From an optimization exercise on the open Yosys and OpenROAD flow, aimed at small area; shortcuts taken in it are not production practice.
At most, simulation tests tie the RTL to the original design; equivalence was not proved.
Some runs may be left out. An edit can pass the tests and still lose a function that they never use.
The RTL of runs 3 to 7, 14 and 15 was laid out without a check of its function.

<file path="config.mk">
export PLATFORM = sky130hd
export DESIGN_NAME = fast
export DESIGN_NICKNAME = fast
export VERILOG_FILES = /design/flow/design.v
export SDC_FILE = /design/flow/constraint.sdc
export NUM_CORES = 4
export LEC_CHECK = 0
export CAP_MARGIN = 40
export CORE_MARGIN = 2
export CORE_UTILIZATION = 40
export CTS_BUF_LIST = sky130_fd_sc_hd__clkbuf_4
export SLEW_MARGIN = 40
export SYNTH_HIERARCHICAL = 1
export BUFFER_PORTS_ARGS = -buffer_cell sky130_fd_sc_hd__buf_1
</file>
<file path="constraint.sdc">
create_clock -name core_clock -period 12.0 [get_ports {clk}]
set_input_delay 2.4000 -clock core_clock [delete_from_list [all_inputs] [get_ports {clk}]]
set_output_delay 2.4000 -clock core_clock [all_outputs]
set_load 0.01 [all_outputs]
</file>
<file path="standard.sh">
#!/bin/bash
# synth_recipe.tcl (not shown) runs the flow's synth.tcl, then flattens the netlist and writes it again
# the make line also repeats each setting of config.mk as NAME=value (left out here)
make -C /OpenROAD-flow-scripts/flow DESIGN_CONFIG=/design/flow/config.mk WORK_HOME=/design/flow/orfs CLKGATE_MAP_FILE= SYNTH_SCRIPT=/design/flow/synth_recipe.tcl "${@:-finish}"
</file>
<file path="design.v">
module fast (
   input bit clk,
   input bit rst_n,
   input logic [391:0] in_data,
   output logic [12:0] out_pixel
);
wire nc0;
wire nc1;
wire nc2;
wire nc3;
wire nc4;
wire nc5;
wire nc6;
wire nc7;
wire x8;
wire k9;
wire s10;
wire c11;
wire s12;
wire c13;
wire s14;
wire c15;
wire s16;
wire c17;
wire s18;
wire c19;
wire s20;
wire c21;
wire s22;
wire c23;
wire a24;
wire p25;
wire d26;
wire d27;
wire d28;
wire d29;
wire d30;
wire d31;
wire d32;
wire x33;
wire k34;
wire s35;
wire c36;
wire s37;
wire c38;
wire s39;
wire c40;
wire s41;
wire c42;
wire s43;
wire c44;
wire s45;
wire c46;
wire s47;
wire c48;
wire a49;
wire p50;
wire d51;
wire d52;
wire d53;
wire d54;
wire d55;
wire d56;
wire d57;
wire x58;
wire k59;
wire s60;
wire c61;
wire s62;
wire c63;
wire s64;
wire c65;
wire s66;
wire c67;
wire s68;
wire c69;
wire s70;
wire c71;
wire s72;
wire c73;
wire a74;
wire p75;
wire d76;
wire d77;
wire d78;
wire d79;
wire d80;
wire d81;
wire d82;
wire x83;
wire k84;
wire s85;
wire c86;
wire s87;
wire c88;
wire s89;
wire c90;
wire s91;
wire c92;
wire s93;
wire c94;
wire s95;
wire c96;
wire s97;
wire c98;
wire a99;
wire p100;
wire d101;
wire d102;
wire d103;
wire d104;
wire d105;
wire d106;
wire d107;
wire x108;
wire k109;
wire s110;
wire c111;
wire s112;
wire c113;
wire s114;
wire c115;
wire s116;
wire c117;
wire s118;
wire c119;
wire s120;
wire c121;
wire s122;
wire c123;
wire a124;
wire p125;
wire d126;
wire d127;
wire d128;
wire d129;
wire d130;
wire d131;
wire d132;
wire x133;
wire k134;
wire s135;
wire c136;
wire s137;
wire c138;
wire s139;
wire c140;
wire s141;
wire c142;
wire s143;
wire c144;
wire s145;
wire c146;
wire s147;
wire c148;
wire a149;
wire p150;
wire d151;
wire d152;
wire d153;
wire d154;
wire d155;
wire d156;
wire d157;
wire x158;
wire k159;
wire s160;
wire c161;
wire s162;
wire c163;
wire s164;
wire c165;
wire s166;
wire c167;
wire s168;
wire c169;
wire s170;
wire c171;
wire s172;
wire c173;
wire a174;
wire p175;
wire d176;
wire d177;
wire d178;
wire d179;
wire d180;
wire d181;
wire d182;
wire x183;
wire k184;
wire s185;
wire c186;
wire s187;
wire c188;
wire s189;
wire c190;
wire s191;
wire c192;
wire s193;
wire c194;
wire s195;
wire c196;
wire s197;
wire c198;
wire a199;
wire p200;
wire d201;
wire d202;
wire d203;
wire d204;
wire d205;
wire d206;
wire d207;
wire x208;
wire k209;
wire s210;
wire c211;
wire s212;
wire c213;
wire s214;
wire c215;
wire s216;
wire c217;
wire s218;
wire c219;
wire s220;
wire c221;
wire s222;
wire c223;
wire a224;
wire p225;
wire d226;
wire d227;
wire d228;
wire d229;
wire d230;
wire d231;
wire d232;
wire x233;
wire k234;
wire s235;
wire c236;
wire s237;
wire c238;
wire s239;
wire c240;
wire s241;
wire c242;
wire s243;
wire c244;
wire s245;
wire c246;
wire s247;
wire c248;
wire a249;
wire p250;
wire d251;
wire d252;
wire d253;
wire d254;
wire d255;
wire d256;
wire d257;
wire x258;
wire k259;
wire s260;
wire c261;
wire s262;
wire c263;
wire s264;
wire c265;
wire s266;
wire c267;
wire s268;
wire c269;
wire s270;
wire c271;
wire s272;
wire c273;
wire a274;
wire p275;
wire d276;
wire d277;
wire d278;
wire d279;
wire d280;
wire d281;
wire d282;
wire x283;
wire k284;
wire s285;
wire c286;
wire s287;
wire c288;
wire s289;
wire c290;
wire s291;
wire c292;
wire s293;
wire c294;
wire s295;
wire c296;
wire s297;
wire c298;
wire a299;
wire p300;
wire d301;
wire d302;
wire d303;
wire d304;
wire d305;
wire d306;
wire d307;
wire x308;
wire k309;
wire s310;
wire c311;
wire s312;
wire c313;
wire s314;
wire c315;
wire s316;
wire c317;
wire s318;
wire c319;
wire s320;
wire c321;
wire s322;
wire c323;
wire a324;
wire p325;
wire d326;
wire d327;
wire d328;
wire d329;
wire d330;
wire d331;
wire d332;
wire x333;
wire k334;
wire s335;
wire c336;
wire s337;
wire c338;
wire s339;
wire c340;
wire s341;
wire c342;
wire s343;
wire c344;
wire s345;
wire c346;
wire s347;
wire c348;
wire a349;
wire p350;
wire d351;
wire d352;
wire d353;
wire d354;
wire d355;
wire d356;
wire d357;
wire x358;
wire k359;
wire s360;
wire c361;
wire s362;
wire c363;
wire s364;
wire c365;
wire s366;
wire c367;
wire s368;
wire c369;
wire s370;
wire c371;
wire s372;
wire c373;
wire a374;
wire p375;
wire d376;
wire d377;
wire d378;
wire d379;
wire d380;
wire d381;
wire d382;
wire x383;
wire k384;
wire s385;
wire c386;
wire s387;
wire c388;
wire s389;
wire c390;
wire s391;
wire c392;
wire s393;
wire c394;
wire s395;
wire c396;
wire s397;
wire c398;
wire a399;
wire p400;
wire d401;
wire d402;
wire d403;
wire d404;
wire d405;
wire d406;
wire d407;
wire s408;
wire c409;
wire s410;
wire c411;
wire s412;
wire c413;
wire s414;
wire c415;
wire s416;
wire c417;
wire s418;
wire c419;
wire s420;
wire c421;
wire s422;
wire c423;
wire s424;
wire c425;
wire s426;
wire c427;
wire s428;
wire c429;
wire s430;
wire c431;
wire s432;
wire c433;
wire s434;
wire c435;
wire s436;
wire c437;
wire s438;
wire c439;
wire s440;
wire c441;
wire s442;
wire c443;
wire s444;
wire c445;
wire s446;
wire c447;
wire s448;
wire c449;
wire s450;
wire c451;
wire s452;
wire c453;
wire s454;
wire c455;
wire s456;
wire c457;
wire s458;
wire c459;
wire s460;
wire c461;
wire s462;
wire c463;
wire s464;
wire c465;
wire s466;
wire c467;
wire s468;
wire c469;
wire s470;
wire c471;
wire s472;
wire c473;
wire s474;
wire c475;
wire s476;
wire c477;
wire s478;
wire c479;
wire s480;
wire c481;
wire s482;
wire c483;
wire s484;
wire c485;
wire s486;
wire c487;
wire s488;
wire c489;
wire s490;
wire c491;
wire s492;
wire c493;
wire s494;
wire c495;
wire s496;
wire c497;
wire s498;
wire c499;
wire s500;
wire c501;
wire s502;
wire c503;
wire s504;
wire c505;
wire s506;
wire c507;
wire s508;
wire c509;
wire s510;
wire c511;
wire s512;
wire c513;
wire s514;
wire c515;
wire s516;
wire c517;
wire s518;
wire c519;
wire s520;
wire c521;
wire s522;
wire c523;
wire s524;
wire c525;
wire s526;
wire c527;
wire s528;
wire c529;
wire s530;
wire c531;
wire s532;
wire c533;
wire s534;
wire c535;
wire s536;
wire c537;
wire s538;
wire c539;
wire s540;
wire c541;
wire s542;
wire c543;
wire s544;
wire c545;
wire s546;
wire c547;
wire s548;
wire c549;
wire s550;
wire c551;
wire s552;
wire c553;
wire s554;
wire c555;
wire s556;
wire c557;
wire s558;
wire c559;
wire s560;
wire c561;
wire s562;
wire c563;
wire s564;
wire c565;
wire s566;
wire c567;
wire s568;
wire c569;
wire s570;
wire c571;
wire s572;
wire c573;
wire s574;
wire c575;
wire s576;
wire c577;
wire s578;
wire c579;
wire s580;
wire c581;
wire s582;
wire c583;
wire s584;
wire c585;
wire s586;
wire c587;
wire s588;
wire c589;
wire s590;
wire c591;
wire s592;
wire c593;
wire s594;
wire c595;
wire s596;
wire c597;
wire s598;
wire c599;
wire s600;
wire c601;
wire s602;
wire c603;
wire s604;
wire c605;
wire s606;
wire c607;
wire s608;
wire c609;
wire s610;
wire c611;
wire s612;
wire c613;
wire s614;
wire c615;
wire s616;
wire c617;
wire s618;
wire c619;
wire s620;
wire c621;
wire s622;
wire c623;
wire s624;
wire c625;
wire s626;
wire c627;
wire s628;
wire c629;
wire s630;
wire c631;
wire s632;
wire c633;
wire s634;
wire c635;
wire s636;
wire c637;
wire s638;
wire c639;
wire s640;
wire c641;
wire s642;
wire c643;
wire s644;
wire c645;
wire s646;
wire c647;
wire s648;
wire c649;
wire s650;
wire c651;
wire s652;
wire c653;
wire s654;
wire c655;
wire s656;
wire c657;
wire s658;
wire c659;
wire s660;
wire c661;
wire s662;
wire c663;
wire s664;
wire c665;
wire s666;
wire c667;
wire s668;
wire c669;
wire s670;
wire c671;
wire s672;
wire c673;
wire s674;
wire c675;
wire s676;
wire c677;
wire s678;
wire c679;
wire s680;
wire c681;
wire s682;
wire c683;
wire s684;
wire c685;
wire s686;
wire c687;
wire s688;
wire c689;
wire s690;
assign nc0 = ~in_data[192];
assign nc1 = ~in_data[193];
assign nc2 = ~in_data[194];
assign nc3 = ~in_data[195];
assign nc4 = ~in_data[196];
assign nc5 = ~in_data[197];
assign nc6 = ~in_data[198];
assign nc7 = ~in_data[199];
assign x8 = in_data[192] ^ in_data[24];
or_cell u_k9 (.a(nc0), .b(in_data[24]), .y(k9));
fa_cell u_s10 (.a(nc1), .b(in_data[25]), .c(k9), .s(s10), .co(c11));
fa_cell u_s12 (.a(nc2), .b(in_data[26]), .c(c11), .s(s12), .co(c13));
fa_cell u_s14 (.a(nc3), .b(in_data[27]), .c(c13), .s(s14), .co(c15));
fa_cell u_s16 (.a(nc4), .b(in_data[28]), .c(c15), .s(s16), .co(c17));
fa_cell u_s18 (.a(nc5), .b(in_data[29]), .c(c17), .s(s18), .co(c19));
fa_cell u_s20 (.a(nc6), .b(in_data[30]), .c(c19), .s(s20), .co(c21));
fa_cell u_s22 (.a(nc7), .b(in_data[31]), .c(c21), .s(s22), .co(c23));
assign a24 = ~c23;
assign p25 = ~(c23 | x8);
assign d26 = s10 ^ a24;
assign d27 = s12 ^ a24;
assign d28 = s14 ^ a24;
assign d29 = s16 ^ a24;
assign d30 = s18 ^ a24;
assign d31 = s20 ^ a24;
assign d32 = s22 ^ a24;
assign x33 = in_data[192] ^ in_data[32];
or_cell u_k34 (.a(nc0), .b(in_data[32]), .y(k34));
fa_cell u_s35 (.a(nc1), .b(in_data[33]), .c(k34), .s(s35), .co(c36));
fa_cell u_s37 (.a(nc2), .b(in_data[34]), .c(c36), .s(s37), .co(c38));
fa_cell u_s39 (.a(nc3), .b(in_data[35]), .c(c38), .s(s39), .co(c40));
fa_cell u_s41 (.a(nc4), .b(in_data[36]), .c(c40), .s(s41), .co(c42));
fa_cell u_s43 (.a(nc5), .b(in_data[37]), .c(c42), .s(s43), .co(c44));
fa_cell u_s45 (.a(nc6), .b(in_data[38]), .c(c44), .s(s45), .co(c46));
fa_cell u_s47 (.a(nc7), .b(in_data[39]), .c(c46), .s(s47), .co(c48));
assign a49 = ~c48;
assign p50 = ~(c48 | x33);
assign d51 = s35 ^ a49;
assign d52 = s37 ^ a49;
assign d53 = s39 ^ a49;
assign d54 = s41 ^ a49;
assign d55 = s43 ^ a49;
assign d56 = s45 ^ a49;
assign d57 = s47 ^ a49;
assign x58 = in_data[192] ^ in_data[96];
or_cell u_k59 (.a(nc0), .b(in_data[96]), .y(k59));
fa_cell u_s60 (.a(nc1), .b(in_data[97]), .c(k59), .s(s60), .co(c61));
fa_cell u_s62 (.a(nc2), .b(in_data[98]), .c(c61), .s(s62), .co(c63));
fa_cell u_s64 (.a(nc3), .b(in_data[99]), .c(c63), .s(s64), .co(c65));
fa_cell u_s66 (.a(nc4), .b(in_data[100]), .c(c65), .s(s66), .co(c67));
fa_cell u_s68 (.a(nc5), .b(in_data[101]), .c(c67), .s(s68), .co(c69));
fa_cell u_s70 (.a(nc6), .b(in_data[102]), .c(c69), .s(s70), .co(c71));
fa_cell u_s72 (.a(nc7), .b(in_data[103]), .c(c71), .s(s72), .co(c73));
assign a74 = ~c73;
assign p75 = ~(c73 | x58);
assign d76 = s60 ^ a74;
assign d77 = s62 ^ a74;
assign d78 = s64 ^ a74;
assign d79 = s66 ^ a74;
assign d80 = s68 ^ a74;
assign d81 = s70 ^ a74;
assign d82 = s72 ^ a74;
assign x83 = in_data[192] ^ in_data[160];
or_cell u_k84 (.a(nc0), .b(in_data[160]), .y(k84));
fa_cell u_s85 (.a(nc1), .b(in_data[161]), .c(k84), .s(s85), .co(c86));
fa_cell u_s87 (.a(nc2), .b(in_data[162]), .c(c86), .s(s87), .co(c88));
fa_cell u_s89 (.a(nc3), .b(in_data[163]), .c(c88), .s(s89), .co(c90));
fa_cell u_s91 (.a(nc4), .b(in_data[164]), .c(c90), .s(s91), .co(c92));
fa_cell u_s93 (.a(nc5), .b(in_data[165]), .c(c92), .s(s93), .co(c94));
fa_cell u_s95 (.a(nc6), .b(in_data[166]), .c(c94), .s(s95), .co(c96));
fa_cell u_s97 (.a(nc7), .b(in_data[167]), .c(c96), .s(s97), .co(c98));
assign a99 = ~c98;
assign p100 = ~(c98 | x83);
assign d101 = s85 ^ a99;
assign d102 = s87 ^ a99;
assign d103 = s89 ^ a99;
assign d104 = s91 ^ a99;
assign d105 = s93 ^ a99;
assign d106 = s95 ^ a99;
assign d107 = s97 ^ a99;
assign x108 = in_data[192] ^ in_data[216];
or_cell u_k109 (.a(nc0), .b(in_data[216]), .y(k109));
fa_cell u_s110 (.a(nc1), .b(in_data[217]), .c(k109), .s(s110), .co(c111));
fa_cell u_s112 (.a(nc2), .b(in_data[218]), .c(c111), .s(s112), .co(c113));
fa_cell u_s114 (.a(nc3), .b(in_data[219]), .c(c113), .s(s114), .co(c115));
fa_cell u_s116 (.a(nc4), .b(in_data[220]), .c(c115), .s(s116), .co(c117));
fa_cell u_s118 (.a(nc5), .b(in_data[221]), .c(c117), .s(s118), .co(c119));
fa_cell u_s120 (.a(nc6), .b(in_data[222]), .c(c119), .s(s120), .co(c121));
fa_cell u_s122 (.a(nc7), .b(in_data[223]), .c(c121), .s(s122), .co(c123));
assign a124 = ~c123;
assign p125 = ~(c123 | x108);
assign d126 = s110 ^ a124;
assign d127 = s112 ^ a124;
assign d128 = s114 ^ a124;
assign d129 = s116 ^ a124;
assign d130 = s118 ^ a124;
assign d131 = s120 ^ a124;
assign d132 = s122 ^ a124;
assign x133 = in_data[192] ^ in_data[272];
or_cell u_k134 (.a(nc0), .b(in_data[272]), .y(k134));
fa_cell u_s135 (.a(nc1), .b(in_data[273]), .c(k134), .s(s135), .co(c136));
fa_cell u_s137 (.a(nc2), .b(in_data[274]), .c(c136), .s(s137), .co(c138));
fa_cell u_s139 (.a(nc3), .b(in_data[275]), .c(c138), .s(s139), .co(c140));
fa_cell u_s141 (.a(nc4), .b(in_data[276]), .c(c140), .s(s141), .co(c142));
fa_cell u_s143 (.a(nc5), .b(in_data[277]), .c(c142), .s(s143), .co(c144));
fa_cell u_s145 (.a(nc6), .b(in_data[278]), .c(c144), .s(s145), .co(c146));
fa_cell u_s147 (.a(nc7), .b(in_data[279]), .c(c146), .s(s147), .co(c148));
assign a149 = ~c148;
assign p150 = ~(c148 | x133);
assign d151 = s135 ^ a149;
assign d152 = s137 ^ a149;
assign d153 = s139 ^ a149;
assign d154 = s141 ^ a149;
assign d155 = s143 ^ a149;
assign d156 = s145 ^ a149;
assign d157 = s147 ^ a149;
assign x158 = in_data[192] ^ in_data[320];
or_cell u_k159 (.a(nc0), .b(in_data[320]), .y(k159));
fa_cell u_s160 (.a(nc1), .b(in_data[321]), .c(k159), .s(s160), .co(c161));
fa_cell u_s162 (.a(nc2), .b(in_data[322]), .c(c161), .s(s162), .co(c163));
fa_cell u_s164 (.a(nc3), .b(in_data[323]), .c(c163), .s(s164), .co(c165));
fa_cell u_s166 (.a(nc4), .b(in_data[324]), .c(c165), .s(s166), .co(c167));
fa_cell u_s168 (.a(nc5), .b(in_data[325]), .c(c167), .s(s168), .co(c169));
fa_cell u_s170 (.a(nc6), .b(in_data[326]), .c(c169), .s(s170), .co(c171));
fa_cell u_s172 (.a(nc7), .b(in_data[327]), .c(c171), .s(s172), .co(c173));
assign a174 = ~c173;
assign p175 = ~(c173 | x158);
assign d176 = s160 ^ a174;
assign d177 = s162 ^ a174;
assign d178 = s164 ^ a174;
assign d179 = s166 ^ a174;
assign d180 = s168 ^ a174;
assign d181 = s170 ^ a174;
assign d182 = s172 ^ a174;
assign x183 = in_data[192] ^ in_data[368];
or_cell u_k184 (.a(nc0), .b(in_data[368]), .y(k184));
fa_cell u_s185 (.a(nc1), .b(in_data[369]), .c(k184), .s(s185), .co(c186));
fa_cell u_s187 (.a(nc2), .b(in_data[370]), .c(c186), .s(s187), .co(c188));
fa_cell u_s189 (.a(nc3), .b(in_data[371]), .c(c188), .s(s189), .co(c190));
fa_cell u_s191 (.a(nc4), .b(in_data[372]), .c(c190), .s(s191), .co(c192));
fa_cell u_s193 (.a(nc5), .b(in_data[373]), .c(c192), .s(s193), .co(c194));
fa_cell u_s195 (.a(nc6), .b(in_data[374]), .c(c194), .s(s195), .co(c196));
fa_cell u_s197 (.a(nc7), .b(in_data[375]), .c(c196), .s(s197), .co(c198));
assign a199 = ~c198;
assign p200 = ~(c198 | x183);
assign d201 = s185 ^ a199;
assign d202 = s187 ^ a199;
assign d203 = s189 ^ a199;
assign d204 = s191 ^ a199;
assign d205 = s193 ^ a199;
assign d206 = s195 ^ a199;
assign d207 = s197 ^ a199;
assign x208 = in_data[192] ^ in_data[360];
or_cell u_k209 (.a(nc0), .b(in_data[360]), .y(k209));
fa_cell u_s210 (.a(nc1), .b(in_data[361]), .c(k209), .s(s210), .co(c211));
fa_cell u_s212 (.a(nc2), .b(in_data[362]), .c(c211), .s(s212), .co(c213));
fa_cell u_s214 (.a(nc3), .b(in_data[363]), .c(c213), .s(s214), .co(c215));
fa_cell u_s216 (.a(nc4), .b(in_data[364]), .c(c215), .s(s216), .co(c217));
fa_cell u_s218 (.a(nc5), .b(in_data[365]), .c(c217), .s(s218), .co(c219));
fa_cell u_s220 (.a(nc6), .b(in_data[366]), .c(c219), .s(s220), .co(c221));
fa_cell u_s222 (.a(nc7), .b(in_data[367]), .c(c221), .s(s222), .co(c223));
assign a224 = ~c223;
assign p225 = ~(c223 | x208);
assign d226 = s210 ^ a224;
assign d227 = s212 ^ a224;
assign d228 = s214 ^ a224;
assign d229 = s216 ^ a224;
assign d230 = s218 ^ a224;
assign d231 = s220 ^ a224;
assign d232 = s222 ^ a224;
assign x233 = in_data[192] ^ in_data[352];
or_cell u_k234 (.a(nc0), .b(in_data[352]), .y(k234));
fa_cell u_s235 (.a(nc1), .b(in_data[353]), .c(k234), .s(s235), .co(c236));
fa_cell u_s237 (.a(nc2), .b(in_data[354]), .c(c236), .s(s237), .co(c238));
fa_cell u_s239 (.a(nc3), .b(in_data[355]), .c(c238), .s(s239), .co(c240));
fa_cell u_s241 (.a(nc4), .b(in_data[356]), .c(c240), .s(s241), .co(c242));
fa_cell u_s243 (.a(nc5), .b(in_data[357]), .c(c242), .s(s243), .co(c244));
fa_cell u_s245 (.a(nc6), .b(in_data[358]), .c(c244), .s(s245), .co(c246));
fa_cell u_s247 (.a(nc7), .b(in_data[359]), .c(c246), .s(s247), .co(c248));
assign a249 = ~c248;
assign p250 = ~(c248 | x233);
assign d251 = s235 ^ a249;
assign d252 = s237 ^ a249;
assign d253 = s239 ^ a249;
assign d254 = s241 ^ a249;
assign d255 = s243 ^ a249;
assign d256 = s245 ^ a249;
assign d257 = s247 ^ a249;
assign x258 = in_data[192] ^ in_data[288];
or_cell u_k259 (.a(nc0), .b(in_data[288]), .y(k259));
fa_cell u_s260 (.a(nc1), .b(in_data[289]), .c(k259), .s(s260), .co(c261));
fa_cell u_s262 (.a(nc2), .b(in_data[290]), .c(c261), .s(s262), .co(c263));
fa_cell u_s264 (.a(nc3), .b(in_data[291]), .c(c263), .s(s264), .co(c265));
fa_cell u_s266 (.a(nc4), .b(in_data[292]), .c(c265), .s(s266), .co(c267));
fa_cell u_s268 (.a(nc5), .b(in_data[293]), .c(c267), .s(s268), .co(c269));
fa_cell u_s270 (.a(nc6), .b(in_data[294]), .c(c269), .s(s270), .co(c271));
fa_cell u_s272 (.a(nc7), .b(in_data[295]), .c(c271), .s(s272), .co(c273));
assign a274 = ~c273;
assign p275 = ~(c273 | x258);
assign d276 = s260 ^ a274;
assign d277 = s262 ^ a274;
assign d278 = s264 ^ a274;
assign d279 = s266 ^ a274;
assign d280 = s268 ^ a274;
assign d281 = s270 ^ a274;
assign d282 = s272 ^ a274;
assign x283 = in_data[192] ^ in_data[224];
or_cell u_k284 (.a(nc0), .b(in_data[224]), .y(k284));
fa_cell u_s285 (.a(nc1), .b(in_data[225]), .c(k284), .s(s285), .co(c286));
fa_cell u_s287 (.a(nc2), .b(in_data[226]), .c(c286), .s(s287), .co(c288));
fa_cell u_s289 (.a(nc3), .b(in_data[227]), .c(c288), .s(s289), .co(c290));
fa_cell u_s291 (.a(nc4), .b(in_data[228]), .c(c290), .s(s291), .co(c292));
fa_cell u_s293 (.a(nc5), .b(in_data[229]), .c(c292), .s(s293), .co(c294));
fa_cell u_s295 (.a(nc6), .b(in_data[230]), .c(c294), .s(s295), .co(c296));
fa_cell u_s297 (.a(nc7), .b(in_data[231]), .c(c296), .s(s297), .co(c298));
assign a299 = ~c298;
assign p300 = ~(c298 | x283);
assign d301 = s285 ^ a299;
assign d302 = s287 ^ a299;
assign d303 = s289 ^ a299;
assign d304 = s291 ^ a299;
assign d305 = s293 ^ a299;
assign d306 = s295 ^ a299;
assign d307 = s297 ^ a299;
assign x308 = in_data[192] ^ in_data[168];
or_cell u_k309 (.a(nc0), .b(in_data[168]), .y(k309));
fa_cell u_s310 (.a(nc1), .b(in_data[169]), .c(k309), .s(s310), .co(c311));
fa_cell u_s312 (.a(nc2), .b(in_data[170]), .c(c311), .s(s312), .co(c313));
fa_cell u_s314 (.a(nc3), .b(in_data[171]), .c(c313), .s(s314), .co(c315));
fa_cell u_s316 (.a(nc4), .b(in_data[172]), .c(c315), .s(s316), .co(c317));
fa_cell u_s318 (.a(nc5), .b(in_data[173]), .c(c317), .s(s318), .co(c319));
fa_cell u_s320 (.a(nc6), .b(in_data[174]), .c(c319), .s(s320), .co(c321));
fa_cell u_s322 (.a(nc7), .b(in_data[175]), .c(c321), .s(s322), .co(c323));
assign a324 = ~c323;
assign p325 = ~(c323 | x308);
assign d326 = s310 ^ a324;
assign d327 = s312 ^ a324;
assign d328 = s314 ^ a324;
assign d329 = s316 ^ a324;
assign d330 = s318 ^ a324;
assign d331 = s320 ^ a324;
assign d332 = s322 ^ a324;
assign x333 = in_data[192] ^ in_data[112];
or_cell u_k334 (.a(nc0), .b(in_data[112]), .y(k334));
fa_cell u_s335 (.a(nc1), .b(in_data[113]), .c(k334), .s(s335), .co(c336));
fa_cell u_s337 (.a(nc2), .b(in_data[114]), .c(c336), .s(s337), .co(c338));
fa_cell u_s339 (.a(nc3), .b(in_data[115]), .c(c338), .s(s339), .co(c340));
fa_cell u_s341 (.a(nc4), .b(in_data[116]), .c(c340), .s(s341), .co(c342));
fa_cell u_s343 (.a(nc5), .b(in_data[117]), .c(c342), .s(s343), .co(c344));
fa_cell u_s345 (.a(nc6), .b(in_data[118]), .c(c344), .s(s345), .co(c346));
fa_cell u_s347 (.a(nc7), .b(in_data[119]), .c(c346), .s(s347), .co(c348));
assign a349 = ~c348;
assign p350 = ~(c348 | x333);
assign d351 = s335 ^ a349;
assign d352 = s337 ^ a349;
assign d353 = s339 ^ a349;
assign d354 = s341 ^ a349;
assign d355 = s343 ^ a349;
assign d356 = s345 ^ a349;
assign d357 = s347 ^ a349;
assign x358 = in_data[192] ^ in_data[64];
or_cell u_k359 (.a(nc0), .b(in_data[64]), .y(k359));
fa_cell u_s360 (.a(nc1), .b(in_data[65]), .c(k359), .s(s360), .co(c361));
fa_cell u_s362 (.a(nc2), .b(in_data[66]), .c(c361), .s(s362), .co(c363));
fa_cell u_s364 (.a(nc3), .b(in_data[67]), .c(c363), .s(s364), .co(c365));
fa_cell u_s366 (.a(nc4), .b(in_data[68]), .c(c365), .s(s366), .co(c367));
fa_cell u_s368 (.a(nc5), .b(in_data[69]), .c(c367), .s(s368), .co(c369));
fa_cell u_s370 (.a(nc6), .b(in_data[70]), .c(c369), .s(s370), .co(c371));
fa_cell u_s372 (.a(nc7), .b(in_data[71]), .c(c371), .s(s372), .co(c373));
assign a374 = ~c373;
assign p375 = ~(c373 | x358);
assign d376 = s360 ^ a374;
assign d377 = s362 ^ a374;
assign d378 = s364 ^ a374;
assign d379 = s366 ^ a374;
assign d380 = s368 ^ a374;
assign d381 = s370 ^ a374;
assign d382 = s372 ^ a374;
assign x383 = in_data[192] ^ in_data[16];
or_cell u_k384 (.a(nc0), .b(in_data[16]), .y(k384));
fa_cell u_s385 (.a(nc1), .b(in_data[17]), .c(k384), .s(s385), .co(c386));
fa_cell u_s387 (.a(nc2), .b(in_data[18]), .c(c386), .s(s387), .co(c388));
fa_cell u_s389 (.a(nc3), .b(in_data[19]), .c(c388), .s(s389), .co(c390));
fa_cell u_s391 (.a(nc4), .b(in_data[20]), .c(c390), .s(s391), .co(c392));
fa_cell u_s393 (.a(nc5), .b(in_data[21]), .c(c392), .s(s393), .co(c394));
fa_cell u_s395 (.a(nc6), .b(in_data[22]), .c(c394), .s(s395), .co(c396));
fa_cell u_s397 (.a(nc7), .b(in_data[23]), .c(c396), .s(s397), .co(c398));
assign a399 = ~c398;
assign p400 = ~(c398 | x383);
assign d401 = s385 ^ a399;
assign d402 = s387 ^ a399;
assign d403 = s389 ^ a399;
assign d404 = s391 ^ a399;
assign d405 = s393 ^ a399;
assign d406 = s395 ^ a399;
assign d407 = s397 ^ a399;
fa_cell u_s408 (.a(x108), .b(x133), .c(x158), .s(s408), .co(c409));
fa_cell u_s410 (.a(x183), .b(x208), .c(x233), .s(s410), .co(c411));
fa_cell u_s412 (.a(x258), .b(x283), .c(x308), .s(s412), .co(c413));
fa_cell u_s414 (.a(x33), .b(x333), .c(x358), .s(s414), .co(c415));
fa_cell u_s416 (.a(x383), .b(x58), .c(x8), .s(s416), .co(c417));
fa_cell u_s418 (.a(x83), .b(s408), .c(s410), .s(s418), .co(c419));
fa_cell u_s420 (.a(s412), .b(s414), .c(s416), .s(s420), .co(c421));
ha_cell u_s422 (.a(s418), .b(s420), .s(s422), .co(c423));
fa_cell u_s424 (.a(c409), .b(c411), .c(c413), .s(s424), .co(c425));
fa_cell u_s426 (.a(c415), .b(c417), .c(c419), .s(s426), .co(c427));
fa_cell u_s428 (.a(c421), .b(s424), .c(c423), .s(s428), .co(c429));
fa_cell u_s430 (.a(s426), .b(s428), .c(p100), .s(s430), .co(c431));
fa_cell u_s432 (.a(p125), .b(p150), .c(p175), .s(s432), .co(c433));
fa_cell u_s434 (.a(p200), .b(p225), .c(p25), .s(s434), .co(c435));
fa_cell u_s436 (.a(p250), .b(p275), .c(p300), .s(s436), .co(c437));
fa_cell u_s438 (.a(p325), .b(p350), .c(p375), .s(s438), .co(c439));
fa_cell u_s440 (.a(p400), .b(p50), .c(p75), .s(s440), .co(c441));
fa_cell u_s442 (.a(d101), .b(d126), .c(d151), .s(s442), .co(c443));
fa_cell u_s444 (.a(d176), .b(d201), .c(d226), .s(s444), .co(c445));
fa_cell u_s446 (.a(d251), .b(d26), .c(d276), .s(s446), .co(c447));
fa_cell u_s448 (.a(d301), .b(d326), .c(d351), .s(s448), .co(c449));
fa_cell u_s450 (.a(d376), .b(d401), .c(d51), .s(s450), .co(c451));
fa_cell u_s452 (.a(d76), .b(s430), .c(s432), .s(s452), .co(c453));
fa_cell u_s454 (.a(s434), .b(s436), .c(s438), .s(s454), .co(c455));
fa_cell u_s456 (.a(s440), .b(s442), .c(s444), .s(s456), .co(c457));
fa_cell u_s458 (.a(s446), .b(s448), .c(s450), .s(s458), .co(c459));
fa_cell u_s460 (.a(s452), .b(s454), .c(s456), .s(s460), .co(c461));
ha_cell u_s462 (.a(s458), .b(s460), .s(s462), .co(c463));
fa_cell u_s464 (.a(c425), .b(c427), .c(c429), .s(s464), .co(c465));
fa_cell u_s466 (.a(s464), .b(d102), .c(d127), .s(s466), .co(c467));
fa_cell u_s468 (.a(d152), .b(d177), .c(d202), .s(s468), .co(c469));
fa_cell u_s470 (.a(d227), .b(d252), .c(d27), .s(s470), .co(c471));
fa_cell u_s472 (.a(d277), .b(d302), .c(d327), .s(s472), .co(c473));
fa_cell u_s474 (.a(d352), .b(d377), .c(d402), .s(s474), .co(c475));
fa_cell u_s476 (.a(d52), .b(d77), .c(c431), .s(s476), .co(c477));
fa_cell u_s478 (.a(c433), .b(c435), .c(c437), .s(s478), .co(c479));
fa_cell u_s480 (.a(c439), .b(c441), .c(c443), .s(s480), .co(c481));
fa_cell u_s482 (.a(c445), .b(c447), .c(c449), .s(s482), .co(c483));
fa_cell u_s484 (.a(c451), .b(s466), .c(s468), .s(s484), .co(c485));
fa_cell u_s486 (.a(s470), .b(s472), .c(s474), .s(s486), .co(c487));
fa_cell u_s488 (.a(c453), .b(c455), .c(s476), .s(s488), .co(c489));
fa_cell u_s490 (.a(s478), .b(c457), .c(c459), .s(s490), .co(c491));
fa_cell u_s492 (.a(s480), .b(s482), .c(s484), .s(s492), .co(c493));
fa_cell u_s494 (.a(s486), .b(s488), .c(c461), .s(s494), .co(c495));
fa_cell u_s496 (.a(s490), .b(s492), .c(c463), .s(s496), .co(c497));
ha_cell u_s498 (.a(s494), .b(s496), .s(s498), .co(c499));
fa_cell u_s500 (.a(c465), .b(d103), .c(d128), .s(s500), .co(c501));
fa_cell u_s502 (.a(d153), .b(d178), .c(d203), .s(s502), .co(c503));
fa_cell u_s504 (.a(d228), .b(d253), .c(d278), .s(s504), .co(c505));
fa_cell u_s506 (.a(d28), .b(d303), .c(d328), .s(s506), .co(c507));
fa_cell u_s508 (.a(d353), .b(d378), .c(d403), .s(s508), .co(c509));
fa_cell u_s510 (.a(d53), .b(d78), .c(c467), .s(s510), .co(c511));
fa_cell u_s512 (.a(c469), .b(c471), .c(c473), .s(s512), .co(c513));
fa_cell u_s514 (.a(c475), .b(s500), .c(s502), .s(s514), .co(c515));
fa_cell u_s516 (.a(s504), .b(s506), .c(s508), .s(s516), .co(c517));
fa_cell u_s518 (.a(c477), .b(c479), .c(c481), .s(s518), .co(c519));
fa_cell u_s520 (.a(c483), .b(c485), .c(c487), .s(s520), .co(c521));
fa_cell u_s522 (.a(s510), .b(s512), .c(s514), .s(s522), .co(c523));
fa_cell u_s524 (.a(s516), .b(c489), .c(c491), .s(s524), .co(c525));
fa_cell u_s526 (.a(s518), .b(c493), .c(s520), .s(s526), .co(c527));
fa_cell u_s528 (.a(s522), .b(c495), .c(s524), .s(s528), .co(c529));
fa_cell u_s530 (.a(s526), .b(c497), .c(s528), .s(s530), .co(c531));
ha_cell u_s532 (.a(c499), .b(s530), .s(s532), .co(c533));
fa_cell u_s534 (.a(d104), .b(d129), .c(d154), .s(s534), .co(c535));
fa_cell u_s536 (.a(d179), .b(d204), .c(d229), .s(s536), .co(c537));
fa_cell u_s538 (.a(d254), .b(d279), .c(d29), .s(s538), .co(c539));
fa_cell u_s540 (.a(d304), .b(d329), .c(d354), .s(s540), .co(c541));
fa_cell u_s542 (.a(d379), .b(d404), .c(d54), .s(s542), .co(c543));
fa_cell u_s544 (.a(d79), .b(c501), .c(c503), .s(s544), .co(c545));
fa_cell u_s546 (.a(c505), .b(c507), .c(c509), .s(s546), .co(c547));
fa_cell u_s548 (.a(s534), .b(s536), .c(s538), .s(s548), .co(c549));
fa_cell u_s550 (.a(s540), .b(s542), .c(c511), .s(s550), .co(c551));
fa_cell u_s552 (.a(c513), .b(c515), .c(c517), .s(s552), .co(c553));
fa_cell u_s554 (.a(s544), .b(s546), .c(s548), .s(s554), .co(c555));
fa_cell u_s556 (.a(c519), .b(c521), .c(s550), .s(s556), .co(c557));
fa_cell u_s558 (.a(c523), .b(s552), .c(s554), .s(s558), .co(c559));
fa_cell u_s560 (.a(c525), .b(c527), .c(s556), .s(s560), .co(c561));
fa_cell u_s562 (.a(s558), .b(c529), .c(s560), .s(s562), .co(c563));
fa_cell u_s564 (.a(c531), .b(s562), .c(c533), .s(s564), .co(c565));
fa_cell u_s566 (.a(d105), .b(d130), .c(d155), .s(s566), .co(c567));
fa_cell u_s568 (.a(d180), .b(d205), .c(d230), .s(s568), .co(c569));
fa_cell u_s570 (.a(d255), .b(d280), .c(d30), .s(s570), .co(c571));
fa_cell u_s572 (.a(d305), .b(d330), .c(d355), .s(s572), .co(c573));
fa_cell u_s574 (.a(d380), .b(d405), .c(d55), .s(s574), .co(c575));
fa_cell u_s576 (.a(d80), .b(c535), .c(c537), .s(s576), .co(c577));
fa_cell u_s578 (.a(c539), .b(c541), .c(c543), .s(s578), .co(c579));
fa_cell u_s580 (.a(s566), .b(s568), .c(s570), .s(s580), .co(c581));
fa_cell u_s582 (.a(s572), .b(s574), .c(c545), .s(s582), .co(c583));
fa_cell u_s584 (.a(c547), .b(c549), .c(s576), .s(s584), .co(c585));
fa_cell u_s586 (.a(s578), .b(s580), .c(c551), .s(s586), .co(c587));
fa_cell u_s588 (.a(c553), .b(s582), .c(c555), .s(s588), .co(c589));
fa_cell u_s590 (.a(s584), .b(c557), .c(s586), .s(s590), .co(c591));
fa_cell u_s592 (.a(c559), .b(s588), .c(c561), .s(s592), .co(c593));
fa_cell u_s594 (.a(s590), .b(c563), .c(s592), .s(s594), .co(c595));
ha_cell u_s596 (.a(s594), .b(c565), .s(s596), .co(c597));
fa_cell u_s598 (.a(d106), .b(d131), .c(d156), .s(s598), .co(c599));
fa_cell u_s600 (.a(d181), .b(d206), .c(d231), .s(s600), .co(c601));
fa_cell u_s602 (.a(d256), .b(d281), .c(d306), .s(s602), .co(c603));
fa_cell u_s604 (.a(d31), .b(d331), .c(d356), .s(s604), .co(c605));
fa_cell u_s606 (.a(d381), .b(d406), .c(d56), .s(s606), .co(c607));
fa_cell u_s608 (.a(d81), .b(c567), .c(c569), .s(s608), .co(c609));
fa_cell u_s610 (.a(c571), .b(c573), .c(c575), .s(s610), .co(c611));
fa_cell u_s612 (.a(s598), .b(s600), .c(s602), .s(s612), .co(c613));
fa_cell u_s614 (.a(s604), .b(s606), .c(c577), .s(s614), .co(c615));
fa_cell u_s616 (.a(c579), .b(c581), .c(s608), .s(s616), .co(c617));
fa_cell u_s618 (.a(s610), .b(s612), .c(c583), .s(s618), .co(c619));
fa_cell u_s620 (.a(c585), .b(s614), .c(s616), .s(s620), .co(c621));
fa_cell u_s622 (.a(c587), .b(s618), .c(c589), .s(s622), .co(c623));
fa_cell u_s624 (.a(s620), .b(c591), .c(s622), .s(s624), .co(c625));
fa_cell u_s626 (.a(c593), .b(s624), .c(c595), .s(s626), .co(c627));
ha_cell u_s628 (.a(s626), .b(c597), .s(s628), .co(c629));
fa_cell u_s630 (.a(d107), .b(d132), .c(d157), .s(s630), .co(c631));
fa_cell u_s632 (.a(d182), .b(d207), .c(d232), .s(s632), .co(c633));
fa_cell u_s634 (.a(d257), .b(d282), .c(d307), .s(s634), .co(c635));
fa_cell u_s636 (.a(d32), .b(d332), .c(d357), .s(s636), .co(c637));
fa_cell u_s638 (.a(d382), .b(d407), .c(d57), .s(s638), .co(c639));
fa_cell u_s640 (.a(d82), .b(c599), .c(c601), .s(s640), .co(c641));
fa_cell u_s642 (.a(c603), .b(c605), .c(c607), .s(s642), .co(c643));
fa_cell u_s644 (.a(s630), .b(s632), .c(s634), .s(s644), .co(c645));
fa_cell u_s646 (.a(s636), .b(s638), .c(c609), .s(s646), .co(c647));
fa_cell u_s648 (.a(c611), .b(c613), .c(s640), .s(s648), .co(c649));
fa_cell u_s650 (.a(s642), .b(s644), .c(c615), .s(s650), .co(c651));
fa_cell u_s652 (.a(c617), .b(s646), .c(s648), .s(s652), .co(c653));
fa_cell u_s654 (.a(c619), .b(s650), .c(c621), .s(s654), .co(c655));
fa_cell u_s656 (.a(s652), .b(c623), .c(s654), .s(s656), .co(c657));
fa_cell u_s658 (.a(c625), .b(s656), .c(c627), .s(s658), .co(c659));
ha_cell u_s660 (.a(c629), .b(s658), .s(s660), .co(c661));
fa_cell u_s662 (.a(c631), .b(c633), .c(c635), .s(s662), .co(c663));
fa_cell u_s664 (.a(c637), .b(c639), .c(c641), .s(s664), .co(c665));
fa_cell u_s666 (.a(c643), .b(c645), .c(s662), .s(s666), .co(c667));
fa_cell u_s668 (.a(c647), .b(c649), .c(s664), .s(s668), .co(c669));
fa_cell u_s670 (.a(s666), .b(c651), .c(c653), .s(s670), .co(c671));
fa_cell u_s672 (.a(s668), .b(c655), .c(s670), .s(s672), .co(c673));
fa_cell u_s674 (.a(c657), .b(s672), .c(c659), .s(s674), .co(c675));
ha_cell u_s676 (.a(c661), .b(s674), .s(s676), .co(c677));
fa_cell u_s678 (.a(c663), .b(c665), .c(c667), .s(s678), .co(c679));
fa_cell u_s680 (.a(c669), .b(s678), .c(c671), .s(s680), .co(c681));
fa_cell u_s682 (.a(c673), .b(s680), .c(c675), .s(s682), .co(c683));
ha_cell u_s684 (.a(c677), .b(s682), .s(s684), .co(c685));
fa_cell u_s686 (.a(c679), .b(c681), .c(c683), .s(s686), .co(c687));
ha_cell u_s688 (.a(c685), .b(s686), .s(s688), .co(c689));
assign s690 = c687 ^ c689;
wire [15:0] A = {a399, a374, a349, a324, a299, a274, a249, a224, a199, a174, a149, a124, a99, a74, a49, a24};
wire [11:0] S = {s690, s688, s684, s676, s660, s628, s596, s564, s532, s498, s462, s422};
wire [15:0] e = ~(A ^ {A[0], A[15:1]});
wire [3:0] full, suf3, suf2, pre2, pre3;
wire [3:0] run;
genvar j;
generate for (j = 0; j < 4; j++) begin : blk
   assign suf2[j] = e[4*j+2] & e[4*j+3];
   assign suf3[j] = e[4*j+1] & suf2[j];
   assign full[j] = e[4*j] & suf3[j];
   assign pre2[j] = e[4*j] & e[4*j+1];
   assign pre3[j] = pre2[j] & e[4*j+2];
end
for (j = 0; j < 4; j++) begin : runs
   assign run[j] = full[(j+1)%4] & (full[j] | (suf3[j] & e[4*((j+2)%4)])
                   | (suf2[j] & pre2[(j+2)%4]) | (e[4*j+3] & pre3[(j+2)%4]));
end
endgenerate
wire is_corner = |run;
always_ff @(posedge clk) begin
   if (~rst_n) out_pixel <= '0;
   else        out_pixel <= is_corner ? {1'b0, S} : '0;
end
endmodule
module fa_cell (input a, input b, input c, output s, output co);
assign {co, s} = {1'b0, a} + {1'b0, b} + {1'b0, c};
endmodule
module ha_cell (input a, input b, output s, output co);
assign {co, s} = {1'b0, a} + {1'b0, b};
endmodule
module or_cell (input a, input b, output y);
assign y = a | b;
endmodule
</file>
<file path="flow/run.sh">
#!/bin/bash
set -euo pipefail
cat >> config.mk <<'EOT'
export BUFFER_PORTS_ARGS = -buffer_cell sky130_fd_sc_hd__buf_1
EOT
bash standard.sh > flow_make.log 2>&1
</file>
==> flow_summary.yaml, run 1 <==
status:
  status: "timing/DRC/antenna clean"
synth:
  synth-edff-count: 0
  synthArstFlopShare_pct: 0
  synth_cells: 531
  synthesis.area_um2: 7270
  synth_seq_cells: 12
  syn_area_per_cell_um2: 13.7
  synth-seq-area-share_pct: 3.30
  synth-main-ff-cell: "dfxtp_1"
clock_tree:
  post-cts-setup-buffer-count: 0
  cts_tree: "done"
  htree_levels: 1
  clock-sinks: 12
  clk_root_buffer_cell: "clkbuf_4"
  numCtsBuffers: 3
  cts_resized: 0
  clk_path_buf_depth: 2
  hold_buffers: 0
route:
  drtPass1Iterations: 4
  drt_iter0_drc: 175
  viasPerCell: 4.89
  route.detailed.drc: 0
  ant_nets: 0
layout:
  reg_top3: "out_pixel (12)"
  largest_reg_flops: 12
  final_cell_mix: "fa_1, buf_1, xnor2_1"
  final_common_cell: "fa_1"
  syn_to_final_growth_pct: 12.6
  layout-drive-gt1-share_pct: 8.04
  nFillCells: 1678
  nets: 1332
global_routing:
  grt-busiest-layer: "met2"
  grt_pass1_vias: 5654
  use_met1_pct: 29.6
  antenna_found_initial: 1
  grtUsageMet2_pct: 38.1
  grt_max_degree: 17
  grt_use_met3_pct: 3.56
setup_path:
  criticalPathCategory: "input pin to register"
  cp_max_fo: 13
  slowest_delay_ps: 560
  critPathRequiredTime_ps: 12220
  cpMostUsedCell: "fa_1"
  cp.arrival_ps: 11950
  critPathCaptureType: "register"
die:
  die_area_um2: 19300
  initial_core_util_pct: 40.6
  rows: 49
place:
  gp_congestion: 0.914
  pre_cts_slack_ps: -246
  placed_cells: 909
sta:
  max_slew_margin_pct: 47.4
  hold_violations: 0
  worst_slack_ps: 271
  worstMarginPinSlew_ps: 790
  fmax_ghz: 0.0853
  min_period_over_period_pct: 97.7
  setup_viol: 0
  period_minus_slack_ps: 11730
flow_run:
  max-cap-violations: 0
hold_path:
  worst_hold_path_type: "input pin to register"
==> run 1: per-module statistics from Yosys, one instance, submodules excluded <==
module	area, µm²	copies in the design	cells inside
fast	2180	1	262
or_cell	6.26	16	1
fa_cell	20.0	243	1
ha_cell	12.5	10	1
==> run 1: final cells by class <==
type | count | area [µm²] | area share, %
Antenna cell | 1 | 2.50 | 0.0306
Clock buffer | 3 | 22.5 | 0.275
Timing Repair Buffer | 173 | 752 | 9.18
Inverter | 8 | 30.0 | 0.367
Tap cell | 229 | 287 | 3.50
Multi-Input combinational cell | 487 | 6850 | 83.7
Sequential cell | 12 | 240 | 2.93
Clock inverter | 1 | 3.75 | 0.0458
==> run 1: worst max-delay path: cells and delay by family <==
kind,cells,cell delay [ps]
xor+xnor,2,380
compound gates,1,160
simple gates,2,300
buf+inv,2,220
fa+ha+maj,20,8450
==> run 1: worst paths after layout <==
check,from,endpoint,depth (start not counted)
setup / recovery,in_data[192],out_pixel[11],27
hold / removal,rst_n,out_pixel[11],3
==> run 1: through the flow <==
step	instance area, µm²	TNS [ps]
6_report	8190	0
5_1_grt	8190	0
4_1_cts	8140	0
3_5_place_dp	8110	-361
3_3_place_gp	8110	-99.6
2_1_floorplan	7270	0
==> run 1: kinds of logic (layout without fill, tap and decap cells) <==
| group | after synthesis | count (layout) | synth area share (%) |
|---|---|---|---|
| compound gates | 22 | 22 | 1.96 |
| simple gates | 58 | 58 | 4.35 |
| other cells | 1 | 2 | 0.0516 |
| mux | 4 | 4 | 0.551 |
| flops | 12 | 12 | 3.30 |
| buf+inv | 32 | 185 | 3.10 |
| fa+ha+maj | 253 | 253 | 68.6 |
| xor+xnor | 149 | 149 | 18.1 |
==> run 1: cell usage after synthesis, types with 2 or more instances <==
| cell | count | area share [%] |
|---|---|---|
| or2_1 | 16 | 1.4 |
| a211oi_1 | 2 | 0.21 |
| buf_2 | 7 | 0.48 |
| fa_1 | 243 | 67 |
| clkbuf_1 | 2 | 0.10 |
| buf_4 | 5 | 0.52 |
| ha_1 | 10 | 1.7 |
| o211ai_1 | 2 | 0.21 |
| inv_1 | 8 | 0.41 |
| xor2_1 | 28 | 3.4 |
| or3_1 | 2 | 0.17 |
| nand2_1 | 14 | 0.72 |
| a21oi_1 | 14 | 0.96 |
| xnor2_1 | 120 | 14 |
| nor2_1 | 18 | 0.93 |
| mux2i_1 | 4 | 0.55 |
| dfxtp_1 | 12 | 3.3 |
| a21oi_2 | 2 | 0.24 |
| and4_1 | 2 | 0.24 |
| buf_6 | 8 | 1.2 |
| a22oi_2 | 2 | 0.34 |
| nor4_1 | 2 | 0.17 |
| and4_2 | 2 | 0.28 |
==> run 1: per-layer routing <==
| layer | up-vias | routed length [µm] |
|---|---|---|
| li1 | 1930 | - |
| met1 | 2349 | 7880 |
| met2 | 166 | 10100 |
| met3 | 20 | 1380 |
| met4 | 0 | 435 |
| met5 | - | 0 |
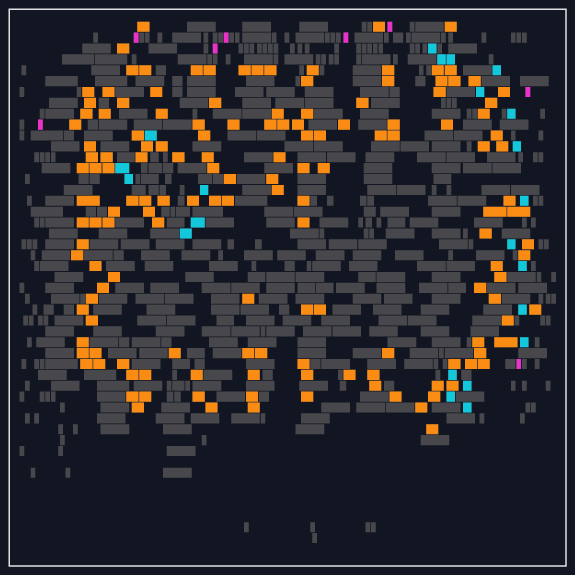
(run_1/logic_types.png)
(4 px per µm)
[AND and OR gates] cyan | cells: 22 | most used: or2_1
[inverters] magenta | cells: 8 | most used: inv_2
[XOR/XNOR gates] orange | cells: 149 | most used: xnor2_1

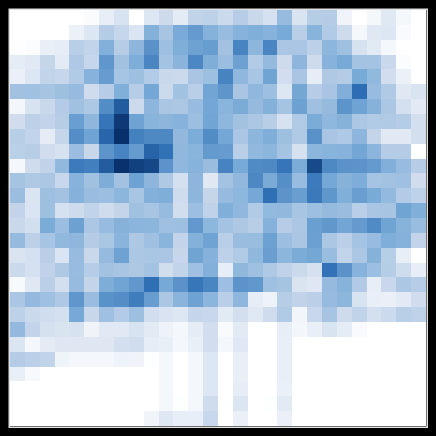
(run_1/metal_density.png)
(3 px per µm) 28 x 28 tiles, from white (low) to dark blue (high), scaled to the fullest tile. Values are wire area over tile area, all layers added.
mean over tiles: 0.16
emptiest ninth of the die: south-east
fullest tile: 0.57
nearly empty tiles: 18%
WL per Instance: 21.6 µm
total wire length: 19800 µm
GR Util All Layers: 22.1%
Vias: 4465

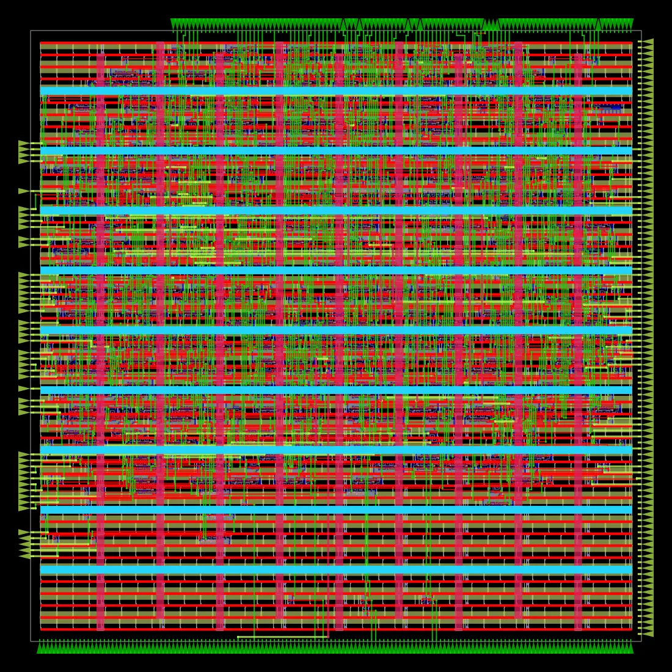
(run_1/layout.png)
Finished Cell Area: 8190 µm²
Die X: 139 µm
chip height: 139 µm

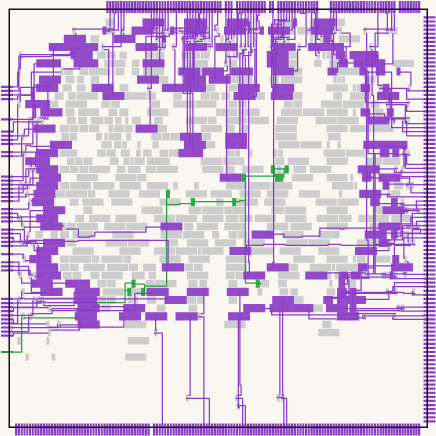
(run_1/io_fan.png)
(3 px per µm)
[in_data] purple | bits: 392 | direction: input | edge: 146 south, 105 north, 100 east, 41 west | end cells: 152 | wire: 4020 µm
[rst_n] green | bits: 1 | direction: input | edge: west | end cells: 12 | wire: 203 µm
Boundary Pins: 407
I/O Buffers: 149

==> run 2: changes to the inputs <==
--- a/config.mk
+++ b/config.mk
@@ -7,3 +7,3 @@
 export LEC_CHECK = 0
-export CAP_MARGIN = 40
+export CAP_MARGIN = 20
 export CORE_MARGIN = 2
@@ -11,3 +11,3 @@
 export CTS_BUF_LIST = sky130_fd_sc_hd__clkbuf_4
-export SLEW_MARGIN = 40
+export SLEW_MARGIN = 20
 export SYNTH_HIERARCHICAL = 1
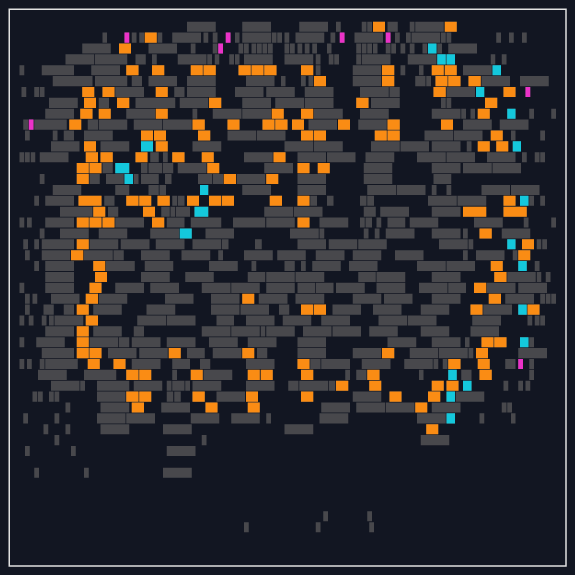
(run_2/logic_types.png)
(4 px per µm)
[XOR/XNOR gates] orange | cells: 149 | most used: xnor2_1
[inverters] magenta | cells: 8 | most used: inv_1
[AND and OR gates] cyan | cells: 22 | most used: or2_1

==> run 2 against run 1 <==
  * Still clean
  * Hold slack improved by 7.4 ps
  * Critical path depth unchanged
  * Count of clock-buffer cells in the layout unchanged
  * First-iteration DRC count increased by 2.9%
  * Synthesized cell count unchanged
  * Maximum frequency about the same
  * Synthesized area unchanged
  * Critical path type unchanged
==> flow_summary.yaml, run 2 <==
route:
  route.detailed.drc: 0
  ant_nets: 0
  routed_wl_um: 19800
  viasPerCell: 4.87
  avgRoutedWirePerCell_um: 21.6
  vias: 4460
  drt_iter0_drc: 180
  drtPass1Iterations: 5
clock_tree:
  cts_resized: 0
  hold_buffers: 0
  post-cts-setup-buffer-count: 0
  clock-sinks: 12
  htree_levels: 1
  clk_path_buf_depth: 2
  clk_root_buffer_cell: "clkbuf_4"
  numCtsBuffers: 3
  cts_tree: "done"
layout:
  nets: 1334
  largest_reg_flops: 12
  reg_top3: "out_pixel (12)"
  nFillCells: 1696
  multi_input_area_um2: 6850
  final_common_cell: "fa_1"
  seq_area_um2: 240
  final_cell_mix: "fa_1, buf_1, xnor2_1"
  layout-drive-gt1-share_pct: 7.73
  syn_to_final_growth_pct: 13.3
setup_path:
  crit_end: "out_pixel[11]"
  criticalPathCategory: "input pin to register"
  cp.arrival_ps: 11940
  critical_path.startpoint: "in_data[192]"
  cp_max_fo: 13
  critPathRequiredTime_ps: 12220
  critPathCaptureType: "register"
synth:
  synth-seq-area-share_pct: 3.30
  yosys.cell_count.top_type: "fa_1"
  ys_top_cells_by_area: "fa_1, xnor2_1, xor2_1"
  synth_cells: 531
  synth-edff-count: 0
  synthesis.area_um2: 7270
  synth_seq_cells: 12
  syn_area_per_cell_um2: 13.7
  synth-main-ff-cell: "dfxtp_1"
  synth_top_area_share_pct: 66.9
  ys_top_cells_by_count: "fa_1, xnor2_1, xor2_1"
  synthArstFlopShare_pct: 0
global_routing:
  grtUsageMet2_pct: 38.3
  use_met1_pct: 30.0
  antenna_found_initial: 1
  grt_max_degree: 17
  grt_pass1_vias: 5606
  grt_use_total_pct: 22.1
  grt-busiest-layer: "met2"
die:
  die_h_um: 139
  initial_core_util_pct: 40.6
  rows: 49
  ios: 407
  die_x_um: 139
  die_area_um2: 19300
sta:
  slew_viol_final: 0
  hold_violations: 0
  setup-tns-final_ps: 0
  fmax_ghz: 0.0853
  max_slew_margin_pct: 35.7
  setup_viol: 0
  worstMarginPinSlew_ps: 958
  min_period_over_period_pct: 97.7
  period_minus_slack_ps: 11720
place:
  port_buffers: 149
  gp_congestion: 0.914
hold_path:
  worst_hold_path_type: "input pin to register"
status:
  status: "timing/DRC/antenna clean"
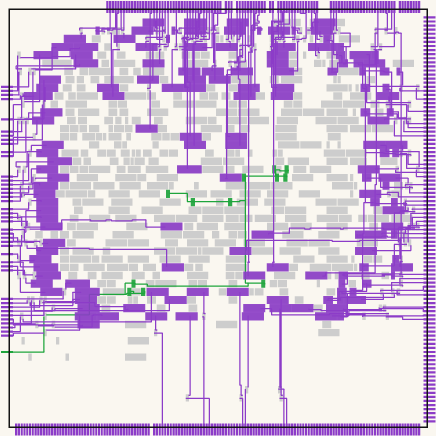
(run_2/io_fan.png)
(3 px per µm)
[in_data] purple | bits: 392 | direction: input | edge: 146 south, 105 north, 100 east, 41 west | end cells: 152 | wire: 4070 µm
[rst_n] green | bits: 1 | direction: input | edge: west | end cells: 12 | wire: 204 µm

## run 2: cell counts after synthesis
No cell type changed its count.
## run 2: per-layer routing
layer / part of all wire [%] / vias to the layer above
met4: 1.9 / 0
met1: 41 / 2352
met3: 6.2 / 16
met5: 0 / -
met2: 51 / 158
li1: - / 1934
## run 2: final cells by class
cell class | count | area share [%]
multi-input combinational | 487 | 83.1
timing repair buffer | 175 | 9.79
tap | 229 | 3.48
sequential | 12 | 2.92
inverter | 8 | 0.364
clock buffer | 3 | 0.273
clock inverter | 1 | 0.0456
antenna | 1 | 0.0304
## run 2: modules after synthesis, one instance, submodules excluded
module,flops+latches,area (µm²),cells inside,times used
fa_cell,0,20.0,1,243
ha_cell,0,12.5,1,10
or_cell,0,6.26,1,16
fast,12,2180,262,1
## run 2: per-stage QoR
step           cells  util (%)  hold slack (ps)  setup slack (ps)  area (µm²)
2_1_floorplan    531         -             2520              13.0        7270
3_3_place_gp     909      45.3             2820             -94.5        8110
3_5_place_dp     909      45.3             2820              -236        8110
4_1_cts          913      45.5             2620              82.5        8140
5_1_grt          916      46.0             2660              4.59        8240
6_report         916      46.0             2640               277        8240
## run 2: critical path: stages
cell	delay, ps
buf_1	110
inv_2	110
or2_1	230
fa_1	370
fa_1	430
fa_1	430
fa_1	440
fa_1	400
fa_1	400
fa_1	570
xnor2_1	280
fa_1	500
fa_1	430
fa_1	420
fa_1	550
fa_1	430
fa_1	400
fa_1	420
fa_1	400
fa_1	390
fa_1	390
fa_1	390
fa_1	440
ha_1	200
xor2_1	160
nand2_1	70
a21oi_1	160
## run 2: worst min-delay path by stage
stage                   from             to  slack, ps  cells after the start
6_report               rst_n  out_pixel[11]       2640                      3
5_1_grt                rst_n  out_pixel[11]       2660                      3
4_1_cts                rst_n  out_pixel[10]       2620                      3
3_5_place_dp   out_pixel[11]  out_pixel[11]       2820                      1
3_3_place_gp    out_pixel[7]   out_pixel[7]       2820                      1
2_1_floorplan          rst_n   out_pixel[0]       2520                      2
## run 2: cells by family (layout without fill, tap and decap cells)
group / Yosys count / in the layout / share of synthesized area [%]
and+or+nand+nor: 58 / 58 / 4.35
buffers and inverters: 32 / 187 / 3.10
AOI/OAI and AO/OA: 22 / 22 / 1.96
xor gates and xnor gates: 149 / 149 / 18.1
other: 1 / 2 / 0.0516
DFF: 12 / 12 / 3.30
adders and majority gates: 253 / 253 / 68.6
muxes: 4 / 4 / 0.551
==> run 3: changes to the inputs <==
--- a/design.v
+++ b/design.v
@@ -714,3 +714,3 @@
 fa_cell u_s22 (.a(nc7), .b(in_data[31]), .c(c21), .s(s22), .co(c23));
-assign a24 = ~c23;
+inv_cell u_a24 (.a(c23), .y(a24));
 assign p25 = ~(c23 | x8);
@@ -732,3 +732,3 @@
 fa_cell u_s47 (.a(nc7), .b(in_data[39]), .c(c46), .s(s47), .co(c48));
-assign a49 = ~c48;
+inv_cell u_a49 (.a(c48), .y(a49));
 assign p50 = ~(c48 | x33);
@@ -750,3 +750,3 @@
 fa_cell u_s72 (.a(nc7), .b(in_data[103]), .c(c71), .s(s72), .co(c73));
-assign a74 = ~c73;
+inv_cell u_a74 (.a(c73), .y(a74));
 assign p75 = ~(c73 | x58);
@@ -768,3 +768,3 @@
 fa_cell u_s97 (.a(nc7), .b(in_data[167]), .c(c96), .s(s97), .co(c98));
-assign a99 = ~c98;
+inv_cell u_a99 (.a(c98), .y(a99));
 assign p100 = ~(c98 | x83);
@@ -786,3 +786,3 @@
 fa_cell u_s122 (.a(nc7), .b(in_data[223]), .c(c121), .s(s122), .co(c123));
-assign a124 = ~c123;
+inv_cell u_a124 (.a(c123), .y(a124));
 assign p125 = ~(c123 | x108);
@@ -804,3 +804,3 @@
 fa_cell u_s147 (.a(nc7), .b(in_data[279]), .c(c146), .s(s147), .co(c148));
-assign a149 = ~c148;
+inv_cell u_a149 (.a(c148), .y(a149));
 assign p150 = ~(c148 | x133);
@@ -822,3 +822,3 @@
 fa_cell u_s172 (.a(nc7), .b(in_data[327]), .c(c171), .s(s172), .co(c173));
-assign a174 = ~c173;
+inv_cell u_a174 (.a(c173), .y(a174));
 assign p175 = ~(c173 | x158);
@@ -840,3 +840,3 @@
 fa_cell u_s197 (.a(nc7), .b(in_data[375]), .c(c196), .s(s197), .co(c198));
-assign a199 = ~c198;
+inv_cell u_a199 (.a(c198), .y(a199));
 assign p200 = ~(c198 | x183);
@@ -858,3 +858,3 @@
 fa_cell u_s222 (.a(nc7), .b(in_data[367]), .c(c221), .s(s222), .co(c223));
-assign a224 = ~c223;
+inv_cell u_a224 (.a(c223), .y(a224));
 assign p225 = ~(c223 | x208);
@@ -876,3 +876,3 @@
 fa_cell u_s247 (.a(nc7), .b(in_data[359]), .c(c246), .s(s247), .co(c248));
-assign a249 = ~c248;
+inv_cell u_a249 (.a(c248), .y(a249));
 assign p250 = ~(c248 | x233);
@@ -894,3 +894,3 @@
 fa_cell u_s272 (.a(nc7), .b(in_data[295]), .c(c271), .s(s272), .co(c273));
-assign a274 = ~c273;
+inv_cell u_a274 (.a(c273), .y(a274));
 assign p275 = ~(c273 | x258);
@@ -912,3 +912,3 @@
 fa_cell u_s297 (.a(nc7), .b(in_data[231]), .c(c296), .s(s297), .co(c298));
-assign a299 = ~c298;
+inv_cell u_a299 (.a(c298), .y(a299));
 assign p300 = ~(c298 | x283);
@@ -930,3 +930,3 @@
 fa_cell u_s322 (.a(nc7), .b(in_data[175]), .c(c321), .s(s322), .co(c323));
-assign a324 = ~c323;
+inv_cell u_a324 (.a(c323), .y(a324));
 assign p325 = ~(c323 | x308);
@@ -948,3 +948,3 @@
 fa_cell u_s347 (.a(nc7), .b(in_data[119]), .c(c346), .s(s347), .co(c348));
-assign a349 = ~c348;
+inv_cell u_a349 (.a(c348), .y(a349));
 assign p350 = ~(c348 | x333);
@@ -966,3 +966,3 @@
 fa_cell u_s372 (.a(nc7), .b(in_data[71]), .c(c371), .s(s372), .co(c373));
-assign a374 = ~c373;
+inv_cell u_a374 (.a(c373), .y(a374));
 assign p375 = ~(c373 | x358);
@@ -984,3 +984,3 @@
 fa_cell u_s397 (.a(nc7), .b(in_data[23]), .c(c396), .s(s397), .co(c398));
-assign a399 = ~c398;
+inv_cell u_a399 (.a(c398), .y(a399));
 assign p400 = ~(c398 | x383);
@@ -1135,5 +1135,5 @@
 assign s690 = c687 ^ c689;
-wire [15:0] A = {a399, a374, a349, a324, a299, a274, a249, a224, a199, a174, a149, a124, a99, a74, a49, a24};
+wire [15:0] B = {c398, c373, c348, c323, c298, c273, c248, c223, c198, c173, c148, c123, c98, c73, c48, c23};
 wire [11:0] S = {s690, s688, s684, s676, s660, s628, s596, s564, s532, s498, s462, s422};
-wire [15:0] e = ~(A ^ {A[0], A[15:1]});
+wire [15:0] e = ~(B ^ {B[0], B[15:1]});
 wire [3:0] full, suf3, suf2, pre2, pre3;
@@ -1165,2 +1165,5 @@
 endmodule
+module inv_cell (input a, output y);
+assign y = ~a;
+endmodule
 module or_cell (input a, input b, output y);
--- a/config.mk
+++ b/config.mk
@@ -7,3 +7,3 @@
 export LEC_CHECK = 0
-export CAP_MARGIN = 20
+export CAP_MARGIN = 40
 export CORE_MARGIN = 2
@@ -11,3 +11,3 @@
 export CTS_BUF_LIST = sky130_fd_sc_hd__clkbuf_4
-export SLEW_MARGIN = 20
+export SLEW_MARGIN = 40
 export SYNTH_HIERARCHICAL = 1
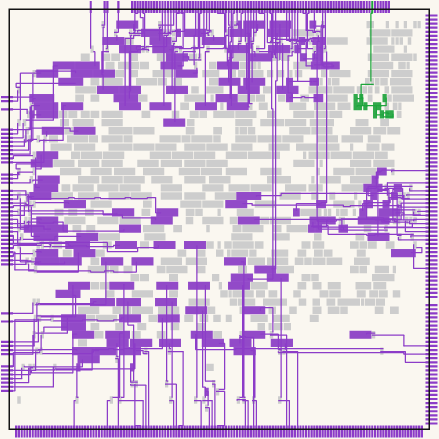
(run_3/io_fan.png)
(3 px per µm)
[in_data] purple | bits: 392 | direction: input | edge: 148 south, 100 east, 97 north, 47 west | end cells: 152 | wire: 4540 µm
[rst_n] green | bits: 1 | direction: input | edge: north | end cells: 12 | wire: 64.9 µm

==> run 3 against run 2 <==
  * Maximum frequency is 0.12% higher
  * Global-route usage is 0.13 points lower
  * Critical path type unchanged
  * Synthesized cell count is 3.8% higher
  * Still clean on timing, DRC and antenna
  * Critical path depth is 2 higher
==> flow_summary.yaml, run 3 <==
status:
  status: "timing/DRC/antenna clean"
die:
  die_area_um2: 19500
  die_x_um: 140
clock_tree:
  cts_tree: "done"
  numCtsBuffers: 3
  htree_levels: 1
  clk_root_buffer_cell: "clkbuf_4"
  clock-sinks: 12
  hold_buffers: 0
  clk_path_buf_depth: 2
setup_path:
  cp.arrival_ps: 11910
  slowest_delay_ps: 590
  cp_num_buf_inv: 4
  critPathCaptureType: "register"
  cp_slowest_cell: "fa_2"
  critPathRequiredTime_ps: 12200
  cp_top_family: "adder cells"
  cpMostUsedCell: "fa_1"
  cp_max_fo: 7
sta:
  setup_viol: 0
  slew_viol_final: 0
  worstMarginPinSlew_ps: 650
  hold_violations: 0
  fmax_ghz: 0.0854
synth:
  ys_top_cells_by_area: "fa_1, xor2_1, dfxtp_1"
  synth-edff-count: 0
  synth_cells: 551
  syn_area_per_cell_um2: 13.3
  synth_top_area_share_pct: 66.2
global_routing:
  grt_pass1_vias: 5611
  grt_use_total_pct: 21.9
  antenna_found_initial: 1
place:
  port_buffers: 149
route:
  route.detailed.drc: 0
  viasPerCell: 4.75
  ant_nets: 0
layout:
  final_cell_mix: "fa_1, buf_1, xor2_1"
hold_path:
  min_from: "rst_n"
flow_run:
  max-cap-violations: 0
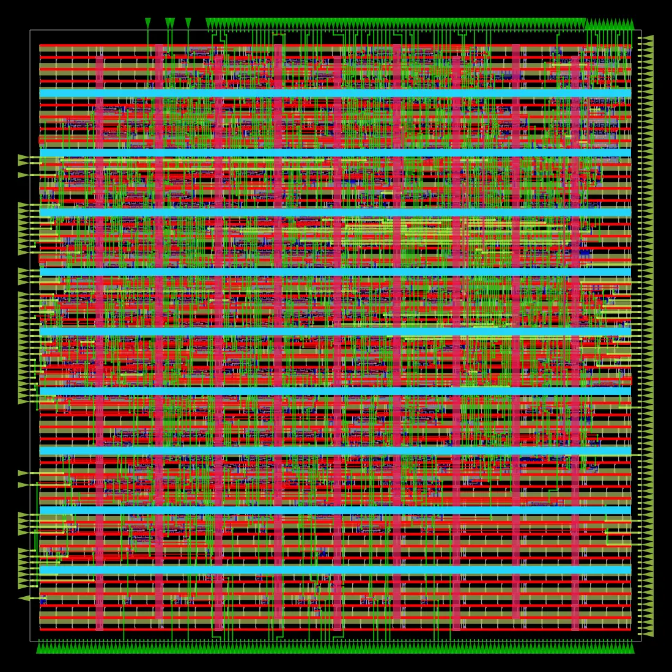
(run_3/layout.png)
Post-Route Utilization: 48.1%
chip height: 140 µm
row count: 49

[run 3: cell types whose count changed after synthesis, sizes merged]
cell	before	now
mux2i	4	2
clkbuf	2	16
inv	8	24
mux2	0	2
buf	21	15
nand2	14	12
o32ai	0	2
or3	2	0
xor2	29	139
a2bb2oi	0	2
a21oi	16	12
xnor2	120	10
[run 3: Yosys stat by module, one instance, submodules excluded]
module,flops+latches,cells inside,copies in the design
fast,12,266,1
or_cell,0,1,16
ha_cell,0,1,10
inv_cell,0,1,16
fa_cell,0,1,243
[run 3: kinds of logic (layout without fill, tap and decap cells)]
group | Yosys count | in the layout | synth area share [%]
fa+ha+maj | 253 | 253 | 67.9
flops | 12 | 12 | 3.27
mux | 4 | 4 | 0.681
other cells | 1 | 2 | 0.0510
simple gates | 54 | 54 | 4.36
buf+inv | 56 | 223 | 3.81
xor+xnor | 149 | 149 | 17.8
compound gates | 22 | 22 | 2.15
[run 3: repair_timing]
| action | CTS | global route |
|---|---|---|
| gates resized for setup | 0 | 66 |
| buffers inserted | 0 | 3 |
| setup endpoints to repair | 0 | 2 |
| endpoints found under the hold margin | 0 | 0 |
[run 3: final cells by class]
cell class / instances / area (µm²)
multi-input combinational: 483 / 7050
fill: 1640 / 9320
antenna: 1 / 2.50
tap: 229 / 287
sequential: 12 / 240
timing repair buffer: 195 / 943
clock buffer: 3 / 22.5
clock inverter: 1 / 3.75
inverter: 24 / 98.8
[run 3: per-stage QoR]
stage                     setup WS [ps]  instance area (µm²)  instances  utilization, %
after detailed placement           -208                 8350        940            46.5
after CTS                          51.0                 8380        944            46.6
after global routing               8.91                 8640        948            48.1
after floorplan                    25.8                 7360        551               -
final                               290                 8640        948            48.1
after global placement             -167                 8350        940            46.5
[run 3: tightest hold or removal path, stage by stage]
cell,delay (ps)
buf_1,200
nand2_1,110
a21oi_1,40
[run 3: per-layer routing]
| layer | part of all wire, % | vias to the layer above | GRT usage (%) |
|---|---|---|---|
| met3 | 5.8 | 17 | 2.86 |
| met1 | 40 | 2374 | 29.9 |
| met2 | 53 | 130 | 38.8 |
| met5 | 0 | - | 0 |
| li1 | - | 1986 | - |
| met4 | 1.3 | 0 | 2.98 |
[run 3: final timing paths]
kind	to	slack (ps)	cells past startpoint
worst min-delay path	out_pixel[4]	2520	3
worst max-delay path	out_pixel[11]	290	29
==> run 4: changes to the inputs <==
--- a/design.v
+++ b/design.v
@@ -1137,19 +1137,4 @@
 wire [11:0] S = {s690, s688, s684, s676, s660, s628, s596, s564, s532, s498, s462, s422};
-wire [15:0] e = ~(B ^ {B[0], B[15:1]});
-wire [3:0] full, suf3, suf2, pre2, pre3;
-wire [3:0] run;
-genvar j;
-generate for (j = 0; j < 4; j++) begin : blk
-   assign suf2[j] = e[4*j+2] & e[4*j+3];
-   assign suf3[j] = e[4*j+1] & suf2[j];
-   assign full[j] = e[4*j] & suf3[j];
-   assign pre2[j] = e[4*j] & e[4*j+1];
-   assign pre3[j] = pre2[j] & e[4*j+2];
-end
-for (j = 0; j < 4; j++) begin : runs
-   assign run[j] = full[(j+1)%4] & (full[j] | (suf3[j] & e[4*((j+2)%4)])
-                   | (suf2[j] & pre2[(j+2)%4]) | (e[4*j+3] & pre3[(j+2)%4]));
-end
-endgenerate
-wire is_corner = |run;
+wire is_corner;
+corner_cell u_corner (.b(B), .y(is_corner));
 always_ff @(posedge clk) begin
@@ -1165,2 +1150,12 @@
 endmodule
+module corner_cell (input [15:0] b, output y);
+wire [15:0] a = ~b;
+wire [15:0] a2 = b & {b[0], b[15:1]};
+wire [15:0] a4 = a2 & {a2[1:0], a2[15:2]};
+wire [15:0] a8 = a4 & {a4[3:0], a4[15:4]};
+wire [15:0] b2 = a & {a[0], a[15:1]};
+wire [15:0] b4 = b2 & {b2[1:0], b2[15:2]};
+wire [15:0] b8 = b4 & {b4[3:0], b4[15:4]};
+assign y = (|(a8 & {a8[0], a8[15:1]})) | (|(b8 & {b8[0], b8[15:1]}));
+endmodule
 module inv_cell (input a, output y);
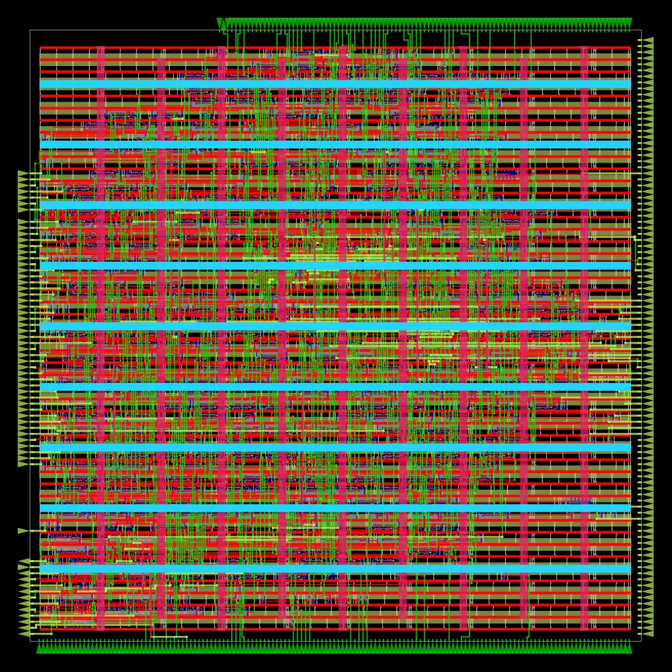
(run_4/layout.png)
chip height: 137 µm
total wire length: 20200 µm
Finished Cell Area: 8280 µm²
Die X: 137 µm

==> run 4 against run 3 <==
  * Still clean
  * Routed wire length fell by 1.5%
  * Maximum frequency fell by 0.40%
  * Global-route usage rose by 1.2 points
  * Count of clock-buffer cells in the layout did not move
  * Non-clock buffer count fell by 6
  * Synthesized area fell by 3.4%
  * Setup slack got worse by 47 ps
  * First-iteration DRC count rose by 31%
  * Critical path depth fell by 2
  * Final area fell by 4.2%
  * Critical path type unchanged
==> flow_summary.yaml, run 4 <==
synth:
  synthesis.area_um2: 7100
  ys_top_cells_by_area: "fa_1, xor2_1, dfxtp_1"
  synth-main-ff-cell: "dfxtp_1"
  yosysUniqueCellTypes: 34
  yosysTopAreaCell: "fa_1"
  synth_top_area_share_pct: 68.5
  yosysWarnings: 7
  yosys.cell_count.top_type: "fa_1"
  synthArstFlopShare_pct: 0
  syn_area_per_cell_um2: 13.4
  synth_seq_cells: 12
  synth_cells: 530
  ys_top_cells_by_count: "fa_1, xor2_1, inv_1"
  synth-seq-area-share_pct: 3.38
  synth-edff-count: 0
sta:
  min_period_over_period_pct: 98.0
  fmax_ghz: 0.0851
  setup_viol: 0
  period_minus_slack_ps: 11760
  rsz0062_at_grt: "false"
  holdWs_ps: 2550
  worstMarginPinSlew_ps: 661
  hold_violations: 0
  max_slew_margin_pct: 55.9
  slew_viol_final: 0
layout:
  syn_to_final_growth_pct: 16.6
  diodes: 0
  final_common_cell: "fa_1"
  top_register: "out_pixel"
  final_cell_mix: "fa_1, buf_1, xor2_1"
  stdcell_count: 926
  largest_reg_flops: 12
  nets: 1350
  reg_top3: "out_pixel (12)"
  layout-drive-gt1-share_pct: 11.8
  utilization_pct: 47.9
place:
  placed_cells: 923
  gp_congestion: 0.959
  dp_hpwl_um: 19000
  place_area_um2: 8140
  port_buffers: 149
setup_path:
  crit_cells: 27
  critPathCaptureType: "register"
  cp_num_buf_inv: 3
  cp.arrival_ps: 11920
  slowest_delay_ps: 550
  criticalPathCategory: "input pin to register"
  cp_slowest_cell: "fa_1"
  cpMostUsedCell: "fa_1"
  startpoint_type: "input pin"
  critPathRequiredTime_ps: 12160
  cp_top_family: "adder cells"
  cp_max_fo: 7
die:
  die_area_um2: 18800
  rows: 48
  coreArea_um2: 17300
  ios: 407
  initial_core_util_pct: 41.1
global_routing:
  grt_pass1_wl_um: 31400
  overflow: 0
  grt_pass1_vias: 5594
  antenna_found_initial: 2
  grt_use_total_pct: 23.1
  grt_max_degree: 17
route:
  route.detailed.drc: 0
  drt_iter0_drc: 176
  viasPerCell: 4.96
  avgRoutedWirePerCell_um: 21.8
  drtPass1Iterations: 4
  ant_nets: 0
clock_tree:
  clk_root_buffer_cell: "clkbuf_4"
  path_clk_slew_ps: 70
  cts_tree: "done"
  numCtsBuffers: 3
  clk_path_buf_depth: 2
  htree_levels: 1
  hold_buffers: 0
  clock-sinks: 12
status:
  status: "timing/DRC/antenna clean"
hold_path:
  min_path_cells: 2
  worst_hold_path_type: "input pin to register"
flow_run:
  max-cap-violations: 0
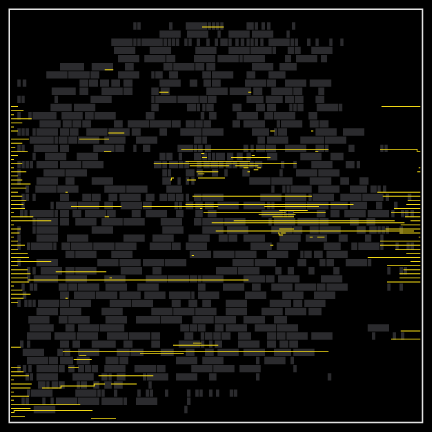
(run_4/layer_met3.png)
(3 px per µm) Cells faint in the background.
share of all routed wire: 7.0%
main direction: horizontal
wire length on this layer: 1410 µm
longest straight run: 88.3 µm
routing usage on met3: 3.64%
Vias: 4590

[run 4: kinds of logic after synthesis]
group | Yosys count | synth area share (%)
adder cells (fa/ha/maj) | 253 | 70.3
XOR/XNOR | 129 | 15.9
AND/OR/NAND/NOR | 66 | 4.95
buffers and inverters | 45 | 3.05
AO/OA/AOI/OAI | 24 | 2.38
flip-flops | 12 | 3.38
other | 1 | 0.0528
[run 4: layer usage]
layer	routed length [µm]	up-vias	track usage [%]
li1	-	1964	-
met1	8640	2399	33.7
met2	9770	203	37.6
met3	1410	24	3.64
met4	337	0	3.49
met5	0	-	0
[run 4: per-stage QoR]
| step | setup TNS [ps] | setup slack [ps] |
|---|---|---|
| after global routing | 0 | 1.47 |
| after global placement | -173 | -124 |
| after CTS | 0 | 55.6 |
| after detailed placement | -413 | -248 |
| after floorplan | 0 | 168 |
| final | 0 | 243 |
[run 4: cell type report]
cell class	count	area, µm²
repair buffers	189	885
multi-input cells	473	6760
inverters	24	90.1
well taps	225	282
flip-flops and latches	12	240
fillers	1616	9020
clock buffers	3	22.5
[run 4: per-module statistics from Yosys, one instance, submodules excluded]
module,area [µm²],times used,flops+latches
or_cell,6.26,16,0
fa_cell,20.0,243,0
fast,1670,1,12
corner_cell,285,1,0
inv_cell,3.75,16,0
ha_cell,12.5,10,0
[run 4: path summary, 6_finish.rpt]
kind                    startpoint            end
worst max-delay path  in_data[192]  out_pixel[11]
worst min-delay path         rst_n   out_pixel[1]
[run 4: what timing repair did]
action                                  CTS  global route
endpoints found under the setup margin    0             2
buffers inserted                          0             0
gates resized for setup                   0            34
==> run 5: changes to the inputs <==
--- a/design.v
+++ b/design.v
@@ -714,3 +714,3 @@
 fa_cell u_s22 (.a(nc7), .b(in_data[31]), .c(c21), .s(s22), .co(c23));
-inv_cell u_a24 (.a(c23), .y(a24));
+assign a24 = ~c23;
 assign p25 = ~(c23 | x8);
@@ -732,3 +732,3 @@
 fa_cell u_s47 (.a(nc7), .b(in_data[39]), .c(c46), .s(s47), .co(c48));
-inv_cell u_a49 (.a(c48), .y(a49));
+assign a49 = ~c48;
 assign p50 = ~(c48 | x33);
@@ -750,3 +750,3 @@
 fa_cell u_s72 (.a(nc7), .b(in_data[103]), .c(c71), .s(s72), .co(c73));
-inv_cell u_a74 (.a(c73), .y(a74));
+assign a74 = ~c73;
 assign p75 = ~(c73 | x58);
@@ -768,3 +768,3 @@
 fa_cell u_s97 (.a(nc7), .b(in_data[167]), .c(c96), .s(s97), .co(c98));
-inv_cell u_a99 (.a(c98), .y(a99));
+assign a99 = ~c98;
 assign p100 = ~(c98 | x83);
@@ -786,3 +786,3 @@
 fa_cell u_s122 (.a(nc7), .b(in_data[223]), .c(c121), .s(s122), .co(c123));
-inv_cell u_a124 (.a(c123), .y(a124));
+assign a124 = ~c123;
 assign p125 = ~(c123 | x108);
@@ -804,3 +804,3 @@
 fa_cell u_s147 (.a(nc7), .b(in_data[279]), .c(c146), .s(s147), .co(c148));
-inv_cell u_a149 (.a(c148), .y(a149));
+assign a149 = ~c148;
 assign p150 = ~(c148 | x133);
@@ -822,3 +822,3 @@
 fa_cell u_s172 (.a(nc7), .b(in_data[327]), .c(c171), .s(s172), .co(c173));
-inv_cell u_a174 (.a(c173), .y(a174));
+assign a174 = ~c173;
 assign p175 = ~(c173 | x158);
@@ -840,3 +840,3 @@
 fa_cell u_s197 (.a(nc7), .b(in_data[375]), .c(c196), .s(s197), .co(c198));
-inv_cell u_a199 (.a(c198), .y(a199));
+assign a199 = ~c198;
 assign p200 = ~(c198 | x183);
@@ -858,3 +858,3 @@
 fa_cell u_s222 (.a(nc7), .b(in_data[367]), .c(c221), .s(s222), .co(c223));
-inv_cell u_a224 (.a(c223), .y(a224));
+assign a224 = ~c223;
 assign p225 = ~(c223 | x208);
@@ -876,3 +876,3 @@
 fa_cell u_s247 (.a(nc7), .b(in_data[359]), .c(c246), .s(s247), .co(c248));
-inv_cell u_a249 (.a(c248), .y(a249));
+assign a249 = ~c248;
 assign p250 = ~(c248 | x233);
@@ -894,3 +894,3 @@
 fa_cell u_s272 (.a(nc7), .b(in_data[295]), .c(c271), .s(s272), .co(c273));
-inv_cell u_a274 (.a(c273), .y(a274));
+assign a274 = ~c273;
 assign p275 = ~(c273 | x258);
@@ -912,3 +912,3 @@
 fa_cell u_s297 (.a(nc7), .b(in_data[231]), .c(c296), .s(s297), .co(c298));
-inv_cell u_a299 (.a(c298), .y(a299));
+assign a299 = ~c298;
 assign p300 = ~(c298 | x283);
@@ -930,3 +930,3 @@
 fa_cell u_s322 (.a(nc7), .b(in_data[175]), .c(c321), .s(s322), .co(c323));
-inv_cell u_a324 (.a(c323), .y(a324));
+assign a324 = ~c323;
 assign p325 = ~(c323 | x308);
@@ -948,3 +948,3 @@
 fa_cell u_s347 (.a(nc7), .b(in_data[119]), .c(c346), .s(s347), .co(c348));
-inv_cell u_a349 (.a(c348), .y(a349));
+assign a349 = ~c348;
 assign p350 = ~(c348 | x333);
@@ -966,3 +966,3 @@
 fa_cell u_s372 (.a(nc7), .b(in_data[71]), .c(c371), .s(s372), .co(c373));
-inv_cell u_a374 (.a(c373), .y(a374));
+assign a374 = ~c373;
 assign p375 = ~(c373 | x358);
@@ -984,3 +984,3 @@
 fa_cell u_s397 (.a(nc7), .b(in_data[23]), .c(c396), .s(s397), .co(c398));
-inv_cell u_a399 (.a(c398), .y(a399));
+assign a399 = ~c398;
 assign p400 = ~(c398 | x383);
@@ -1036,4 +1036,4 @@
 fa_cell u_s492 (.a(s480), .b(s482), .c(s484), .s(s492), .co(c493));
-fa_cell u_s494 (.a(s486), .b(s488), .c(c461), .s(s494), .co(c495));
-fa_cell u_s496 (.a(s490), .b(s492), .c(c463), .s(s496), .co(c497));
+fa_cell u_s494 (.a(s486), .b(s488), .c(s490), .s(s494), .co(c495));
+fa_cell u_s496 (.a(c461), .b(s492), .c(c463), .s(s496), .co(c497));
 ha_cell u_s498 (.a(s494), .b(s496), .s(s498), .co(c499));
@@ -1052,3 +1052,3 @@
 fa_cell u_s524 (.a(s516), .b(c489), .c(c491), .s(s524), .co(c525));
-fa_cell u_s526 (.a(s518), .b(c493), .c(s520), .s(s526), .co(c527));
+fa_cell u_s526 (.a(s518), .b(s520), .c(c493), .s(s526), .co(c527));
 fa_cell u_s528 (.a(s522), .b(c495), .c(s524), .s(s528), .co(c529));
@@ -1068,4 +1068,4 @@
 fa_cell u_s556 (.a(c519), .b(c521), .c(s550), .s(s556), .co(c557));
-fa_cell u_s558 (.a(c523), .b(s552), .c(s554), .s(s558), .co(c559));
-fa_cell u_s560 (.a(c525), .b(c527), .c(s556), .s(s560), .co(c561));
+fa_cell u_s558 (.a(s552), .b(c523), .c(s554), .s(s558), .co(c559));
+fa_cell u_s560 (.a(c525), .b(s556), .c(c527), .s(s560), .co(c561));
 fa_cell u_s562 (.a(s558), .b(c529), .c(s560), .s(s562), .co(c563));
@@ -1083,6 +1083,6 @@
 fa_cell u_s586 (.a(s578), .b(s580), .c(c551), .s(s586), .co(c587));
-fa_cell u_s588 (.a(c553), .b(s582), .c(c555), .s(s588), .co(c589));
-fa_cell u_s590 (.a(s584), .b(c557), .c(s586), .s(s590), .co(c591));
-fa_cell u_s592 (.a(c559), .b(s588), .c(c561), .s(s592), .co(c593));
-fa_cell u_s594 (.a(s590), .b(c563), .c(s592), .s(s594), .co(c595));
+fa_cell u_s588 (.a(c553), .b(s582), .c(s584), .s(s588), .co(c589));
+fa_cell u_s590 (.a(c555), .b(c557), .c(s586), .s(s590), .co(c591));
+fa_cell u_s592 (.a(s588), .b(c559), .c(s590), .s(s592), .co(c593));
+fa_cell u_s594 (.a(c561), .b(s592), .c(c563), .s(s594), .co(c595));
 ha_cell u_s596 (.a(s594), .b(c565), .s(s596), .co(c597));
@@ -1103,3 +1103,3 @@
 fa_cell u_s626 (.a(c593), .b(s624), .c(c595), .s(s626), .co(c627));
-ha_cell u_s628 (.a(s626), .b(c597), .s(s628), .co(c629));
+ha_cell u_s628 (.a(c597), .b(s626), .s(s628), .co(c629));
 fa_cell u_s630 (.a(d107), .b(d132), .c(d157), .s(s630), .co(c631));
@@ -1135,6 +1135,9 @@
 assign s690 = c687 ^ c689;
-wire [15:0] B = {c398, c373, c348, c323, c298, c273, c248, c223, c198, c173, c148, c123, c98, c73, c48, c23};
+wire [15:0] A = {a399, a374, a349, a324, a299, a274, a249, a224, a199, a174, a149, a124, a99, a74, a49, a24};
 wire [11:0] S = {s690, s688, s684, s676, s660, s628, s596, s564, s532, s498, s462, s422};
-wire is_corner;
-corner_cell u_corner (.b(B), .y(is_corner));
+wire [15:0] e = ~(A ^ {A[0], A[15:1]});            
+wire [15:0] q2 = e & {e[0], e[15:1]};                
+wire [15:0] q4 = q2 & {q2[1:0], q2[15:2]};           
+wire [15:0] q8 = q4 & {q4[3:0], q4[15:4]};           
+wire is_corner = |q8;
 always_ff @(posedge clk) begin
@@ -1150,15 +1153,2 @@
 endmodule
-module corner_cell (input [15:0] b, output y);
-wire [15:0] a = ~b;
-wire [15:0] a2 = b & {b[0], b[15:1]};
-wire [15:0] a4 = a2 & {a2[1:0], a2[15:2]};
-wire [15:0] a8 = a4 & {a4[3:0], a4[15:4]};
-wire [15:0] b2 = a & {a[0], a[15:1]};
-wire [15:0] b4 = b2 & {b2[1:0], b2[15:2]};
-wire [15:0] b8 = b4 & {b4[3:0], b4[15:4]};
-assign y = (|(a8 & {a8[0], a8[15:1]})) | (|(b8 & {b8[0], b8[15:1]}));
-endmodule
-module inv_cell (input a, output y);
-assign y = ~a;
-endmodule
 module or_cell (input a, input b, output y);
==> run.sh (new file) <==
#!/bin/bash
# synth_recipe.tcl (not shown) runs the flow's synth.tcl, then flattens the netlist and writes it again
# the make line also repeats each setting of config.mk as NAME=value (left out here)
make -C /OpenROAD-flow-scripts/flow DESIGN_CONFIG=/design/flow/config.mk WORK_HOME=/design/flow/orfs CLKGATE_MAP_FILE= SYNTH_SCRIPT=/design/flow/synth_recipe.tcl finish
==> config.mk (replaced) <==
export PLATFORM = sky130hd
export DESIGN_NAME = fast
export DESIGN_NICKNAME = fast
export VERILOG_FILES = /design/flow/design.v
export SDC_FILE = /design/flow/constraint.sdc
export NUM_CORES = 4
export LEC_CHECK = 0
export CAP_MARGIN = 20
export CORE_MARGIN = 2
export CORE_UTILIZATION = 40
export SLEW_MARGIN = 20
export SYNTH_HIERARCHICAL = 1
removed: flow/run.sh
removed: standard.sh
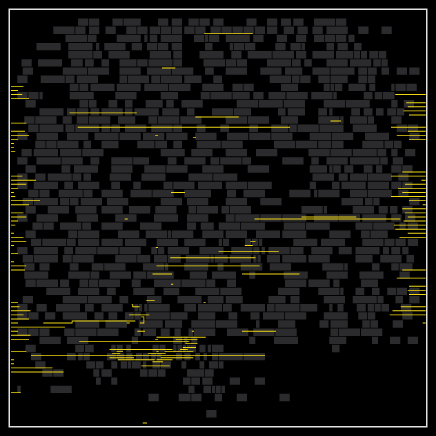
(run_5/layer_met3.png)
(3 px per µm) Cells faint in the background.
nets with wire on the layer: 121
longest straight run: 77.7 µm
wire length on this layer: 1060 µm
main direction: horizontal
share of all routed wire: 4.8%

==> run 5 against run 4 <==
  * Routed wire length rose by 11%
  * Maximum frequency rose by 0.18%
  * Via count grew 5.7%
  * Final area up 24%
  * Non-clock buffer count is 28 higher
  * Count of clock-buffer cells in the layout is 1 higher
  * Utilization grew 9.4 points
  * Hold slack gained 510 ps
  * Synthesized cell count up 3.8%
  * Sequential share of layout area down 0.56 points
  * Largest cell class unchanged
  * Critical path depth stayed put
  * Setup slack better by 21 ps
==> flow_summary.yaml, run 5 <==
status:
  status: "timing/DRC/antenna clean"
place:
  port_buffers: 149
  gp_congestion: 0.875
die:
  initial_core_util_pct: 40.5
  rows: 49
sta:
  hold_violations: 0
  period_minus_slack_ps: 11740
  slew_viol_final: 0
  setup-tns-final_ps: 0
  worstMarginPinSlew_ps: 980
  max_slew_margin_pct: 34.7
synth:
  synth-seq-area-share_pct: 3.31
  synth.mux.area_fraction_pct: 0.586
  yosysUniqueCellTypes: 41
  yosys.cell_count.top_type: "fa_1"
  ys_top_cells_by_count: "fa_1, xnor2_1, xor2_1"
  synth-compound-area-share_pct: 3.10
  synth_cells: 550
  synthArstFlopShare_pct: 0
  yosys.area_share.simple_pct: 5.69
  synth_seq_cells: 12
  synth_top_family_by_area: "adder cells"
  synth_xor_area_share_pct: 16.2
flow_run:
  max-cap-violations: 0
layout:
  syn_to_final_growth_pct: 41.4
  nets: 1394
  top_register: "out_pixel"
  reg_top3: "out_pixel (12)"
  final_cell_mix: "fa_1, clkdlybuf4s50_1, fa_2"
  stdcell_area_um2: 10300
  layout-drive-gt1-share_pct: 29.0
route:
  drt_iter0_drc: 267
  routed_wl_um: 22400
  viasPerCell: 4.98
  ant_nets: 0
  vias: 4852
clock_tree:
  htree_levels: 1
  clock-sinks: 12
  cts_tree: "done"
  clk_root_buffer_cell: "clkbuf_16"
  path_clk_slew_ps: 60
global_routing:
  grt_use_total_pct: 24.0
  antenna_found_initial: 0
  grt_max_degree: 17
setup_path:
  critPathCaptureType: "register"
  slowest_delay_ps: 580
  cp.arrival_ps: 11910
  cpMostUsedCell: "fa_1"
hold_path:
  worst_hold_path_type: "input pin to register"
  min_from: "rst_n"
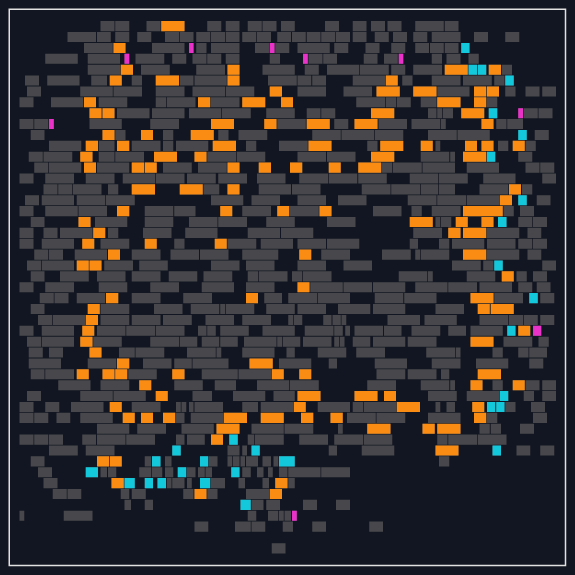
(run_5/logic_types.png)
(4 px per µm)
[inverters] magenta | cells: 9 | most used: inv_1
[AND and OR gates] cyan | cells: 30 | most used: or2_1 | where: spread over the die
[XOR/XNOR gates] orange | cells: 134 | most used: xnor2_1
Cell Count, Final, Fillers Out: 975
fraction of area in multi-input gates: 72.3%
commonest non-fill, non-tap cell in the layout: fa_1

## run 5: changes by cell type in the layout (fill, tap and decap cells not counted), sizes merged, moves of 4 or more
cell / delta
clkdlybuf4s50: +148
buf: -121
xnor2: +113
xor2: -108
inv: -15
nand2: +15
a31oi: +11
and3: -11
a21oi: -6
nor2: -5
or3: +5
nand3: +4
or4: +4
## run 5: modules after synthesis (local to each module, per instance)
module,area [µm²],cells
fa_cell,20.0,1
fast,2170,281
or_cell,6.26,1
ha_cell,12.5,1
## run 5: timing repair
item                                    CTS  global route
hold endpoints to repair                  0             0
endpoints found under the setup margin    3             2
setup buffers                             0            18
pin swaps                                18            39
resized for setup                        61           107
## run 5: routing by layer
layer / up-vias / global-route usage (%) / share of wire (%)
met5: - / 0 / 0
met4: 0 / 4.47 / 1.3
met3: 15 / 2.42 / 4.8
met2: 175 / 41.6 / 52
met1: 2528 / 33.5 / 42
li1: 2134 / - / -
## run 5: worst max path at each step
stage | start | end | slack (ps) | cells past startpoint
finish | in_data[193] | out_pixel[11] | 260 | 27
detailed placement | in_data[192] | out_pixel[11] | -690 | 28
floorplan | in_data[192] | out_pixel[11] | 10 | 29
global route | in_data[193] | out_pixel[11] | -40 | 27
global placement | in_data[192] | out_pixel[11] | -660 | 28
CTS | in_data[192] | out_pixel[11] | 0.3 | 28
## run 5: worst max-delay path, delay by kind of cell
family	cells	cell delay, ps
xor gates and xnor gates	2	350
AOI/OAI and AO/OA	1	200
and+or+nand+nor	1	90
buffers and inverters	3	680
adders and majority gates	20	8190
## run 5: kinds of logic after synthesis
logic type,Yosys count
xor+xnor,134
flops,12
compound gates,33
simple gates,80
mux,3
fa+ha+maj,253
other cells,1
buf+inv,34
## run 5: metrics by stage
| step | hold slack [ps] | instances | setup WS (ps) |
|---|---|---|---|
| 5_1_grt | 3140 | 975 | -40.3 |
| 6_report | 3070 | 975 | 264 |
| 4_1_cts | 3070 | 957 | 0.296 |
| 2_1_floorplan | 2520 | 550 | 9.68 |
| 3_3_place_gp | 3150 | 953 | -658 |
| 3_5_place_dp | 3150 | 953 | -686 |
## run 5: final cells by class
class | instances | area [µm²]
clock buffers | 4 | 88.8
multi-input cells | 504 | 7420
inverters | 9 | 36.3
flip-flops and latches | 12 | 240
well taps | 229 | 287
repair buffers | 217 | 2190
fillers | 1464 | 7640
==> run 6: changes to the inputs <==
==> flow/run.sh (new file) <==
#!/bin/bash
set -euo pipefail
cat >> config.mk <<'EOT'
export BUFFER_PORTS_ARGS = -buffer_cell sky130_fd_sc_hd__buf_1
export RECOVER_POWER = 100
EOT
bash standard.sh > flow_make.log 2>&1
==> standard.sh (new file) <==
#!/bin/bash
# synth_recipe.tcl (not shown) runs the flow's synth.tcl, then flattens the netlist and writes it again
# the make line also repeats each setting of config.mk as NAME=value (left out here)
make -C /OpenROAD-flow-scripts/flow DESIGN_CONFIG=/design/flow/config.mk WORK_HOME=/design/flow/orfs CLKGATE_MAP_FILE= SYNTH_SCRIPT=/design/flow/synth_recipe.tcl "${@:-finish}"
--- a/config.mk
+++ b/config.mk
@@ -10,3 +10,6 @@
 export CORE_UTILIZATION = 40
+export CTS_BUF_LIST = sky130_fd_sc_hd__clkbuf_4
 export SLEW_MARGIN = 20
 export SYNTH_HIERARCHICAL = 1
+export BUFFER_PORTS_ARGS = -buffer_cell sky130_fd_sc_hd__buf_1
+export RECOVER_POWER = 100
removed: run.sh
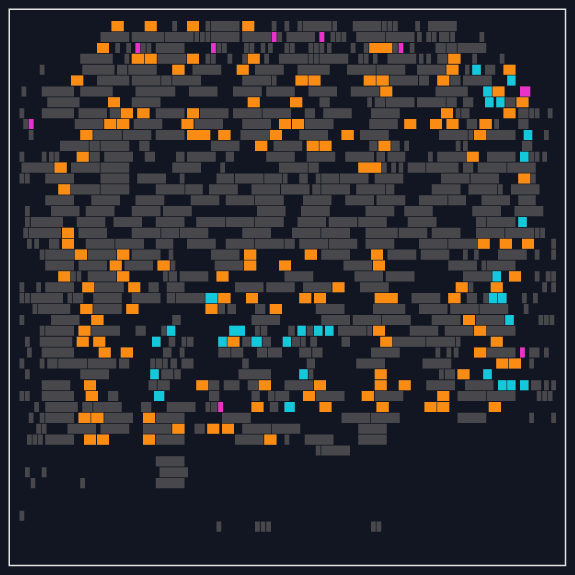
(run_6/logic_types.png)
(4 px per µm)
[inverters] magenta | cells: 9 | most used: inv_1
[AND and OR gates] cyan | cells: 30 | most used: or2_1
[XOR/XNOR gates] orange | cells: 134 | most used: xnor2_1 | where: spread over the die

==> run 6 against run 5 <==
  * The layout now fails its checks (capacitance limit, slew limit)
  * First-iteration DRC count decreased by 2.6%
  * Hold slack got worse by 450 ps
  * Routed wire length decreased by 5.8%
  * Critical path type unchanged
  * Synthesized cell count unchanged
  * Critical path depth increased by 1
  * Non-clock buffer count decreased by 25
  * Synthesized area unchanged
==> flow_summary.yaml, run 6 <==
status:
  status: "complete, but fails checks"
  so_faults: "capacitance limit, slew limit"
synth:
  ys_top_cells_by_count: "fa_1, xnor2_1, xor2_1"
  synth-seq-area-share_pct: 3.31
  syn_area_per_cell_um2: 13.2
  yosys.cell_count.top_type: "fa_1"
  synth-compound-area-share_pct: 3.10
  synth_cells: 550
  synthesis.area_um2: 7260
  synth-main-ff-cell: "dfxtp_1"
  synth_top_family_by_area: "adder cells"
  yosysWarnings: 7
  synth.mux.area_fraction_pct: 0.586
  yosys.area_share.simple_pct: 5.69
  synthArstFlopShare_pct: 0
  yosysTopAreaCell: "fa_1"
  ys_top_cells_by_area: "fa_1, xnor2_1, dfxtp_1"
hold_path:
  min_from: "rst_n"
  worst_hold_path_type: "input pin to register"
sta:
  holdWs_ps: 2620
  min_period_over_period_pct: 98.5
  max_slew_margin_pct: -26.1
  hold_violations: 0
  slew_viol_final: 13
layout:
  final_cell_mix: "fa_1, buf_1, xnor2_1"
  largest_reg_flops: 12
  final_common_cell: "fa_1"
  reg_top3: "out_pixel (12)"
  top_register: "out_pixel"
  layout-drive-gt1-share_pct: 11.7
  syn_to_final_growth_pct: 16.7
route:
  route.detailed.drc: 0
  ant_nets: 0
  viasPerCell: 5.01
  drtPass1Iterations: 5
clock_tree:
  cts_tree: "done"
  path_clk_slew_ps: 130
  clock-sinks: 12
  htree_levels: 1
  clk_root_buffer_cell: "clkbuf_4"
  hold_buffers: 0
die:
  ios: 407
  initial_core_util_pct: 40.5
  rows: 49
  die_h_um: 139
  die_area_um2: 19200
  die_x_um: 139
global_routing:
  antenna_found_initial: 1
  overflow: 0
  grt_max_degree: 17
  grt_pass1_vias: 5684
setup_path:
  critPathCaptureType: "register"
  critical_path.startpoint: "in_data[193]"
  cp_max_fo: 5
  startpoint_type: "input pin"
  crit_end: "out_pixel[11]"
  criticalPathCategory: "input pin to register"
flow_run:
  max-cap-violations: 1
place:
  dp_hpwl_um: 19400
  pre_cts_slack_ps: -368
  port_buffers: 149
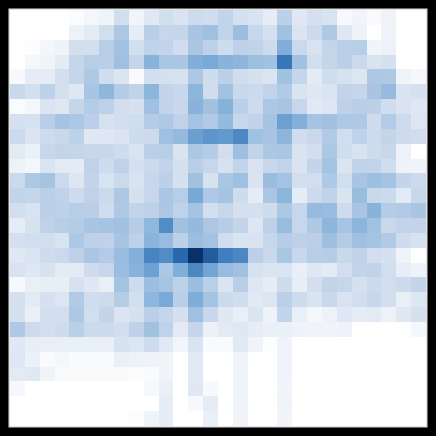
(run_6/metal_density.png)
(3 px per µm) 28 x 28 tiles, from white (low) to dark blue (high), scaled to the fullest tile. Values are wire area over tile area, all layers added.
nearly empty tiles: 17%
tiles over half the peak: 2.4%
fullest tile: 0.86
mean over tiles: 0.17
GR Util All Layers: 23.1%
Vias: 4768
total wire length: 21100 µm
WL per Instance: 22.2 µm

==> run 6: worst max-delay path: stages <==
cell        delay [ps]
buf_1              130
clkinvlp_4         180
buf_4              200
buf_4              130
fa_1               430
fa_1               400
fa_1               400
fa_1               400
fa_1               400
fa_1               400
fa_1               480
nor2_1             280
fa_1               530
fa_1               480
fa_1               490
fa_1               400
fa_1               430
fa_1               440
fa_1               400
fa_1               390
fa_1               400
fa_1               390
fa_1               390
fa_1               440
ha_1               200
xor2_1             140
nand2_1             80
a31oi_2            240
==> run 6: worst min-delay path by stage <==
stage,endpoint,depth (start not counted)
6_report,out_pixel[0],3
5_1_grt,out_pixel[10],3
4_1_cts,out_pixel[7],3
3_5_place_dp,out_pixel[3],1
3_3_place_gp,out_pixel[2],1
2_1_floorplan,out_pixel[0],2
==> run 6: per-module statistics from Yosys, one instance, submodules excluded <==
| module | cells | cell area, µm² | copies in the design | flops+latches |
|---|---|---|---|---|
| fa_cell | 1 | 20.0 | 243 | 0 |
| fast | 281 | 2170 | 1 | 12 |
| ha_cell | 1 | 12.5 | 10 | 0 |
| or_cell | 1 | 6.26 | 16 | 0 |
==> run 6: area by class of cell <==
type	count	area [µm²]
inverters	9	37.5
clock buffers	3	22.5
flip-flops and latches	12	240
well taps	229	287
clock inverters	1	3.75
repair buffers	192	927
fillers	1641	9440
diodes	1	2.50
multi-input cells	504	6940
==> run 6: per-stage QoR <==
step / TNS [ps] / utilization (%) / std cells / cell area, µm²
final: 0 / 47.3 / 951 / 8460
after global routing: -5.11 / 47.3 / 951 / 8460
after CTS: 0 / 46.5 / 946 / 8320
after detailed placement: -656 / 46.3 / 942 / 8290
after global placement: -456 / 46.3 / 942 / 8290
after floorplan: 0 / - / 550 / 7260
==> run 6: logic make-up (layout without fill, tap and decap cells) <==
kind of cell | count (synthesis) | in the layout
XOR/XNOR | 134 | 134
multiplexers | 3 | 3
buffers and inverters | 34 | 205
AO/OA/AOI/OAI | 33 | 33
AND/OR/NAND/NOR | 80 | 80
other | 1 | 2
flip-flops | 12 | 12
adder cells (fa/ha/maj) | 253 | 253
==> run 6: routing by layer <==
| metal | global-route usage, % | vias to the layer above |
|---|---|---|
| met3 | 2.52 | 18 |
| met2 | 39.2 | 194 |
| met5 | 0 | - |
| li1 | - | 2073 |
| met1 | 32.7 | 2483 |
| met4 | 4.57 | 0 |
==> run 6: repair_timing <==
action,CTS,global route
gates cloned,0,0
pin swaps,0,5
resized for setup,1,30
buffers inserted,0,3
endpoints found under the setup margin,1,2
==> run 7: a larger rewrite; changed files in full <==
==> design.v <==
module fast (
   input bit clk,
   input bit rst_n,
   input logic [391:0] in_data,
   output logic [12:0] out_pixel
);
wire nc0;
wire nc1;
wire nc2;
wire nc3;
wire nc4;
wire nc5;
wire nc6;
wire nc7;
wire x8;
wire k9;
wire s10;
wire c11;
wire s12;
wire c13;
wire s14;
wire c15;
wire s16;
wire c17;
wire s18;
wire c19;
wire s20;
wire c21;
wire s22;
wire c23;
wire a24;
wire p25;
wire d26;
wire d27;
wire d28;
wire d29;
wire d30;
wire d31;
wire d32;
wire x33;
wire k34;
wire s35;
wire c36;
wire s37;
wire c38;
wire s39;
wire c40;
wire s41;
wire c42;
wire s43;
wire c44;
wire s45;
wire c46;
wire s47;
wire c48;
wire a49;
wire p50;
wire d51;
wire d52;
wire d53;
wire d54;
wire d55;
wire d56;
wire d57;
wire x58;
wire k59;
wire s60;
wire c61;
wire s62;
wire c63;
wire s64;
wire c65;
wire s66;
wire c67;
wire s68;
wire c69;
wire s70;
wire c71;
wire s72;
wire c73;
wire a74;
wire p75;
wire d76;
wire d77;
wire d78;
wire d79;
wire d80;
wire d81;
wire d82;
wire x83;
wire k84;
wire s85;
wire c86;
wire s87;
wire c88;
wire s89;
wire c90;
wire s91;
wire c92;
wire s93;
wire c94;
wire s95;
wire c96;
wire s97;
wire c98;
wire a99;
wire p100;
wire d101;
wire d102;
wire d103;
wire d104;
wire d105;
wire d106;
wire d107;
wire x108;
wire k109;
wire s110;
wire c111;
wire s112;
wire c113;
wire s114;
wire c115;
wire s116;
wire c117;
wire s118;
wire c119;
wire s120;
wire c121;
wire s122;
wire c123;
wire a124;
wire p125;
wire d126;
wire d127;
wire d128;
wire d129;
wire d130;
wire d131;
wire d132;
wire x133;
wire k134;
wire s135;
wire c136;
wire s137;
wire c138;
wire s139;
wire c140;
wire s141;
wire c142;
wire s143;
wire c144;
wire s145;
wire c146;
wire s147;
wire c148;
wire a149;
wire p150;
wire d151;
wire d152;
wire d153;
wire d154;
wire d155;
wire d156;
wire d157;
wire x158;
wire k159;
wire s160;
wire c161;
wire s162;
wire c163;
wire s164;
wire c165;
wire s166;
wire c167;
wire s168;
wire c169;
wire s170;
wire c171;
wire s172;
wire c173;
wire a174;
wire p175;
wire d176;
wire d177;
wire d178;
wire d179;
wire d180;
wire d181;
wire d182;
wire x183;
wire k184;
wire s185;
wire c186;
wire s187;
wire c188;
wire s189;
wire c190;
wire s191;
wire c192;
wire s193;
wire c194;
wire s195;
wire c196;
wire s197;
wire c198;
wire a199;
wire p200;
wire d201;
wire d202;
wire d203;
wire d204;
wire d205;
wire d206;
wire d207;
wire x208;
wire k209;
wire s210;
wire c211;
wire s212;
wire c213;
wire s214;
wire c215;
wire s216;
wire c217;
wire s218;
wire c219;
wire s220;
wire c221;
wire s222;
wire c223;
wire a224;
wire p225;
wire d226;
wire d227;
wire d228;
wire d229;
wire d230;
wire d231;
wire d232;
wire x233;
wire k234;
wire s235;
wire c236;
wire s237;
wire c238;
wire s239;
wire c240;
wire s241;
wire c242;
wire s243;
wire c244;
wire s245;
wire c246;
wire s247;
wire c248;
wire a249;
wire p250;
wire d251;
wire d252;
wire d253;
wire d254;
wire d255;
wire d256;
wire d257;
wire x258;
wire k259;
wire s260;
wire c261;
wire s262;
wire c263;
wire s264;
wire c265;
wire s266;
wire c267;
wire s268;
wire c269;
wire s270;
wire c271;
wire s272;
wire c273;
wire a274;
wire p275;
wire d276;
wire d277;
wire d278;
wire d279;
wire d280;
wire d281;
wire d282;
wire x283;
wire k284;
wire s285;
wire c286;
wire s287;
wire c288;
wire s289;
wire c290;
wire s291;
wire c292;
wire s293;
wire c294;
wire s295;
wire c296;
wire s297;
wire c298;
wire a299;
wire p300;
wire d301;
wire d302;
wire d303;
wire d304;
wire d305;
wire d306;
wire d307;
wire x308;
wire k309;
wire s310;
wire c311;
wire s312;
wire c313;
wire s314;
wire c315;
wire s316;
wire c317;
wire s318;
wire c319;
wire s320;
wire c321;
wire s322;
wire c323;
wire a324;
wire p325;
wire d326;
wire d327;
wire d328;
wire d329;
wire d330;
wire d331;
wire d332;
wire x333;
wire k334;
wire s335;
wire c336;
wire s337;
wire c338;
wire s339;
wire c340;
wire s341;
wire c342;
wire s343;
wire c344;
wire s345;
wire c346;
wire s347;
wire c348;
wire a349;
wire p350;
wire d351;
wire d352;
wire d353;
wire d354;
wire d355;
wire d356;
wire d357;
wire x358;
wire k359;
wire s360;
wire c361;
wire s362;
wire c363;
wire s364;
wire c365;
wire s366;
wire c367;
wire s368;
wire c369;
wire s370;
wire c371;
wire s372;
wire c373;
wire a374;
wire p375;
wire d376;
wire d377;
wire d378;
wire d379;
wire d380;
wire d381;
wire d382;
wire x383;
wire k384;
wire s385;
wire c386;
wire s387;
wire c388;
wire s389;
wire c390;
wire s391;
wire c392;
wire s393;
wire c394;
wire s395;
wire c396;
wire s397;
wire c398;
wire a399;
wire p400;
wire d401;
wire d402;
wire d403;
wire d404;
wire d405;
wire d406;
wire d407;
wire s408;
wire c409;
wire s410;
wire c411;
wire s412;
wire c413;
wire s414;
wire c415;
wire s416;
wire c417;
wire s418;
wire c419;
wire s420;
wire c421;
wire s422;
wire c423;
wire s424;
wire c425;
wire s426;
wire c427;
wire s428;
wire c429;
wire s430;
wire c431;
wire s432;
wire c433;
wire s434;
wire c435;
wire s436;
wire c437;
wire s438;
wire c439;
wire s440;
wire c441;
wire s442;
wire c443;
wire s444;
wire c445;
wire s446;
wire c447;
wire s448;
wire c449;
wire s450;
wire c451;
wire s452;
wire c453;
wire s454;
wire c455;
wire s456;
wire c457;
wire s458;
wire c459;
wire s460;
wire c461;
wire s462;
wire c463;
wire s464;
wire c465;
wire s466;
wire c467;
wire s468;
wire c469;
wire s470;
wire c471;
wire s472;
wire c473;
wire s474;
wire c475;
wire s476;
wire c477;
wire s478;
wire c479;
wire s480;
wire c481;
wire s482;
wire c483;
wire s484;
wire c485;
wire s486;
wire c487;
wire s488;
wire c489;
wire s490;
wire c491;
wire s492;
wire c493;
wire s494;
wire c495;
wire s496;
wire c497;
wire s498;
wire c499;
wire s500;
wire c501;
wire s502;
wire c503;
wire s504;
wire c505;
wire s506;
wire c507;
wire s508;
wire c509;
wire s510;
wire c511;
wire s512;
wire c513;
wire s514;
wire c515;
wire s516;
wire c517;
wire s518;
wire c519;
wire s520;
wire c521;
wire s522;
wire c523;
wire s524;
wire c525;
wire s526;
wire c527;
wire s528;
wire c529;
wire s530;
wire c531;
wire s532;
wire c533;
wire s534;
wire c535;
wire s536;
wire c537;
wire s538;
wire c539;
wire s540;
wire c541;
wire s542;
wire c543;
wire s544;
wire c545;
wire s546;
wire c547;
wire s548;
wire c549;
wire s550;
wire c551;
wire s552;
wire c553;
wire s554;
wire c555;
wire s556;
wire c557;
wire s558;
wire c559;
wire s560;
wire c561;
wire s562;
wire c563;
wire s564;
wire c565;
wire s566;
wire c567;
wire s568;
wire c569;
wire s570;
wire c571;
wire s572;
wire c573;
wire s574;
wire c575;
wire s576;
wire c577;
wire s578;
wire c579;
wire s580;
wire c581;
wire s582;
wire c583;
wire s584;
wire c585;
wire s586;
wire c587;
wire s588;
wire c589;
wire s590;
wire c591;
wire s592;
wire c593;
wire s594;
wire c595;
wire s596;
wire c597;
wire s598;
wire c599;
wire s600;
wire c601;
wire s602;
wire c603;
wire s604;
wire c605;
wire s606;
wire c607;
wire s608;
wire c609;
wire s610;
wire c611;
wire s612;
wire c613;
wire s614;
wire c615;
wire s616;
wire c617;
wire s618;
wire c619;
wire s620;
wire c621;
wire s622;
wire c623;
wire s624;
wire c625;
wire s626;
wire c627;
wire s628;
wire c629;
wire s630;
wire c631;
wire s632;
wire c633;
wire s634;
wire c635;
wire s636;
wire c637;
wire s638;
wire c639;
wire s640;
wire c641;
wire s642;
wire c643;
wire s644;
wire c645;
wire s646;
wire c647;
wire s648;
wire c649;
wire s650;
wire c651;
wire s652;
wire c653;
wire s654;
wire c655;
wire s656;
wire c657;
wire s658;
wire c659;
wire s660;
wire c661;
wire s662;
wire c663;
wire s664;
wire c665;
wire s666;
wire c667;
wire s668;
wire c669;
wire s670;
wire c671;
wire s672;
wire c673;
wire s674;
wire c675;
wire s676;
wire c677;
wire s678;
wire c679;
wire s680;
wire c681;
wire s682;
wire c683;
wire s684;
wire c685;
wire s686;
wire c687;
wire s688;
wire c689;
wire s690;
wire s691;
wire c692;
wire s693;
wire c694;
wire s695;
wire c696;
wire s697;
wire c698;
wire s699;
wire s700;
wire s701;
wire s702;
wire s703;
wire s704;
assign nc0 = ~in_data[192];
assign nc1 = ~in_data[193];
assign nc2 = ~in_data[194];
assign nc3 = ~in_data[195];
assign nc4 = ~in_data[196];
assign nc5 = ~in_data[197];
assign nc6 = ~in_data[198];
assign nc7 = ~in_data[199];
assign x8 = in_data[192] ^ in_data[24];
or_cell u_k9 (.a(nc0), .b(in_data[24]), .y(k9));
fa_cell u_s10 (.a(nc1), .b(in_data[25]), .c(k9), .s(s10), .co(c11));
fa_cell u_s12 (.a(nc2), .b(in_data[26]), .c(c11), .s(s12), .co(c13));
fa_cell u_s14 (.a(nc3), .b(in_data[27]), .c(c13), .s(s14), .co(c15));
fa_cell u_s16 (.a(nc4), .b(in_data[28]), .c(c15), .s(s16), .co(c17));
fa_cell u_s18 (.a(nc5), .b(in_data[29]), .c(c17), .s(s18), .co(c19));
fa_cell u_s20 (.a(nc6), .b(in_data[30]), .c(c19), .s(s20), .co(c21));
fa_cell u_s22 (.a(nc7), .b(in_data[31]), .c(c21), .s(s22), .co(c23));
inv_cell u_a24 (.a(c23), .y(a24));
assign p25 = ~(c23 | x8);
assign d26 = s10 ^ a24;
assign d27 = s12 ^ a24;
assign d28 = s14 ^ a24;
assign d29 = s16 ^ a24;
assign d30 = s18 ^ a24;
assign d31 = s20 ^ a24;
assign d32 = s22 ^ a24;
assign x33 = in_data[192] ^ in_data[32];
or_cell u_k34 (.a(nc0), .b(in_data[32]), .y(k34));
fa_cell u_s35 (.a(nc1), .b(in_data[33]), .c(k34), .s(s35), .co(c36));
fa_cell u_s37 (.a(nc2), .b(in_data[34]), .c(c36), .s(s37), .co(c38));
fa_cell u_s39 (.a(nc3), .b(in_data[35]), .c(c38), .s(s39), .co(c40));
fa_cell u_s41 (.a(nc4), .b(in_data[36]), .c(c40), .s(s41), .co(c42));
fa_cell u_s43 (.a(nc5), .b(in_data[37]), .c(c42), .s(s43), .co(c44));
fa_cell u_s45 (.a(nc6), .b(in_data[38]), .c(c44), .s(s45), .co(c46));
fa_cell u_s47 (.a(nc7), .b(in_data[39]), .c(c46), .s(s47), .co(c48));
inv_cell u_a49 (.a(c48), .y(a49));
assign p50 = ~(c48 | x33);
assign d51 = s35 ^ a49;
assign d52 = s37 ^ a49;
assign d53 = s39 ^ a49;
assign d54 = s41 ^ a49;
assign d55 = s43 ^ a49;
assign d56 = s45 ^ a49;
assign d57 = s47 ^ a49;
assign x58 = in_data[192] ^ in_data[96];
or_cell u_k59 (.a(nc0), .b(in_data[96]), .y(k59));
fa_cell u_s60 (.a(nc1), .b(in_data[97]), .c(k59), .s(s60), .co(c61));
fa_cell u_s62 (.a(nc2), .b(in_data[98]), .c(c61), .s(s62), .co(c63));
fa_cell u_s64 (.a(nc3), .b(in_data[99]), .c(c63), .s(s64), .co(c65));
fa_cell u_s66 (.a(nc4), .b(in_data[100]), .c(c65), .s(s66), .co(c67));
fa_cell u_s68 (.a(nc5), .b(in_data[101]), .c(c67), .s(s68), .co(c69));
fa_cell u_s70 (.a(nc6), .b(in_data[102]), .c(c69), .s(s70), .co(c71));
fa_cell u_s72 (.a(nc7), .b(in_data[103]), .c(c71), .s(s72), .co(c73));
inv_cell u_a74 (.a(c73), .y(a74));
assign p75 = ~(c73 | x58);
assign d76 = s60 ^ a74;
assign d77 = s62 ^ a74;
assign d78 = s64 ^ a74;
assign d79 = s66 ^ a74;
assign d80 = s68 ^ a74;
assign d81 = s70 ^ a74;
assign d82 = s72 ^ a74;
assign x83 = in_data[192] ^ in_data[160];
or_cell u_k84 (.a(nc0), .b(in_data[160]), .y(k84));
fa_cell u_s85 (.a(nc1), .b(in_data[161]), .c(k84), .s(s85), .co(c86));
fa_cell u_s87 (.a(nc2), .b(in_data[162]), .c(c86), .s(s87), .co(c88));
fa_cell u_s89 (.a(nc3), .b(in_data[163]), .c(c88), .s(s89), .co(c90));
fa_cell u_s91 (.a(nc4), .b(in_data[164]), .c(c90), .s(s91), .co(c92));
fa_cell u_s93 (.a(nc5), .b(in_data[165]), .c(c92), .s(s93), .co(c94));
fa_cell u_s95 (.a(nc6), .b(in_data[166]), .c(c94), .s(s95), .co(c96));
fa_cell u_s97 (.a(nc7), .b(in_data[167]), .c(c96), .s(s97), .co(c98));
inv_cell u_a99 (.a(c98), .y(a99));
assign p100 = ~(c98 | x83);
assign d101 = s85 ^ a99;
assign d102 = s87 ^ a99;
assign d103 = s89 ^ a99;
assign d104 = s91 ^ a99;
assign d105 = s93 ^ a99;
assign d106 = s95 ^ a99;
assign d107 = s97 ^ a99;
assign x108 = in_data[192] ^ in_data[216];
or_cell u_k109 (.a(nc0), .b(in_data[216]), .y(k109));
fa_cell u_s110 (.a(nc1), .b(in_data[217]), .c(k109), .s(s110), .co(c111));
fa_cell u_s112 (.a(nc2), .b(in_data[218]), .c(c111), .s(s112), .co(c113));
fa_cell u_s114 (.a(nc3), .b(in_data[219]), .c(c113), .s(s114), .co(c115));
fa_cell u_s116 (.a(nc4), .b(in_data[220]), .c(c115), .s(s116), .co(c117));
fa_cell u_s118 (.a(nc5), .b(in_data[221]), .c(c117), .s(s118), .co(c119));
fa_cell u_s120 (.a(nc6), .b(in_data[222]), .c(c119), .s(s120), .co(c121));
fa_cell u_s122 (.a(nc7), .b(in_data[223]), .c(c121), .s(s122), .co(c123));
inv_cell u_a124 (.a(c123), .y(a124));
assign p125 = ~(c123 | x108);
assign d126 = s110 ^ a124;
assign d127 = s112 ^ a124;
assign d128 = s114 ^ a124;
assign d129 = s116 ^ a124;
assign d130 = s118 ^ a124;
assign d131 = s120 ^ a124;
assign d132 = s122 ^ a124;
assign x133 = in_data[192] ^ in_data[272];
or_cell u_k134 (.a(nc0), .b(in_data[272]), .y(k134));
fa_cell u_s135 (.a(nc1), .b(in_data[273]), .c(k134), .s(s135), .co(c136));
fa_cell u_s137 (.a(nc2), .b(in_data[274]), .c(c136), .s(s137), .co(c138));
fa_cell u_s139 (.a(nc3), .b(in_data[275]), .c(c138), .s(s139), .co(c140));
fa_cell u_s141 (.a(nc4), .b(in_data[276]), .c(c140), .s(s141), .co(c142));
fa_cell u_s143 (.a(nc5), .b(in_data[277]), .c(c142), .s(s143), .co(c144));
fa_cell u_s145 (.a(nc6), .b(in_data[278]), .c(c144), .s(s145), .co(c146));
fa_cell u_s147 (.a(nc7), .b(in_data[279]), .c(c146), .s(s147), .co(c148));
inv_cell u_a149 (.a(c148), .y(a149));
assign p150 = ~(c148 | x133);
assign d151 = s135 ^ a149;
assign d152 = s137 ^ a149;
assign d153 = s139 ^ a149;
assign d154 = s141 ^ a149;
assign d155 = s143 ^ a149;
assign d156 = s145 ^ a149;
assign d157 = s147 ^ a149;
assign x158 = in_data[192] ^ in_data[320];
or_cell u_k159 (.a(nc0), .b(in_data[320]), .y(k159));
fa_cell u_s160 (.a(nc1), .b(in_data[321]), .c(k159), .s(s160), .co(c161));
fa_cell u_s162 (.a(nc2), .b(in_data[322]), .c(c161), .s(s162), .co(c163));
fa_cell u_s164 (.a(nc3), .b(in_data[323]), .c(c163), .s(s164), .co(c165));
fa_cell u_s166 (.a(nc4), .b(in_data[324]), .c(c165), .s(s166), .co(c167));
fa_cell u_s168 (.a(nc5), .b(in_data[325]), .c(c167), .s(s168), .co(c169));
fa_cell u_s170 (.a(nc6), .b(in_data[326]), .c(c169), .s(s170), .co(c171));
fa_cell u_s172 (.a(nc7), .b(in_data[327]), .c(c171), .s(s172), .co(c173));
inv_cell u_a174 (.a(c173), .y(a174));
assign p175 = ~(c173 | x158);
assign d176 = s160 ^ a174;
assign d177 = s162 ^ a174;
assign d178 = s164 ^ a174;
assign d179 = s166 ^ a174;
assign d180 = s168 ^ a174;
assign d181 = s170 ^ a174;
assign d182 = s172 ^ a174;
assign x183 = in_data[192] ^ in_data[368];
or_cell u_k184 (.a(nc0), .b(in_data[368]), .y(k184));
fa_cell u_s185 (.a(nc1), .b(in_data[369]), .c(k184), .s(s185), .co(c186));
fa_cell u_s187 (.a(nc2), .b(in_data[370]), .c(c186), .s(s187), .co(c188));
fa_cell u_s189 (.a(nc3), .b(in_data[371]), .c(c188), .s(s189), .co(c190));
fa_cell u_s191 (.a(nc4), .b(in_data[372]), .c(c190), .s(s191), .co(c192));
fa_cell u_s193 (.a(nc5), .b(in_data[373]), .c(c192), .s(s193), .co(c194));
fa_cell u_s195 (.a(nc6), .b(in_data[374]), .c(c194), .s(s195), .co(c196));
fa_cell u_s197 (.a(nc7), .b(in_data[375]), .c(c196), .s(s197), .co(c198));
inv_cell u_a199 (.a(c198), .y(a199));
assign p200 = ~(c198 | x183);
assign d201 = s185 ^ a199;
assign d202 = s187 ^ a199;
assign d203 = s189 ^ a199;
assign d204 = s191 ^ a199;
assign d205 = s193 ^ a199;
assign d206 = s195 ^ a199;
assign d207 = s197 ^ a199;
assign x208 = in_data[192] ^ in_data[360];
or_cell u_k209 (.a(nc0), .b(in_data[360]), .y(k209));
fa_cell u_s210 (.a(nc1), .b(in_data[361]), .c(k209), .s(s210), .co(c211));
fa_cell u_s212 (.a(nc2), .b(in_data[362]), .c(c211), .s(s212), .co(c213));
fa_cell u_s214 (.a(nc3), .b(in_data[363]), .c(c213), .s(s214), .co(c215));
fa_cell u_s216 (.a(nc4), .b(in_data[364]), .c(c215), .s(s216), .co(c217));
fa_cell u_s218 (.a(nc5), .b(in_data[365]), .c(c217), .s(s218), .co(c219));
fa_cell u_s220 (.a(nc6), .b(in_data[366]), .c(c219), .s(s220), .co(c221));
fa_cell u_s222 (.a(nc7), .b(in_data[367]), .c(c221), .s(s222), .co(c223));
inv_cell u_a224 (.a(c223), .y(a224));
assign p225 = ~(c223 | x208);
assign d226 = s210 ^ a224;
assign d227 = s212 ^ a224;
assign d228 = s214 ^ a224;
assign d229 = s216 ^ a224;
assign d230 = s218 ^ a224;
assign d231 = s220 ^ a224;
assign d232 = s222 ^ a224;
assign x233 = in_data[192] ^ in_data[352];
or_cell u_k234 (.a(nc0), .b(in_data[352]), .y(k234));
fa_cell u_s235 (.a(nc1), .b(in_data[353]), .c(k234), .s(s235), .co(c236));
fa_cell u_s237 (.a(nc2), .b(in_data[354]), .c(c236), .s(s237), .co(c238));
fa_cell u_s239 (.a(nc3), .b(in_data[355]), .c(c238), .s(s239), .co(c240));
fa_cell u_s241 (.a(nc4), .b(in_data[356]), .c(c240), .s(s241), .co(c242));
fa_cell u_s243 (.a(nc5), .b(in_data[357]), .c(c242), .s(s243), .co(c244));
fa_cell u_s245 (.a(nc6), .b(in_data[358]), .c(c244), .s(s245), .co(c246));
fa_cell u_s247 (.a(nc7), .b(in_data[359]), .c(c246), .s(s247), .co(c248));
inv_cell u_a249 (.a(c248), .y(a249));
assign p250 = ~(c248 | x233);
assign d251 = s235 ^ a249;
assign d252 = s237 ^ a249;
assign d253 = s239 ^ a249;
assign d254 = s241 ^ a249;
assign d255 = s243 ^ a249;
assign d256 = s245 ^ a249;
assign d257 = s247 ^ a249;
assign x258 = in_data[192] ^ in_data[288];
or_cell u_k259 (.a(nc0), .b(in_data[288]), .y(k259));
fa_cell u_s260 (.a(nc1), .b(in_data[289]), .c(k259), .s(s260), .co(c261));
fa_cell u_s262 (.a(nc2), .b(in_data[290]), .c(c261), .s(s262), .co(c263));
fa_cell u_s264 (.a(nc3), .b(in_data[291]), .c(c263), .s(s264), .co(c265));
fa_cell u_s266 (.a(nc4), .b(in_data[292]), .c(c265), .s(s266), .co(c267));
fa_cell u_s268 (.a(nc5), .b(in_data[293]), .c(c267), .s(s268), .co(c269));
fa_cell u_s270 (.a(nc6), .b(in_data[294]), .c(c269), .s(s270), .co(c271));
fa_cell u_s272 (.a(nc7), .b(in_data[295]), .c(c271), .s(s272), .co(c273));
inv_cell u_a274 (.a(c273), .y(a274));
assign p275 = ~(c273 | x258);
assign d276 = s260 ^ a274;
assign d277 = s262 ^ a274;
assign d278 = s264 ^ a274;
assign d279 = s266 ^ a274;
assign d280 = s268 ^ a274;
assign d281 = s270 ^ a274;
assign d282 = s272 ^ a274;
assign x283 = in_data[192] ^ in_data[224];
or_cell u_k284 (.a(nc0), .b(in_data[224]), .y(k284));
fa_cell u_s285 (.a(nc1), .b(in_data[225]), .c(k284), .s(s285), .co(c286));
fa_cell u_s287 (.a(nc2), .b(in_data[226]), .c(c286), .s(s287), .co(c288));
fa_cell u_s289 (.a(nc3), .b(in_data[227]), .c(c288), .s(s289), .co(c290));
fa_cell u_s291 (.a(nc4), .b(in_data[228]), .c(c290), .s(s291), .co(c292));
fa_cell u_s293 (.a(nc5), .b(in_data[229]), .c(c292), .s(s293), .co(c294));
fa_cell u_s295 (.a(nc6), .b(in_data[230]), .c(c294), .s(s295), .co(c296));
fa_cell u_s297 (.a(nc7), .b(in_data[231]), .c(c296), .s(s297), .co(c298));
inv_cell u_a299 (.a(c298), .y(a299));
assign p300 = ~(c298 | x283);
assign d301 = s285 ^ a299;
assign d302 = s287 ^ a299;
assign d303 = s289 ^ a299;
assign d304 = s291 ^ a299;
assign d305 = s293 ^ a299;
assign d306 = s295 ^ a299;
assign d307 = s297 ^ a299;
assign x308 = in_data[192] ^ in_data[168];
or_cell u_k309 (.a(nc0), .b(in_data[168]), .y(k309));
fa_cell u_s310 (.a(nc1), .b(in_data[169]), .c(k309), .s(s310), .co(c311));
fa_cell u_s312 (.a(nc2), .b(in_data[170]), .c(c311), .s(s312), .co(c313));
fa_cell u_s314 (.a(nc3), .b(in_data[171]), .c(c313), .s(s314), .co(c315));
fa_cell u_s316 (.a(nc4), .b(in_data[172]), .c(c315), .s(s316), .co(c317));
fa_cell u_s318 (.a(nc5), .b(in_data[173]), .c(c317), .s(s318), .co(c319));
fa_cell u_s320 (.a(nc6), .b(in_data[174]), .c(c319), .s(s320), .co(c321));
fa_cell u_s322 (.a(nc7), .b(in_data[175]), .c(c321), .s(s322), .co(c323));
inv_cell u_a324 (.a(c323), .y(a324));
assign p325 = ~(c323 | x308);
assign d326 = s310 ^ a324;
assign d327 = s312 ^ a324;
assign d328 = s314 ^ a324;
assign d329 = s316 ^ a324;
assign d330 = s318 ^ a324;
assign d331 = s320 ^ a324;
assign d332 = s322 ^ a324;
assign x333 = in_data[192] ^ in_data[112];
or_cell u_k334 (.a(nc0), .b(in_data[112]), .y(k334));
fa_cell u_s335 (.a(nc1), .b(in_data[113]), .c(k334), .s(s335), .co(c336));
fa_cell u_s337 (.a(nc2), .b(in_data[114]), .c(c336), .s(s337), .co(c338));
fa_cell u_s339 (.a(nc3), .b(in_data[115]), .c(c338), .s(s339), .co(c340));
fa_cell u_s341 (.a(nc4), .b(in_data[116]), .c(c340), .s(s341), .co(c342));
fa_cell u_s343 (.a(nc5), .b(in_data[117]), .c(c342), .s(s343), .co(c344));
fa_cell u_s345 (.a(nc6), .b(in_data[118]), .c(c344), .s(s345), .co(c346));
fa_cell u_s347 (.a(nc7), .b(in_data[119]), .c(c346), .s(s347), .co(c348));
inv_cell u_a349 (.a(c348), .y(a349));
assign p350 = ~(c348 | x333);
assign d351 = s335 ^ a349;
assign d352 = s337 ^ a349;
assign d353 = s339 ^ a349;
assign d354 = s341 ^ a349;
assign d355 = s343 ^ a349;
assign d356 = s345 ^ a349;
assign d357 = s347 ^ a349;
assign x358 = in_data[192] ^ in_data[64];
or_cell u_k359 (.a(nc0), .b(in_data[64]), .y(k359));
fa_cell u_s360 (.a(nc1), .b(in_data[65]), .c(k359), .s(s360), .co(c361));
fa_cell u_s362 (.a(nc2), .b(in_data[66]), .c(c361), .s(s362), .co(c363));
fa_cell u_s364 (.a(nc3), .b(in_data[67]), .c(c363), .s(s364), .co(c365));
fa_cell u_s366 (.a(nc4), .b(in_data[68]), .c(c365), .s(s366), .co(c367));
fa_cell u_s368 (.a(nc5), .b(in_data[69]), .c(c367), .s(s368), .co(c369));
fa_cell u_s370 (.a(nc6), .b(in_data[70]), .c(c369), .s(s370), .co(c371));
fa_cell u_s372 (.a(nc7), .b(in_data[71]), .c(c371), .s(s372), .co(c373));
inv_cell u_a374 (.a(c373), .y(a374));
assign p375 = ~(c373 | x358);
assign d376 = s360 ^ a374;
assign d377 = s362 ^ a374;
assign d378 = s364 ^ a374;
assign d379 = s366 ^ a374;
assign d380 = s368 ^ a374;
assign d381 = s370 ^ a374;
assign d382 = s372 ^ a374;
assign x383 = in_data[192] ^ in_data[16];
or_cell u_k384 (.a(nc0), .b(in_data[16]), .y(k384));
fa_cell u_s385 (.a(nc1), .b(in_data[17]), .c(k384), .s(s385), .co(c386));
fa_cell u_s387 (.a(nc2), .b(in_data[18]), .c(c386), .s(s387), .co(c388));
fa_cell u_s389 (.a(nc3), .b(in_data[19]), .c(c388), .s(s389), .co(c390));
fa_cell u_s391 (.a(nc4), .b(in_data[20]), .c(c390), .s(s391), .co(c392));
fa_cell u_s393 (.a(nc5), .b(in_data[21]), .c(c392), .s(s393), .co(c394));
fa_cell u_s395 (.a(nc6), .b(in_data[22]), .c(c394), .s(s395), .co(c396));
fa_cell u_s397 (.a(nc7), .b(in_data[23]), .c(c396), .s(s397), .co(c398));
inv_cell u_a399 (.a(c398), .y(a399));
assign p400 = ~(c398 | x383);
assign d401 = s385 ^ a399;
assign d402 = s387 ^ a399;
assign d403 = s389 ^ a399;
assign d404 = s391 ^ a399;
assign d405 = s393 ^ a399;
assign d406 = s395 ^ a399;
assign d407 = s397 ^ a399;
fa_cell u_s408 (.a(x108), .b(x133), .c(x158), .s(s408), .co(c409));
fa_cell u_s410 (.a(x183), .b(x208), .c(x233), .s(s410), .co(c411));
fa_cell u_s412 (.a(x258), .b(x283), .c(x308), .s(s412), .co(c413));
fa_cell u_s414 (.a(x33), .b(x333), .c(x358), .s(s414), .co(c415));
fa_cell u_s416 (.a(x383), .b(x58), .c(x8), .s(s416), .co(c417));
fa_cell u_s418 (.a(x83), .b(s408), .c(s410), .s(s418), .co(c419));
fa_cell u_s420 (.a(s412), .b(s414), .c(s416), .s(s420), .co(c421));
fa_cell u_s422 (.a(c409), .b(c411), .c(c413), .s(s422), .co(c423));
fa_cell u_s424 (.a(c415), .b(c417), .c(c419), .s(s424), .co(c425));
fa_cell u_s426 (.a(c421), .b(s422), .c(s424), .s(s426), .co(c427));
fa_cell u_s428 (.a(s426), .b(p100), .c(p125), .s(s428), .co(c429));
fa_cell u_s430 (.a(p150), .b(p175), .c(p200), .s(s430), .co(c431));
fa_cell u_s432 (.a(p225), .b(p25), .c(p250), .s(s432), .co(c433));
fa_cell u_s434 (.a(p275), .b(p300), .c(p325), .s(s434), .co(c435));
fa_cell u_s436 (.a(p350), .b(p375), .c(p400), .s(s436), .co(c437));
fa_cell u_s438 (.a(p50), .b(p75), .c(d101), .s(s438), .co(c439));
fa_cell u_s440 (.a(d126), .b(d151), .c(d176), .s(s440), .co(c441));
fa_cell u_s442 (.a(d201), .b(d226), .c(d251), .s(s442), .co(c443));
fa_cell u_s444 (.a(d26), .b(d276), .c(d301), .s(s444), .co(c445));
fa_cell u_s446 (.a(d326), .b(d351), .c(d376), .s(s446), .co(c447));
fa_cell u_s448 (.a(d401), .b(d51), .c(d76), .s(s448), .co(c449));
fa_cell u_s450 (.a(s428), .b(s430), .c(s432), .s(s450), .co(c451));
fa_cell u_s452 (.a(s434), .b(s436), .c(s438), .s(s452), .co(c453));
fa_cell u_s454 (.a(s440), .b(s442), .c(s444), .s(s454), .co(c455));
fa_cell u_s456 (.a(s446), .b(s448), .c(s450), .s(s456), .co(c457));
ha_cell u_s458 (.a(s452), .b(s454), .s(s458), .co(c459));
fa_cell u_s460 (.a(c423), .b(c425), .c(c427), .s(s460), .co(c461));
fa_cell u_s462 (.a(s460), .b(d102), .c(d127), .s(s462), .co(c463));
fa_cell u_s464 (.a(d152), .b(d177), .c(d202), .s(s464), .co(c465));
fa_cell u_s466 (.a(d227), .b(d252), .c(d27), .s(s466), .co(c467));
fa_cell u_s468 (.a(d277), .b(d302), .c(d327), .s(s468), .co(c469));
fa_cell u_s470 (.a(d352), .b(d377), .c(d402), .s(s470), .co(c471));
fa_cell u_s472 (.a(d52), .b(d77), .c(c429), .s(s472), .co(c473));
fa_cell u_s474 (.a(c431), .b(c433), .c(c435), .s(s474), .co(c475));
fa_cell u_s476 (.a(c437), .b(c439), .c(c441), .s(s476), .co(c477));
fa_cell u_s478 (.a(c443), .b(c445), .c(c447), .s(s478), .co(c479));
fa_cell u_s480 (.a(c449), .b(s462), .c(s464), .s(s480), .co(c481));
fa_cell u_s482 (.a(s466), .b(s468), .c(s470), .s(s482), .co(c483));
fa_cell u_s484 (.a(c451), .b(s472), .c(s474), .s(s484), .co(c485));
fa_cell u_s486 (.a(c453), .b(c455), .c(s476), .s(s486), .co(c487));
fa_cell u_s488 (.a(s478), .b(s480), .c(s482), .s(s488), .co(c489));
fa_cell u_s490 (.a(c457), .b(s484), .c(c459), .s(s490), .co(c491));
ha_cell u_s492 (.a(s486), .b(s488), .s(s492), .co(c493));
fa_cell u_s494 (.a(c461), .b(d103), .c(d128), .s(s494), .co(c495));
fa_cell u_s496 (.a(d153), .b(d178), .c(d203), .s(s496), .co(c497));
fa_cell u_s498 (.a(d228), .b(d253), .c(d278), .s(s498), .co(c499));
fa_cell u_s500 (.a(d28), .b(d303), .c(d328), .s(s500), .co(c501));
fa_cell u_s502 (.a(d353), .b(d378), .c(d403), .s(s502), .co(c503));
fa_cell u_s504 (.a(d53), .b(d78), .c(c463), .s(s504), .co(c505));
fa_cell u_s506 (.a(c465), .b(c467), .c(c469), .s(s506), .co(c507));
fa_cell u_s508 (.a(c471), .b(s494), .c(s496), .s(s508), .co(c509));
fa_cell u_s510 (.a(s498), .b(s500), .c(s502), .s(s510), .co(c511));
fa_cell u_s512 (.a(c473), .b(c475), .c(c477), .s(s512), .co(c513));
fa_cell u_s514 (.a(c479), .b(c481), .c(c483), .s(s514), .co(c515));
fa_cell u_s516 (.a(s504), .b(s506), .c(s508), .s(s516), .co(c517));
fa_cell u_s518 (.a(s510), .b(c485), .c(c487), .s(s518), .co(c519));
fa_cell u_s520 (.a(s512), .b(c489), .c(s514), .s(s520), .co(c521));
fa_cell u_s522 (.a(s516), .b(c491), .c(c493), .s(s522), .co(c523));
ha_cell u_s524 (.a(s518), .b(s520), .s(s524), .co(c525));
fa_cell u_s526 (.a(d104), .b(d129), .c(d154), .s(s526), .co(c527));
fa_cell u_s528 (.a(d179), .b(d204), .c(d229), .s(s528), .co(c529));
fa_cell u_s530 (.a(d254), .b(d279), .c(d29), .s(s530), .co(c531));
fa_cell u_s532 (.a(d304), .b(d329), .c(d354), .s(s532), .co(c533));
fa_cell u_s534 (.a(d379), .b(d404), .c(d54), .s(s534), .co(c535));
fa_cell u_s536 (.a(d79), .b(c495), .c(c497), .s(s536), .co(c537));
fa_cell u_s538 (.a(c499), .b(c501), .c(c503), .s(s538), .co(c539));
fa_cell u_s540 (.a(s526), .b(s528), .c(s530), .s(s540), .co(c541));
fa_cell u_s542 (.a(s532), .b(s534), .c(c505), .s(s542), .co(c543));
fa_cell u_s544 (.a(c507), .b(c509), .c(c511), .s(s544), .co(c545));
fa_cell u_s546 (.a(s536), .b(s538), .c(s540), .s(s546), .co(c547));
fa_cell u_s548 (.a(c513), .b(c515), .c(s542), .s(s548), .co(c549));
fa_cell u_s550 (.a(c517), .b(s544), .c(s546), .s(s550), .co(c551));
fa_cell u_s552 (.a(c519), .b(c521), .c(s548), .s(s552), .co(c553));
fa_cell u_s554 (.a(s550), .b(c523), .c(c525), .s(s554), .co(c555));
fa_cell u_s556 (.a(d105), .b(d130), .c(d155), .s(s556), .co(c557));
fa_cell u_s558 (.a(d180), .b(d205), .c(d230), .s(s558), .co(c559));
fa_cell u_s560 (.a(d255), .b(d280), .c(d30), .s(s560), .co(c561));
fa_cell u_s562 (.a(d305), .b(d330), .c(d355), .s(s562), .co(c563));
fa_cell u_s564 (.a(d380), .b(d405), .c(d55), .s(s564), .co(c565));
fa_cell u_s566 (.a(d80), .b(c527), .c(c529), .s(s566), .co(c567));
fa_cell u_s568 (.a(c531), .b(c533), .c(c535), .s(s568), .co(c569));
fa_cell u_s570 (.a(s556), .b(s558), .c(s560), .s(s570), .co(c571));
fa_cell u_s572 (.a(s562), .b(s564), .c(c537), .s(s572), .co(c573));
fa_cell u_s574 (.a(c539), .b(c541), .c(s566), .s(s574), .co(c575));
fa_cell u_s576 (.a(s568), .b(s570), .c(c543), .s(s576), .co(c577));
fa_cell u_s578 (.a(c545), .b(s572), .c(c547), .s(s578), .co(c579));
fa_cell u_s580 (.a(s574), .b(c549), .c(s576), .s(s580), .co(c581));
fa_cell u_s582 (.a(c551), .b(s578), .c(c553), .s(s582), .co(c583));
ha_cell u_s584 (.a(s580), .b(c555), .s(s584), .co(c585));
fa_cell u_s586 (.a(d106), .b(d131), .c(d156), .s(s586), .co(c587));
fa_cell u_s588 (.a(d181), .b(d206), .c(d231), .s(s588), .co(c589));
fa_cell u_s590 (.a(d256), .b(d281), .c(d306), .s(s590), .co(c591));
fa_cell u_s592 (.a(d31), .b(d331), .c(d356), .s(s592), .co(c593));
fa_cell u_s594 (.a(d381), .b(d406), .c(d56), .s(s594), .co(c595));
fa_cell u_s596 (.a(d81), .b(c557), .c(c559), .s(s596), .co(c597));
fa_cell u_s598 (.a(c561), .b(c563), .c(c565), .s(s598), .co(c599));
fa_cell u_s600 (.a(s586), .b(s588), .c(s590), .s(s600), .co(c601));
fa_cell u_s602 (.a(s592), .b(s594), .c(c567), .s(s602), .co(c603));
fa_cell u_s604 (.a(c569), .b(c571), .c(s596), .s(s604), .co(c605));
fa_cell u_s606 (.a(s598), .b(s600), .c(c573), .s(s606), .co(c607));
fa_cell u_s608 (.a(c575), .b(s602), .c(s604), .s(s608), .co(c609));
fa_cell u_s610 (.a(c577), .b(s606), .c(c579), .s(s610), .co(c611));
fa_cell u_s612 (.a(s608), .b(c581), .c(s610), .s(s612), .co(c613));
ha_cell u_s614 (.a(c583), .b(c585), .s(s614), .co(c615));
fa_cell u_s616 (.a(d107), .b(d132), .c(d157), .s(s616), .co(c617));
fa_cell u_s618 (.a(d182), .b(d207), .c(d232), .s(s618), .co(c619));
fa_cell u_s620 (.a(d257), .b(d282), .c(d307), .s(s620), .co(c621));
fa_cell u_s622 (.a(d32), .b(d332), .c(d357), .s(s622), .co(c623));
fa_cell u_s624 (.a(d382), .b(d407), .c(d57), .s(s624), .co(c625));
fa_cell u_s626 (.a(d82), .b(c587), .c(c589), .s(s626), .co(c627));
fa_cell u_s628 (.a(c591), .b(c593), .c(c595), .s(s628), .co(c629));
fa_cell u_s630 (.a(s616), .b(s618), .c(s620), .s(s630), .co(c631));
fa_cell u_s632 (.a(s622), .b(s624), .c(c597), .s(s632), .co(c633));
fa_cell u_s634 (.a(c599), .b(c601), .c(s626), .s(s634), .co(c635));
fa_cell u_s636 (.a(s628), .b(s630), .c(c603), .s(s636), .co(c637));
fa_cell u_s638 (.a(c605), .b(s632), .c(s634), .s(s638), .co(c639));
fa_cell u_s640 (.a(c607), .b(s636), .c(c609), .s(s640), .co(c641));
fa_cell u_s642 (.a(s638), .b(c611), .c(s640), .s(s642), .co(c643));
ha_cell u_s644 (.a(c613), .b(s642), .s(s644), .co(c645));
fa_cell u_s646 (.a(c617), .b(c619), .c(c621), .s(s646), .co(c647));
fa_cell u_s648 (.a(c623), .b(c625), .c(c627), .s(s648), .co(c649));
fa_cell u_s650 (.a(c629), .b(c631), .c(s646), .s(s650), .co(c651));
fa_cell u_s652 (.a(c633), .b(c635), .c(s648), .s(s652), .co(c653));
fa_cell u_s654 (.a(s650), .b(c637), .c(c639), .s(s654), .co(c655));
fa_cell u_s656 (.a(s652), .b(c641), .c(s654), .s(s656), .co(c657));
ha_cell u_s658 (.a(c643), .b(s656), .s(s658), .co(c659));
fa_cell u_s660 (.a(c647), .b(c649), .c(c651), .s(s660), .co(c661));
fa_cell u_s662 (.a(c653), .b(s660), .c(c655), .s(s662), .co(c663));
ha_cell u_s664 (.a(c657), .b(s662), .s(s664), .co(c665));
ha_cell u_s666 (.a(c661), .b(c663), .s(s666), .co(c667));
ha_cell u_s668 (.a(s418), .b(s420), .s(s668), .co(c669));
fa_cell u_s670 (.a(c669), .b(s456), .c(s458), .s(s670), .co(c671));
fa_cell u_s672 (.a(s490), .b(c671), .c(s492), .s(s672), .co(c673));
fa_cell u_s674 (.a(s522), .b(c673), .c(s524), .s(s674), .co(c675));
fa_cell u_s676 (.a(s552), .b(s554), .c(c675), .s(s676), .co(c677));
fa_cell u_s678 (.a(s582), .b(s584), .c(c677), .s(s678), .co(c679));
fa_cell u_s680 (.a(s612), .b(s614), .c(c679), .s(s680), .co(c681));
ha_cell u_s682 (.a(c615), .b(s644), .s(s682), .co(c683));
fa_cell u_s684 (.a(c645), .b(s658), .c(c683), .s(s684), .co(c685));
fa_cell u_s686 (.a(c659), .b(s664), .c(c685), .s(s686), .co(c687));
fa_cell u_s688 (.a(c665), .b(s666), .c(c687), .s(s688), .co(c689));
assign s690 = c667 ^ c689;
assign s691 = ~(c615 ^ s644);
assign c692 = c615 | s644;
fa_cell u_s693 (.a(c645), .b(s658), .c(c692), .s(s693), .co(c694));
fa_cell u_s695 (.a(c659), .b(s664), .c(c694), .s(s695), .co(c696));
fa_cell u_s697 (.a(c665), .b(s666), .c(c696), .s(s697), .co(c698));
assign s699 = c667 ^ c698;
assign s700 = c681 ? s691 : s682;
assign s701 = c681 ? s693 : s684;
assign s702 = c681 ? s695 : s686;
assign s703 = c681 ? s697 : s688;
assign s704 = c681 ? s699 : s690;
wire [15:0] B = {c398, c373, c348, c323, c298, c273, c248, c223, c198, c173, c148, c123, c98, c73, c48, c23};
wire [11:0] S = {s704, s703, s702, s701, s700, s680, s678, s676, s674, s672, s670, s668};
wire is_corner;
corner_cell u_corner (.b(B), .y(is_corner));
always_ff @(posedge clk) begin
   if (~rst_n) out_pixel <= '0;
   else        out_pixel <= is_corner ? {1'b0, S} : '0;
end
endmodule
module fa_cell (input a, input b, input c, output s, output co);
assign {co, s} = {1'b0, a} + {1'b0, b} + {1'b0, c};
endmodule
module ha_cell (input a, input b, output s, output co);
assign {co, s} = {1'b0, a} + {1'b0, b};
endmodule
module corner_cell (input [15:0] b, output y);
wire [15:0] a = ~b;
wire [15:0] a2 = b & {b[0], b[15:1]};
wire [15:0] a4 = a2 & {a2[1:0], a2[15:2]};
wire [15:0] a8 = a4 & {a4[3:0], a4[15:4]};
wire [15:0] b2 = a & {a[0], a[15:1]};
wire [15:0] b4 = b2 & {b2[1:0], b2[15:2]};
wire [15:0] b8 = b4 & {b4[3:0], b4[15:4]};
assign y = (|(a8 & {a8[0], a8[15:1]})) | (|(b8 & {b8[0], b8[15:1]}));
endmodule
module inv_cell (input a, output y);
assign y = ~a;
endmodule
module or_cell (input a, input b, output y);
assign y = a | b;
endmodule
==> flow/run.sh <==
#!/bin/bash
set -euo pipefail
cat >> config.mk <<'EOT'
export BUFFER_PORTS_ARGS = -buffer_cell sky130_fd_sc_hd__buf_1
EOT
bash standard.sh > flow_make.log 2>&1
==> config.mk <==
export PLATFORM = sky130hd
export DESIGN_NAME = fast
export DESIGN_NICKNAME = fast
export VERILOG_FILES = /design/flow/design.v
export SDC_FILE = /design/flow/constraint.sdc
export NUM_CORES = 4
export LEC_CHECK = 0
export CAP_MARGIN = 40
export CORE_MARGIN = 2
export CORE_UTILIZATION = 40
export CTS_BUF_LIST = sky130_fd_sc_hd__clkbuf_4
export SLEW_MARGIN = 40
export SYNTH_HIERARCHICAL = 1
export BUFFER_PORTS_ARGS = -buffer_cell sky130_fd_sc_hd__buf_1
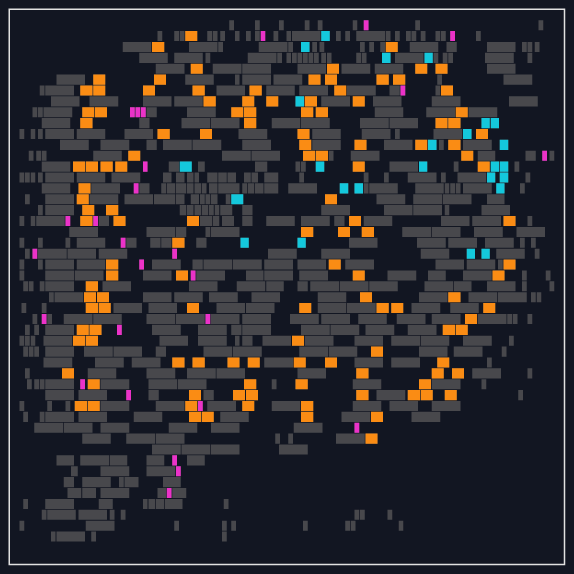
(run_7/logic_types.png)
(4 px per µm)
[inverters] magenta | cells: 27 | most used: inv_1
[AND and OR gates] cyan | cells: 25 | most used: or2_1
[XOR/XNOR gates] orange | cells: 128 | most used: xor2_1
fraction of area in multi-input gates: 83.3%
Cell Count, Final, Fillers Out: 926

==> run 7 against run 6 <==
  * Non-clock buffer count is 24 lower
  * Final cell count is 2.6% lower
  * Critical path depth is 1 lower
  * The run now finishes clean
  * Maximum frequency is 6.6% higher
  * Final area is 4.0% lower
==> flow_summary.yaml, run 7 <==
status:
  status: "timing/DRC/antenna clean"
place:
  port_buffers: 149
  gp_congestion: 0.930
  place_area_um2: 8100
  dp_hpwl_um: 19400
synth:
  synth_xor_area_share_pct: 15.5
  yosysUniqueCellTypes: 36
  synth_cells: 544
  synth-main-ff-cell: "dfxtp_1"
  synth-compound-area-share_pct: 2.41
  synth_top_family_by_area: "adder cells"
  synth_top_area_share_pct: 67.8
  ys_top_cells_by_count: "fa_1, xor2_1, inv_1"
  yosys.cell_count.top_type: "fa_1"
  synth_seq_cells: 12
  synthesis.area_um2: 7230
  ys_top_cells_by_area: "fa_1, xor2_1, dfxtp_1"
  syn_area_per_cell_um2: 13.3
  yosys.area_share.simple_pct: 4.98
  synth-seq-area-share_pct: 3.32
  synth-edff-count: 0
  yosysWarnings: 7
  synth.mux.area_fraction_pct: 0.692
  yosysTopAreaCell: "fa_1"
  synthAdderAreaFrac_pct: 69.9
  synthArstFlopShare_pct: 0
sta:
  rsz0062_at_grt: "false"
  setup-tns-final_ps: 0
  period_minus_slack_ps: 11080
  slew_viol_final: 0
  min_period_over_period_pct: 92.3
  fmax_ghz: 0.0902
  hold_violations: 0
  max_slew_margin_pct: 55.8
  setup_viol: 0
  worstMarginPinSlew_ps: 663
clock_tree:
  post-cts-setup-buffer-count: 0
  hold_buffers: 0
  path_clk_slew_ps: 100
  htree_levels: 1
  numCtsBuffers: 3
  clk_root_buffer_cell: "clkbuf_4"
  cts_resized: 0
  cts_tree: "done"
  clk_path_buf_depth: 2
  clock-sinks: 12
setup_path:
  slowest_delay_ps: 540
  startpoint_type: "input pin"
  cp_num_buf_inv: 5
  critPathCaptureType: "register"
  cp_max_fo: 16
  cp_top_family: "adder cells"
  cp.arrival_ps: 11320
  cp_slowest_cell: "fa_1"
  critical_path.startpoint: "in_data[192]"
  criticalPathCategory: "input pin to register"
  cpMostUsedCell: "fa_1"
  critPathRequiredTime_ps: 12240
route:
  drt_iter0_drc: 477
  drtPass1Iterations: 5
  avgRoutedWirePerCell_um: 22.2
  route.detailed.drc: 0
  viasPerCell: 5.03
  vias: 4662
  routed_wl_um: 20500
  ant_nets: 0
global_routing:
  grt_pass1_wl_um: 32300
  antenna_found_initial: 1
  grt_pass1_vias: 5606
  grt_use_total_pct: 22.5
  grt_max_degree: 17
  overflow: 0
die:
  rows: 49
  coreArea_um2: 17800
  ios: 407
  die_x_um: 138
  initial_core_util_pct: 40.5
  die_h_um: 138
  die_area_um2: 19200
flow_run:
  max-cap-violations: 0
layout:
  stdcell_area_um2: 8130
  top_register: "out_pixel"
  syn_to_final_growth_pct: 12.4
  final_common_cell: "fa_1"
  nFillCells: 1638
  largest_reg_flops: 12
  layout-drive-gt1-share_pct: 4.31
  nets: 1348
  final_cell_mix: "fa_1, buf_1, xor2_1"
  reg_top3: "out_pixel (12)"
hold_path:
  min_from: "rst_n"
  worst_hold_path_type: "input pin to register"
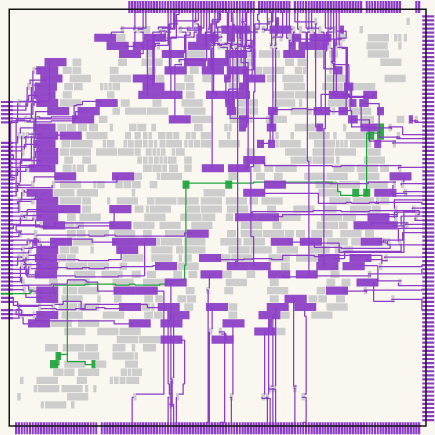
(run_7/io_fan.png)
(3 px per µm)
[in_data] purple | bits: 392 | direction: input | edge: 146 south, 100 east, 98 north, 48 west | end cells: 152 | wire: 4410 µm
[rst_n] green | bits: 1 | direction: input | edge: west | end cells: 10 | wire: 232 µm

## run 7: cell count changes in the layout (fill, tap and decap cells not counted), moves of 5 or more
| cell | before | now |
|---|---|---|
| nand2_1 | 18 | 4 |
| fa_2 | 23 | 0 |
| and3_1 | 1 | 7 |
| buf_4 | 40 | 19 |
| xnor2_1 | 109 | 0 |
| nor2_1 | 17 | 26 |
| inv_1 | 4 | 21 |
| a31oi_1 | 11 | 1 |
| a21oi_1 | 3 | 10 |
| fa_1 | 220 | 245 |
| xor2_1 | 21 | 128 |
| or3_1 | 5 | 0 |
## run 7: routing by layer
layer / share of wire (%) / track usage, % / vias to the layer above
met5: 0 / 0 / -
met4: 2.4 / 5.32 / 0
met3: 4.7 / 2.81 / 27
met2: 50 / 37.5 / 183
met1: 43 / 31.7 / 2469
li1: - / - / 1983
## run 7: kinds of logic (layout without fill, tap and decap cells)
| group | count (synthesis) | count (layout) |
|---|---|---|
| flip-flops | 12 | 12 |
| adder cells (fa/ha/maj) | 257 | 257 |
| AND/OR/NAND/NOR | 69 | 69 |
| multiplexers | 5 | 5 |
| AO/OA/AOI/OAI | 25 | 25 |
| XOR/XNOR | 128 | 128 |
| buffers and inverters | 47 | 199 |
| other | 1 | 2 |
## run 7: layout make-up
cell class,count,area (µm²),share of cell area [%]
Sequential cell,12,240,2.96
Antenna cell,1,2.50,0.0308
Tap cell,229,287,3.52
Clock buffer,3,22.5,0.277
Inverter,27,101,1.25
Timing Repair Buffer,168,702,8.63
Multi-Input combinational cell,485,6770,83.3
Clock inverter,1,3.75,0.0462
## run 7: through the flow
stage / util, % / worst slack [ps] / hold WS (ps) / std cells
after floorplan: - / 1070 / 2550 / 544
after global placement: 45.4 / 654 / 2790 / 921
after detailed placement: 45.4 / 576 / 2790 / 921
after CTS: 45.6 / 876 / 2650 / 925
after global routing: 45.6 / 481 / 2670 / 926
final: 45.6 / 918 / 2670 / 926
## run 7: path summary, 6_finish.rpt
| kind | slack [ps] | cells past startpoint | endpoint |
|---|---|---|---|
| worst max-delay path | 920 | 27 | out_pixel[11] |
| worst min-delay path | 2670 | 3 | out_pixel[11] |
## run 7: per-module statistics from Yosys (local to each module, per instance)
module | cells inside | area (µm²) | flip-flops and latches | copies in the design
fa_cell | 1 | 20.0 | 0 | 245
inv_cell | 1 | 3.75 | 0 | 16
ha_cell | 1 | 12.5 | 0 | 11
or_cell | 1 | 6.26 | 0 | 16
corner_cell | 46 | 285 | 0 | 1
fast | 210 | 1740 | 12 | 1
==> run 8: changes to the inputs <==
--- a/design.v
+++ b/design.v
@@ -704,3 +704,3 @@
 wire s697;
-wire c698;
+wire s698;
 wire s699;
@@ -708,5 +708,2 @@
 wire s701;
-wire s702;
-wire s703;
-wire s704;
 assign nc0 = ~in_data[192];
@@ -1144,4 +1141,4 @@
 fa_cell u_s680 (.a(s612), .b(s614), .c(c679), .s(s680), .co(c681));
-ha_cell u_s682 (.a(c615), .b(s644), .s(s682), .co(c683));
-fa_cell u_s684 (.a(c645), .b(s658), .c(c683), .s(s684), .co(c685));
+fa_cell u_s682 (.a(c615), .b(s644), .c(c681), .s(s682), .co(c683));
+ha_cell u_s684 (.a(c645), .b(s658), .s(s684), .co(c685));
 fa_cell u_s686 (.a(c659), .b(s664), .c(c685), .s(s686), .co(c687));
@@ -1149,15 +1146,13 @@
 assign s690 = c667 ^ c689;
-assign s691 = ~(c615 ^ s644);
-assign c692 = c615 | s644;
-fa_cell u_s693 (.a(c645), .b(s658), .c(c692), .s(s693), .co(c694));
-fa_cell u_s695 (.a(c659), .b(s664), .c(c694), .s(s695), .co(c696));
-fa_cell u_s697 (.a(c665), .b(s666), .c(c696), .s(s697), .co(c698));
-assign s699 = c667 ^ c698;
-assign s700 = c681 ? s691 : s682;
-assign s701 = c681 ? s693 : s684;
-assign s702 = c681 ? s695 : s686;
-assign s703 = c681 ? s697 : s688;
-assign s704 = c681 ? s699 : s690;
+assign s691 = ~(c645 ^ s658);
+assign c692 = c645 | s658;
+fa_cell u_s693 (.a(c659), .b(s664), .c(c692), .s(s693), .co(c694));
+fa_cell u_s695 (.a(c665), .b(s666), .c(c694), .s(s695), .co(c696));
+assign s697 = c667 ^ c696;
+assign s698 = c683 ? s691 : s684;
+assign s699 = c683 ? s693 : s686;
+assign s700 = c683 ? s695 : s688;
+assign s701 = c683 ? s697 : s690;
 wire [15:0] B = {c398, c373, c348, c323, c298, c273, c248, c223, c198, c173, c148, c123, c98, c73, c48, c23};
-wire [11:0] S = {s704, s703, s702, s701, s700, s680, s678, s676, s674, s672, s670, s668};
+wire [11:0] S = {s701, s700, s699, s698, s682, s680, s678, s676, s674, s672, s670, s668};
 wire is_corner;
--- a/flow/run.sh
+++ b/flow/run.sh
@@ -4,2 +4,3 @@
 export BUFFER_PORTS_ARGS = -buffer_cell sky130_fd_sc_hd__buf_1
+export REMOVE_ABC_BUFFERS = 1
 EOT
--- a/config.mk
+++ b/config.mk
@@ -11,2 +11,3 @@
 export CTS_BUF_LIST = sky130_fd_sc_hd__clkbuf_4
+export GPL_TIMING_DRIVEN = 0
 export SLEW_MARGIN = 40
@@ -14 +15,2 @@
 export BUFFER_PORTS_ARGS = -buffer_cell sky130_fd_sc_hd__buf_1
+export REMOVE_ABC_BUFFERS = 1
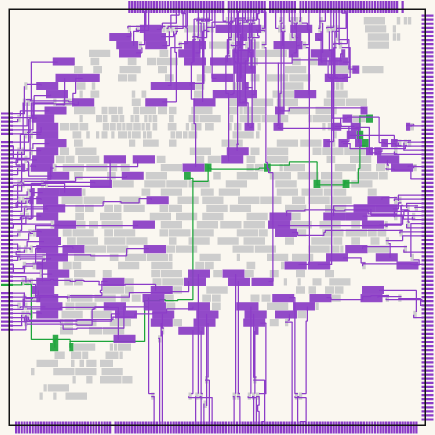
(run_8/io_fan.png)
(3 px per µm)
[rst_n] green | bits: 1 | direction: input | edge: west | end cells: 11 | wire: 242 µm
[in_data] purple | bits: 392 | direction: input | edge: 145 south, 100 east, 96 north, 51 west | end cells: 152 | wire: 4210 µm

==> run 8 against run 7 <==
  * Synthesized area shrank 0.35%
  * Global-route usage increased by 0.20 points
  * Hold slack better by 4.2 ps
  * Utilization fell by 0.88 points
  * Final cell count is 2.3% lower
==> flow_summary.yaml, run 8 <==
global_routing:
  overflow: 0
  grt_pass1_vias: 5594
  grt_use_total_pct: 22.7
  grt_max_degree: 18
  antenna_found_initial: 1
  grt_pass1_wl_um: 32300
layout:
  syn_to_final_growth_pct: 10.6
  reg_top3: "out_pixel (12)"
  nets: 1326
  stdcell_area_um2: 7970
  stdcell_count: 905
  layout-drive-gt1-share_pct: 2.37
  multi_input_area_um2: 6740
  largest_reg_flops: 12
  top_register: "out_pixel"
  utilization_pct: 44.7
  final_common_cell: "fa_1"
  final_cell_mix: "fa_1, buf_1, xor2_1"
  seq_area_um2: 240
route:
  ant_nets: 0
  vias: 4656
  drtPass1Iterations: 5
  routed_wl_um: 20700
  drt_iter0_drc: 335
  route.detailed.drc: 0
  viasPerCell: 5.14
  avgRoutedWirePerCell_um: 22.9
die:
  die_x_um: 138
  die_area_um2: 19100
  rows: 49
  die_h_um: 138
  coreArea_um2: 17800
  initial_core_util_pct: 40.4
  ios: 407
synth:
  ys_top_cells_by_count: "fa_1, xor2_1, inv_1"
  synth_top_area_share_pct: 67.8
  yosysUniqueCellTypes: 37
  synth-main-ff-cell: "dfxtp_1"
  synth-edff-count: 0
  yosysWarnings: 7
  ys_top_cells_by_area: "fa_1, xor2_1, dfxtp_1"
  synthesis.area_um2: 7200
  synth-seq-area-share_pct: 3.33
  synth_cells: 543
  synthArstFlopShare_pct: 0
  yosysTopAreaCell: "fa_1"
  syn_area_per_cell_um2: 13.3
  yosys.cell_count.top_type: "fa_1"
clock_tree:
  path_clk_slew_ps: 120
  cts_tree: "done"
  clk_path_buf_depth: 2
  clock-sinks: 12
  hold_buffers: 0
  numCtsBuffers: 3
  clk_root_buffer_cell: "clkbuf_4"
  post-cts-setup-buffer-count: 0
  htree_levels: 1
setup_path:
  crit_end: "out_pixel[11]"
  critPathCaptureType: "register"
  startpoint_type: "input pin"
  cp.arrival_ps: 11930
  critPathRequiredTime_ps: 12260
  critical_path.startpoint: "in_data[192]"
  criticalPathCategory: "input pin to register"
  slowest_delay_ps: 660
  cp_max_fo: 17
  cp_slowest_cell: "fa_1"
  cpMostUsedCell: "fa_1"
  path_cells: "buf_2 > inv_1 > or2_1 > fa_1 > fa_1 > fa_1 > fa_1 > fa_1 > fa_1 > fa_1 > inv_1 > xor2_1 > fa_1 > fa_1 > fa_1 > ha_1 > fa_1 > fa_1 > fa_1 > fa_1 > fa_1 > fa_1 > mux2i_1 > mux2i_1"
place:
  dp_hpwl_um: 19000
  placed_cells: 900
  port_buffers: 149
  place_area_um2: 7930
  gp_congestion: 0.931
sta:
  max_slew_margin_pct: 52.0
  slew_viol_final: 0
  rsz0062_at_grt: "false"
  hold_violations: 0
  fmax_ghz: 0.0857
  setup-tns-final_ps: 0
  setup_viol: 0
  min_period_over_period_pct: 97.3
flow_run:
  max-cap-violations: 0
status:
  status: "timing/DRC/antenna clean"
hold_path:
  worst_hold_path_type: "input pin to register"
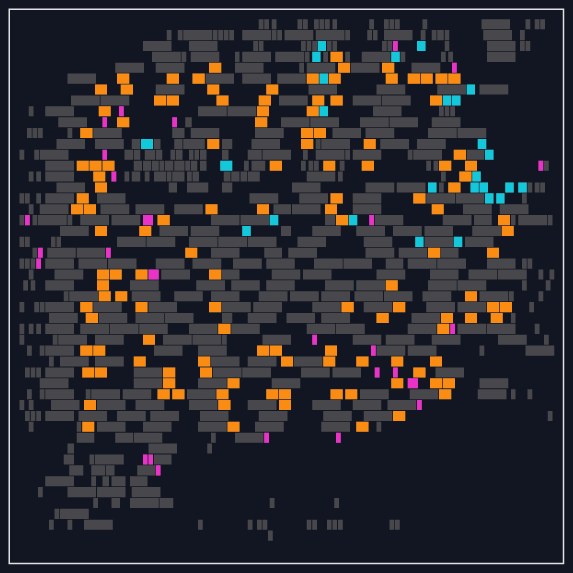
(run_8/logic_types.png)
(4 px per µm)
[inverters] magenta | cells: 27 | most used: inv_1
[XOR/XNOR gates] orange | cells: 128 | most used: xor2_1
[AND and OR gates] cyan | cells: 26 | most used: or2_1

## run 8: cell types whose count changed in the layout (fill, tap and decap cells not counted), sizes merged
cell | before | now
and3 | 7 | 8
buf | 168 | 149
clkinvlp | 0 | 3
fa | 245 | 244
inv | 27 | 24
mux2i | 5 | 4
nor2 | 26 | 25
## run 8: area by class of cell
type	count	area share, %
Antenna cell	1	0.0314
Clock buffer	3	0.283
Clock inverter	1	0.0471
Inverter	27	1.41
Multi-Input combinational cell	483	84.6
Sequential cell	12	3.01
Tap cell	229	3.59
Timing Repair Buffer	149	7.03
## run 8: how the worst min path moves through the flow
| stage | start | endpoint | slack [ps] | depth (start not counted) |
|---|---|---|---|---|
| floorplan | rst_n | out_pixel[0] | 2550 | 1 |
| global placement | out_pixel[5] | out_pixel[5] | 2790 | 1 |
| detailed placement | out_pixel[7] | out_pixel[7] | 2790 | 1 |
| CTS | rst_n | out_pixel[11] | 2630 | 3 |
| global route | rst_n | out_pixel[11] | 2670 | 3 |
| finish | rst_n | out_pixel[11] | 2680 | 3 |
## run 8: cell families after synthesis
kind of cell	synth area share, %
AO/OA/AOI/OAI	2.41
XOR/XNOR	15.6
adder cells (fa/ha/maj)	69.9
buffers and inverters	3.16
flip-flops	3.33
multiplexers	0.556
other	0.0521
AND/OR/NAND/NOR	5.04
## run 8: what timing repair did
item / 4_1_cts / 5_1_grt
resized for setup: 0 / 3
endpoints found under the hold margin: 0 / 0
setup endpoints to repair: 0 / 1
## run 8: modules after synthesis, one instance, submodules excluded
| module | times used | cells inside | flops+latches | cell area, µm² |
|---|---|---|---|---|
| fa_cell | 244 | 1 | 0 | 20.0 |
| or_cell | 16 | 1 | 0 | 6.26 |
| fast | 1 | 210 | 12 | 1740 |
| corner_cell | 1 | 46 | 0 | 285 |
| ha_cell | 11 | 1 | 0 | 12.5 |
| inv_cell | 16 | 1 | 0 | 3.75 |
## run 8: per-layer routing
| metal | vias up | GRT usage [%] | wire (µm) | part of all wire, % |
|---|---|---|---|---|
| li1 | 1942 | - | - | - |
| met1 | 2447 | 31.2 | 8590 | 41 |
| met2 | 230 | 37.3 | 10000 | 48 |
| met3 | 37 | 3.95 | 1410 | 6.8 |
| met4 | 0 | 6.77 | 685 | 3.3 |
| met5 | - | 0 | 0 | 0 |
## run 8: stage by stage
| step | worst slack (ps) | hold WS, ps |
|---|---|---|
| finish | 329 | 2680 |
| global route | 1.33 | 2670 |
| CTS | 221 | 2630 |
| detailed placement | -100 | 2790 |
| global placement | -662 | 2790 |
| floorplan | 1230 | 2550 |
## run 8: critical path: cells and delay by family
family	cells	cell delay, ps
AND/OR/NAND/NOR	1	320
adder cells (fa/ha/maj)	17	7470
multiplexers	2	420
XOR/XNOR	1	160
buffers and inverters	3	1160
==> run 9: changes to the inputs <==
--- a/config.mk
+++ b/config.mk
@@ -10,3 +10,3 @@
 export CORE_UTILIZATION = 40
-export CTS_BUF_LIST = sky130_fd_sc_hd__clkbuf_4
+export CTS_BUF_LIST = sky130_fd_sc_hd__clkbuf_8
 export GPL_TIMING_DRIVEN = 0
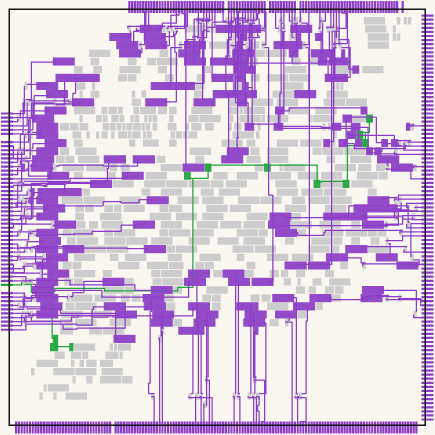
(run_9/io_fan.png)
(3 px per µm)
[rst_n] green | bits: 1 | direction: input | edge: west | end cells: 11 | wire: 224 µm
[in_data] purple | bits: 392 | direction: input | edge: 145 south, 100 east, 96 north, 51 west | end cells: 152 | wire: 4190 µm

==> run 9 against run 8 <==
  * Still clean
  * Final area rose by 0.61%
  * Non-clock buffer count did not move
  * Maximum frequency grew 0.23%
  * Synthesized cell count is the same
  * Global-route usage about the same
  * First-iteration DRC count grew 16%
  * Hold slack improved by 47 ps
  * Via count decreased by 1.8%
  * Critical endpoint unchanged
  * Largest cell class unchanged
==> flow_summary.yaml, run 9 <==
synth:
  synth_cells: 543
  synth-compound-area-share_pct: 2.41
  synthArstFlopShare_pct: 0
  ys_top_cells_by_area: "fa_1, xor2_1, dfxtp_1"
  synth.mux.area_fraction_pct: 0.556
  ys_top_cells_by_count: "fa_1, xor2_1, inv_1"
  yosysWarnings: 7
  synth-edff-count: 0
  synth_top_area_share_pct: 67.8
global_routing:
  grt_pass1_vias: 5590
  grtUsageMet2_pct: 37.2
  grt-busiest-layer: "met2"
  overflow: 0
  grt_max_degree: 18
  grt_use_total_pct: 22.7
  grt_use_met3_pct: 3.95
  use_met1_pct: 31.2
  antenna_found_initial: 0
place:
  port_buffers: 149
  dp_hpwl_um: 19000
  gp_congestion: 0.931
setup_path:
  cpMostUsedCell: "fa_1"
  cp.arrival_ps: 11860
  slowest_delay_ps: 690
  path_cells: "buf_2 > inv_1 > or2_1 > fa_1 > fa_1 > fa_1 > fa_1 > fa_1 > fa_1 > fa_1 > clkinvlp_4 > xor2_1 > fa_1 > fa_1 > fa_1 > ha_1 > fa_1 > fa_1 > fa_1 > fa_1 > fa_1 > fa_1 > mux2i_1 > mux2i_1"
  critPathRequiredTime_ps: 12210
  startpoint_type: "input pin"
layout:
  diodes: 0
  top_register: "out_pixel"
  layout-drive-gt1-share_pct: 3.41
  largest_reg_flops: 12
  reg_top3: "out_pixel (12)"
  syn_to_final_growth_pct: 11.3
die:
  die_h_um: 138
  initial_core_util_pct: 40.4
  rows: 49
  ios: 407
clock_tree:
  hold_buffers: 0
  clk_path_buf_depth: 2
  numCtsBuffers: 3
  path_clk_slew_ps: 80
  clk_root_buffer_cell: "clkbuf_8"
route:
  drt_iter0_drc: 390
  viasPerCell: 5.06
  vias: 4571
sta:
  min_period_over_period_pct: 97.0
  setup_viol: 0
  period_minus_slack_ps: 11640
  worstMarginPinSlew_ps: 720
  max_slew_margin_pct: 51.9
status:
  status: "timing/DRC/antenna clean"
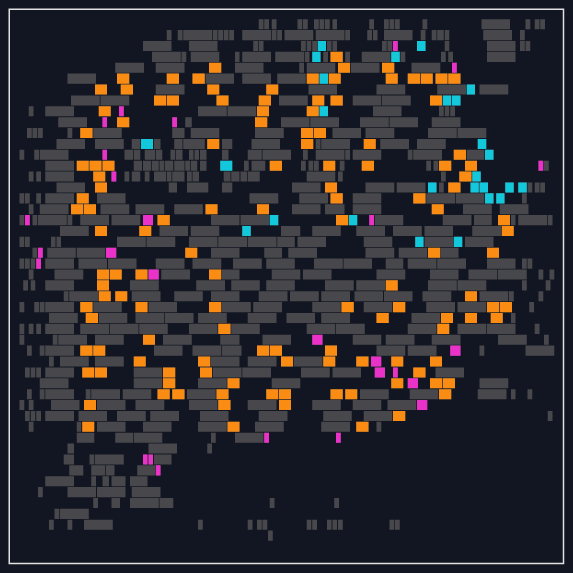
(run_9/logic_types.png)
(4 px per µm)
[AND and OR gates] cyan | cells: 26 | most used: or2_1
[inverters] magenta | cells: 27 | most used: inv_1
[XOR/XNOR gates] orange | cells: 128 | most used: xor2_1
fraction of area in multi-input gates: 84.1%
Cell Count, Final, Fillers Out: 904

[run 9: per-module statistics from Yosys, one instance, submodules excluded]
module,flip-flops and latches,area [µm²],times used,cells inside
corner_cell,0,285,1,46
or_cell,0,6.26,16,1
ha_cell,0,12.5,11,1
fa_cell,0,20.0,244,1
fast,12,1740,1,210
inv_cell,0,3.75,16,1
[run 9: logic make-up (layout without fill, tap and decap cells)]
family / after synthesis / count (layout)
adder cells (fa/ha/maj): 256 / 256
AO/OA/AOI/OAI: 25 / 25
XOR/XNOR: 128 / 128
multiplexers: 4 / 4
flip-flops: 12 / 12
other: 1 / 1
buffers and inverters: 48 / 180
AND/OR/NAND/NOR: 69 / 69
[run 9: layout make-up]
type	count	area [µm²]
sequential	12	240
multi-input combinational	483	6740
tap	229	287
fill	1684	9820
inverter	27	135
timing repair buffer	149	561
clock buffer	4	55.1
[run 9: stage by stage]
| stage | hold slack, ps | TNS (ps) | instance area (µm²) | worst slack (ps) |
|---|---|---|---|---|
| 2_1_floorplan | 2550 | 0 | 7080 | 1230 |
| 3_3_place_gp | 2790 | -2760 | 7920 | -662 |
| 3_5_place_dp | 2790 | -137 | 7930 | -100 |
| 4_1_cts | 2690 | 0 | 7990 | 160 |
| 5_1_grt | 2740 | 0 | 8020 | 1.95 |
| 6_report | 2720 | 0 | 8020 | 356 |
[run 9: routing by layer]
| layer | wire length [µm] | part of all wire [%] |
|---|---|---|
| met5 | 0 | 0 |
| met1 | 8220 | 40 |
| met2 | 9890 | 48 |
| met4 | 669 | 3.2 |
| met3 | 1820 | 8.8 |
[run 9: worst paths after layout]
check                     from            end  slack (ps)  cells past startpoint
setup / recovery  in_data[192]  out_pixel[11]         360                     24
hold / removal           rst_n  out_pixel[11]        2720                      3
[run 9: worst max-delay path: cells and delay by family]
kind,cells,cell delay [ps]
simple gates,1,340
fa+ha+maj,17,7420
buf+inv,3,1060
xor+xnor,1,230
mux,2,420
[run 9: timing repair]
| action | 4_1_cts | 5_1_grt |
|---|---|---|
| resized for setup | 0 | 9 |
| endpoints found under the hold margin | 0 | 0 |
| endpoints found under the setup margin | 0 | 1 |
==> run 10: changes to the inputs <==
--- a/flow/run.sh
+++ b/flow/run.sh
@@ -4,3 +4,2 @@
 export BUFFER_PORTS_ARGS = -buffer_cell sky130_fd_sc_hd__buf_1
-export REMOVE_ABC_BUFFERS = 1
 EOT
--- a/config.mk
+++ b/config.mk
@@ -10,4 +10,3 @@
 export CORE_UTILIZATION = 40
-export CTS_BUF_LIST = sky130_fd_sc_hd__clkbuf_8
-export GPL_TIMING_DRIVEN = 0
+export CTS_BUF_LIST = sky130_fd_sc_hd__clkbuf_4
 export SLEW_MARGIN = 40
@@ -15,2 +14 @@
 export BUFFER_PORTS_ARGS = -buffer_cell sky130_fd_sc_hd__buf_1
-export REMOVE_ABC_BUFFERS = 1
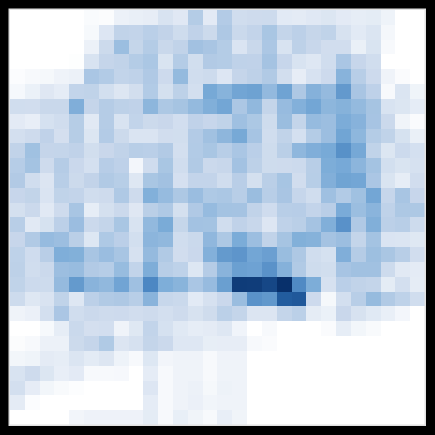
(run_10/metal_density.png)
(3 px per µm) 28 x 28 tiles, from white (low) to dark blue (high), scaled to the fullest tile. Values are wire area over tile area, all layers added.
densest ninth of the die: center
tiles over half the peak: 4.6%
nearly empty tiles: 17%
emptiest ninth of the die: south-east
fullest tile: 0.77
mean over tiles: 0.17
GR Util All Layers: 23.0%
total wire length: 20800 µm
WL per Instance: 22.6 µm
Vias: 4624

==> run 10 against run 9 <==
  * Final area rose by 0.73%
  * Hold slack got worse by 45 ps
  * Global-route usage rose by 0.33 points
  * Flip-flop and latch count did not move
  * Non-clock buffer count rose by 16
  * Maximum frequency rose by 3.8%
  * Count of clock-buffer cells in the layout fell by 1
  * Synthesized cell count did not move
  * Final cell count rose by 1.9%
  * Utilization rose by 0.33 points
  * Synthesized area did not move
==> flow_summary.yaml, run 10 <==
die:
  die_x_um: 138
  die_area_um2: 19100
  die_h_um: 138
  rows: 49
  initial_core_util_pct: 40.4
  ios: 407
  coreArea_um2: 17800
global_routing:
  antenna_found_initial: 1
  grt_max_degree: 17
  grt_pass1_vias: 5695
layout:
  largest_reg_flops: 12
  stdcell_count: 921
  nFillCells: 1672
  seq_area_um2: 240
  reg_top3: "out_pixel (12)"
  syn_to_final_growth_pct: 12.1
  top_register: "out_pixel"
  final_cell_mix: "fa_1, buf_1, xor2_1"
  utilization_pct: 45.3
  final_common_cell: "fa_1"
  multi_input_area_um2: 6740
  layout-drive-gt1-share_pct: 3.91
setup_path:
  startpoint_type: "input pin"
  slowest_delay_ps: 580
  critPathCaptureType: "register"
  cp_num_buf_inv: 3
  critPathRequiredTime_ps: 12230
  criticalPathCategory: "input pin to register"
  path_cells: "buf_1 > inv_1 > or2_1 > fa_1 > fa_1 > fa_1 > fa_1 > fa_1 > fa_1 > fa_1 > inv_1 > xor2_1 > fa_1 > fa_1 > fa_1 > ha_1 > fa_1 > fa_1 > fa_1 > fa_1 > fa_1 > fa_1 > mux2i_1 > mux2i_1"
flow_run:
  max-cap-violations: 0
place:
  dp_hpwl_um: 19300
  port_buffers: 149
  placed_cells: 916
clock_tree:
  clk_root_buffer_cell: "clkbuf_4"
  cts_tree: "done"
  numCtsBuffers: 3
  clock-sinks: 12
  cts_resized: 0
  htree_levels: 1
  hold_buffers: 0
  post-cts-setup-buffer-count: 0
sta:
  worstMarginPinSlew_ps: 679
  fmax_ghz: 0.0891
  max_slew_margin_pct: 54.7
  rsz0062_at_grt: "false"
  setup_viol: 0
  worst_slack_ps: 782
route:
  drtPass1Iterations: 5
  drt_iter0_drc: 306
  ant_nets: 0
synth:
  synth_cells: 543
  synth-main-ff-cell: "dfxtp_1"
  yosysWarnings: 7
  synthesis.area_um2: 7200
  ys_top_cells_by_count: "fa_1, xor2_1, inv_1"
  synth-seq-area-share_pct: 3.33
  yosysUniqueCellTypes: 37
  ys_top_cells_by_area: "fa_1, xor2_1, dfxtp_1"
  syn_area_per_cell_um2: 13.3
  synth_top_area_share_pct: 67.8
  synth-edff-count: 0
  yosysTopAreaCell: "fa_1"
hold_path:
  min_from: "rst_n"
  min_path_cells: 3
status:
  status: "timing/DRC/antenna clean"
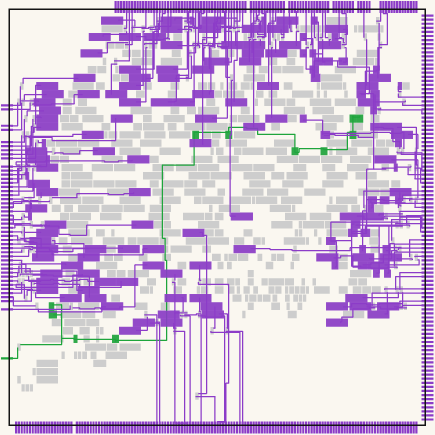
(run_10/io_fan.png)
(3 px per µm)
[in_data] purple | bits: 392 | direction: input | edge: 145 south, 103 north, 100 east, 44 west | end cells: 152 | wire: 3940 µm
[rst_n] green | bits: 1 | direction: input | edge: west | end cells: 11 | wire: 235 µm

run 10: cell families after synthesis:
kind of cell	synth area share, %
adder cells (fa/ha/maj)	69.9
XOR/XNOR	15.6
AND/OR/NAND/NOR	5.04
buffers and inverters	3.16
AO/OA/AOI/OAI	2.41
flip-flops	3.33
multiplexers	0.556
other	0.0521
run 10: worst max path at each step:
stage / to / slack (ps) / cells after the start
finish: out_pixel[11] / 780 / 24
global route: out_pixel[11] / 490 / 24
CTS: out_pixel[11] / 770 / 24
detailed placement: out_pixel[11] / 470 / 24
global placement: out_pixel[11] / 510 / 24
floorplan: out_pixel[11] / 1200 / 26
run 10: cell type report:
type	instances	area share (%)
multi-input cells	483	83.5
repair buffers	165	8.41
well taps	229	3.55
flip-flops and latches	12	2.97
inverters	27	1.25
clock buffers	3	0.279
clock inverters	1	0.0465
diodes	1	0.0310
run 10: metrics by stage:
step / area [µm²] / hold slack [ps]
2_1_floorplan: 7200 / 2570
3_3_place_gp: 8040 / 2790
3_5_place_dp: 8050 / 2790
4_1_cts: 8080 / 2670
5_1_grt: 8080 / 2730
6_report: 8080 / 2680
run 10: modules after synthesis (local to each module, per instance):
module       times used  cells inside  flops+latches  cell area [µm²]
fast                  1           210             12             1740
corner_cell           1            46              0              285
fa_cell             244             1              0             20.0
ha_cell              11             1              0             12.5
or_cell              16             1              0             6.26
inv_cell             16             1              0             3.75
run 10: layer usage:
metal / GRT usage [%] / vias to the layer above / share of wire (%)
met3: 2.81 / 17 / 5.0
met4: 3.76 / 0 / 1.4
met2: 39.0 / 184 / 50
li1: - / 1967 / -
met1: 32.8 / 2456 / 43
met5: 0.251 / - / 0
run 10: tightest hold or removal path, cell delays in order:
cell,delay (ps)
buf_1,290
nand3b_1,190
mux2i_1,60
==> run 11: changes to the inputs <==
--- a/design.v
+++ b/design.v
@@ -725,3 +725,3 @@
 fa_cell u_s22 (.a(nc7), .b(in_data[31]), .c(c21), .s(s22), .co(c23));
-inv_cell u_a24 (.a(c23), .y(a24));
+assign a24 = ~c23;
 assign p25 = ~(c23 | x8);
@@ -743,3 +743,3 @@
 fa_cell u_s47 (.a(nc7), .b(in_data[39]), .c(c46), .s(s47), .co(c48));
-inv_cell u_a49 (.a(c48), .y(a49));
+assign a49 = ~c48;
 assign p50 = ~(c48 | x33);
@@ -761,3 +761,3 @@
 fa_cell u_s72 (.a(nc7), .b(in_data[103]), .c(c71), .s(s72), .co(c73));
-inv_cell u_a74 (.a(c73), .y(a74));
+assign a74 = ~c73;
 assign p75 = ~(c73 | x58);
@@ -779,3 +779,3 @@
 fa_cell u_s97 (.a(nc7), .b(in_data[167]), .c(c96), .s(s97), .co(c98));
-inv_cell u_a99 (.a(c98), .y(a99));
+assign a99 = ~c98;
 assign p100 = ~(c98 | x83);
@@ -797,3 +797,3 @@
 fa_cell u_s122 (.a(nc7), .b(in_data[223]), .c(c121), .s(s122), .co(c123));
-inv_cell u_a124 (.a(c123), .y(a124));
+assign a124 = ~c123;
 assign p125 = ~(c123 | x108);
@@ -815,3 +815,3 @@
 fa_cell u_s147 (.a(nc7), .b(in_data[279]), .c(c146), .s(s147), .co(c148));
-inv_cell u_a149 (.a(c148), .y(a149));
+assign a149 = ~c148;
 assign p150 = ~(c148 | x133);
@@ -833,3 +833,3 @@
 fa_cell u_s172 (.a(nc7), .b(in_data[327]), .c(c171), .s(s172), .co(c173));
-inv_cell u_a174 (.a(c173), .y(a174));
+assign a174 = ~c173;
 assign p175 = ~(c173 | x158);
@@ -851,3 +851,3 @@
 fa_cell u_s197 (.a(nc7), .b(in_data[375]), .c(c196), .s(s197), .co(c198));
-inv_cell u_a199 (.a(c198), .y(a199));
+assign a199 = ~c198;
 assign p200 = ~(c198 | x183);
@@ -869,3 +869,3 @@
 fa_cell u_s222 (.a(nc7), .b(in_data[367]), .c(c221), .s(s222), .co(c223));
-inv_cell u_a224 (.a(c223), .y(a224));
+assign a224 = ~c223;
 assign p225 = ~(c223 | x208);
@@ -887,3 +887,3 @@
 fa_cell u_s247 (.a(nc7), .b(in_data[359]), .c(c246), .s(s247), .co(c248));
-inv_cell u_a249 (.a(c248), .y(a249));
+assign a249 = ~c248;
 assign p250 = ~(c248 | x233);
@@ -905,3 +905,3 @@
 fa_cell u_s272 (.a(nc7), .b(in_data[295]), .c(c271), .s(s272), .co(c273));
-inv_cell u_a274 (.a(c273), .y(a274));
+assign a274 = ~c273;
 assign p275 = ~(c273 | x258);
@@ -923,3 +923,3 @@
 fa_cell u_s297 (.a(nc7), .b(in_data[231]), .c(c296), .s(s297), .co(c298));
-inv_cell u_a299 (.a(c298), .y(a299));
+assign a299 = ~c298;
 assign p300 = ~(c298 | x283);
@@ -941,3 +941,3 @@
 fa_cell u_s322 (.a(nc7), .b(in_data[175]), .c(c321), .s(s322), .co(c323));
-inv_cell u_a324 (.a(c323), .y(a324));
+assign a324 = ~c323;
 assign p325 = ~(c323 | x308);
@@ -959,3 +959,3 @@
 fa_cell u_s347 (.a(nc7), .b(in_data[119]), .c(c346), .s(s347), .co(c348));
-inv_cell u_a349 (.a(c348), .y(a349));
+assign a349 = ~c348;
 assign p350 = ~(c348 | x333);
@@ -977,3 +977,3 @@
 fa_cell u_s372 (.a(nc7), .b(in_data[71]), .c(c371), .s(s372), .co(c373));
-inv_cell u_a374 (.a(c373), .y(a374));
+assign a374 = ~c373;
 assign p375 = ~(c373 | x358);
@@ -995,3 +995,3 @@
 fa_cell u_s397 (.a(nc7), .b(in_data[23]), .c(c396), .s(s397), .co(c398));
-inv_cell u_a399 (.a(c398), .y(a399));
+assign a399 = ~c398;
 assign p400 = ~(c398 | x383);
--- a/flow/run.sh
+++ b/flow/run.sh
@@ -4,2 +4,3 @@
 export BUFFER_PORTS_ARGS = -buffer_cell sky130_fd_sc_hd__buf_1
+export REMOVE_ABC_BUFFERS = 1
 EOT
--- a/config.mk
+++ b/config.mk
@@ -9,4 +9,5 @@
 export CORE_MARGIN = 2
-export CORE_UTILIZATION = 40
+export CORE_UTILIZATION = 60
 export CTS_BUF_LIST = sky130_fd_sc_hd__clkbuf_4
+export GPL_TIMING_DRIVEN = 0
 export SLEW_MARGIN = 40
@@ -14 +15,2 @@
 export BUFFER_PORTS_ARGS = -buffer_cell sky130_fd_sc_hd__buf_1
+export REMOVE_ABC_BUFFERS = 1
==> run 11 against run 10 <==
  * Synthesized cell count fell by 2.9%
  * Synthesized area shrank 0.83%
  * The flow now stops in 3_2_place_iop
==> flow_summary.yaml, run 11 <==
die:
  die_x_um: 113
  initial_core_util_pct: 62.0
  rows: 39
  die_h_um: 113
synth:
  synth-edff-count: 0
  syn_area_per_cell_um2: 13.6
  synthArstFlopShare_pct: 0
  yosys.cell_count.top_type: "fa_1"
  synth-seq-area-share_pct: 3.36
  yosysTopAreaCell: "fa_1"
  synthesis.area_um2: 7140
  synth_top_area_share_pct: 68.4
  ys_top_cells_by_area: "fa_1, xnor2_1, dfxtp_1"
  synth_seq_cells: 12
  yosysUniqueCellTypes: 38
  synth_cells: 527
  ys_top_cells_by_count: "fa_1, xnor2_1, nor2_1"
  yosysWarnings: 7
  synth-main-ff-cell: "dfxtp_1"
status:
  lastStage: "3_2_place_iop"
  stop_error: "[ERROR PPL-0024] Number of IO pins (407) exceeds maximum number of available positions (400). Increase the die perimeter from 452.48um to 553.52um."
  status: "did not finish"
==> run 11: Yosys stat by module, one instance, submodules excluded <==
module | cells | flops+latches
or_cell | 1 | 0
corner_cell | 46 | 0
fa_cell | 1 | 0
ha_cell | 1 | 0
fast | 210 | 12
==> run 11: cells by family after synthesis <==
kind of cell	Yosys count	share of synthesized area [%]
compound gates	25	2.43
fa+ha+maj	256	70.5
mux	4	0.560
other cells	1	0.0525
simple gates	69	5.08
xor+xnor	128	15.7
flops	12	3.36
buf+inv	32	2.35
==> run 12: changes to the inputs <==
--- a/config.mk
+++ b/config.mk
@@ -9,3 +9,3 @@
 export CORE_MARGIN = 2
-export CORE_UTILIZATION = 60
+export CORE_UTILIZATION = 40
 export CTS_BUF_LIST = sky130_fd_sc_hd__clkbuf_4
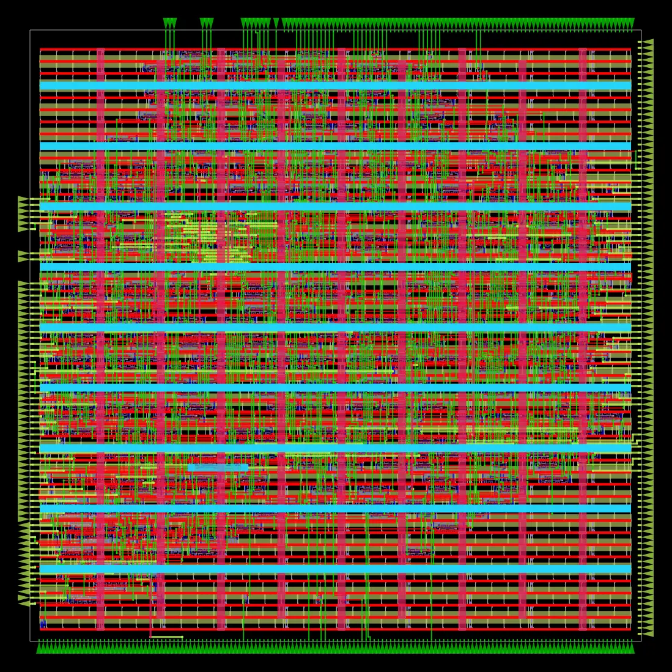
(run_12/layout.png)
total wire length: 19500 µm
chip height: 138 µm
row count: 48
Cell Count, Final, Fillers Out: 887
Post-Route Utilization: 45.7%

==> run 12 against run 11 <==
  * The run now finishes clean
  * Synthesized cell count stayed put
  * Synthesized area stayed put
==> flow_summary.yaml, run 12 <==
clock_tree:
  htree_levels: 1
  numCtsBuffers: 3
  hold_buffers: 0
  path_clk_slew_ps: 70
  clk_root_buffer_cell: "clkbuf_4"
  clk_path_buf_depth: 2
  cts_tree: "done"
  clock-sinks: 12
  post-cts-setup-buffer-count: 0
die:
  ios: 407
  die_area_um2: 18900
  die_x_um: 138
  initial_core_util_pct: 41.2
  coreArea_um2: 17400
place:
  gp_congestion: 0.890
  placed_cells: 880
  pre_cts_slack_ps: -103
  dp_hpwl_um: 17800
  port_buffers: 149
  place_area_um2: 7860
status:
  status: "timing/DRC/antenna clean"
layout:
  largest_reg_flops: 12
  top_register: "out_pixel"
  stdcell_area_um2: 7930
  final_common_cell: "fa_1"
  nets: 1310
  final_cell_mix: "fa_1, buf_1, xnor2_1"
  syn_to_final_growth_pct: 10.9
  reg_top3: "out_pixel (12)"
  layout-drive-gt1-share_pct: 3.49
route:
  vias: 4511
  avgRoutedWirePerCell_um: 22.0
  viasPerCell: 5.09
  route.detailed.drc: 0
  drt_iter0_drc: 370
  ant_nets: 0
  drtPass1Iterations: 5
flow_run:
  max-cap-violations: 0
global_routing:
  grt_use_total_pct: 22.0
  grt_pass1_wl_um: 30400
  overflow: 0
  grt_pass1_vias: 5359
  grt_max_degree: 18
  antenna_found_initial: 4
synth:
  synth_seq_cells: 12
  synth-edff-count: 0
  yosysUniqueCellTypes: 38
  yosys.cell_count.top_type: "fa_1"
  ys_top_cells_by_area: "fa_1, xnor2_1, dfxtp_1"
  synth_cells: 527
  synth-seq-area-share_pct: 3.36
  synth_top_area_share_pct: 68.4
  yosys.area_share.simple_pct: 5.08
  syn_area_per_cell_um2: 13.6
  ys_top_cells_by_count: "fa_1, xnor2_1, nor2_1"
  synthAdderAreaFrac_pct: 70.5
  synth_top_family_by_area: "adder cells"
  yosysWarnings: 7
  synth-compound-area-share_pct: 2.43
  synthArstFlopShare_pct: 0
  yosysTopAreaCell: "fa_1"
  synth_xor_area_share_pct: 15.7
  synth.mux.area_fraction_pct: 0.560
  synthesis.area_um2: 7140
  synth-main-ff-cell: "dfxtp_1"
hold_path:
  worst_hold_path_type: "input pin to register"
setup_path:
  criticalPathCategory: "input pin to register"
  cp.arrival_ps: 11690
  critPathCaptureType: "register"
  cp_max_fo: 17
  startpoint_type: "input pin"
  critPathRequiredTime_ps: 12190
sta:
  fmax_ghz: 0.0869
  slew_viol_final: 0
  holdWs_ps: 2550
  period_minus_slack_ps: 11500
  setup_viol: 0
  hold_violations: 0
  setup-tns-final_ps: 0
  worstMarginPinSlew_ps: 862
  min_period_over_period_pct: 95.8
  worst_slack_ps: 498
  rsz0062_at_grt: "false"
  max_slew_margin_pct: 42.4
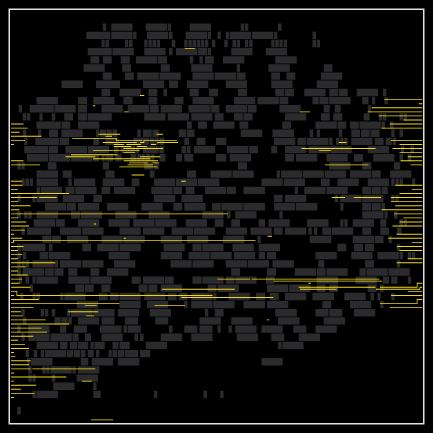
(run_12/layer_met3.png)
(3 px per µm) Cells faint in the background.
wire length on this layer: 1450 µm
main direction: horizontal
longest straight run: 80.5 µm
nets with wire on the layer: 142

-- run 12: cell counts after synthesis --
Identical to the previous run, type by type.
-- run 12: modules after synthesis, one instance, submodules excluded --
module	cells inside	flip-flops and latches	cell area (µm²)
corner_cell	46	0	285
fa_cell	1	0	20.0
or_cell	1	0	6.26
fast	210	12	1740
ha_cell	1	0	12.5
-- run 12: cell type report --
| cell class | count | area, µm² |
|---|---|---|
| antenna | 3 | 7.51 |
| clock inverter | 1 | 3.75 |
| fill | 1620 | 9430 |
| sequential | 12 | 240 |
| clock buffer | 3 | 22.5 |
| inverter | 11 | 41.3 |
| multi-input combinational | 483 | 6770 |
| timing repair buffer | 149 | 561 |
| tap | 225 | 282 |
-- run 12: cell families after synthesis --
| kind of cell | after synthesis |
|---|---|
| fa+ha+maj | 256 |
| xor+xnor | 128 |
| simple gates | 69 |
| buf+inv | 32 |
| compound gates | 25 |
| flops | 12 |
| mux | 4 |
| other cells | 1 |
-- run 12: final timing paths --
kind | startpoint | end | slack (ps) | cells after the start
min | rst_n | out_pixel[11] | 2550 | 3
max | in_data[192] | out_pixel[11] | 500 | 23
-- run 12: timing repair --
action / in CTS / in global routing
endpoints found under the hold margin: 0 / 0
resized for setup: 0 / 6
setup endpoints to repair: 0 / 1
-- run 12: critical path: stages --
cell	delay, ps
buf_2	390
inv_1	350
or2_1	320
fa_1	380
fa_1	440
fa_1	410
fa_1	440
fa_1	410
fa_1	390
fa_1	710
xnor2_1	340
fa_1	510
fa_1	560
fa_1	420
ha_1	210
fa_1	470
fa_1	450
fa_1	390
fa_1	390
fa_1	380
fa_1	480
mux2i_1	220
mux2i_1	210
-- run 12: per-layer routing --
metal,part of all wire [%],routed length [µm],track usage (%),vias up
met5,0.056,11,0,-
met1,42,8230,31.6,2378
met3,7.4,1450,3.61,20
met4,1.3,260,2.63,2
li1,-,-,-,1906
met2,49,9560,36.4,205
==> run 13: changes to the inputs <==
--- a/config.mk
+++ b/config.mk
@@ -10,3 +10,3 @@
 export CORE_UTILIZATION = 40
-export CTS_BUF_LIST = sky130_fd_sc_hd__clkbuf_4
+export CTS_BUF_LIST = sky130_fd_sc_hd__clkbuf_8
 export GPL_TIMING_DRIVEN = 0
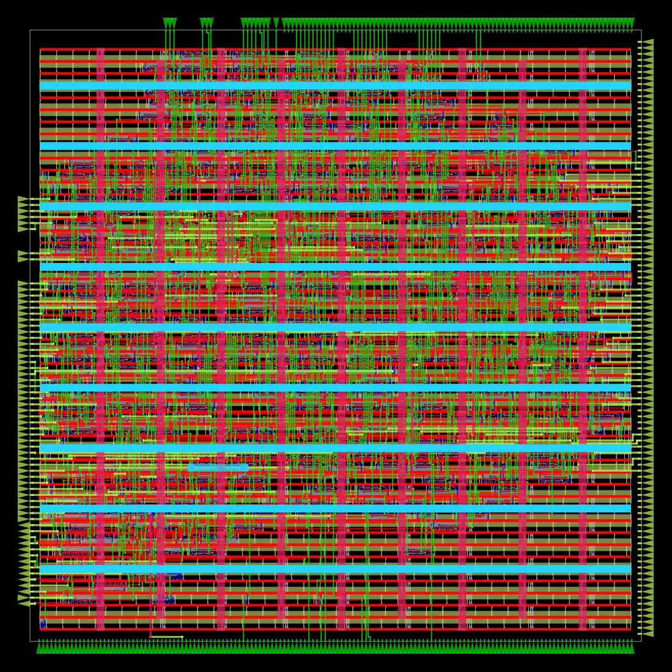
(run_13/layout.png)
die area: 18900 µm²
Finished Cell Area: 7960 µm²
Cell Count, Final, Fillers Out: 888
Post-Route Utilization: 45.8%

==> run 13 against run 12 <==
  * Still clean
  * Critical path depth is the same
  * Routed wire length is essentially flat
  * Non-clock buffer count unchanged
  * Synthesized area is the same
  * Maximum frequency down 0.30%
  * First-iteration DRC count is 12% lower
  * Setup slack got worse by 35 ps
  * Via count rose by 0.16%
  * Count of clock-buffer cells in the layout grew 1
  * Critical endpoint unchanged
  * Largest cell class unchanged
==> flow_summary.yaml, run 13 <==
clock_tree:
  cts_resized: 0
  numCtsBuffers: 3
  path_clk_slew_ps: 50
  clk_root_buffer_cell: "clkbuf_8"
  hold_buffers: 0
  clk_path_buf_depth: 2
  post-cts-setup-buffer-count: 0
  htree_levels: 1
  clock-sinks: 12
  cts_tree: "done"
synth:
  synth_cells: 527
  synth-seq-area-share_pct: 3.36
  synth-edff-count: 0
  synthesis.area_um2: 7140
  synth_top_area_share_pct: 68.4
  yosysUniqueCellTypes: 38
  yosysTopAreaCell: "fa_1"
  ys_top_cells_by_count: "fa_1, xnor2_1, nor2_1"
  synth-main-ff-cell: "dfxtp_1"
  ys_top_cells_by_area: "fa_1, xnor2_1, dfxtp_1"
  yosysWarnings: 7
  synth_seq_cells: 12
  synthArstFlopShare_pct: 0
  syn_area_per_cell_um2: 13.6
  yosys.cell_count.top_type: "fa_1"
setup_path:
  critPathRequiredTime_ps: 12170
  criticalPathCategory: "input pin to register"
  critPathCaptureType: "register"
  cp_max_fo: 17
  startpoint_type: "input pin"
  cp.arrival_ps: 11700
die:
  die_h_um: 138
  coreArea_um2: 17400
  die_x_um: 138
  rows: 48
  initial_core_util_pct: 41.2
  ios: 407
sta:
  fmax_ghz: 0.0867
  rsz0062_at_grt: "false"
  hold_violations: 0
  max_slew_margin_pct: 41.6
  setup_viol: 0
  slew_viol_final: 0
  period_minus_slack_ps: 11540
  worstMarginPinSlew_ps: 874
  min_period_over_period_pct: 96.1
  holdWs_ps: 2580
global_routing:
  grt_use_total_pct: 22.0
  grt_max_degree: 18
  antenna_found_initial: 4
  grt_pass1_vias: 5359
  overflow: 0
  grt_pass1_wl_um: 30400
place:
  placed_cells: 880
  place_area_um2: 7860
  port_buffers: 149
  dp_hpwl_um: 17800
  gp_congestion: 0.890
layout:
  seq_area_um2: 240
  nFillCells: 1612
  largest_reg_flops: 12
  reg_top3: "out_pixel (12)"
  final_common_cell: "fa_1"
  final_cell_mix: "fa_1, buf_1, xnor2_1"
  nets: 1310
  layout-drive-gt1-share_pct: 3.64
  multi_input_area_um2: 6770
  top_register: "out_pixel"
  syn_to_final_growth_pct: 11.4
flow_run:
  max-cap-violations: 0
route:
  viasPerCell: 5.09
  routed_wl_um: 19500
  avgRoutedWirePerCell_um: 22.0
  route.detailed.drc: 0
  drt_iter0_drc: 326
  vias: 4518
  drtPass1Iterations: 5
  ant_nets: 0
hold_path:
  worst_hold_path_type: "input pin to register"
status:
  status: "timing/DRC/antenna clean"
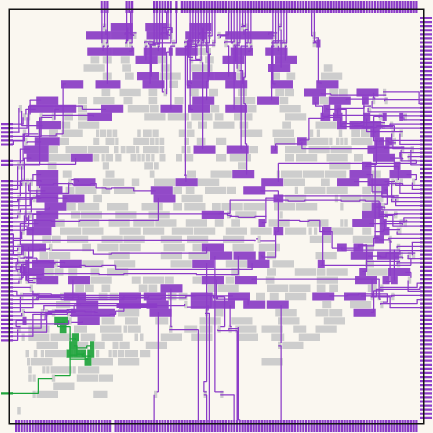
(run_13/io_fan.png)
(3 px per µm)
[rst_n] green | bits: 1 | direction: input | edge: west | end cells: 11 | wire: 74.5 µm
[in_data] purple | bits: 392 | direction: input | edge: 145 south, 100 north, 99 east, 48 west | end cells: 152 | wire: 4420 µm

==> run 13: cell counts after synthesis <==
No cell type changed its count.
==> run 13: layout make-up <==
class                           instances  share of cell area (%)
Timing Repair Buffer                  149                    7.05
Antenna cell                            4                   0.126
Sequential cell                        12                    3.02
Tap cell                              225                    3.54
Clock buffer                            4                   0.692
Multi-Input combinational cell        483                    85.1
Inverter                               11                   0.519
==> run 13: modules after synthesis (local to each module, per instance) <==
module | copies in the design | cell area [µm²]
corner_cell | 1 | 285
fa_cell | 244 | 20.0
fast | 1 | 1740
ha_cell | 11 | 12.5
or_cell | 16 | 6.26
==> run 13: kinds of logic after synthesis <==
logic type / synth area share (%)
buffers and inverters: 2.35
AO/OA/AOI/OAI: 2.43
XOR/XNOR: 15.7
other: 0.0525
AND/OR/NAND/NOR: 5.08
multiplexers: 0.560
flip-flops: 3.36
adder cells (fa/ha/maj): 70.5
==> run 13: final timing paths <==
| kind | endpoint | from | cells after the start |
|---|---|---|---|
| min | out_pixel[11] | rst_n | 3 |
| max | out_pixel[11] | in_data[192] | 23 |
==> run 13: through the flow <==
stage	setup WS, ps	setup TNS [ps]
finish	463	0
global route	39.0	0
CTS	182	0
detailed placement	-103	-119
global placement	-561	-2360
floorplan	1140	0
==> run 13: metal layers <==
metal	global-route usage, %	vias to the layer above	wire (µm)
li1	-	1911	-
met4	3.32	2	283
met3	3.61	20	1750
met5	0	-	11
met1	31.6	2369	7970
met2	36.3	216	9490
==> run 13: critical path, cell delays in order <==
cell and delay, ps:
buf_2 390, inv_1 350, or2_1 320, fa_1 380, fa_1 440, fa_1 400, fa_1 430, fa_1 410
fa_1 400, fa_1 740, xnor2_1 320, fa_1 500, fa_1 560, fa_1 420, ha_1 210, fa_1 470
fa_1 450, fa_1 390, fa_1 390, fa_1 380, fa_1 480, mux2i_1 220, mux2i_1 210
==> run 14: changes to the inputs <==
--- a/design.v
+++ b/design.v
@@ -702,8 +702,5 @@
 wire s695;
-wire c696;
+wire s696;
 wire s697;
 wire s698;
-wire s699;
-wire s700;
-wire s701;
 assign nc0 = ~in_data[192];
@@ -1142,17 +1139,15 @@
 fa_cell u_s682 (.a(c615), .b(s644), .c(c681), .s(s682), .co(c683));
-ha_cell u_s684 (.a(c645), .b(s658), .s(s684), .co(c685));
-fa_cell u_s686 (.a(c659), .b(s664), .c(c685), .s(s686), .co(c687));
+fa_cell u_s684 (.a(c645), .b(s658), .c(c683), .s(s684), .co(c685));
+ha_cell u_s686 (.a(c659), .b(s664), .s(s686), .co(c687));
 fa_cell u_s688 (.a(c665), .b(s666), .c(c687), .s(s688), .co(c689));
 assign s690 = c667 ^ c689;
-assign s691 = ~(c645 ^ s658);
-assign c692 = c645 | s658;
-fa_cell u_s693 (.a(c659), .b(s664), .c(c692), .s(s693), .co(c694));
-fa_cell u_s695 (.a(c665), .b(s666), .c(c694), .s(s695), .co(c696));
-assign s697 = c667 ^ c696;
-assign s698 = c683 ? s691 : s684;
-assign s699 = c683 ? s693 : s686;
-assign s700 = c683 ? s695 : s688;
-assign s701 = c683 ? s697 : s690;
+assign s691 = ~(c659 ^ s664);
+assign c692 = c659 | s664;
+fa_cell u_s693 (.a(c665), .b(s666), .c(c692), .s(s693), .co(c694));
+assign s695 = c667 ^ c694;
+assign s696 = c685 ? s691 : s686;
+assign s697 = c685 ? s693 : s688;
+assign s698 = c685 ? s695 : s690;
 wire [15:0] B = {c398, c373, c348, c323, c298, c273, c248, c223, c198, c173, c148, c123, c98, c73, c48, c23};
-wire [11:0] S = {s701, s700, s699, s698, s682, s680, s678, s676, s674, s672, s670, s668};
+wire [11:0] S = {s698, s697, s696, s684, s682, s680, s678, s676, s674, s672, s670, s668};
 wire is_corner;
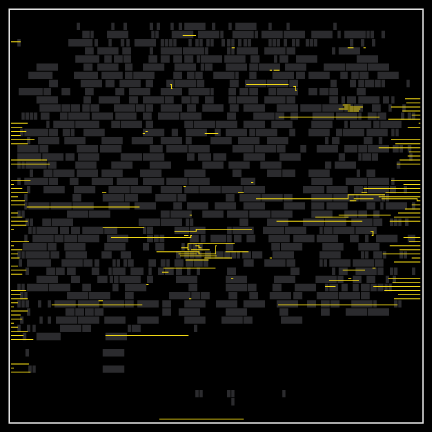
(run_14/layer_met3.png)
(3 px per µm) Cells faint in the background.
longest straight run: 39.6 µm
share of all routed wire: 5.4%
nets with wire on the layer: 126
main direction: horizontal
wire length on this layer: 1060 µm
total wire length: 19400 µm
routing usage on met3: 2.47%
Vias: 4559

==> run 14 against run 13 <==
  * Still clean on timing, DRC and antenna
  * Critical path depth increased by 1
  * Utilization increased by 1.1 points
  * Via count up 0.91%
  * Final cell count is 2.5% higher
  * Hold slack better by 130 ps
  * Maximum frequency fell by 0.83%
  * Non-clock buffer count up 28
  * Synthesized area decreased by 0.39%
  * Synthesized cell count fell by 0.38%
  * Count of clock-buffer cells in the layout did not move
  * Sequential share of layout area fell by 0.068 points
  * Largest cell class unchanged
==> flow_summary.yaml, run 14 <==
status:
  status: "timing/DRC/antenna clean"
place:
  gp_congestion: 0.955
  place_area_um2: 7840
  port_buffers: 149
setup_path:
  crit_end: "out_pixel[11]"
  cp_slowest_cell: "fa_1"
  cp.arrival_ps: 11820
  cpMostUsedCell: "fa_1"
  path_cells: "clkbuf_4 > inv_1 > or2_1 > fa_1 > fa_1 > fa_1 > fa_1 > fa_1 > fa_1 > fa_2 > nor2_1 > fa_1 > fa_1 > fa_1 > fa_1 > fa_1 > fa_1 > fa_1 > fa_1 > fa_1 > fa_1 > fa_1 > mux2i_1 > mux2i_1"
  criticalPathCategory: "input pin to register"
  cp_max_fo: 17
  critPathRequiredTime_ps: 12190
  startpoint_type: "input pin"
  critical_path.startpoint: "in_data[192]"
  critPathCaptureType: "register"
sta:
  worst_slack_ps: 367
  max_slew_margin_pct: 50.4
  fmax_ghz: 0.0860
  min_period_over_period_pct: 96.9
  setup-tns-final_ps: 0
  worstMarginPinSlew_ps: 741
  setup_viol: 0
  hold_violations: 0
  slew_viol_final: 0
  period_minus_slack_ps: 11630
die:
  die_area_um2: 18900
  die_x_um: 137
  initial_core_util_pct: 41.0
  rows: 48
  coreArea_um2: 17400
layout:
  final_cell_mix: "fa_1, buf_1, xnor2_1"
  top_register: "out_pixel"
  largest_reg_flops: 12
  diodes: 0
  stdcell_area_um2: 8140
  nets: 1335
synth:
  yosys.cell_count.top_type: "fa_1"
  synthArstFlopShare_pct: 0
  ys_top_cells_by_area: "fa_1, xnor2_1, dfxtp_1"
  synth_cells: 525
  synth-seq-area-share_pct: 3.38
  yosysWarnings: 7
  synth-main-ff-cell: "dfxtp_1"
  yosysUniqueCellTypes: 38
  ys_top_cells_by_count: "fa_1, xnor2_1, nor2_1"
global_routing:
  grt_pass1_vias: 5461
  antenna_found_initial: 0
  grt_max_degree: 18
  grt_use_total_pct: 22.4
clock_tree:
  htree_levels: 1
  path_clk_slew_ps: 80
  numCtsBuffers: 3
  cts_tree: "done"
  clk_path_buf_depth: 2
  clock-sinks: 12
route:
  viasPerCell: 5.01
  ant_nets: 0
  avgRoutedWirePerCell_um: 21.4
  drt_iter0_drc: 230
hold_path:
  min_path_cells: 3
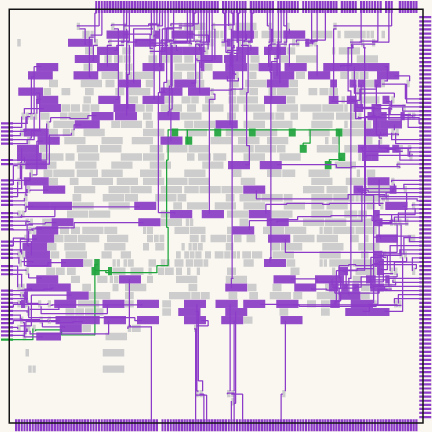
(run_14/io_fan.png)
(3 px per µm)
[rst_n] green | bits: 1 | direction: input | edge: west | end cells: 12 | wire: 218 µm
[in_data] purple | bits: 392 | direction: input | edge: 145 south, 108 north, 99 east, 40 west | end cells: 152 | wire: 4330 µm

[run 14: cell types whose count changed after synthesis]
cell     delta
and3_1      +1
fa_1        -1
mux2i_1     -1
nor2_1      -1
[run 14: worst min path at each step]
stage,from,endpoint
final,rst_n,out_pixel[9]
after global routing,rst_n,out_pixel[11]
after CTS,rst_n,out_pixel[9]
after detailed placement,out_pixel[3],out_pixel[3]
after global placement,out_pixel[5],out_pixel[5]
after floorplan,rst_n,out_pixel[9]
[run 14: repair_timing]
action / CTS / global route
setup endpoints to repair: 3 / 3
pin swaps: 0 / 5
gates resized for setup: 8 / 5
hold buffers: 0 / 0
buffers inserted: 0 / 28
[run 14: critical path, delay by kind of cell]
kind	cells	cell delay, ps
multiplexers	2	480
AND/OR/NAND/NOR	2	510
adder cells (fa/ha/maj)	18	7870
buffers and inverters	2	560
[run 14: cell families (layout without fill, tap and decap cells)]
kind of cell	count (synthesis)	after routing	synth area share [%]
adders and majority gates	255	255	70.5
and+or+nand+nor	69	69	5.13
xor gates and xnor gates	128	128	15.8
DFF	12	12	3.38
muxes	3	3	0.422
other	1	1	0.0527
AOI/OAI and AO/OA	25	25	2.44
buffers and inverters	32	192	2.36
[run 14: layout make-up]
class	instances	area [µm²]	area share, %
Multi-Input combinational cell	481	6750	82.9
Timing Repair Buffer	177	773	9.50
Tap cell	225	282	3.46
Sequential cell	12	240	2.95
Clock buffer	4	55.1	0.676
Inverter	11	41.3	0.507
[run 14: modules after synthesis (local to each module, per instance)]
module       cell area [µm²]  copies in the design
corner_cell              285                     1
fa_cell                 20.0                   243
fast                    1730                     1
ha_cell                 12.5                    11
or_cell                 6.26                    16
[run 14: per-stage QoR]
step | std cells | util [%]
floorplan | 504 | -
global placement | 878 | 45.1
detailed placement | 878 | 45.2
CTS | 882 | 45.6
global route | 910 | 46.9
finish | 910 | 46.9
[run 14: routing by layer]
metal	vias up	global-route usage (%)	wire length [µm]
li1	1950	-	-
met1	2396	29.4	7600
met2	179	38.5	10100
met3	34	2.47	1060
met4	0	8.30	700
met5	-	0	0
==> run 15: a larger rewrite; changed files in full <==
removed: flow/run.sh
removed: standard.sh
==> design.v <==
module fast #(
   parameter PIXEL_DEPTH = 8,
   parameter KERNEL_SIZE = 7,
   parameter PPC = 1
) (
   input bit clk,
   input bit rst_n,
   input logic [KERNEL_SIZE*(KERNEL_SIZE+PPC-1)*PIXEL_DEPTH-1:0] in_data,
   output logic [PIXEL_DEPTH-1+5:0] out_pixel
);
logic [KERNEL_SIZE-1:0][KERNEL_SIZE-1 + (PPC-1): 0][PIXEL_DEPTH-1:0] in_win;
assign in_win = in_data;
localparam LENGTH = 16;
localparam N = 9;  
logic [PIXEL_DEPTH - 1: 0] pixel_circle[LENGTH];
logic [PIXEL_DEPTH - 1: 0] pixel_diff[LENGTH];
logic [PIXEL_DEPTH - 1 + 5: 0] pixel_score;
logic [LENGTH - 1: 0] brighter;
logic [2* LENGTH - 1: 0] brighter_brighter;  
logic [LENGTH - 1: 0] bright_bitmask;
logic [LENGTH - 1: 0] darker;
logic [2* LENGTH - 1: 0] darker_darker;  
logic [LENGTH - 1: 0] dark_bitmask;
logic is_corner;
wire [PIXEL_DEPTH-1:0] center_pixel = in_win[3][3];
always_comb begin
   pixel_circle[0] = in_win[0][3];
   pixel_circle[1] = in_win[0][4];
   pixel_circle[2] = in_win[1][5];
   pixel_circle[3] = in_win[2][6];
   pixel_circle[4] = in_win[3][6];
   pixel_circle[5] = in_win[4][6];
   pixel_circle[6] = in_win[5][5];
   pixel_circle[7] = in_win[6][4];
   pixel_circle[8] = in_win[6][3];
   pixel_circle[9] = in_win[6][2];
   pixel_circle[10] = in_win[5][1];
   pixel_circle[11] = in_win[4][0];
   pixel_circle[12] = in_win[3][0];
   pixel_circle[13] = in_win[2][0];
   pixel_circle[14] = in_win[1][1];
   pixel_circle[15] = in_win[0][2];
end
always_comb begin
   pixel_score = 0;
   for(int i = 0; i < LENGTH; i++) begin
      brighter[i] = center_pixel > pixel_circle[i];
      darker[i] = center_pixel <= pixel_circle[i];
      pixel_diff[i] = (center_pixel > pixel_circle[i]) ? 
         (center_pixel - pixel_circle[i]) : (pixel_circle[i] - center_pixel);
      pixel_score += pixel_diff[i];
   end
end
assign brighter_brighter = {brighter, brighter};
assign darker_darker = {darker, darker};
always_comb begin
   for(int i = 0; i < LENGTH; i++) begin
      bright_bitmask[i] = &brighter_brighter[i +: N];
      dark_bitmask[i] = &darker_darker[i +: N];
   end
   is_corner = (|bright_bitmask) | (|dark_bitmask);
end
always_ff @(posedge clk) begin
   if(~rst_n) begin
      out_pixel <= '0;
   end else begin
      out_pixel <= is_corner ? pixel_score : '0;
   end
end
endmodule
==> run.sh <==
#!/bin/bash
# synth_recipe.tcl (not shown) runs the flow's synth.tcl, then flattens the netlist and writes it again
# the make line also repeats each setting of config.mk as NAME=value (left out here)
make -C /OpenROAD-flow-scripts/flow DESIGN_CONFIG=/design/flow/config.mk WORK_HOME=/design/flow/orfs CLKGATE_MAP_FILE= SYNTH_SCRIPT=/design/flow/synth_recipe.tcl finish
==> config.mk <==
export PLATFORM = sky130hd
export DESIGN_NAME = fast
export DESIGN_NICKNAME = fast
export VERILOG_FILES = /design/flow/design.v
export SDC_FILE = /design/flow/constraint.sdc
export NUM_CORES = 4
export LEC_CHECK = 0
export CAP_MARGIN = 20
export CORE_MARGIN = 2
export CORE_UTILIZATION = 40
export SLEW_MARGIN = 20
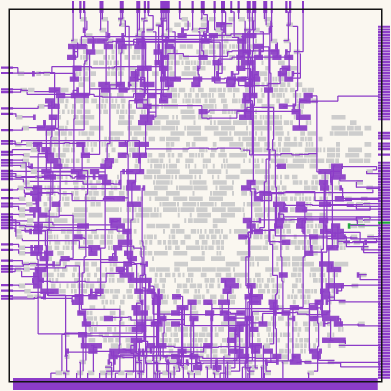
(run_15/io_fan.png)
(2 px per µm)
[in_data] purple | bits: 392 | direction: input | edge: 198 south, 121 east, 38 west, 35 north | end cells: 407 | wire: 9120 µm
[rst_n] green | bits: 1 | direction: input | edge: east | end cells: 1 | wire: 20.8 µm
I/O Buffers: 150

==> run 15 against run 14 <==
  * Critical path depth is 4 higher
  * Sequential share of layout area is 1.3 points lower
  * Utilization is 0.82 points higher
  * Critical path type unchanged
  * Critical endpoint unchanged
==> flow_summary.yaml, run 15 <==
status:
  status: "timing/DRC/antenna clean"
synth:
  synth_cells: 1578
  synth_top_family_by_area: "adder cells"
  synthesis.area_um2: 13200
  synth-seq-area-share_pct: 1.97
  ys_top_cells_by_area: "ha_1, fa_1, inv_1"
  yosysWarnings: 3
  synthArstFlopShare_pct: 0
  ys_top_cells_by_count: "inv_1, ha_1, fa_1"
  synth_xor_area_share_pct: 6.58
  synth-compound-area-share_pct: 17.3
  yosys.area_share.simple_pct: 10.5
  synthAdderAreaFrac_pct: 46.0
  yosys.cell_count.top_type: "inv_1"
  synth.mux.area_fraction_pct: 7.49
clock_tree:
  numCtsBuffers: 3
  clock-sinks: 13
  clk_path_buf_depth: 2
  clk_root_buffer_cell: "clkbuf_16"
  post-cts-setup-buffer-count: 0
  path_clk_slew_ps: 50
  htree_levels: 1
place:
  placed_cells: 2176
  gp_congestion: 0.930
  place_area_um2: 15400
  dp_hpwl_um: 34000
hold_path:
  min_from: "rst_n"
  holdPathEnd: "out_pixel[10]"
  min_path_cells: 4
setup_path:
  criticalPathCategory: "input pin to register"
  cp_num_buf_inv: 7
  critPathCaptureType: "register"
  cp_slowest_cell: "o22ai_1"
  cp.arrival_ps: 11190
  cp_max_fo: 10
  startpoint_type: "input pin"
  cpMostUsedCell: "fa_1"
  slowest_delay_ps: 760
die:
  coreArea_um2: 32500
  ios: 407
route:
  drtPass1Iterations: 5
  routed_wl_um: 39800
  route.detailed.drc: 0
  avgRoutedWirePerCell_um: 18.2
  viasPerCell: 5.23
  drt_iter0_drc: 784
sta:
  max_slew_margin_pct: 35.0
  fmax_ghz: 0.0904
  setup-tns-final_ps: 0
  rsz0062_at_grt: "false"
  period_minus_slack_ps: 11060
  min_period_over_period_pct: 92.1
layout:
  final_cell_mix: "inv_1, ha_1, clkdlybuf4s50_1"
  reg_top3: "out_pixel (13)"
  syn_to_final_growth_pct: 17.5
  nets: 2534
  stdcell_area_um2: 15500
  layout-drive-gt1-share_pct: 5.70
global_routing:
  grt_pass1_wl_um: 61600
  grt_pass1_vias: 11297
  grt_max_degree: 19
flow_run:
  max-cap-violations: 0
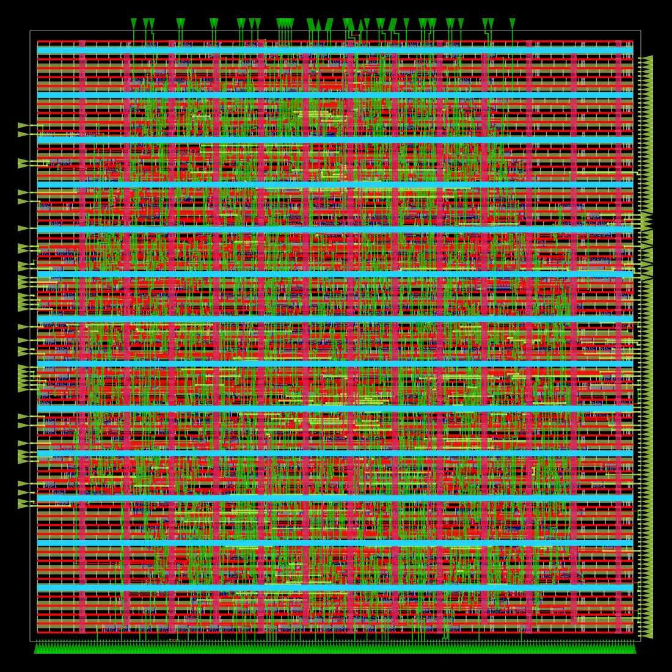
(run_15/layout.png)
row count: 66
Cell Count, Final, Fillers Out: 2180
die area: 34400 µm²

[run 15: tightest hold or removal path: stages]
cell,delay (ps)
clkdlybuf4s50_1,400
inv_1,150
a41oi_2,140
and2_1,160
[run 15: per-layer routing]
metal	wire length [µm]	vias to the layer above	share of wire [%]	GRT usage (%)
met5	0	-	0	0
met4	795	0	2.0	4.25
met3	2040	50	5.1	2.48
met2	18900	303	48	40.6
met1	18000	5422	45	32.0
li1	-	5632	-	-
[run 15: final cells by class]
type	instances	area [µm²]
inverters	311	1170
fillers	3192	17000
multi-input cells	1220	11600
well taps	442	553
flip-flops and latches	13	260
clock buffers	4	78.8
repair buffers	190	1830
[run 15: worst max path at each step]
stage	startpoint	end	slack, ps	cells past startpoint
global placement	in_data[192]	out_pixel[11]	660	28
detailed placement	in_data[192]	out_pixel[11]	620	28
CTS	in_data[192]	out_pixel[11]	850	28
global route	in_data[192]	out_pixel[11]	450	29
floorplan	in_data[193]	out_pixel[11]	1350	28
finish	in_data[192]	out_pixel[11]	940	28
[run 15: kinds of logic (layout without fill, tap and decap cells)]
group                    Yosys count  count (layout)
adder cells (fa/ha/maj)          401             401
multiplexers                      95              95
AO/OA/AOI/OAI                    349             349
flip-flops                        13              13
AND/OR/NAND/NOR                  276             276
buffers and inverters            345             505
XOR/XNOR                          99              99
## Run 16: large edit since run 15, in outline
design.v: 70 -> 1187 lines; modules unchanged: 0
  fast: edited, 70 -> 1162 lines
  fa_cell: new, 3 lines
  ha_cell: new, 3 lines
  corner_cell: new, 10 lines
  inv_cell: new, 3 lines
  nand_cell: new, 3 lines
  or_cell: new, 3 lines
==> module fa_cell as of run 16 <==
module fa_cell (input a, input b, input c, output s, output co);
assign {co, s} = {1'b0, a} + {1'b0, b} + {1'b0, c};
endmodule
==> module nand_cell as of run 16 <==
module nand_cell (input a, input b, output y);
assign y = ~(a & b);
endmodule
==> module ha_cell as of run 16 <==
module ha_cell (input a, input b, output s, output co);
assign {co, s} = {1'b0, a} + {1'b0, b};
endmodule
==> module inv_cell as of run 16 <==
module inv_cell (input a, output y);
assign y = ~a;
endmodule
==> module corner_cell as of run 16 <==
module corner_cell (input [15:0] b, output y);
wire [15:0] a = ~b;
wire [15:0] a2 = b & {b[0], b[15:1]};
wire [15:0] a4 = a2 & {a2[1:0], a2[15:2]};
wire [15:0] a8 = a4 & {a4[3:0], a4[15:4]};
wire [15:0] b2 = a & {a[0], a[15:1]};
wire [15:0] b4 = b2 & {b2[1:0], b2[15:2]};
wire [15:0] b8 = b4 & {b4[3:0], b4[15:4]};
assign y = (|(a8 & {a8[0], a8[15:1]})) | (|(b8 & {b8[0], b8[15:1]}));
endmodule
==> module or_cell as of run 16 <==
module or_cell (input a, input b, output y);
assign y = a | b;
endmodule
==> flow/run.sh (new file) <==
#!/bin/bash
set -euo pipefail
cat >> config.mk <<'EOT'
export BUFFER_PORTS_ARGS = -buffer_cell sky130_fd_sc_hd__buf_1
export REMOVE_ABC_BUFFERS = 1
EOT
bash standard.sh > flow_make.log 2>&1
==> standard.sh (new file) <==
#!/bin/bash
# synth_recipe.tcl (not shown) runs the flow's synth.tcl, then flattens the netlist and writes it again
# the make line also repeats each setting of config.mk as NAME=value (left out here)
make -C /OpenROAD-flow-scripts/flow DESIGN_CONFIG=/design/flow/config.mk WORK_HOME=/design/flow/orfs CLKGATE_MAP_FILE= SYNTH_SCRIPT=/design/flow/synth_recipe.tcl "${@:-finish}"
--- a/config.mk
+++ b/config.mk
@@ -6,6 +6,11 @@
 export NUM_CORES = 4
 export LEC_CHECK = 0
-export CAP_MARGIN = 20
+export CAP_MARGIN = 40
 export CORE_MARGIN = 2
 export CORE_UTILIZATION = 40
-export SLEW_MARGIN = 20
+export CTS_BUF_LIST = sky130_fd_sc_hd__clkbuf_8
+export GPL_TIMING_DRIVEN = 0
+export SLEW_MARGIN = 40
+export SYNTH_HIERARCHICAL = 1
+export BUFFER_PORTS_ARGS = -buffer_cell sky130_fd_sc_hd__buf_1
+export REMOVE_ABC_BUFFERS = 1
removed: run.sh
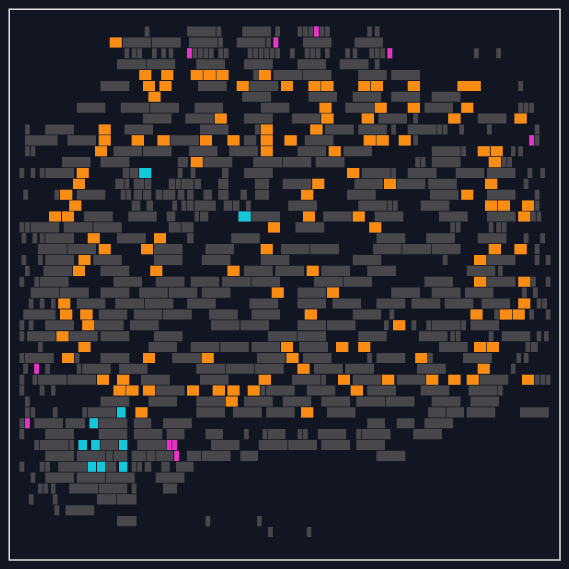
(run_16/logic_types.png)
(4 px per µm)
[AND and OR gates] cyan | cells: 10 | most used: and3_1
[XOR/XNOR gates] orange | cells: 128 | most used: xnor2_1
[inverters] magenta | cells: 10 | most used: inv_2 | where: spread over the die

==> run 16 against run 15 <==
  * Highest routed layer is now met5
  * Global-route usage shrank 2.1 points
  * Setup slack lost 510 ps
  * Routed wire length shrank 52%
==> flow_summary.yaml, run 16 <==
route:
  drtPass1Iterations: 6
  wl_met3_um: 1050
synth:
  ys_top_cells_by_area: "fa_1, xnor2_1, dfxtp_1"
  synth_cells: 526
  yosysWarnings: 7
  syn_area_per_cell_um2: 13.5
  yosysUniqueCellTypes: 38
  synth_seq_cells: 12
layout:
  final_cell_mix: "fa_1, buf_1, xnor2_1"
  seq_area_um2: 240
  utilization_pct: 45.6
  reg_top3: "out_pixel (12)"
  multi_input_area_um2: 6710
  stdcell_count: 885
  layout-drive-gt1-share_pct: 2.58
  largest_reg_flops: 12
  top_register: "out_pixel"
place:
  gp_congestion: 0.864
die:
  rows: 48
  ios: 407
status:
  status: "timing/DRC/antenna clean"
clock_tree:
  clk_root_buffer_cell: "clkbuf_8"
  clk_path_buf_depth: 2
  hold_buffers: 0
  post-cts-setup-buffer-count: 0
  path_clk_slew_ps: 50
sta:
  fmax_ghz: 0.0865
  max_slew_margin_pct: 40.6
  slew_viol_final: 0
  worst_slack_ps: 434
setup_path:
  cp_slowest_cell: "fa_1"
  critPathCaptureType: "register"
  criticalPathCategory: "input pin to register"
global_routing:
  antenna_found_initial: 2
  grt_pass1_wl_um: 29600
  grt_pass1_vias: 5304
hold_path:
  holdPathEnd: "out_pixel[8]"
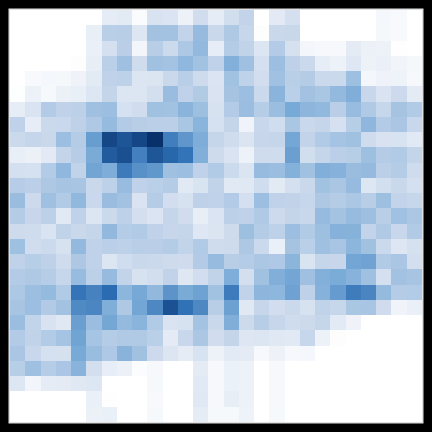
(run_16/metal_density.png)
(3 px per µm) 27 x 27 tiles, from white (low) to dark blue (high), scaled to the fullest tile. Values are wire area over tile area, all layers added.
mean over tiles: 0.16
emptiest ninth of the die: south-east
tiles over half the peak: 6.2%
nearly empty tiles: 17%
fullest tile: 0.66
GR Util All Layers: 21.5%
Vias: 4451
total wire length: 19000 µm
WL per Instance: 21.5 µm

run 16: cell types whose count changed in the layout (fill, tap and decap cells not counted), moves of 35 or more:
cell,delta
clkdlybuf4s50_1,-150
inv_1,-307
a21o_1,-35
buf_1,+148
ha_1,-249
fa_1,+102
a21oi_1,-92
mux2i_1,-62
o21ai_0,-67
buf_4,-38
nand2_1,-74
xnor2_1,+52
run 16: Yosys stat by module, one instance, submodules excluded:
module,cells,area (µm²),flops+latches,copies in the design
fast,209,1740,12,1
corner_cell,46,285,0,1
fa_cell,1,20.0,0,244
ha_cell,1,12.5,0,11
nand_cell,1,3.75,0,16
run 16: area by class of cell:
class	count	share of cell area, %
flip-flops and latches	12	3.04
diodes	1	0.0317
clock buffers	4	0.696
well taps	225	3.56
repair buffers	150	7.34
inverters	10	0.475
multi-input cells	483	84.9
run 16: metal layers:
metal  track usage, %  vias up
li1                 -     1907
met2             36.9      182
met5                0        -
met3             2.24       16
met1             30.7     2344
met4             2.41        2
run 16: kinds of logic after synthesis:
group | Yosys count | synth area share, %
other cells | 1 | 0.0528
xor+xnor | 128 | 15.9
mux | 4 | 0.563
buf+inv | 31 | 2.31
compound gates | 25 | 2.45
simple gates | 69 | 4.54
fa+ha+maj | 256 | 70.8
flops | 12 | 3.38
run 16: critical path: cells and delay by family:
family	cells	cell delay (ps)
AND/OR/NAND/NOR	2	410
buffers and inverters	2	400
multiplexers	2	440
adder cells (fa/ha/maj)	17	7730
XOR/XNOR	1	330
run 16: per-stage QoR:
step,TNS [ps],instance area [µm²]
floorplan,0,6980
global placement,-2820,7820
detailed placement,0,7840
CTS,0,7900
global route,0,7900
finish,0,7910
run 16: how the worst max path moves through the flow:
stage | from | endpoint | cells after the start
3_3_place_gp | in_data[192] | out_pixel[11] | 23
3_5_place_dp | in_data[192] | out_pixel[11] | 24
2_1_floorplan | in_data[193] | out_pixel[11] | 21
5_1_grt | in_data[192] | out_pixel[11] | 24
6_report | in_data[192] | out_pixel[11] | 24
4_1_cts | in_data[192] | out_pixel[11] | 24
==> run 17: changes to the inputs <==
--- a/config.mk
+++ b/config.mk
@@ -10,3 +10,3 @@
 export CORE_UTILIZATION = 40
-export CTS_BUF_LIST = sky130_fd_sc_hd__clkbuf_8
+export CTS_BUF_LIST = sky130_fd_sc_hd__clkbuf_4
 export GPL_TIMING_DRIVEN = 0
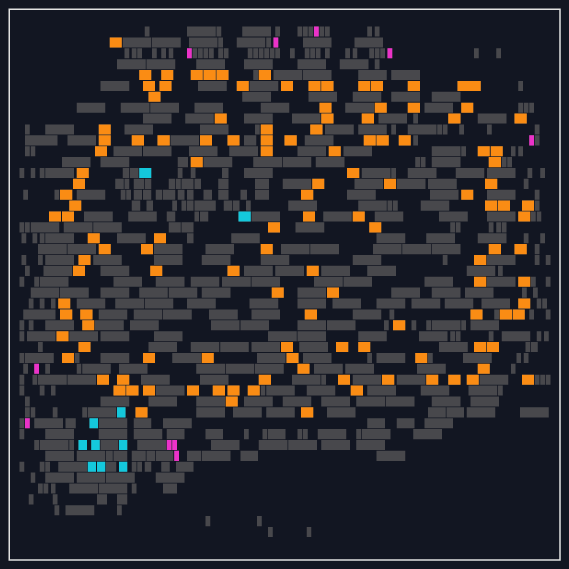
(run_17/logic_types.png)
(4 px per µm)
[XOR/XNOR gates] orange | cells: 128 | most used: xnor2_1
[AND and OR gates] cyan | cells: 10 | most used: and3_1
[inverters] magenta | cells: 10 | most used: inv_2 | where: spread over the die

==> run 17 against run 16 <==
  * Utilization down 0.17 points
  * Hold slack worse by 40 ps
  * Global-route usage about the same
  * Routed wire length about the same
  * Critical path type unchanged
  * Critical endpoint unchanged
  * Largest cell class unchanged
==> flow_summary.yaml, run 17 <==
global_routing:
  grt_pass1_vias: 5297
  overflow: 0
  grt_pass1_wl_um: 29600
  grt_use_total_pct: 21.5
  antenna_found_initial: 2
  grt_max_degree: 28
layout:
  stdcell_count: 885
  reg_top3: "out_pixel (12)"
  final_common_cell: "fa_1"
  nFillCells: 1626
  syn_to_final_growth_pct: 10.8
  nets: 1310
  largest_reg_flops: 12
  layout-drive-gt1-share_pct: 2.43
  top_register: "out_pixel"
  final_cell_mix: "fa_1, buf_1, xnor2_1"
sta:
  min_period_over_period_pct: 96.1
  fmax_ghz: 0.0868
  setup_viol: 0
  max_slew_margin_pct: 40.0
  worstMarginPinSlew_ps: 897
  rsz0062_at_grt: "false"
  hold_violations: 0
  period_minus_slack_ps: 11530
synth:
  synth-main-ff-cell: "dfxtp_1"
  synth_seq_cells: 12
  synth_top_area_share_pct: 68.7
  synthArstFlopShare_pct: 0
  synth-seq-area-share_pct: 3.38
  yosys.cell_count.top_type: "fa_1"
  ys_top_cells_by_count: "fa_1, xnor2_1, nor2_1"
  synth_cells: 526
  synth-edff-count: 0
  ys_top_cells_by_area: "fa_1, xnor2_1, dfxtp_1"
  yosysUniqueCellTypes: 38
  yosysWarnings: 7
  synthesis.area_um2: 7110
  syn_area_per_cell_um2: 13.5
clock_tree:
  cts_resized: 0
  hold_buffers: 0
  clk_root_buffer_cell: "clkbuf_4"
  clock-sinks: 12
  htree_levels: 1
  clk_path_buf_depth: 2
  path_clk_slew_ps: 70
  post-cts-setup-buffer-count: 0
  cts_tree: "done"
  numCtsBuffers: 3
flow_run:
  max-cap-violations: 0
hold_path:
  min_path_cells: 3
  worst_hold_path_type: "input pin to register"
die:
  die_h_um: 137
  die_x_um: 137
  ios: 407
  die_area_um2: 18900
  coreArea_um2: 17400
  initial_core_util_pct: 41.0
  rows: 48
setup_path:
  critPathCaptureType: "register"
  cp.arrival_ps: 11720
  critPathRequiredTime_ps: 12200
  criticalPathCategory: "input pin to register"
  cp_max_fo: 27
  startpoint_type: "input pin"
route:
  drtPass1Iterations: 5
  routed_wl_um: 19000
  vias: 4447
  ant_nets: 0
  viasPerCell: 5.02
  route.detailed.drc: 0
  avgRoutedWirePerCell_um: 21.5
  drt_iter0_drc: 242
place:
  placed_cells: 880
  gp_congestion: 0.864
  dp_hpwl_um: 17600
status:
  status: "timing/DRC/antenna clean"
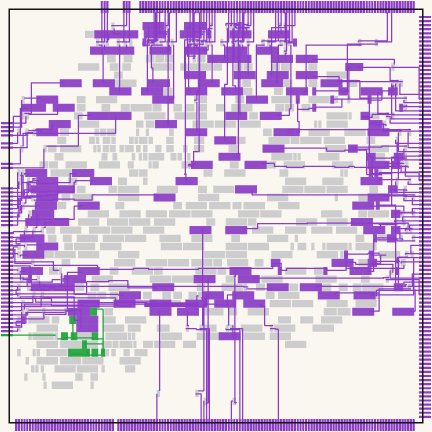
(run_17/io_fan.png)
(3 px per µm)
[rst_n] green | bits: 1 | direction: input | edge: west | end cells: 11 | wire: 74.2 µm
[in_data] purple | bits: 392 | direction: input | edge: 144 south, 106 north, 99 east, 43 west | end cells: 151 | wire: 4250 µm
I/O Buffers: 149

## run 17: cell types whose count changed in the layout (fill, tap and decap cells not counted)
cell      previous run  this run
clkbuf_4             0         3
clkbuf_8             4         0
clkinv_1             0         1
## run 17: per-layer routing
metal  GRT usage [%]  routed length [µm]  vias up
met5               0                  16        -
met4            2.23                 208        2
met3            2.24                 986       18
met2            36.9                9530      178
met1            30.7                8250     2344
li1                -                   -     1905
## run 17: path summary, 6_finish.rpt
check / start / end / slack (ps)
worst max-delay path: in_data[192] / out_pixel[11] / 470
worst min-delay path: rst_n / out_pixel[8] / 2560
## run 17: area by class of cell
class                           count  area, µm²  share of cell area, %
Clock buffer                        3       22.5                  0.286
Antenna cell                        1       2.50                 0.0318
Tap cell                          225        282                   3.57
Clock inverter                      1       3.75                 0.0476
Inverter                           10       37.5                  0.476
Timing Repair Buffer              150        581                   7.37
Multi-Input combinational cell    483       6710                   85.2
Sequential cell                    12        240                   3.05
## run 17: Yosys stat by module, one instance, submodules excluded
module | cells inside | copies in the design | cell area [µm²]
corner_cell | 46 | 1 | 285
fast | 209 | 1 | 1740
fa_cell | 1 | 244 | 20.0
nand_cell | 1 | 16 | 3.75
ha_cell | 1 | 11 | 12.5
## run 17: worst max-delay path, stage by stage
cell and delay, ps:
buf_2 180, buf_12 220, xor2_1 330, nand2_1 120, fa_1 430, fa_1 410, fa_1 390, fa_1 390
fa_1 410, fa_1 410, fa_1 710, nor2_1 280, fa_1 500, fa_1 450, fa_1 620, fa_1 470
fa_1 460, fa_1 420, fa_1 400, fa_1 390, fa_1 390, fa_1 490, mux2i_1 220, mux2i_1 220
## run 17: cells by family after synthesis
| group | share of synthesized area [%] |
|---|---|
| AOI/OAI and AO/OA | 2.45 |
| xor gates and xnor gates | 15.9 |
| adders and majority gates | 70.8 |
| buffers and inverters | 2.31 |
| DFF | 3.38 |
| muxes | 0.563 |
| other | 0.0528 |
| and+or+nand+nor | 4.54 |
## run 17: stage by stage
stage / setup WS (ps) / utilization, % / hold slack, ps / instance area [µm²] / TNS (ps)
floorplan: 1110 / - / 2550 / 6980 / 0
finish: 474 / 45.4 / 2560 / 7880 / 0
global placement: -638 / 45.1 / 2790 / 7820 / -2820
global route: 129 / 45.4 / 2600 / 7880 / 0
CTS: 386 / 45.3 / 2540 / 7870 / 0
detailed placement: 78.9 / 45.2 / 2790 / 7840 / 0
==> run 18: changes to the inputs <==
--- a/flow/run.sh
+++ b/flow/run.sh
@@ -5,2 +5,3 @@
 export REMOVE_ABC_BUFFERS = 1
+export RECOVER_POWER = 100
 EOT
--- a/config.mk
+++ b/config.mk
@@ -16 +16,2 @@
 export REMOVE_ABC_BUFFERS = 1
+export RECOVER_POWER = 100
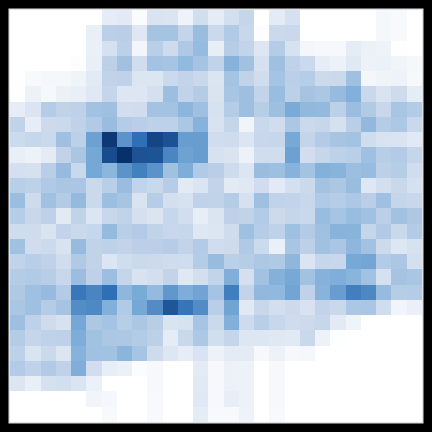
(run_18/metal_density.png)
(3 px per µm) 27 x 27 tiles, from white (low) to dark blue (high), scaled to the fullest tile. Values are wire area over tile area, all layers added.
fullest tile: 0.68
tiles over half the peak: 6.0%
emptiest ninth of the die: south-east
mean over tiles: 0.16
nearly empty tiles: 17%

==> run 18 against run 17 <==
  * Die area is the same
  * Sequential share of layout area is the same
  * Final area is the same
  * Critical endpoint unchanged
  * Synthesized cell count is the same
  * Still clean
  * Count of clock-buffer cells in the layout is the same
==> flow_summary.yaml, run 18 <==
place:
  port_buffers: 149
  gp_congestion: 0.864
  pre_cts_slack_ps: 78.9
  place_area_um2: 7840
  dp_hpwl_um: 17600
setup_path:
  critPathCaptureType: "register"
  crit_end: "out_pixel[11]"
  criticalPathCategory: "input pin to register"
  startpoint_type: "input pin"
  critical_path.startpoint: "in_data[192]"
  cp.arrival_ps: 11720
  critPathRequiredTime_ps: 12200
layout:
  final_common_cell: "fa_1"
  syn_to_final_growth_pct: 10.8
  stdcell_area_um2: 7880
  nets: 1310
  final_cell_mix: "fa_1, buf_1, xnor2_1"
  reg_top3: "out_pixel (12)"
  top_register: "out_pixel"
clock_tree:
  numCtsBuffers: 3
  hold_buffers: 0
  clock-sinks: 12
  cts_tree: "done"
  clk_root_buffer_cell: "clkbuf_4"
  post-cts-setup-buffer-count: 0
  cts_resized: 0
  htree_levels: 1
synth:
  synth-main-ff-cell: "dfxtp_1"
  synthArstFlopShare_pct: 0
  synth-seq-area-share_pct: 3.38
  syn_area_per_cell_um2: 13.5
  ys_top_cells_by_count: "fa_1, xnor2_1, nor2_1"
  synth_cells: 526
  yosys.cell_count.top_type: "fa_1"
  yosysTopAreaCell: "fa_1"
  yosysUniqueCellTypes: 38
  yosysWarnings: 7
route:
  route.detailed.drc: 0
  drt_iter0_drc: 242
  viasPerCell: 5.02
  drtPass1Iterations: 5
  ant_nets: 0
die:
  coreArea_um2: 17400
  ios: 407
  rows: 48
  initial_core_util_pct: 41.0
sta:
  worstMarginPinSlew_ps: 897
  min_period_over_period_pct: 96.1
  setup_viol: 0
  holdWs_ps: 2560
  period_minus_slack_ps: 11530
  fmax_ghz: 0.0868
  hold_violations: 0
  rsz0062_at_grt: "false"
  setup-tns-final_ps: 0
  slew_viol_final: 0
global_routing:
  antenna_found_initial: 2
  grt_pass1_vias: 5297
  grt_use_total_pct: 21.5
flow_run:
  max-cap-violations: 0
status:
  status: "timing/DRC/antenna clean"
hold_path:
  worst_hold_path_type: "input pin to register"
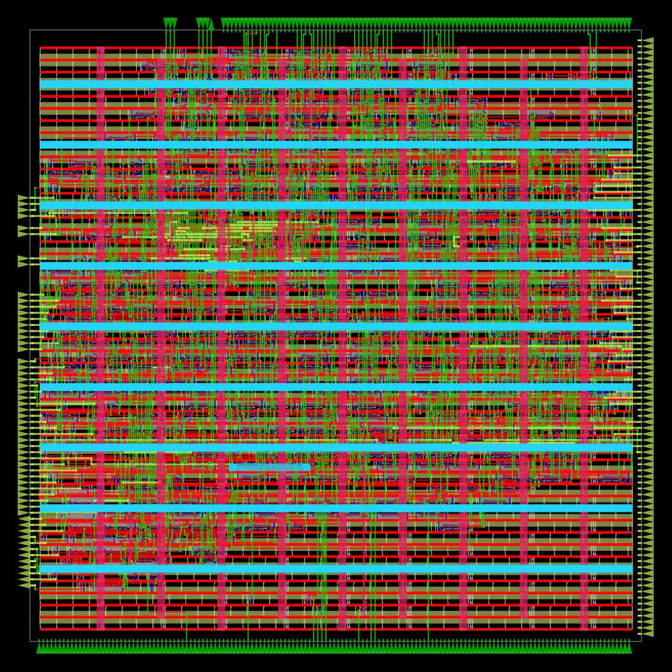
(run_18/layout.png)
Cell Count, Final, Fillers Out: 885
total wire length: 19000 µm
Die X: 137 µm
Post-Route Utilization: 45.4%
die area: 18900 µm²

run 18: worst max-delay path, stage by stage:
cell and delay, ps:
buf_2 180, buf_12 220, xor2_1 330, nand2_1 120, fa_1 430, fa_1 410
fa_1 390, fa_1 390, fa_1 410, fa_1 410, fa_1 710, nor2_1 280
fa_1 500, fa_1 450, fa_1 620, fa_1 470, fa_1 460, fa_1 420
fa_1 400, fa_1 390, fa_1 390, fa_1 490, mux2i_1 220, mux2i_1 220
run 18: worst min-delay path by stage:
stage	slack, ps	cells past startpoint	to	from
3_5_place_dp	2790	1	out_pixel[7]	out_pixel[7]
4_1_cts	2540	3	out_pixel[11]	rst_n
5_1_grt	2600	3	out_pixel[11]	rst_n
6_report	2560	3	out_pixel[8]	rst_n
2_1_floorplan	2550	1	out_pixel[0]	rst_n
3_3_place_gp	2790	1	out_pixel[6]	out_pixel[6]
run 18: area by class of cell:
class	instances	area, µm²
repair buffers	150	581
diodes	1	2.50
multi-input cells	483	6710
fillers	1626	9480
clock buffers	3	22.5
inverters	10	37.5
well taps	225	282
clock inverters	1	3.75
flip-flops and latches	12	240
run 18: logic make-up after synthesis:
family	synth area share, %
adder cells (fa/ha/maj)	70.8
multiplexers	0.563
XOR/XNOR	15.9
flip-flops	3.38
AND/OR/NAND/NOR	4.54
buffers and inverters	2.31
other	0.0528
AO/OA/AOI/OAI	2.45
run 18: metal layers:
layer  GRT usage (%)  wire length [µm]  part of all wire [%]  vias to the layer above
li1                -                 -                     -                     1905
met1            30.7              8250                    43                     2344
met2            36.9              9530                    50                      178
met3            2.24               986                   5.2                       18
met4            2.23               208                   1.1                        2
met5               0                16                 0.084                        -
run 18: per-module statistics from Yosys (local to each module, per instance):
module       flip-flops and latches  cells  cell area, µm²
corner_cell                       0     46             285
fast                             12    209            1740
fa_cell                           0      1            20.0
nand_cell                         0      1            3.75
ha_cell                           0      1            12.5
run 18: per-stage QoR:
| step | cells |
|---|---|
| 4_1_cts | 884 |
| 6_report | 885 |
| 5_1_grt | 884 |
| 2_1_floorplan | 505 |
| 3_3_place_gp | 879 |
| 3_5_place_dp | 880 |
==> run 19: changes to the inputs <==
--- a/flow/run.sh
+++ b/flow/run.sh
@@ -5,3 +5,2 @@
 export REMOVE_ABC_BUFFERS = 1
-export RECOVER_POWER = 100
 EOT
--- a/config.mk
+++ b/config.mk
@@ -7,3 +7,3 @@
 export LEC_CHECK = 0
-export CAP_MARGIN = 40
+export CAP_MARGIN = 20
 export CORE_MARGIN = 2
@@ -12,3 +12,3 @@
 export GPL_TIMING_DRIVEN = 0
-export SLEW_MARGIN = 40
+export SLEW_MARGIN = 20
 export SYNTH_HIERARCHICAL = 1
@@ -16,2 +16 @@
 export REMOVE_ABC_BUFFERS = 1
-export RECOVER_POWER = 100
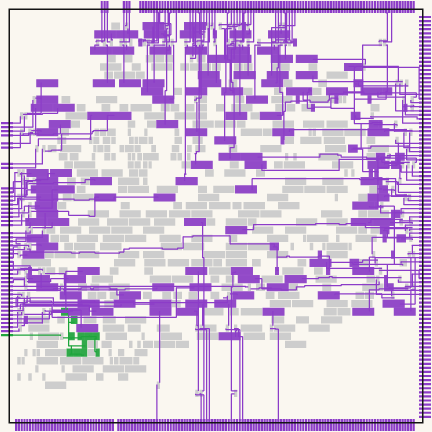
(run_19/io_fan.png)
(3 px per µm)
[in_data] purple | bits: 392 | direction: input | edge: 144 south, 106 north, 99 east, 43 west | end cells: 151 | wire: 4240 µm
[rst_n] green | bits: 1 | direction: input | edge: west | end cells: 11 | wire: 64.2 µm

==> run 19 against run 18 <==
  * Sequential share of layout area about the same
  * Count of clock-buffer cells in the layout unchanged
  * Critical endpoint unchanged
  * Synthesized cell count unchanged
  * Utilization about the same
  * Critical path depth decreased by 1
  * Final area about the same
  * First-iteration DRC count increased by 8.3%
==> flow_summary.yaml, run 19 <==
synth:
  synthArstFlopShare_pct: 0
  synth_seq_cells: 12
  yosys.cell_count.top_type: "fa_1"
  yosysUniqueCellTypes: 38
  synth-compound-area-share_pct: 2.45
  ys_top_cells_by_area: "fa_1, xnor2_1, dfxtp_1"
  synth_cells: 526
  synthesis.area_um2: 7110
  syn_area_per_cell_um2: 13.5
  yosysWarnings: 7
  synth.mux.area_fraction_pct: 0.563
  synth_top_area_share_pct: 68.7
  synth_top_family_by_area: "adder cells"
  synth-main-ff-cell: "dfxtp_1"
  synth-edff-count: 0
  yosys.area_share.simple_pct: 4.54
  synth_xor_area_share_pct: 15.9
layout:
  stdcell_area_um2: 7880
  utilization_pct: 45.4
  final_cell_mix: "fa_1, buf_1, xnor2_1"
  final_common_cell: "fa_1"
  multi_input_area_um2: 6700
  nFillCells: 1614
  largest_reg_flops: 12
  reg_top3: "out_pixel (12)"
  top_register: "out_pixel"
  layout-drive-gt1-share_pct: 1.67
  nets: 1310
  syn_to_final_growth_pct: 10.9
route:
  viasPerCell: 5.00
  vias: 4422
  routed_wl_um: 19000
  avgRoutedWirePerCell_um: 21.5
  ant_nets: 0
  drt_iter0_drc: 262
global_routing:
  grt_pass1_wl_um: 29600
  antenna_found_initial: 1
  overflow: 0
  grt_use_total_pct: 21.5
  grt_max_degree: 33
  grt_pass1_vias: 5226
setup_path:
  critical_path.startpoint: "in_data[192]"
  path_cells: "clkbuf_4 > xor2_1 > nand2_1 > fa_1 > fa_1 > fa_1 > fa_1 > fa_1 > fa_1 > fa_1 > nor2_1 > fa_1 > fa_1 > fa_1 > fa_1 > fa_1 > fa_1 > fa_1 > fa_1 > fa_1 > fa_1 > mux2i_1 > mux2i_1"
  cp_top_family: "adder cells"
  slowest_delay_ps: 730
  critPathCaptureType: "register"
  critPathRequiredTime_ps: 12190
  cp_num_buf_inv: 1
  criticalPathCategory: "input pin to register"
  cp_slowest_cell: "fa_1"
  startpoint_type: "input pin"
clock_tree:
  clk_root_buffer_cell: "clkbuf_4"
  post-cts-setup-buffer-count: 0
  cts_tree: "done"
  htree_levels: 1
  clock-sinks: 12
  numCtsBuffers: 3
  hold_buffers: 0
  cts_resized: 0
flow_run:
  max-cap-violations: 0
die:
  die_x_um: 137
  die_area_um2: 18900
  die_h_um: 137
sta:
  slew_viol_final: 0
  setup_viol: 0
  rsz0062_at_grt: "false"
  hold_violations: 0
  min_period_over_period_pct: 96.5
  max_slew_margin_pct: 35.1
  holdWs_ps: 2550
  worstMarginPinSlew_ps: 968
  fmax_ghz: 0.0863
hold_path:
  min_from: "rst_n"
  worst_hold_path_type: "input pin to register"
place:
  dp_hpwl_um: 17600
  place_area_um2: 7820
  port_buffers: 149
  gp_congestion: 0.864
status:
  status: "timing/DRC/antenna clean"
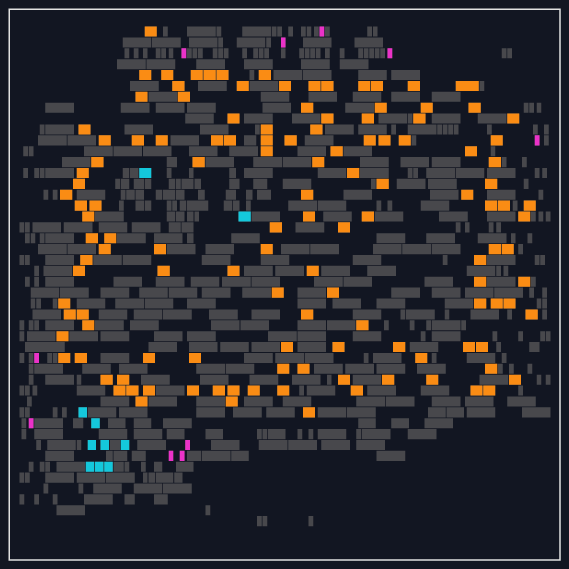
(run_19/logic_types.png)
(4 px per µm)
[AND and OR gates] cyan | cells: 10 | most used: and3_1
[inverters] magenta | cells: 10 | most used: inv_2 | where: spread over the die
[XOR/XNOR gates] orange | cells: 128 | most used: xnor2_1

-- run 19: area by class of cell --
cell class                      instances  share of cell area, %
Multi-Input combinational cell        483                   85.1
Timing Repair Buffer                  150                   7.49
Tap cell                              225                   3.57
Sequential cell                        12                   3.05
Inverter                               10                  0.476
Clock buffer                            3                  0.286
Antenna cell                            2                 0.0635
-- run 19: per-module statistics from Yosys, one instance, submodules excluded --
module	cells	flip-flops and latches	area (µm²)
fa_cell	1	0	20.0
corner_cell	46	0	285
fast	209	12	1740
ha_cell	1	0	12.5
nand_cell	1	0	3.75
-- run 19: through the flow --
stage | std cells | setup slack (ps) | setup TNS (ps)
floorplan | 505 | 1110 | 0
global placement | 879 | -638 | -2820
detailed placement | 879 | -153 | -271
CTS | 882 | 140 | 0
global route | 883 | 12.5 | 0
finish | 885 | 415 | 0
-- run 19: cell families after synthesis --
logic type	Yosys count
other	1
muxes	4
AOI/OAI and AO/OA	25
adders and majority gates	256
xor gates and xnor gates	128
DFF	12
buffers and inverters	31
and+or+nand+nor	69
-- run 19: final timing paths --
path / endpoint / slack (ps) / cells after the start
setup / recovery: out_pixel[11] / 420 / 23
hold / removal: out_pixel[8] / 2550 / 3
-- run 19: per-layer routing --
metal	wire length, µm	GRT usage, %
met5	0	0
met4	245	2.98
met3	1040	1.99
met2	9520	36.1
met1	8210	31.4

## Gallery

Wires at chosen ports, followed through buffers.
(3 px per µm)
(a)
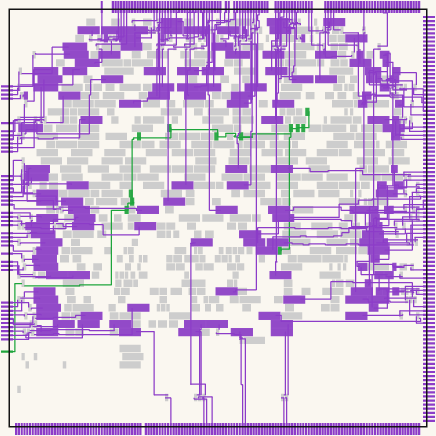
(b)
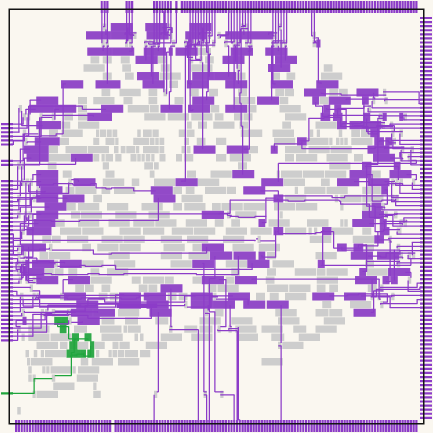
(c)
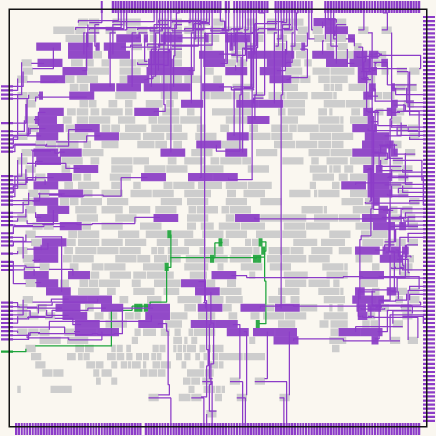
(d)
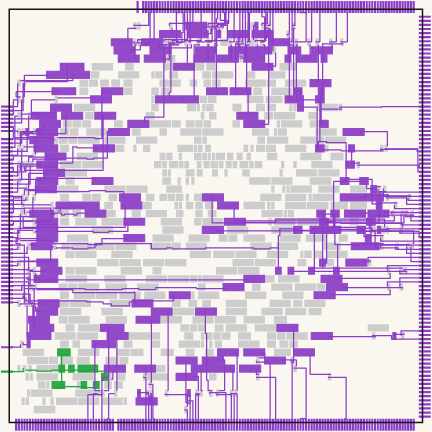
| picture | from |
|---|---|
| (a) | run 6 |
| (b) | run 12 |
| (d) | run 4 |
| (c) | run 5 |

Key to (a):
[rst_n] green | bits: 1 | direction: input | edge: west | end cells: 12 | wire: 236 µm
[in_data] purple | bits: 392 | direction: input | edge: 146 south, 105 north, 100 east, 41 west | end cells: 152 | wire: 4320 µm


==> gallery <==
Routed metal per tile.
image #1
(3 px per µm) 28 x 28 tiles, from white (low) to dark blue (high), scaled to the fullest tile. Values are wire area over tile area, all layers added.
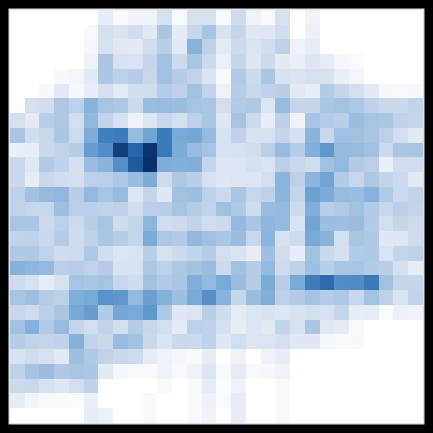
image #2
(3 px per µm) 28 x 28 tiles, from white (low) to dark blue (high), scaled to the fullest tile. Values are wire area over tile area, all layers added.
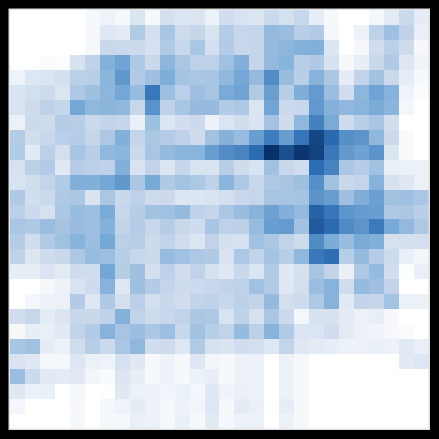
image #3
(3 px per µm) 27 x 27 tiles, from white (low) to dark blue (high), scaled to the fullest tile. Values are wire area over tile area, all layers added.
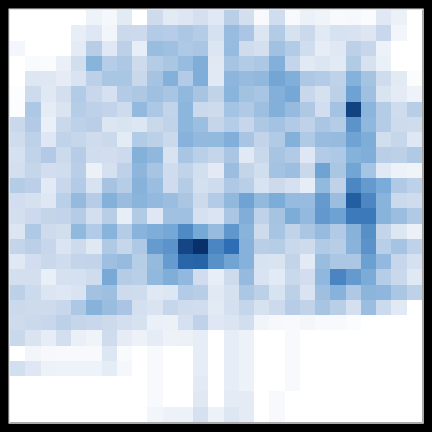
image #4
(2 px per µm) 37 x 37 tiles, from white (low) to dark blue (high), scaled to the fullest tile. Values are wire area over tile area, all layers added.
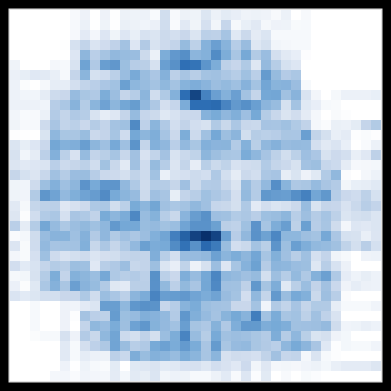
image #5
(3 px per µm) 28 x 28 tiles, from white (low) to dark blue (high), scaled to the fullest tile. Values are wire area over tile area, all layers added.
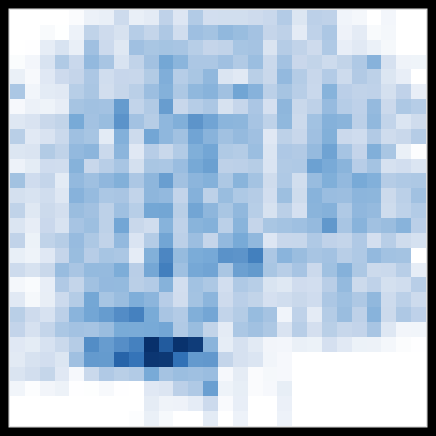
image #6
(3 px per µm) 28 x 28 tiles, from white (low) to dark blue (high), scaled to the fullest tile. Values are wire area over tile area, all layers added.
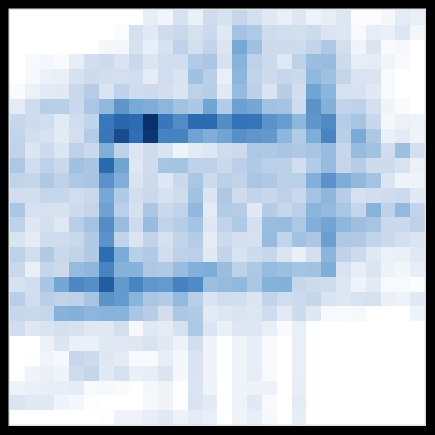
The one with the largest die is image #4.
run 12: image #1
run 9: image #6
run 3: image #2
run 15: image #4
run 14: image #3
run 5: image #5

-- afterwards: timing with drivers on the ports --
The flow's constraints put no driver on any port. The routed layouts listed below were extracted and timed again, unchanged, in two steps.
Step 1 assumes that a clkbuf_16 drives the clock port and a buf_2 every other input.
Step 2, shift: input delay + t, output delay - t, t = (earliest + latest rising clock arrival at the registers) / 2. This alone moves slack from input paths to output paths.
Slacks: no drivers / after step 1 / after step 2; pairs: no drivers / after step 1.
run | t, ns | setup WS [ns] | worst setup path at the end | worst register clock-pin slew, ns | worst slew at a driven data input, ns
run 1 | 0.316 | 0.271 / 0.274 / -0.042 | input to register | 0.10 / 0.10 | 0.04
run 2 | 0.306 | 0.277 / 0.279 / -0.027 | input to register | 0.10 / 0.10 | 0.04
run 3 | 0.299 | 0.290 / 0.300 / 0.000 | input to register | 0.07 / 0.07 | 0.05
run 4 | 0.290 | 0.243 / 0.231 / -0.059 | input to register | 0.07 / 0.07 | 0.04
run 5 | 0.284 | 0.264 / 0.267 / -0.017 | input to register | 0.06 / 0.06 | 0.05
run 6 | 0.355 | 0.182 / 0.192 / -0.163 | input to register | 0.13 / 0.13 | 0.04
run 7 | 0.341 | 0.918 / 0.929 / 0.589 | input to register | 0.10 / 0.10 | 0.05
run 8 | 0.341 | 0.329 / 0.340 / 0.000 | input to register | 0.12 / 0.12 | 0.04
run 9 | 0.306 | 0.356 / 0.372 / 0.065 | input to register | 0.08 / 0.08 | 0.04
run 10 | 0.337 | 0.782 / 0.792 / 0.455 | input to register | 0.11 / 0.11 | 0.06
run 12 | 0.281 | 0.498 / 0.491 / 0.210 | input to register | 0.07 / 0.07 | 0.08
run 13 | 0.262 | 0.463 / 0.461 / 0.199 | input to register | 0.05 / 0.05 | 0.09
run 14 | 0.297 | 0.367 / 0.377 / 0.080 | input to register | 0.08 / 0.08 | 0.05
run 15 | 0.279 | 0.943 / 0.953 / 0.674 | input to register | 0.05 / 0.05 | 0.05
run 16 | 0.258 | 0.434 / 0.431 / 0.173 | input to register | 0.05 / 0.05 | 0.09
run 17 | 0.286 | 0.474 / 0.468 / 0.181 | input to register | 0.07 / 0.07 | 0.09
run 18 | 0.286 | 0.474 / 0.468 / 0.181 | input to register | 0.07 / 0.07 | 0.09
run 19 | 0.279 | 0.415 / 0.407 / 0.127 | input to register | 0.07 / 0.07 | 0.08
For run 6, which loses most, drivers alone change the setup slack by +0.010 ns; drivers and shift together by -0.345 ns.
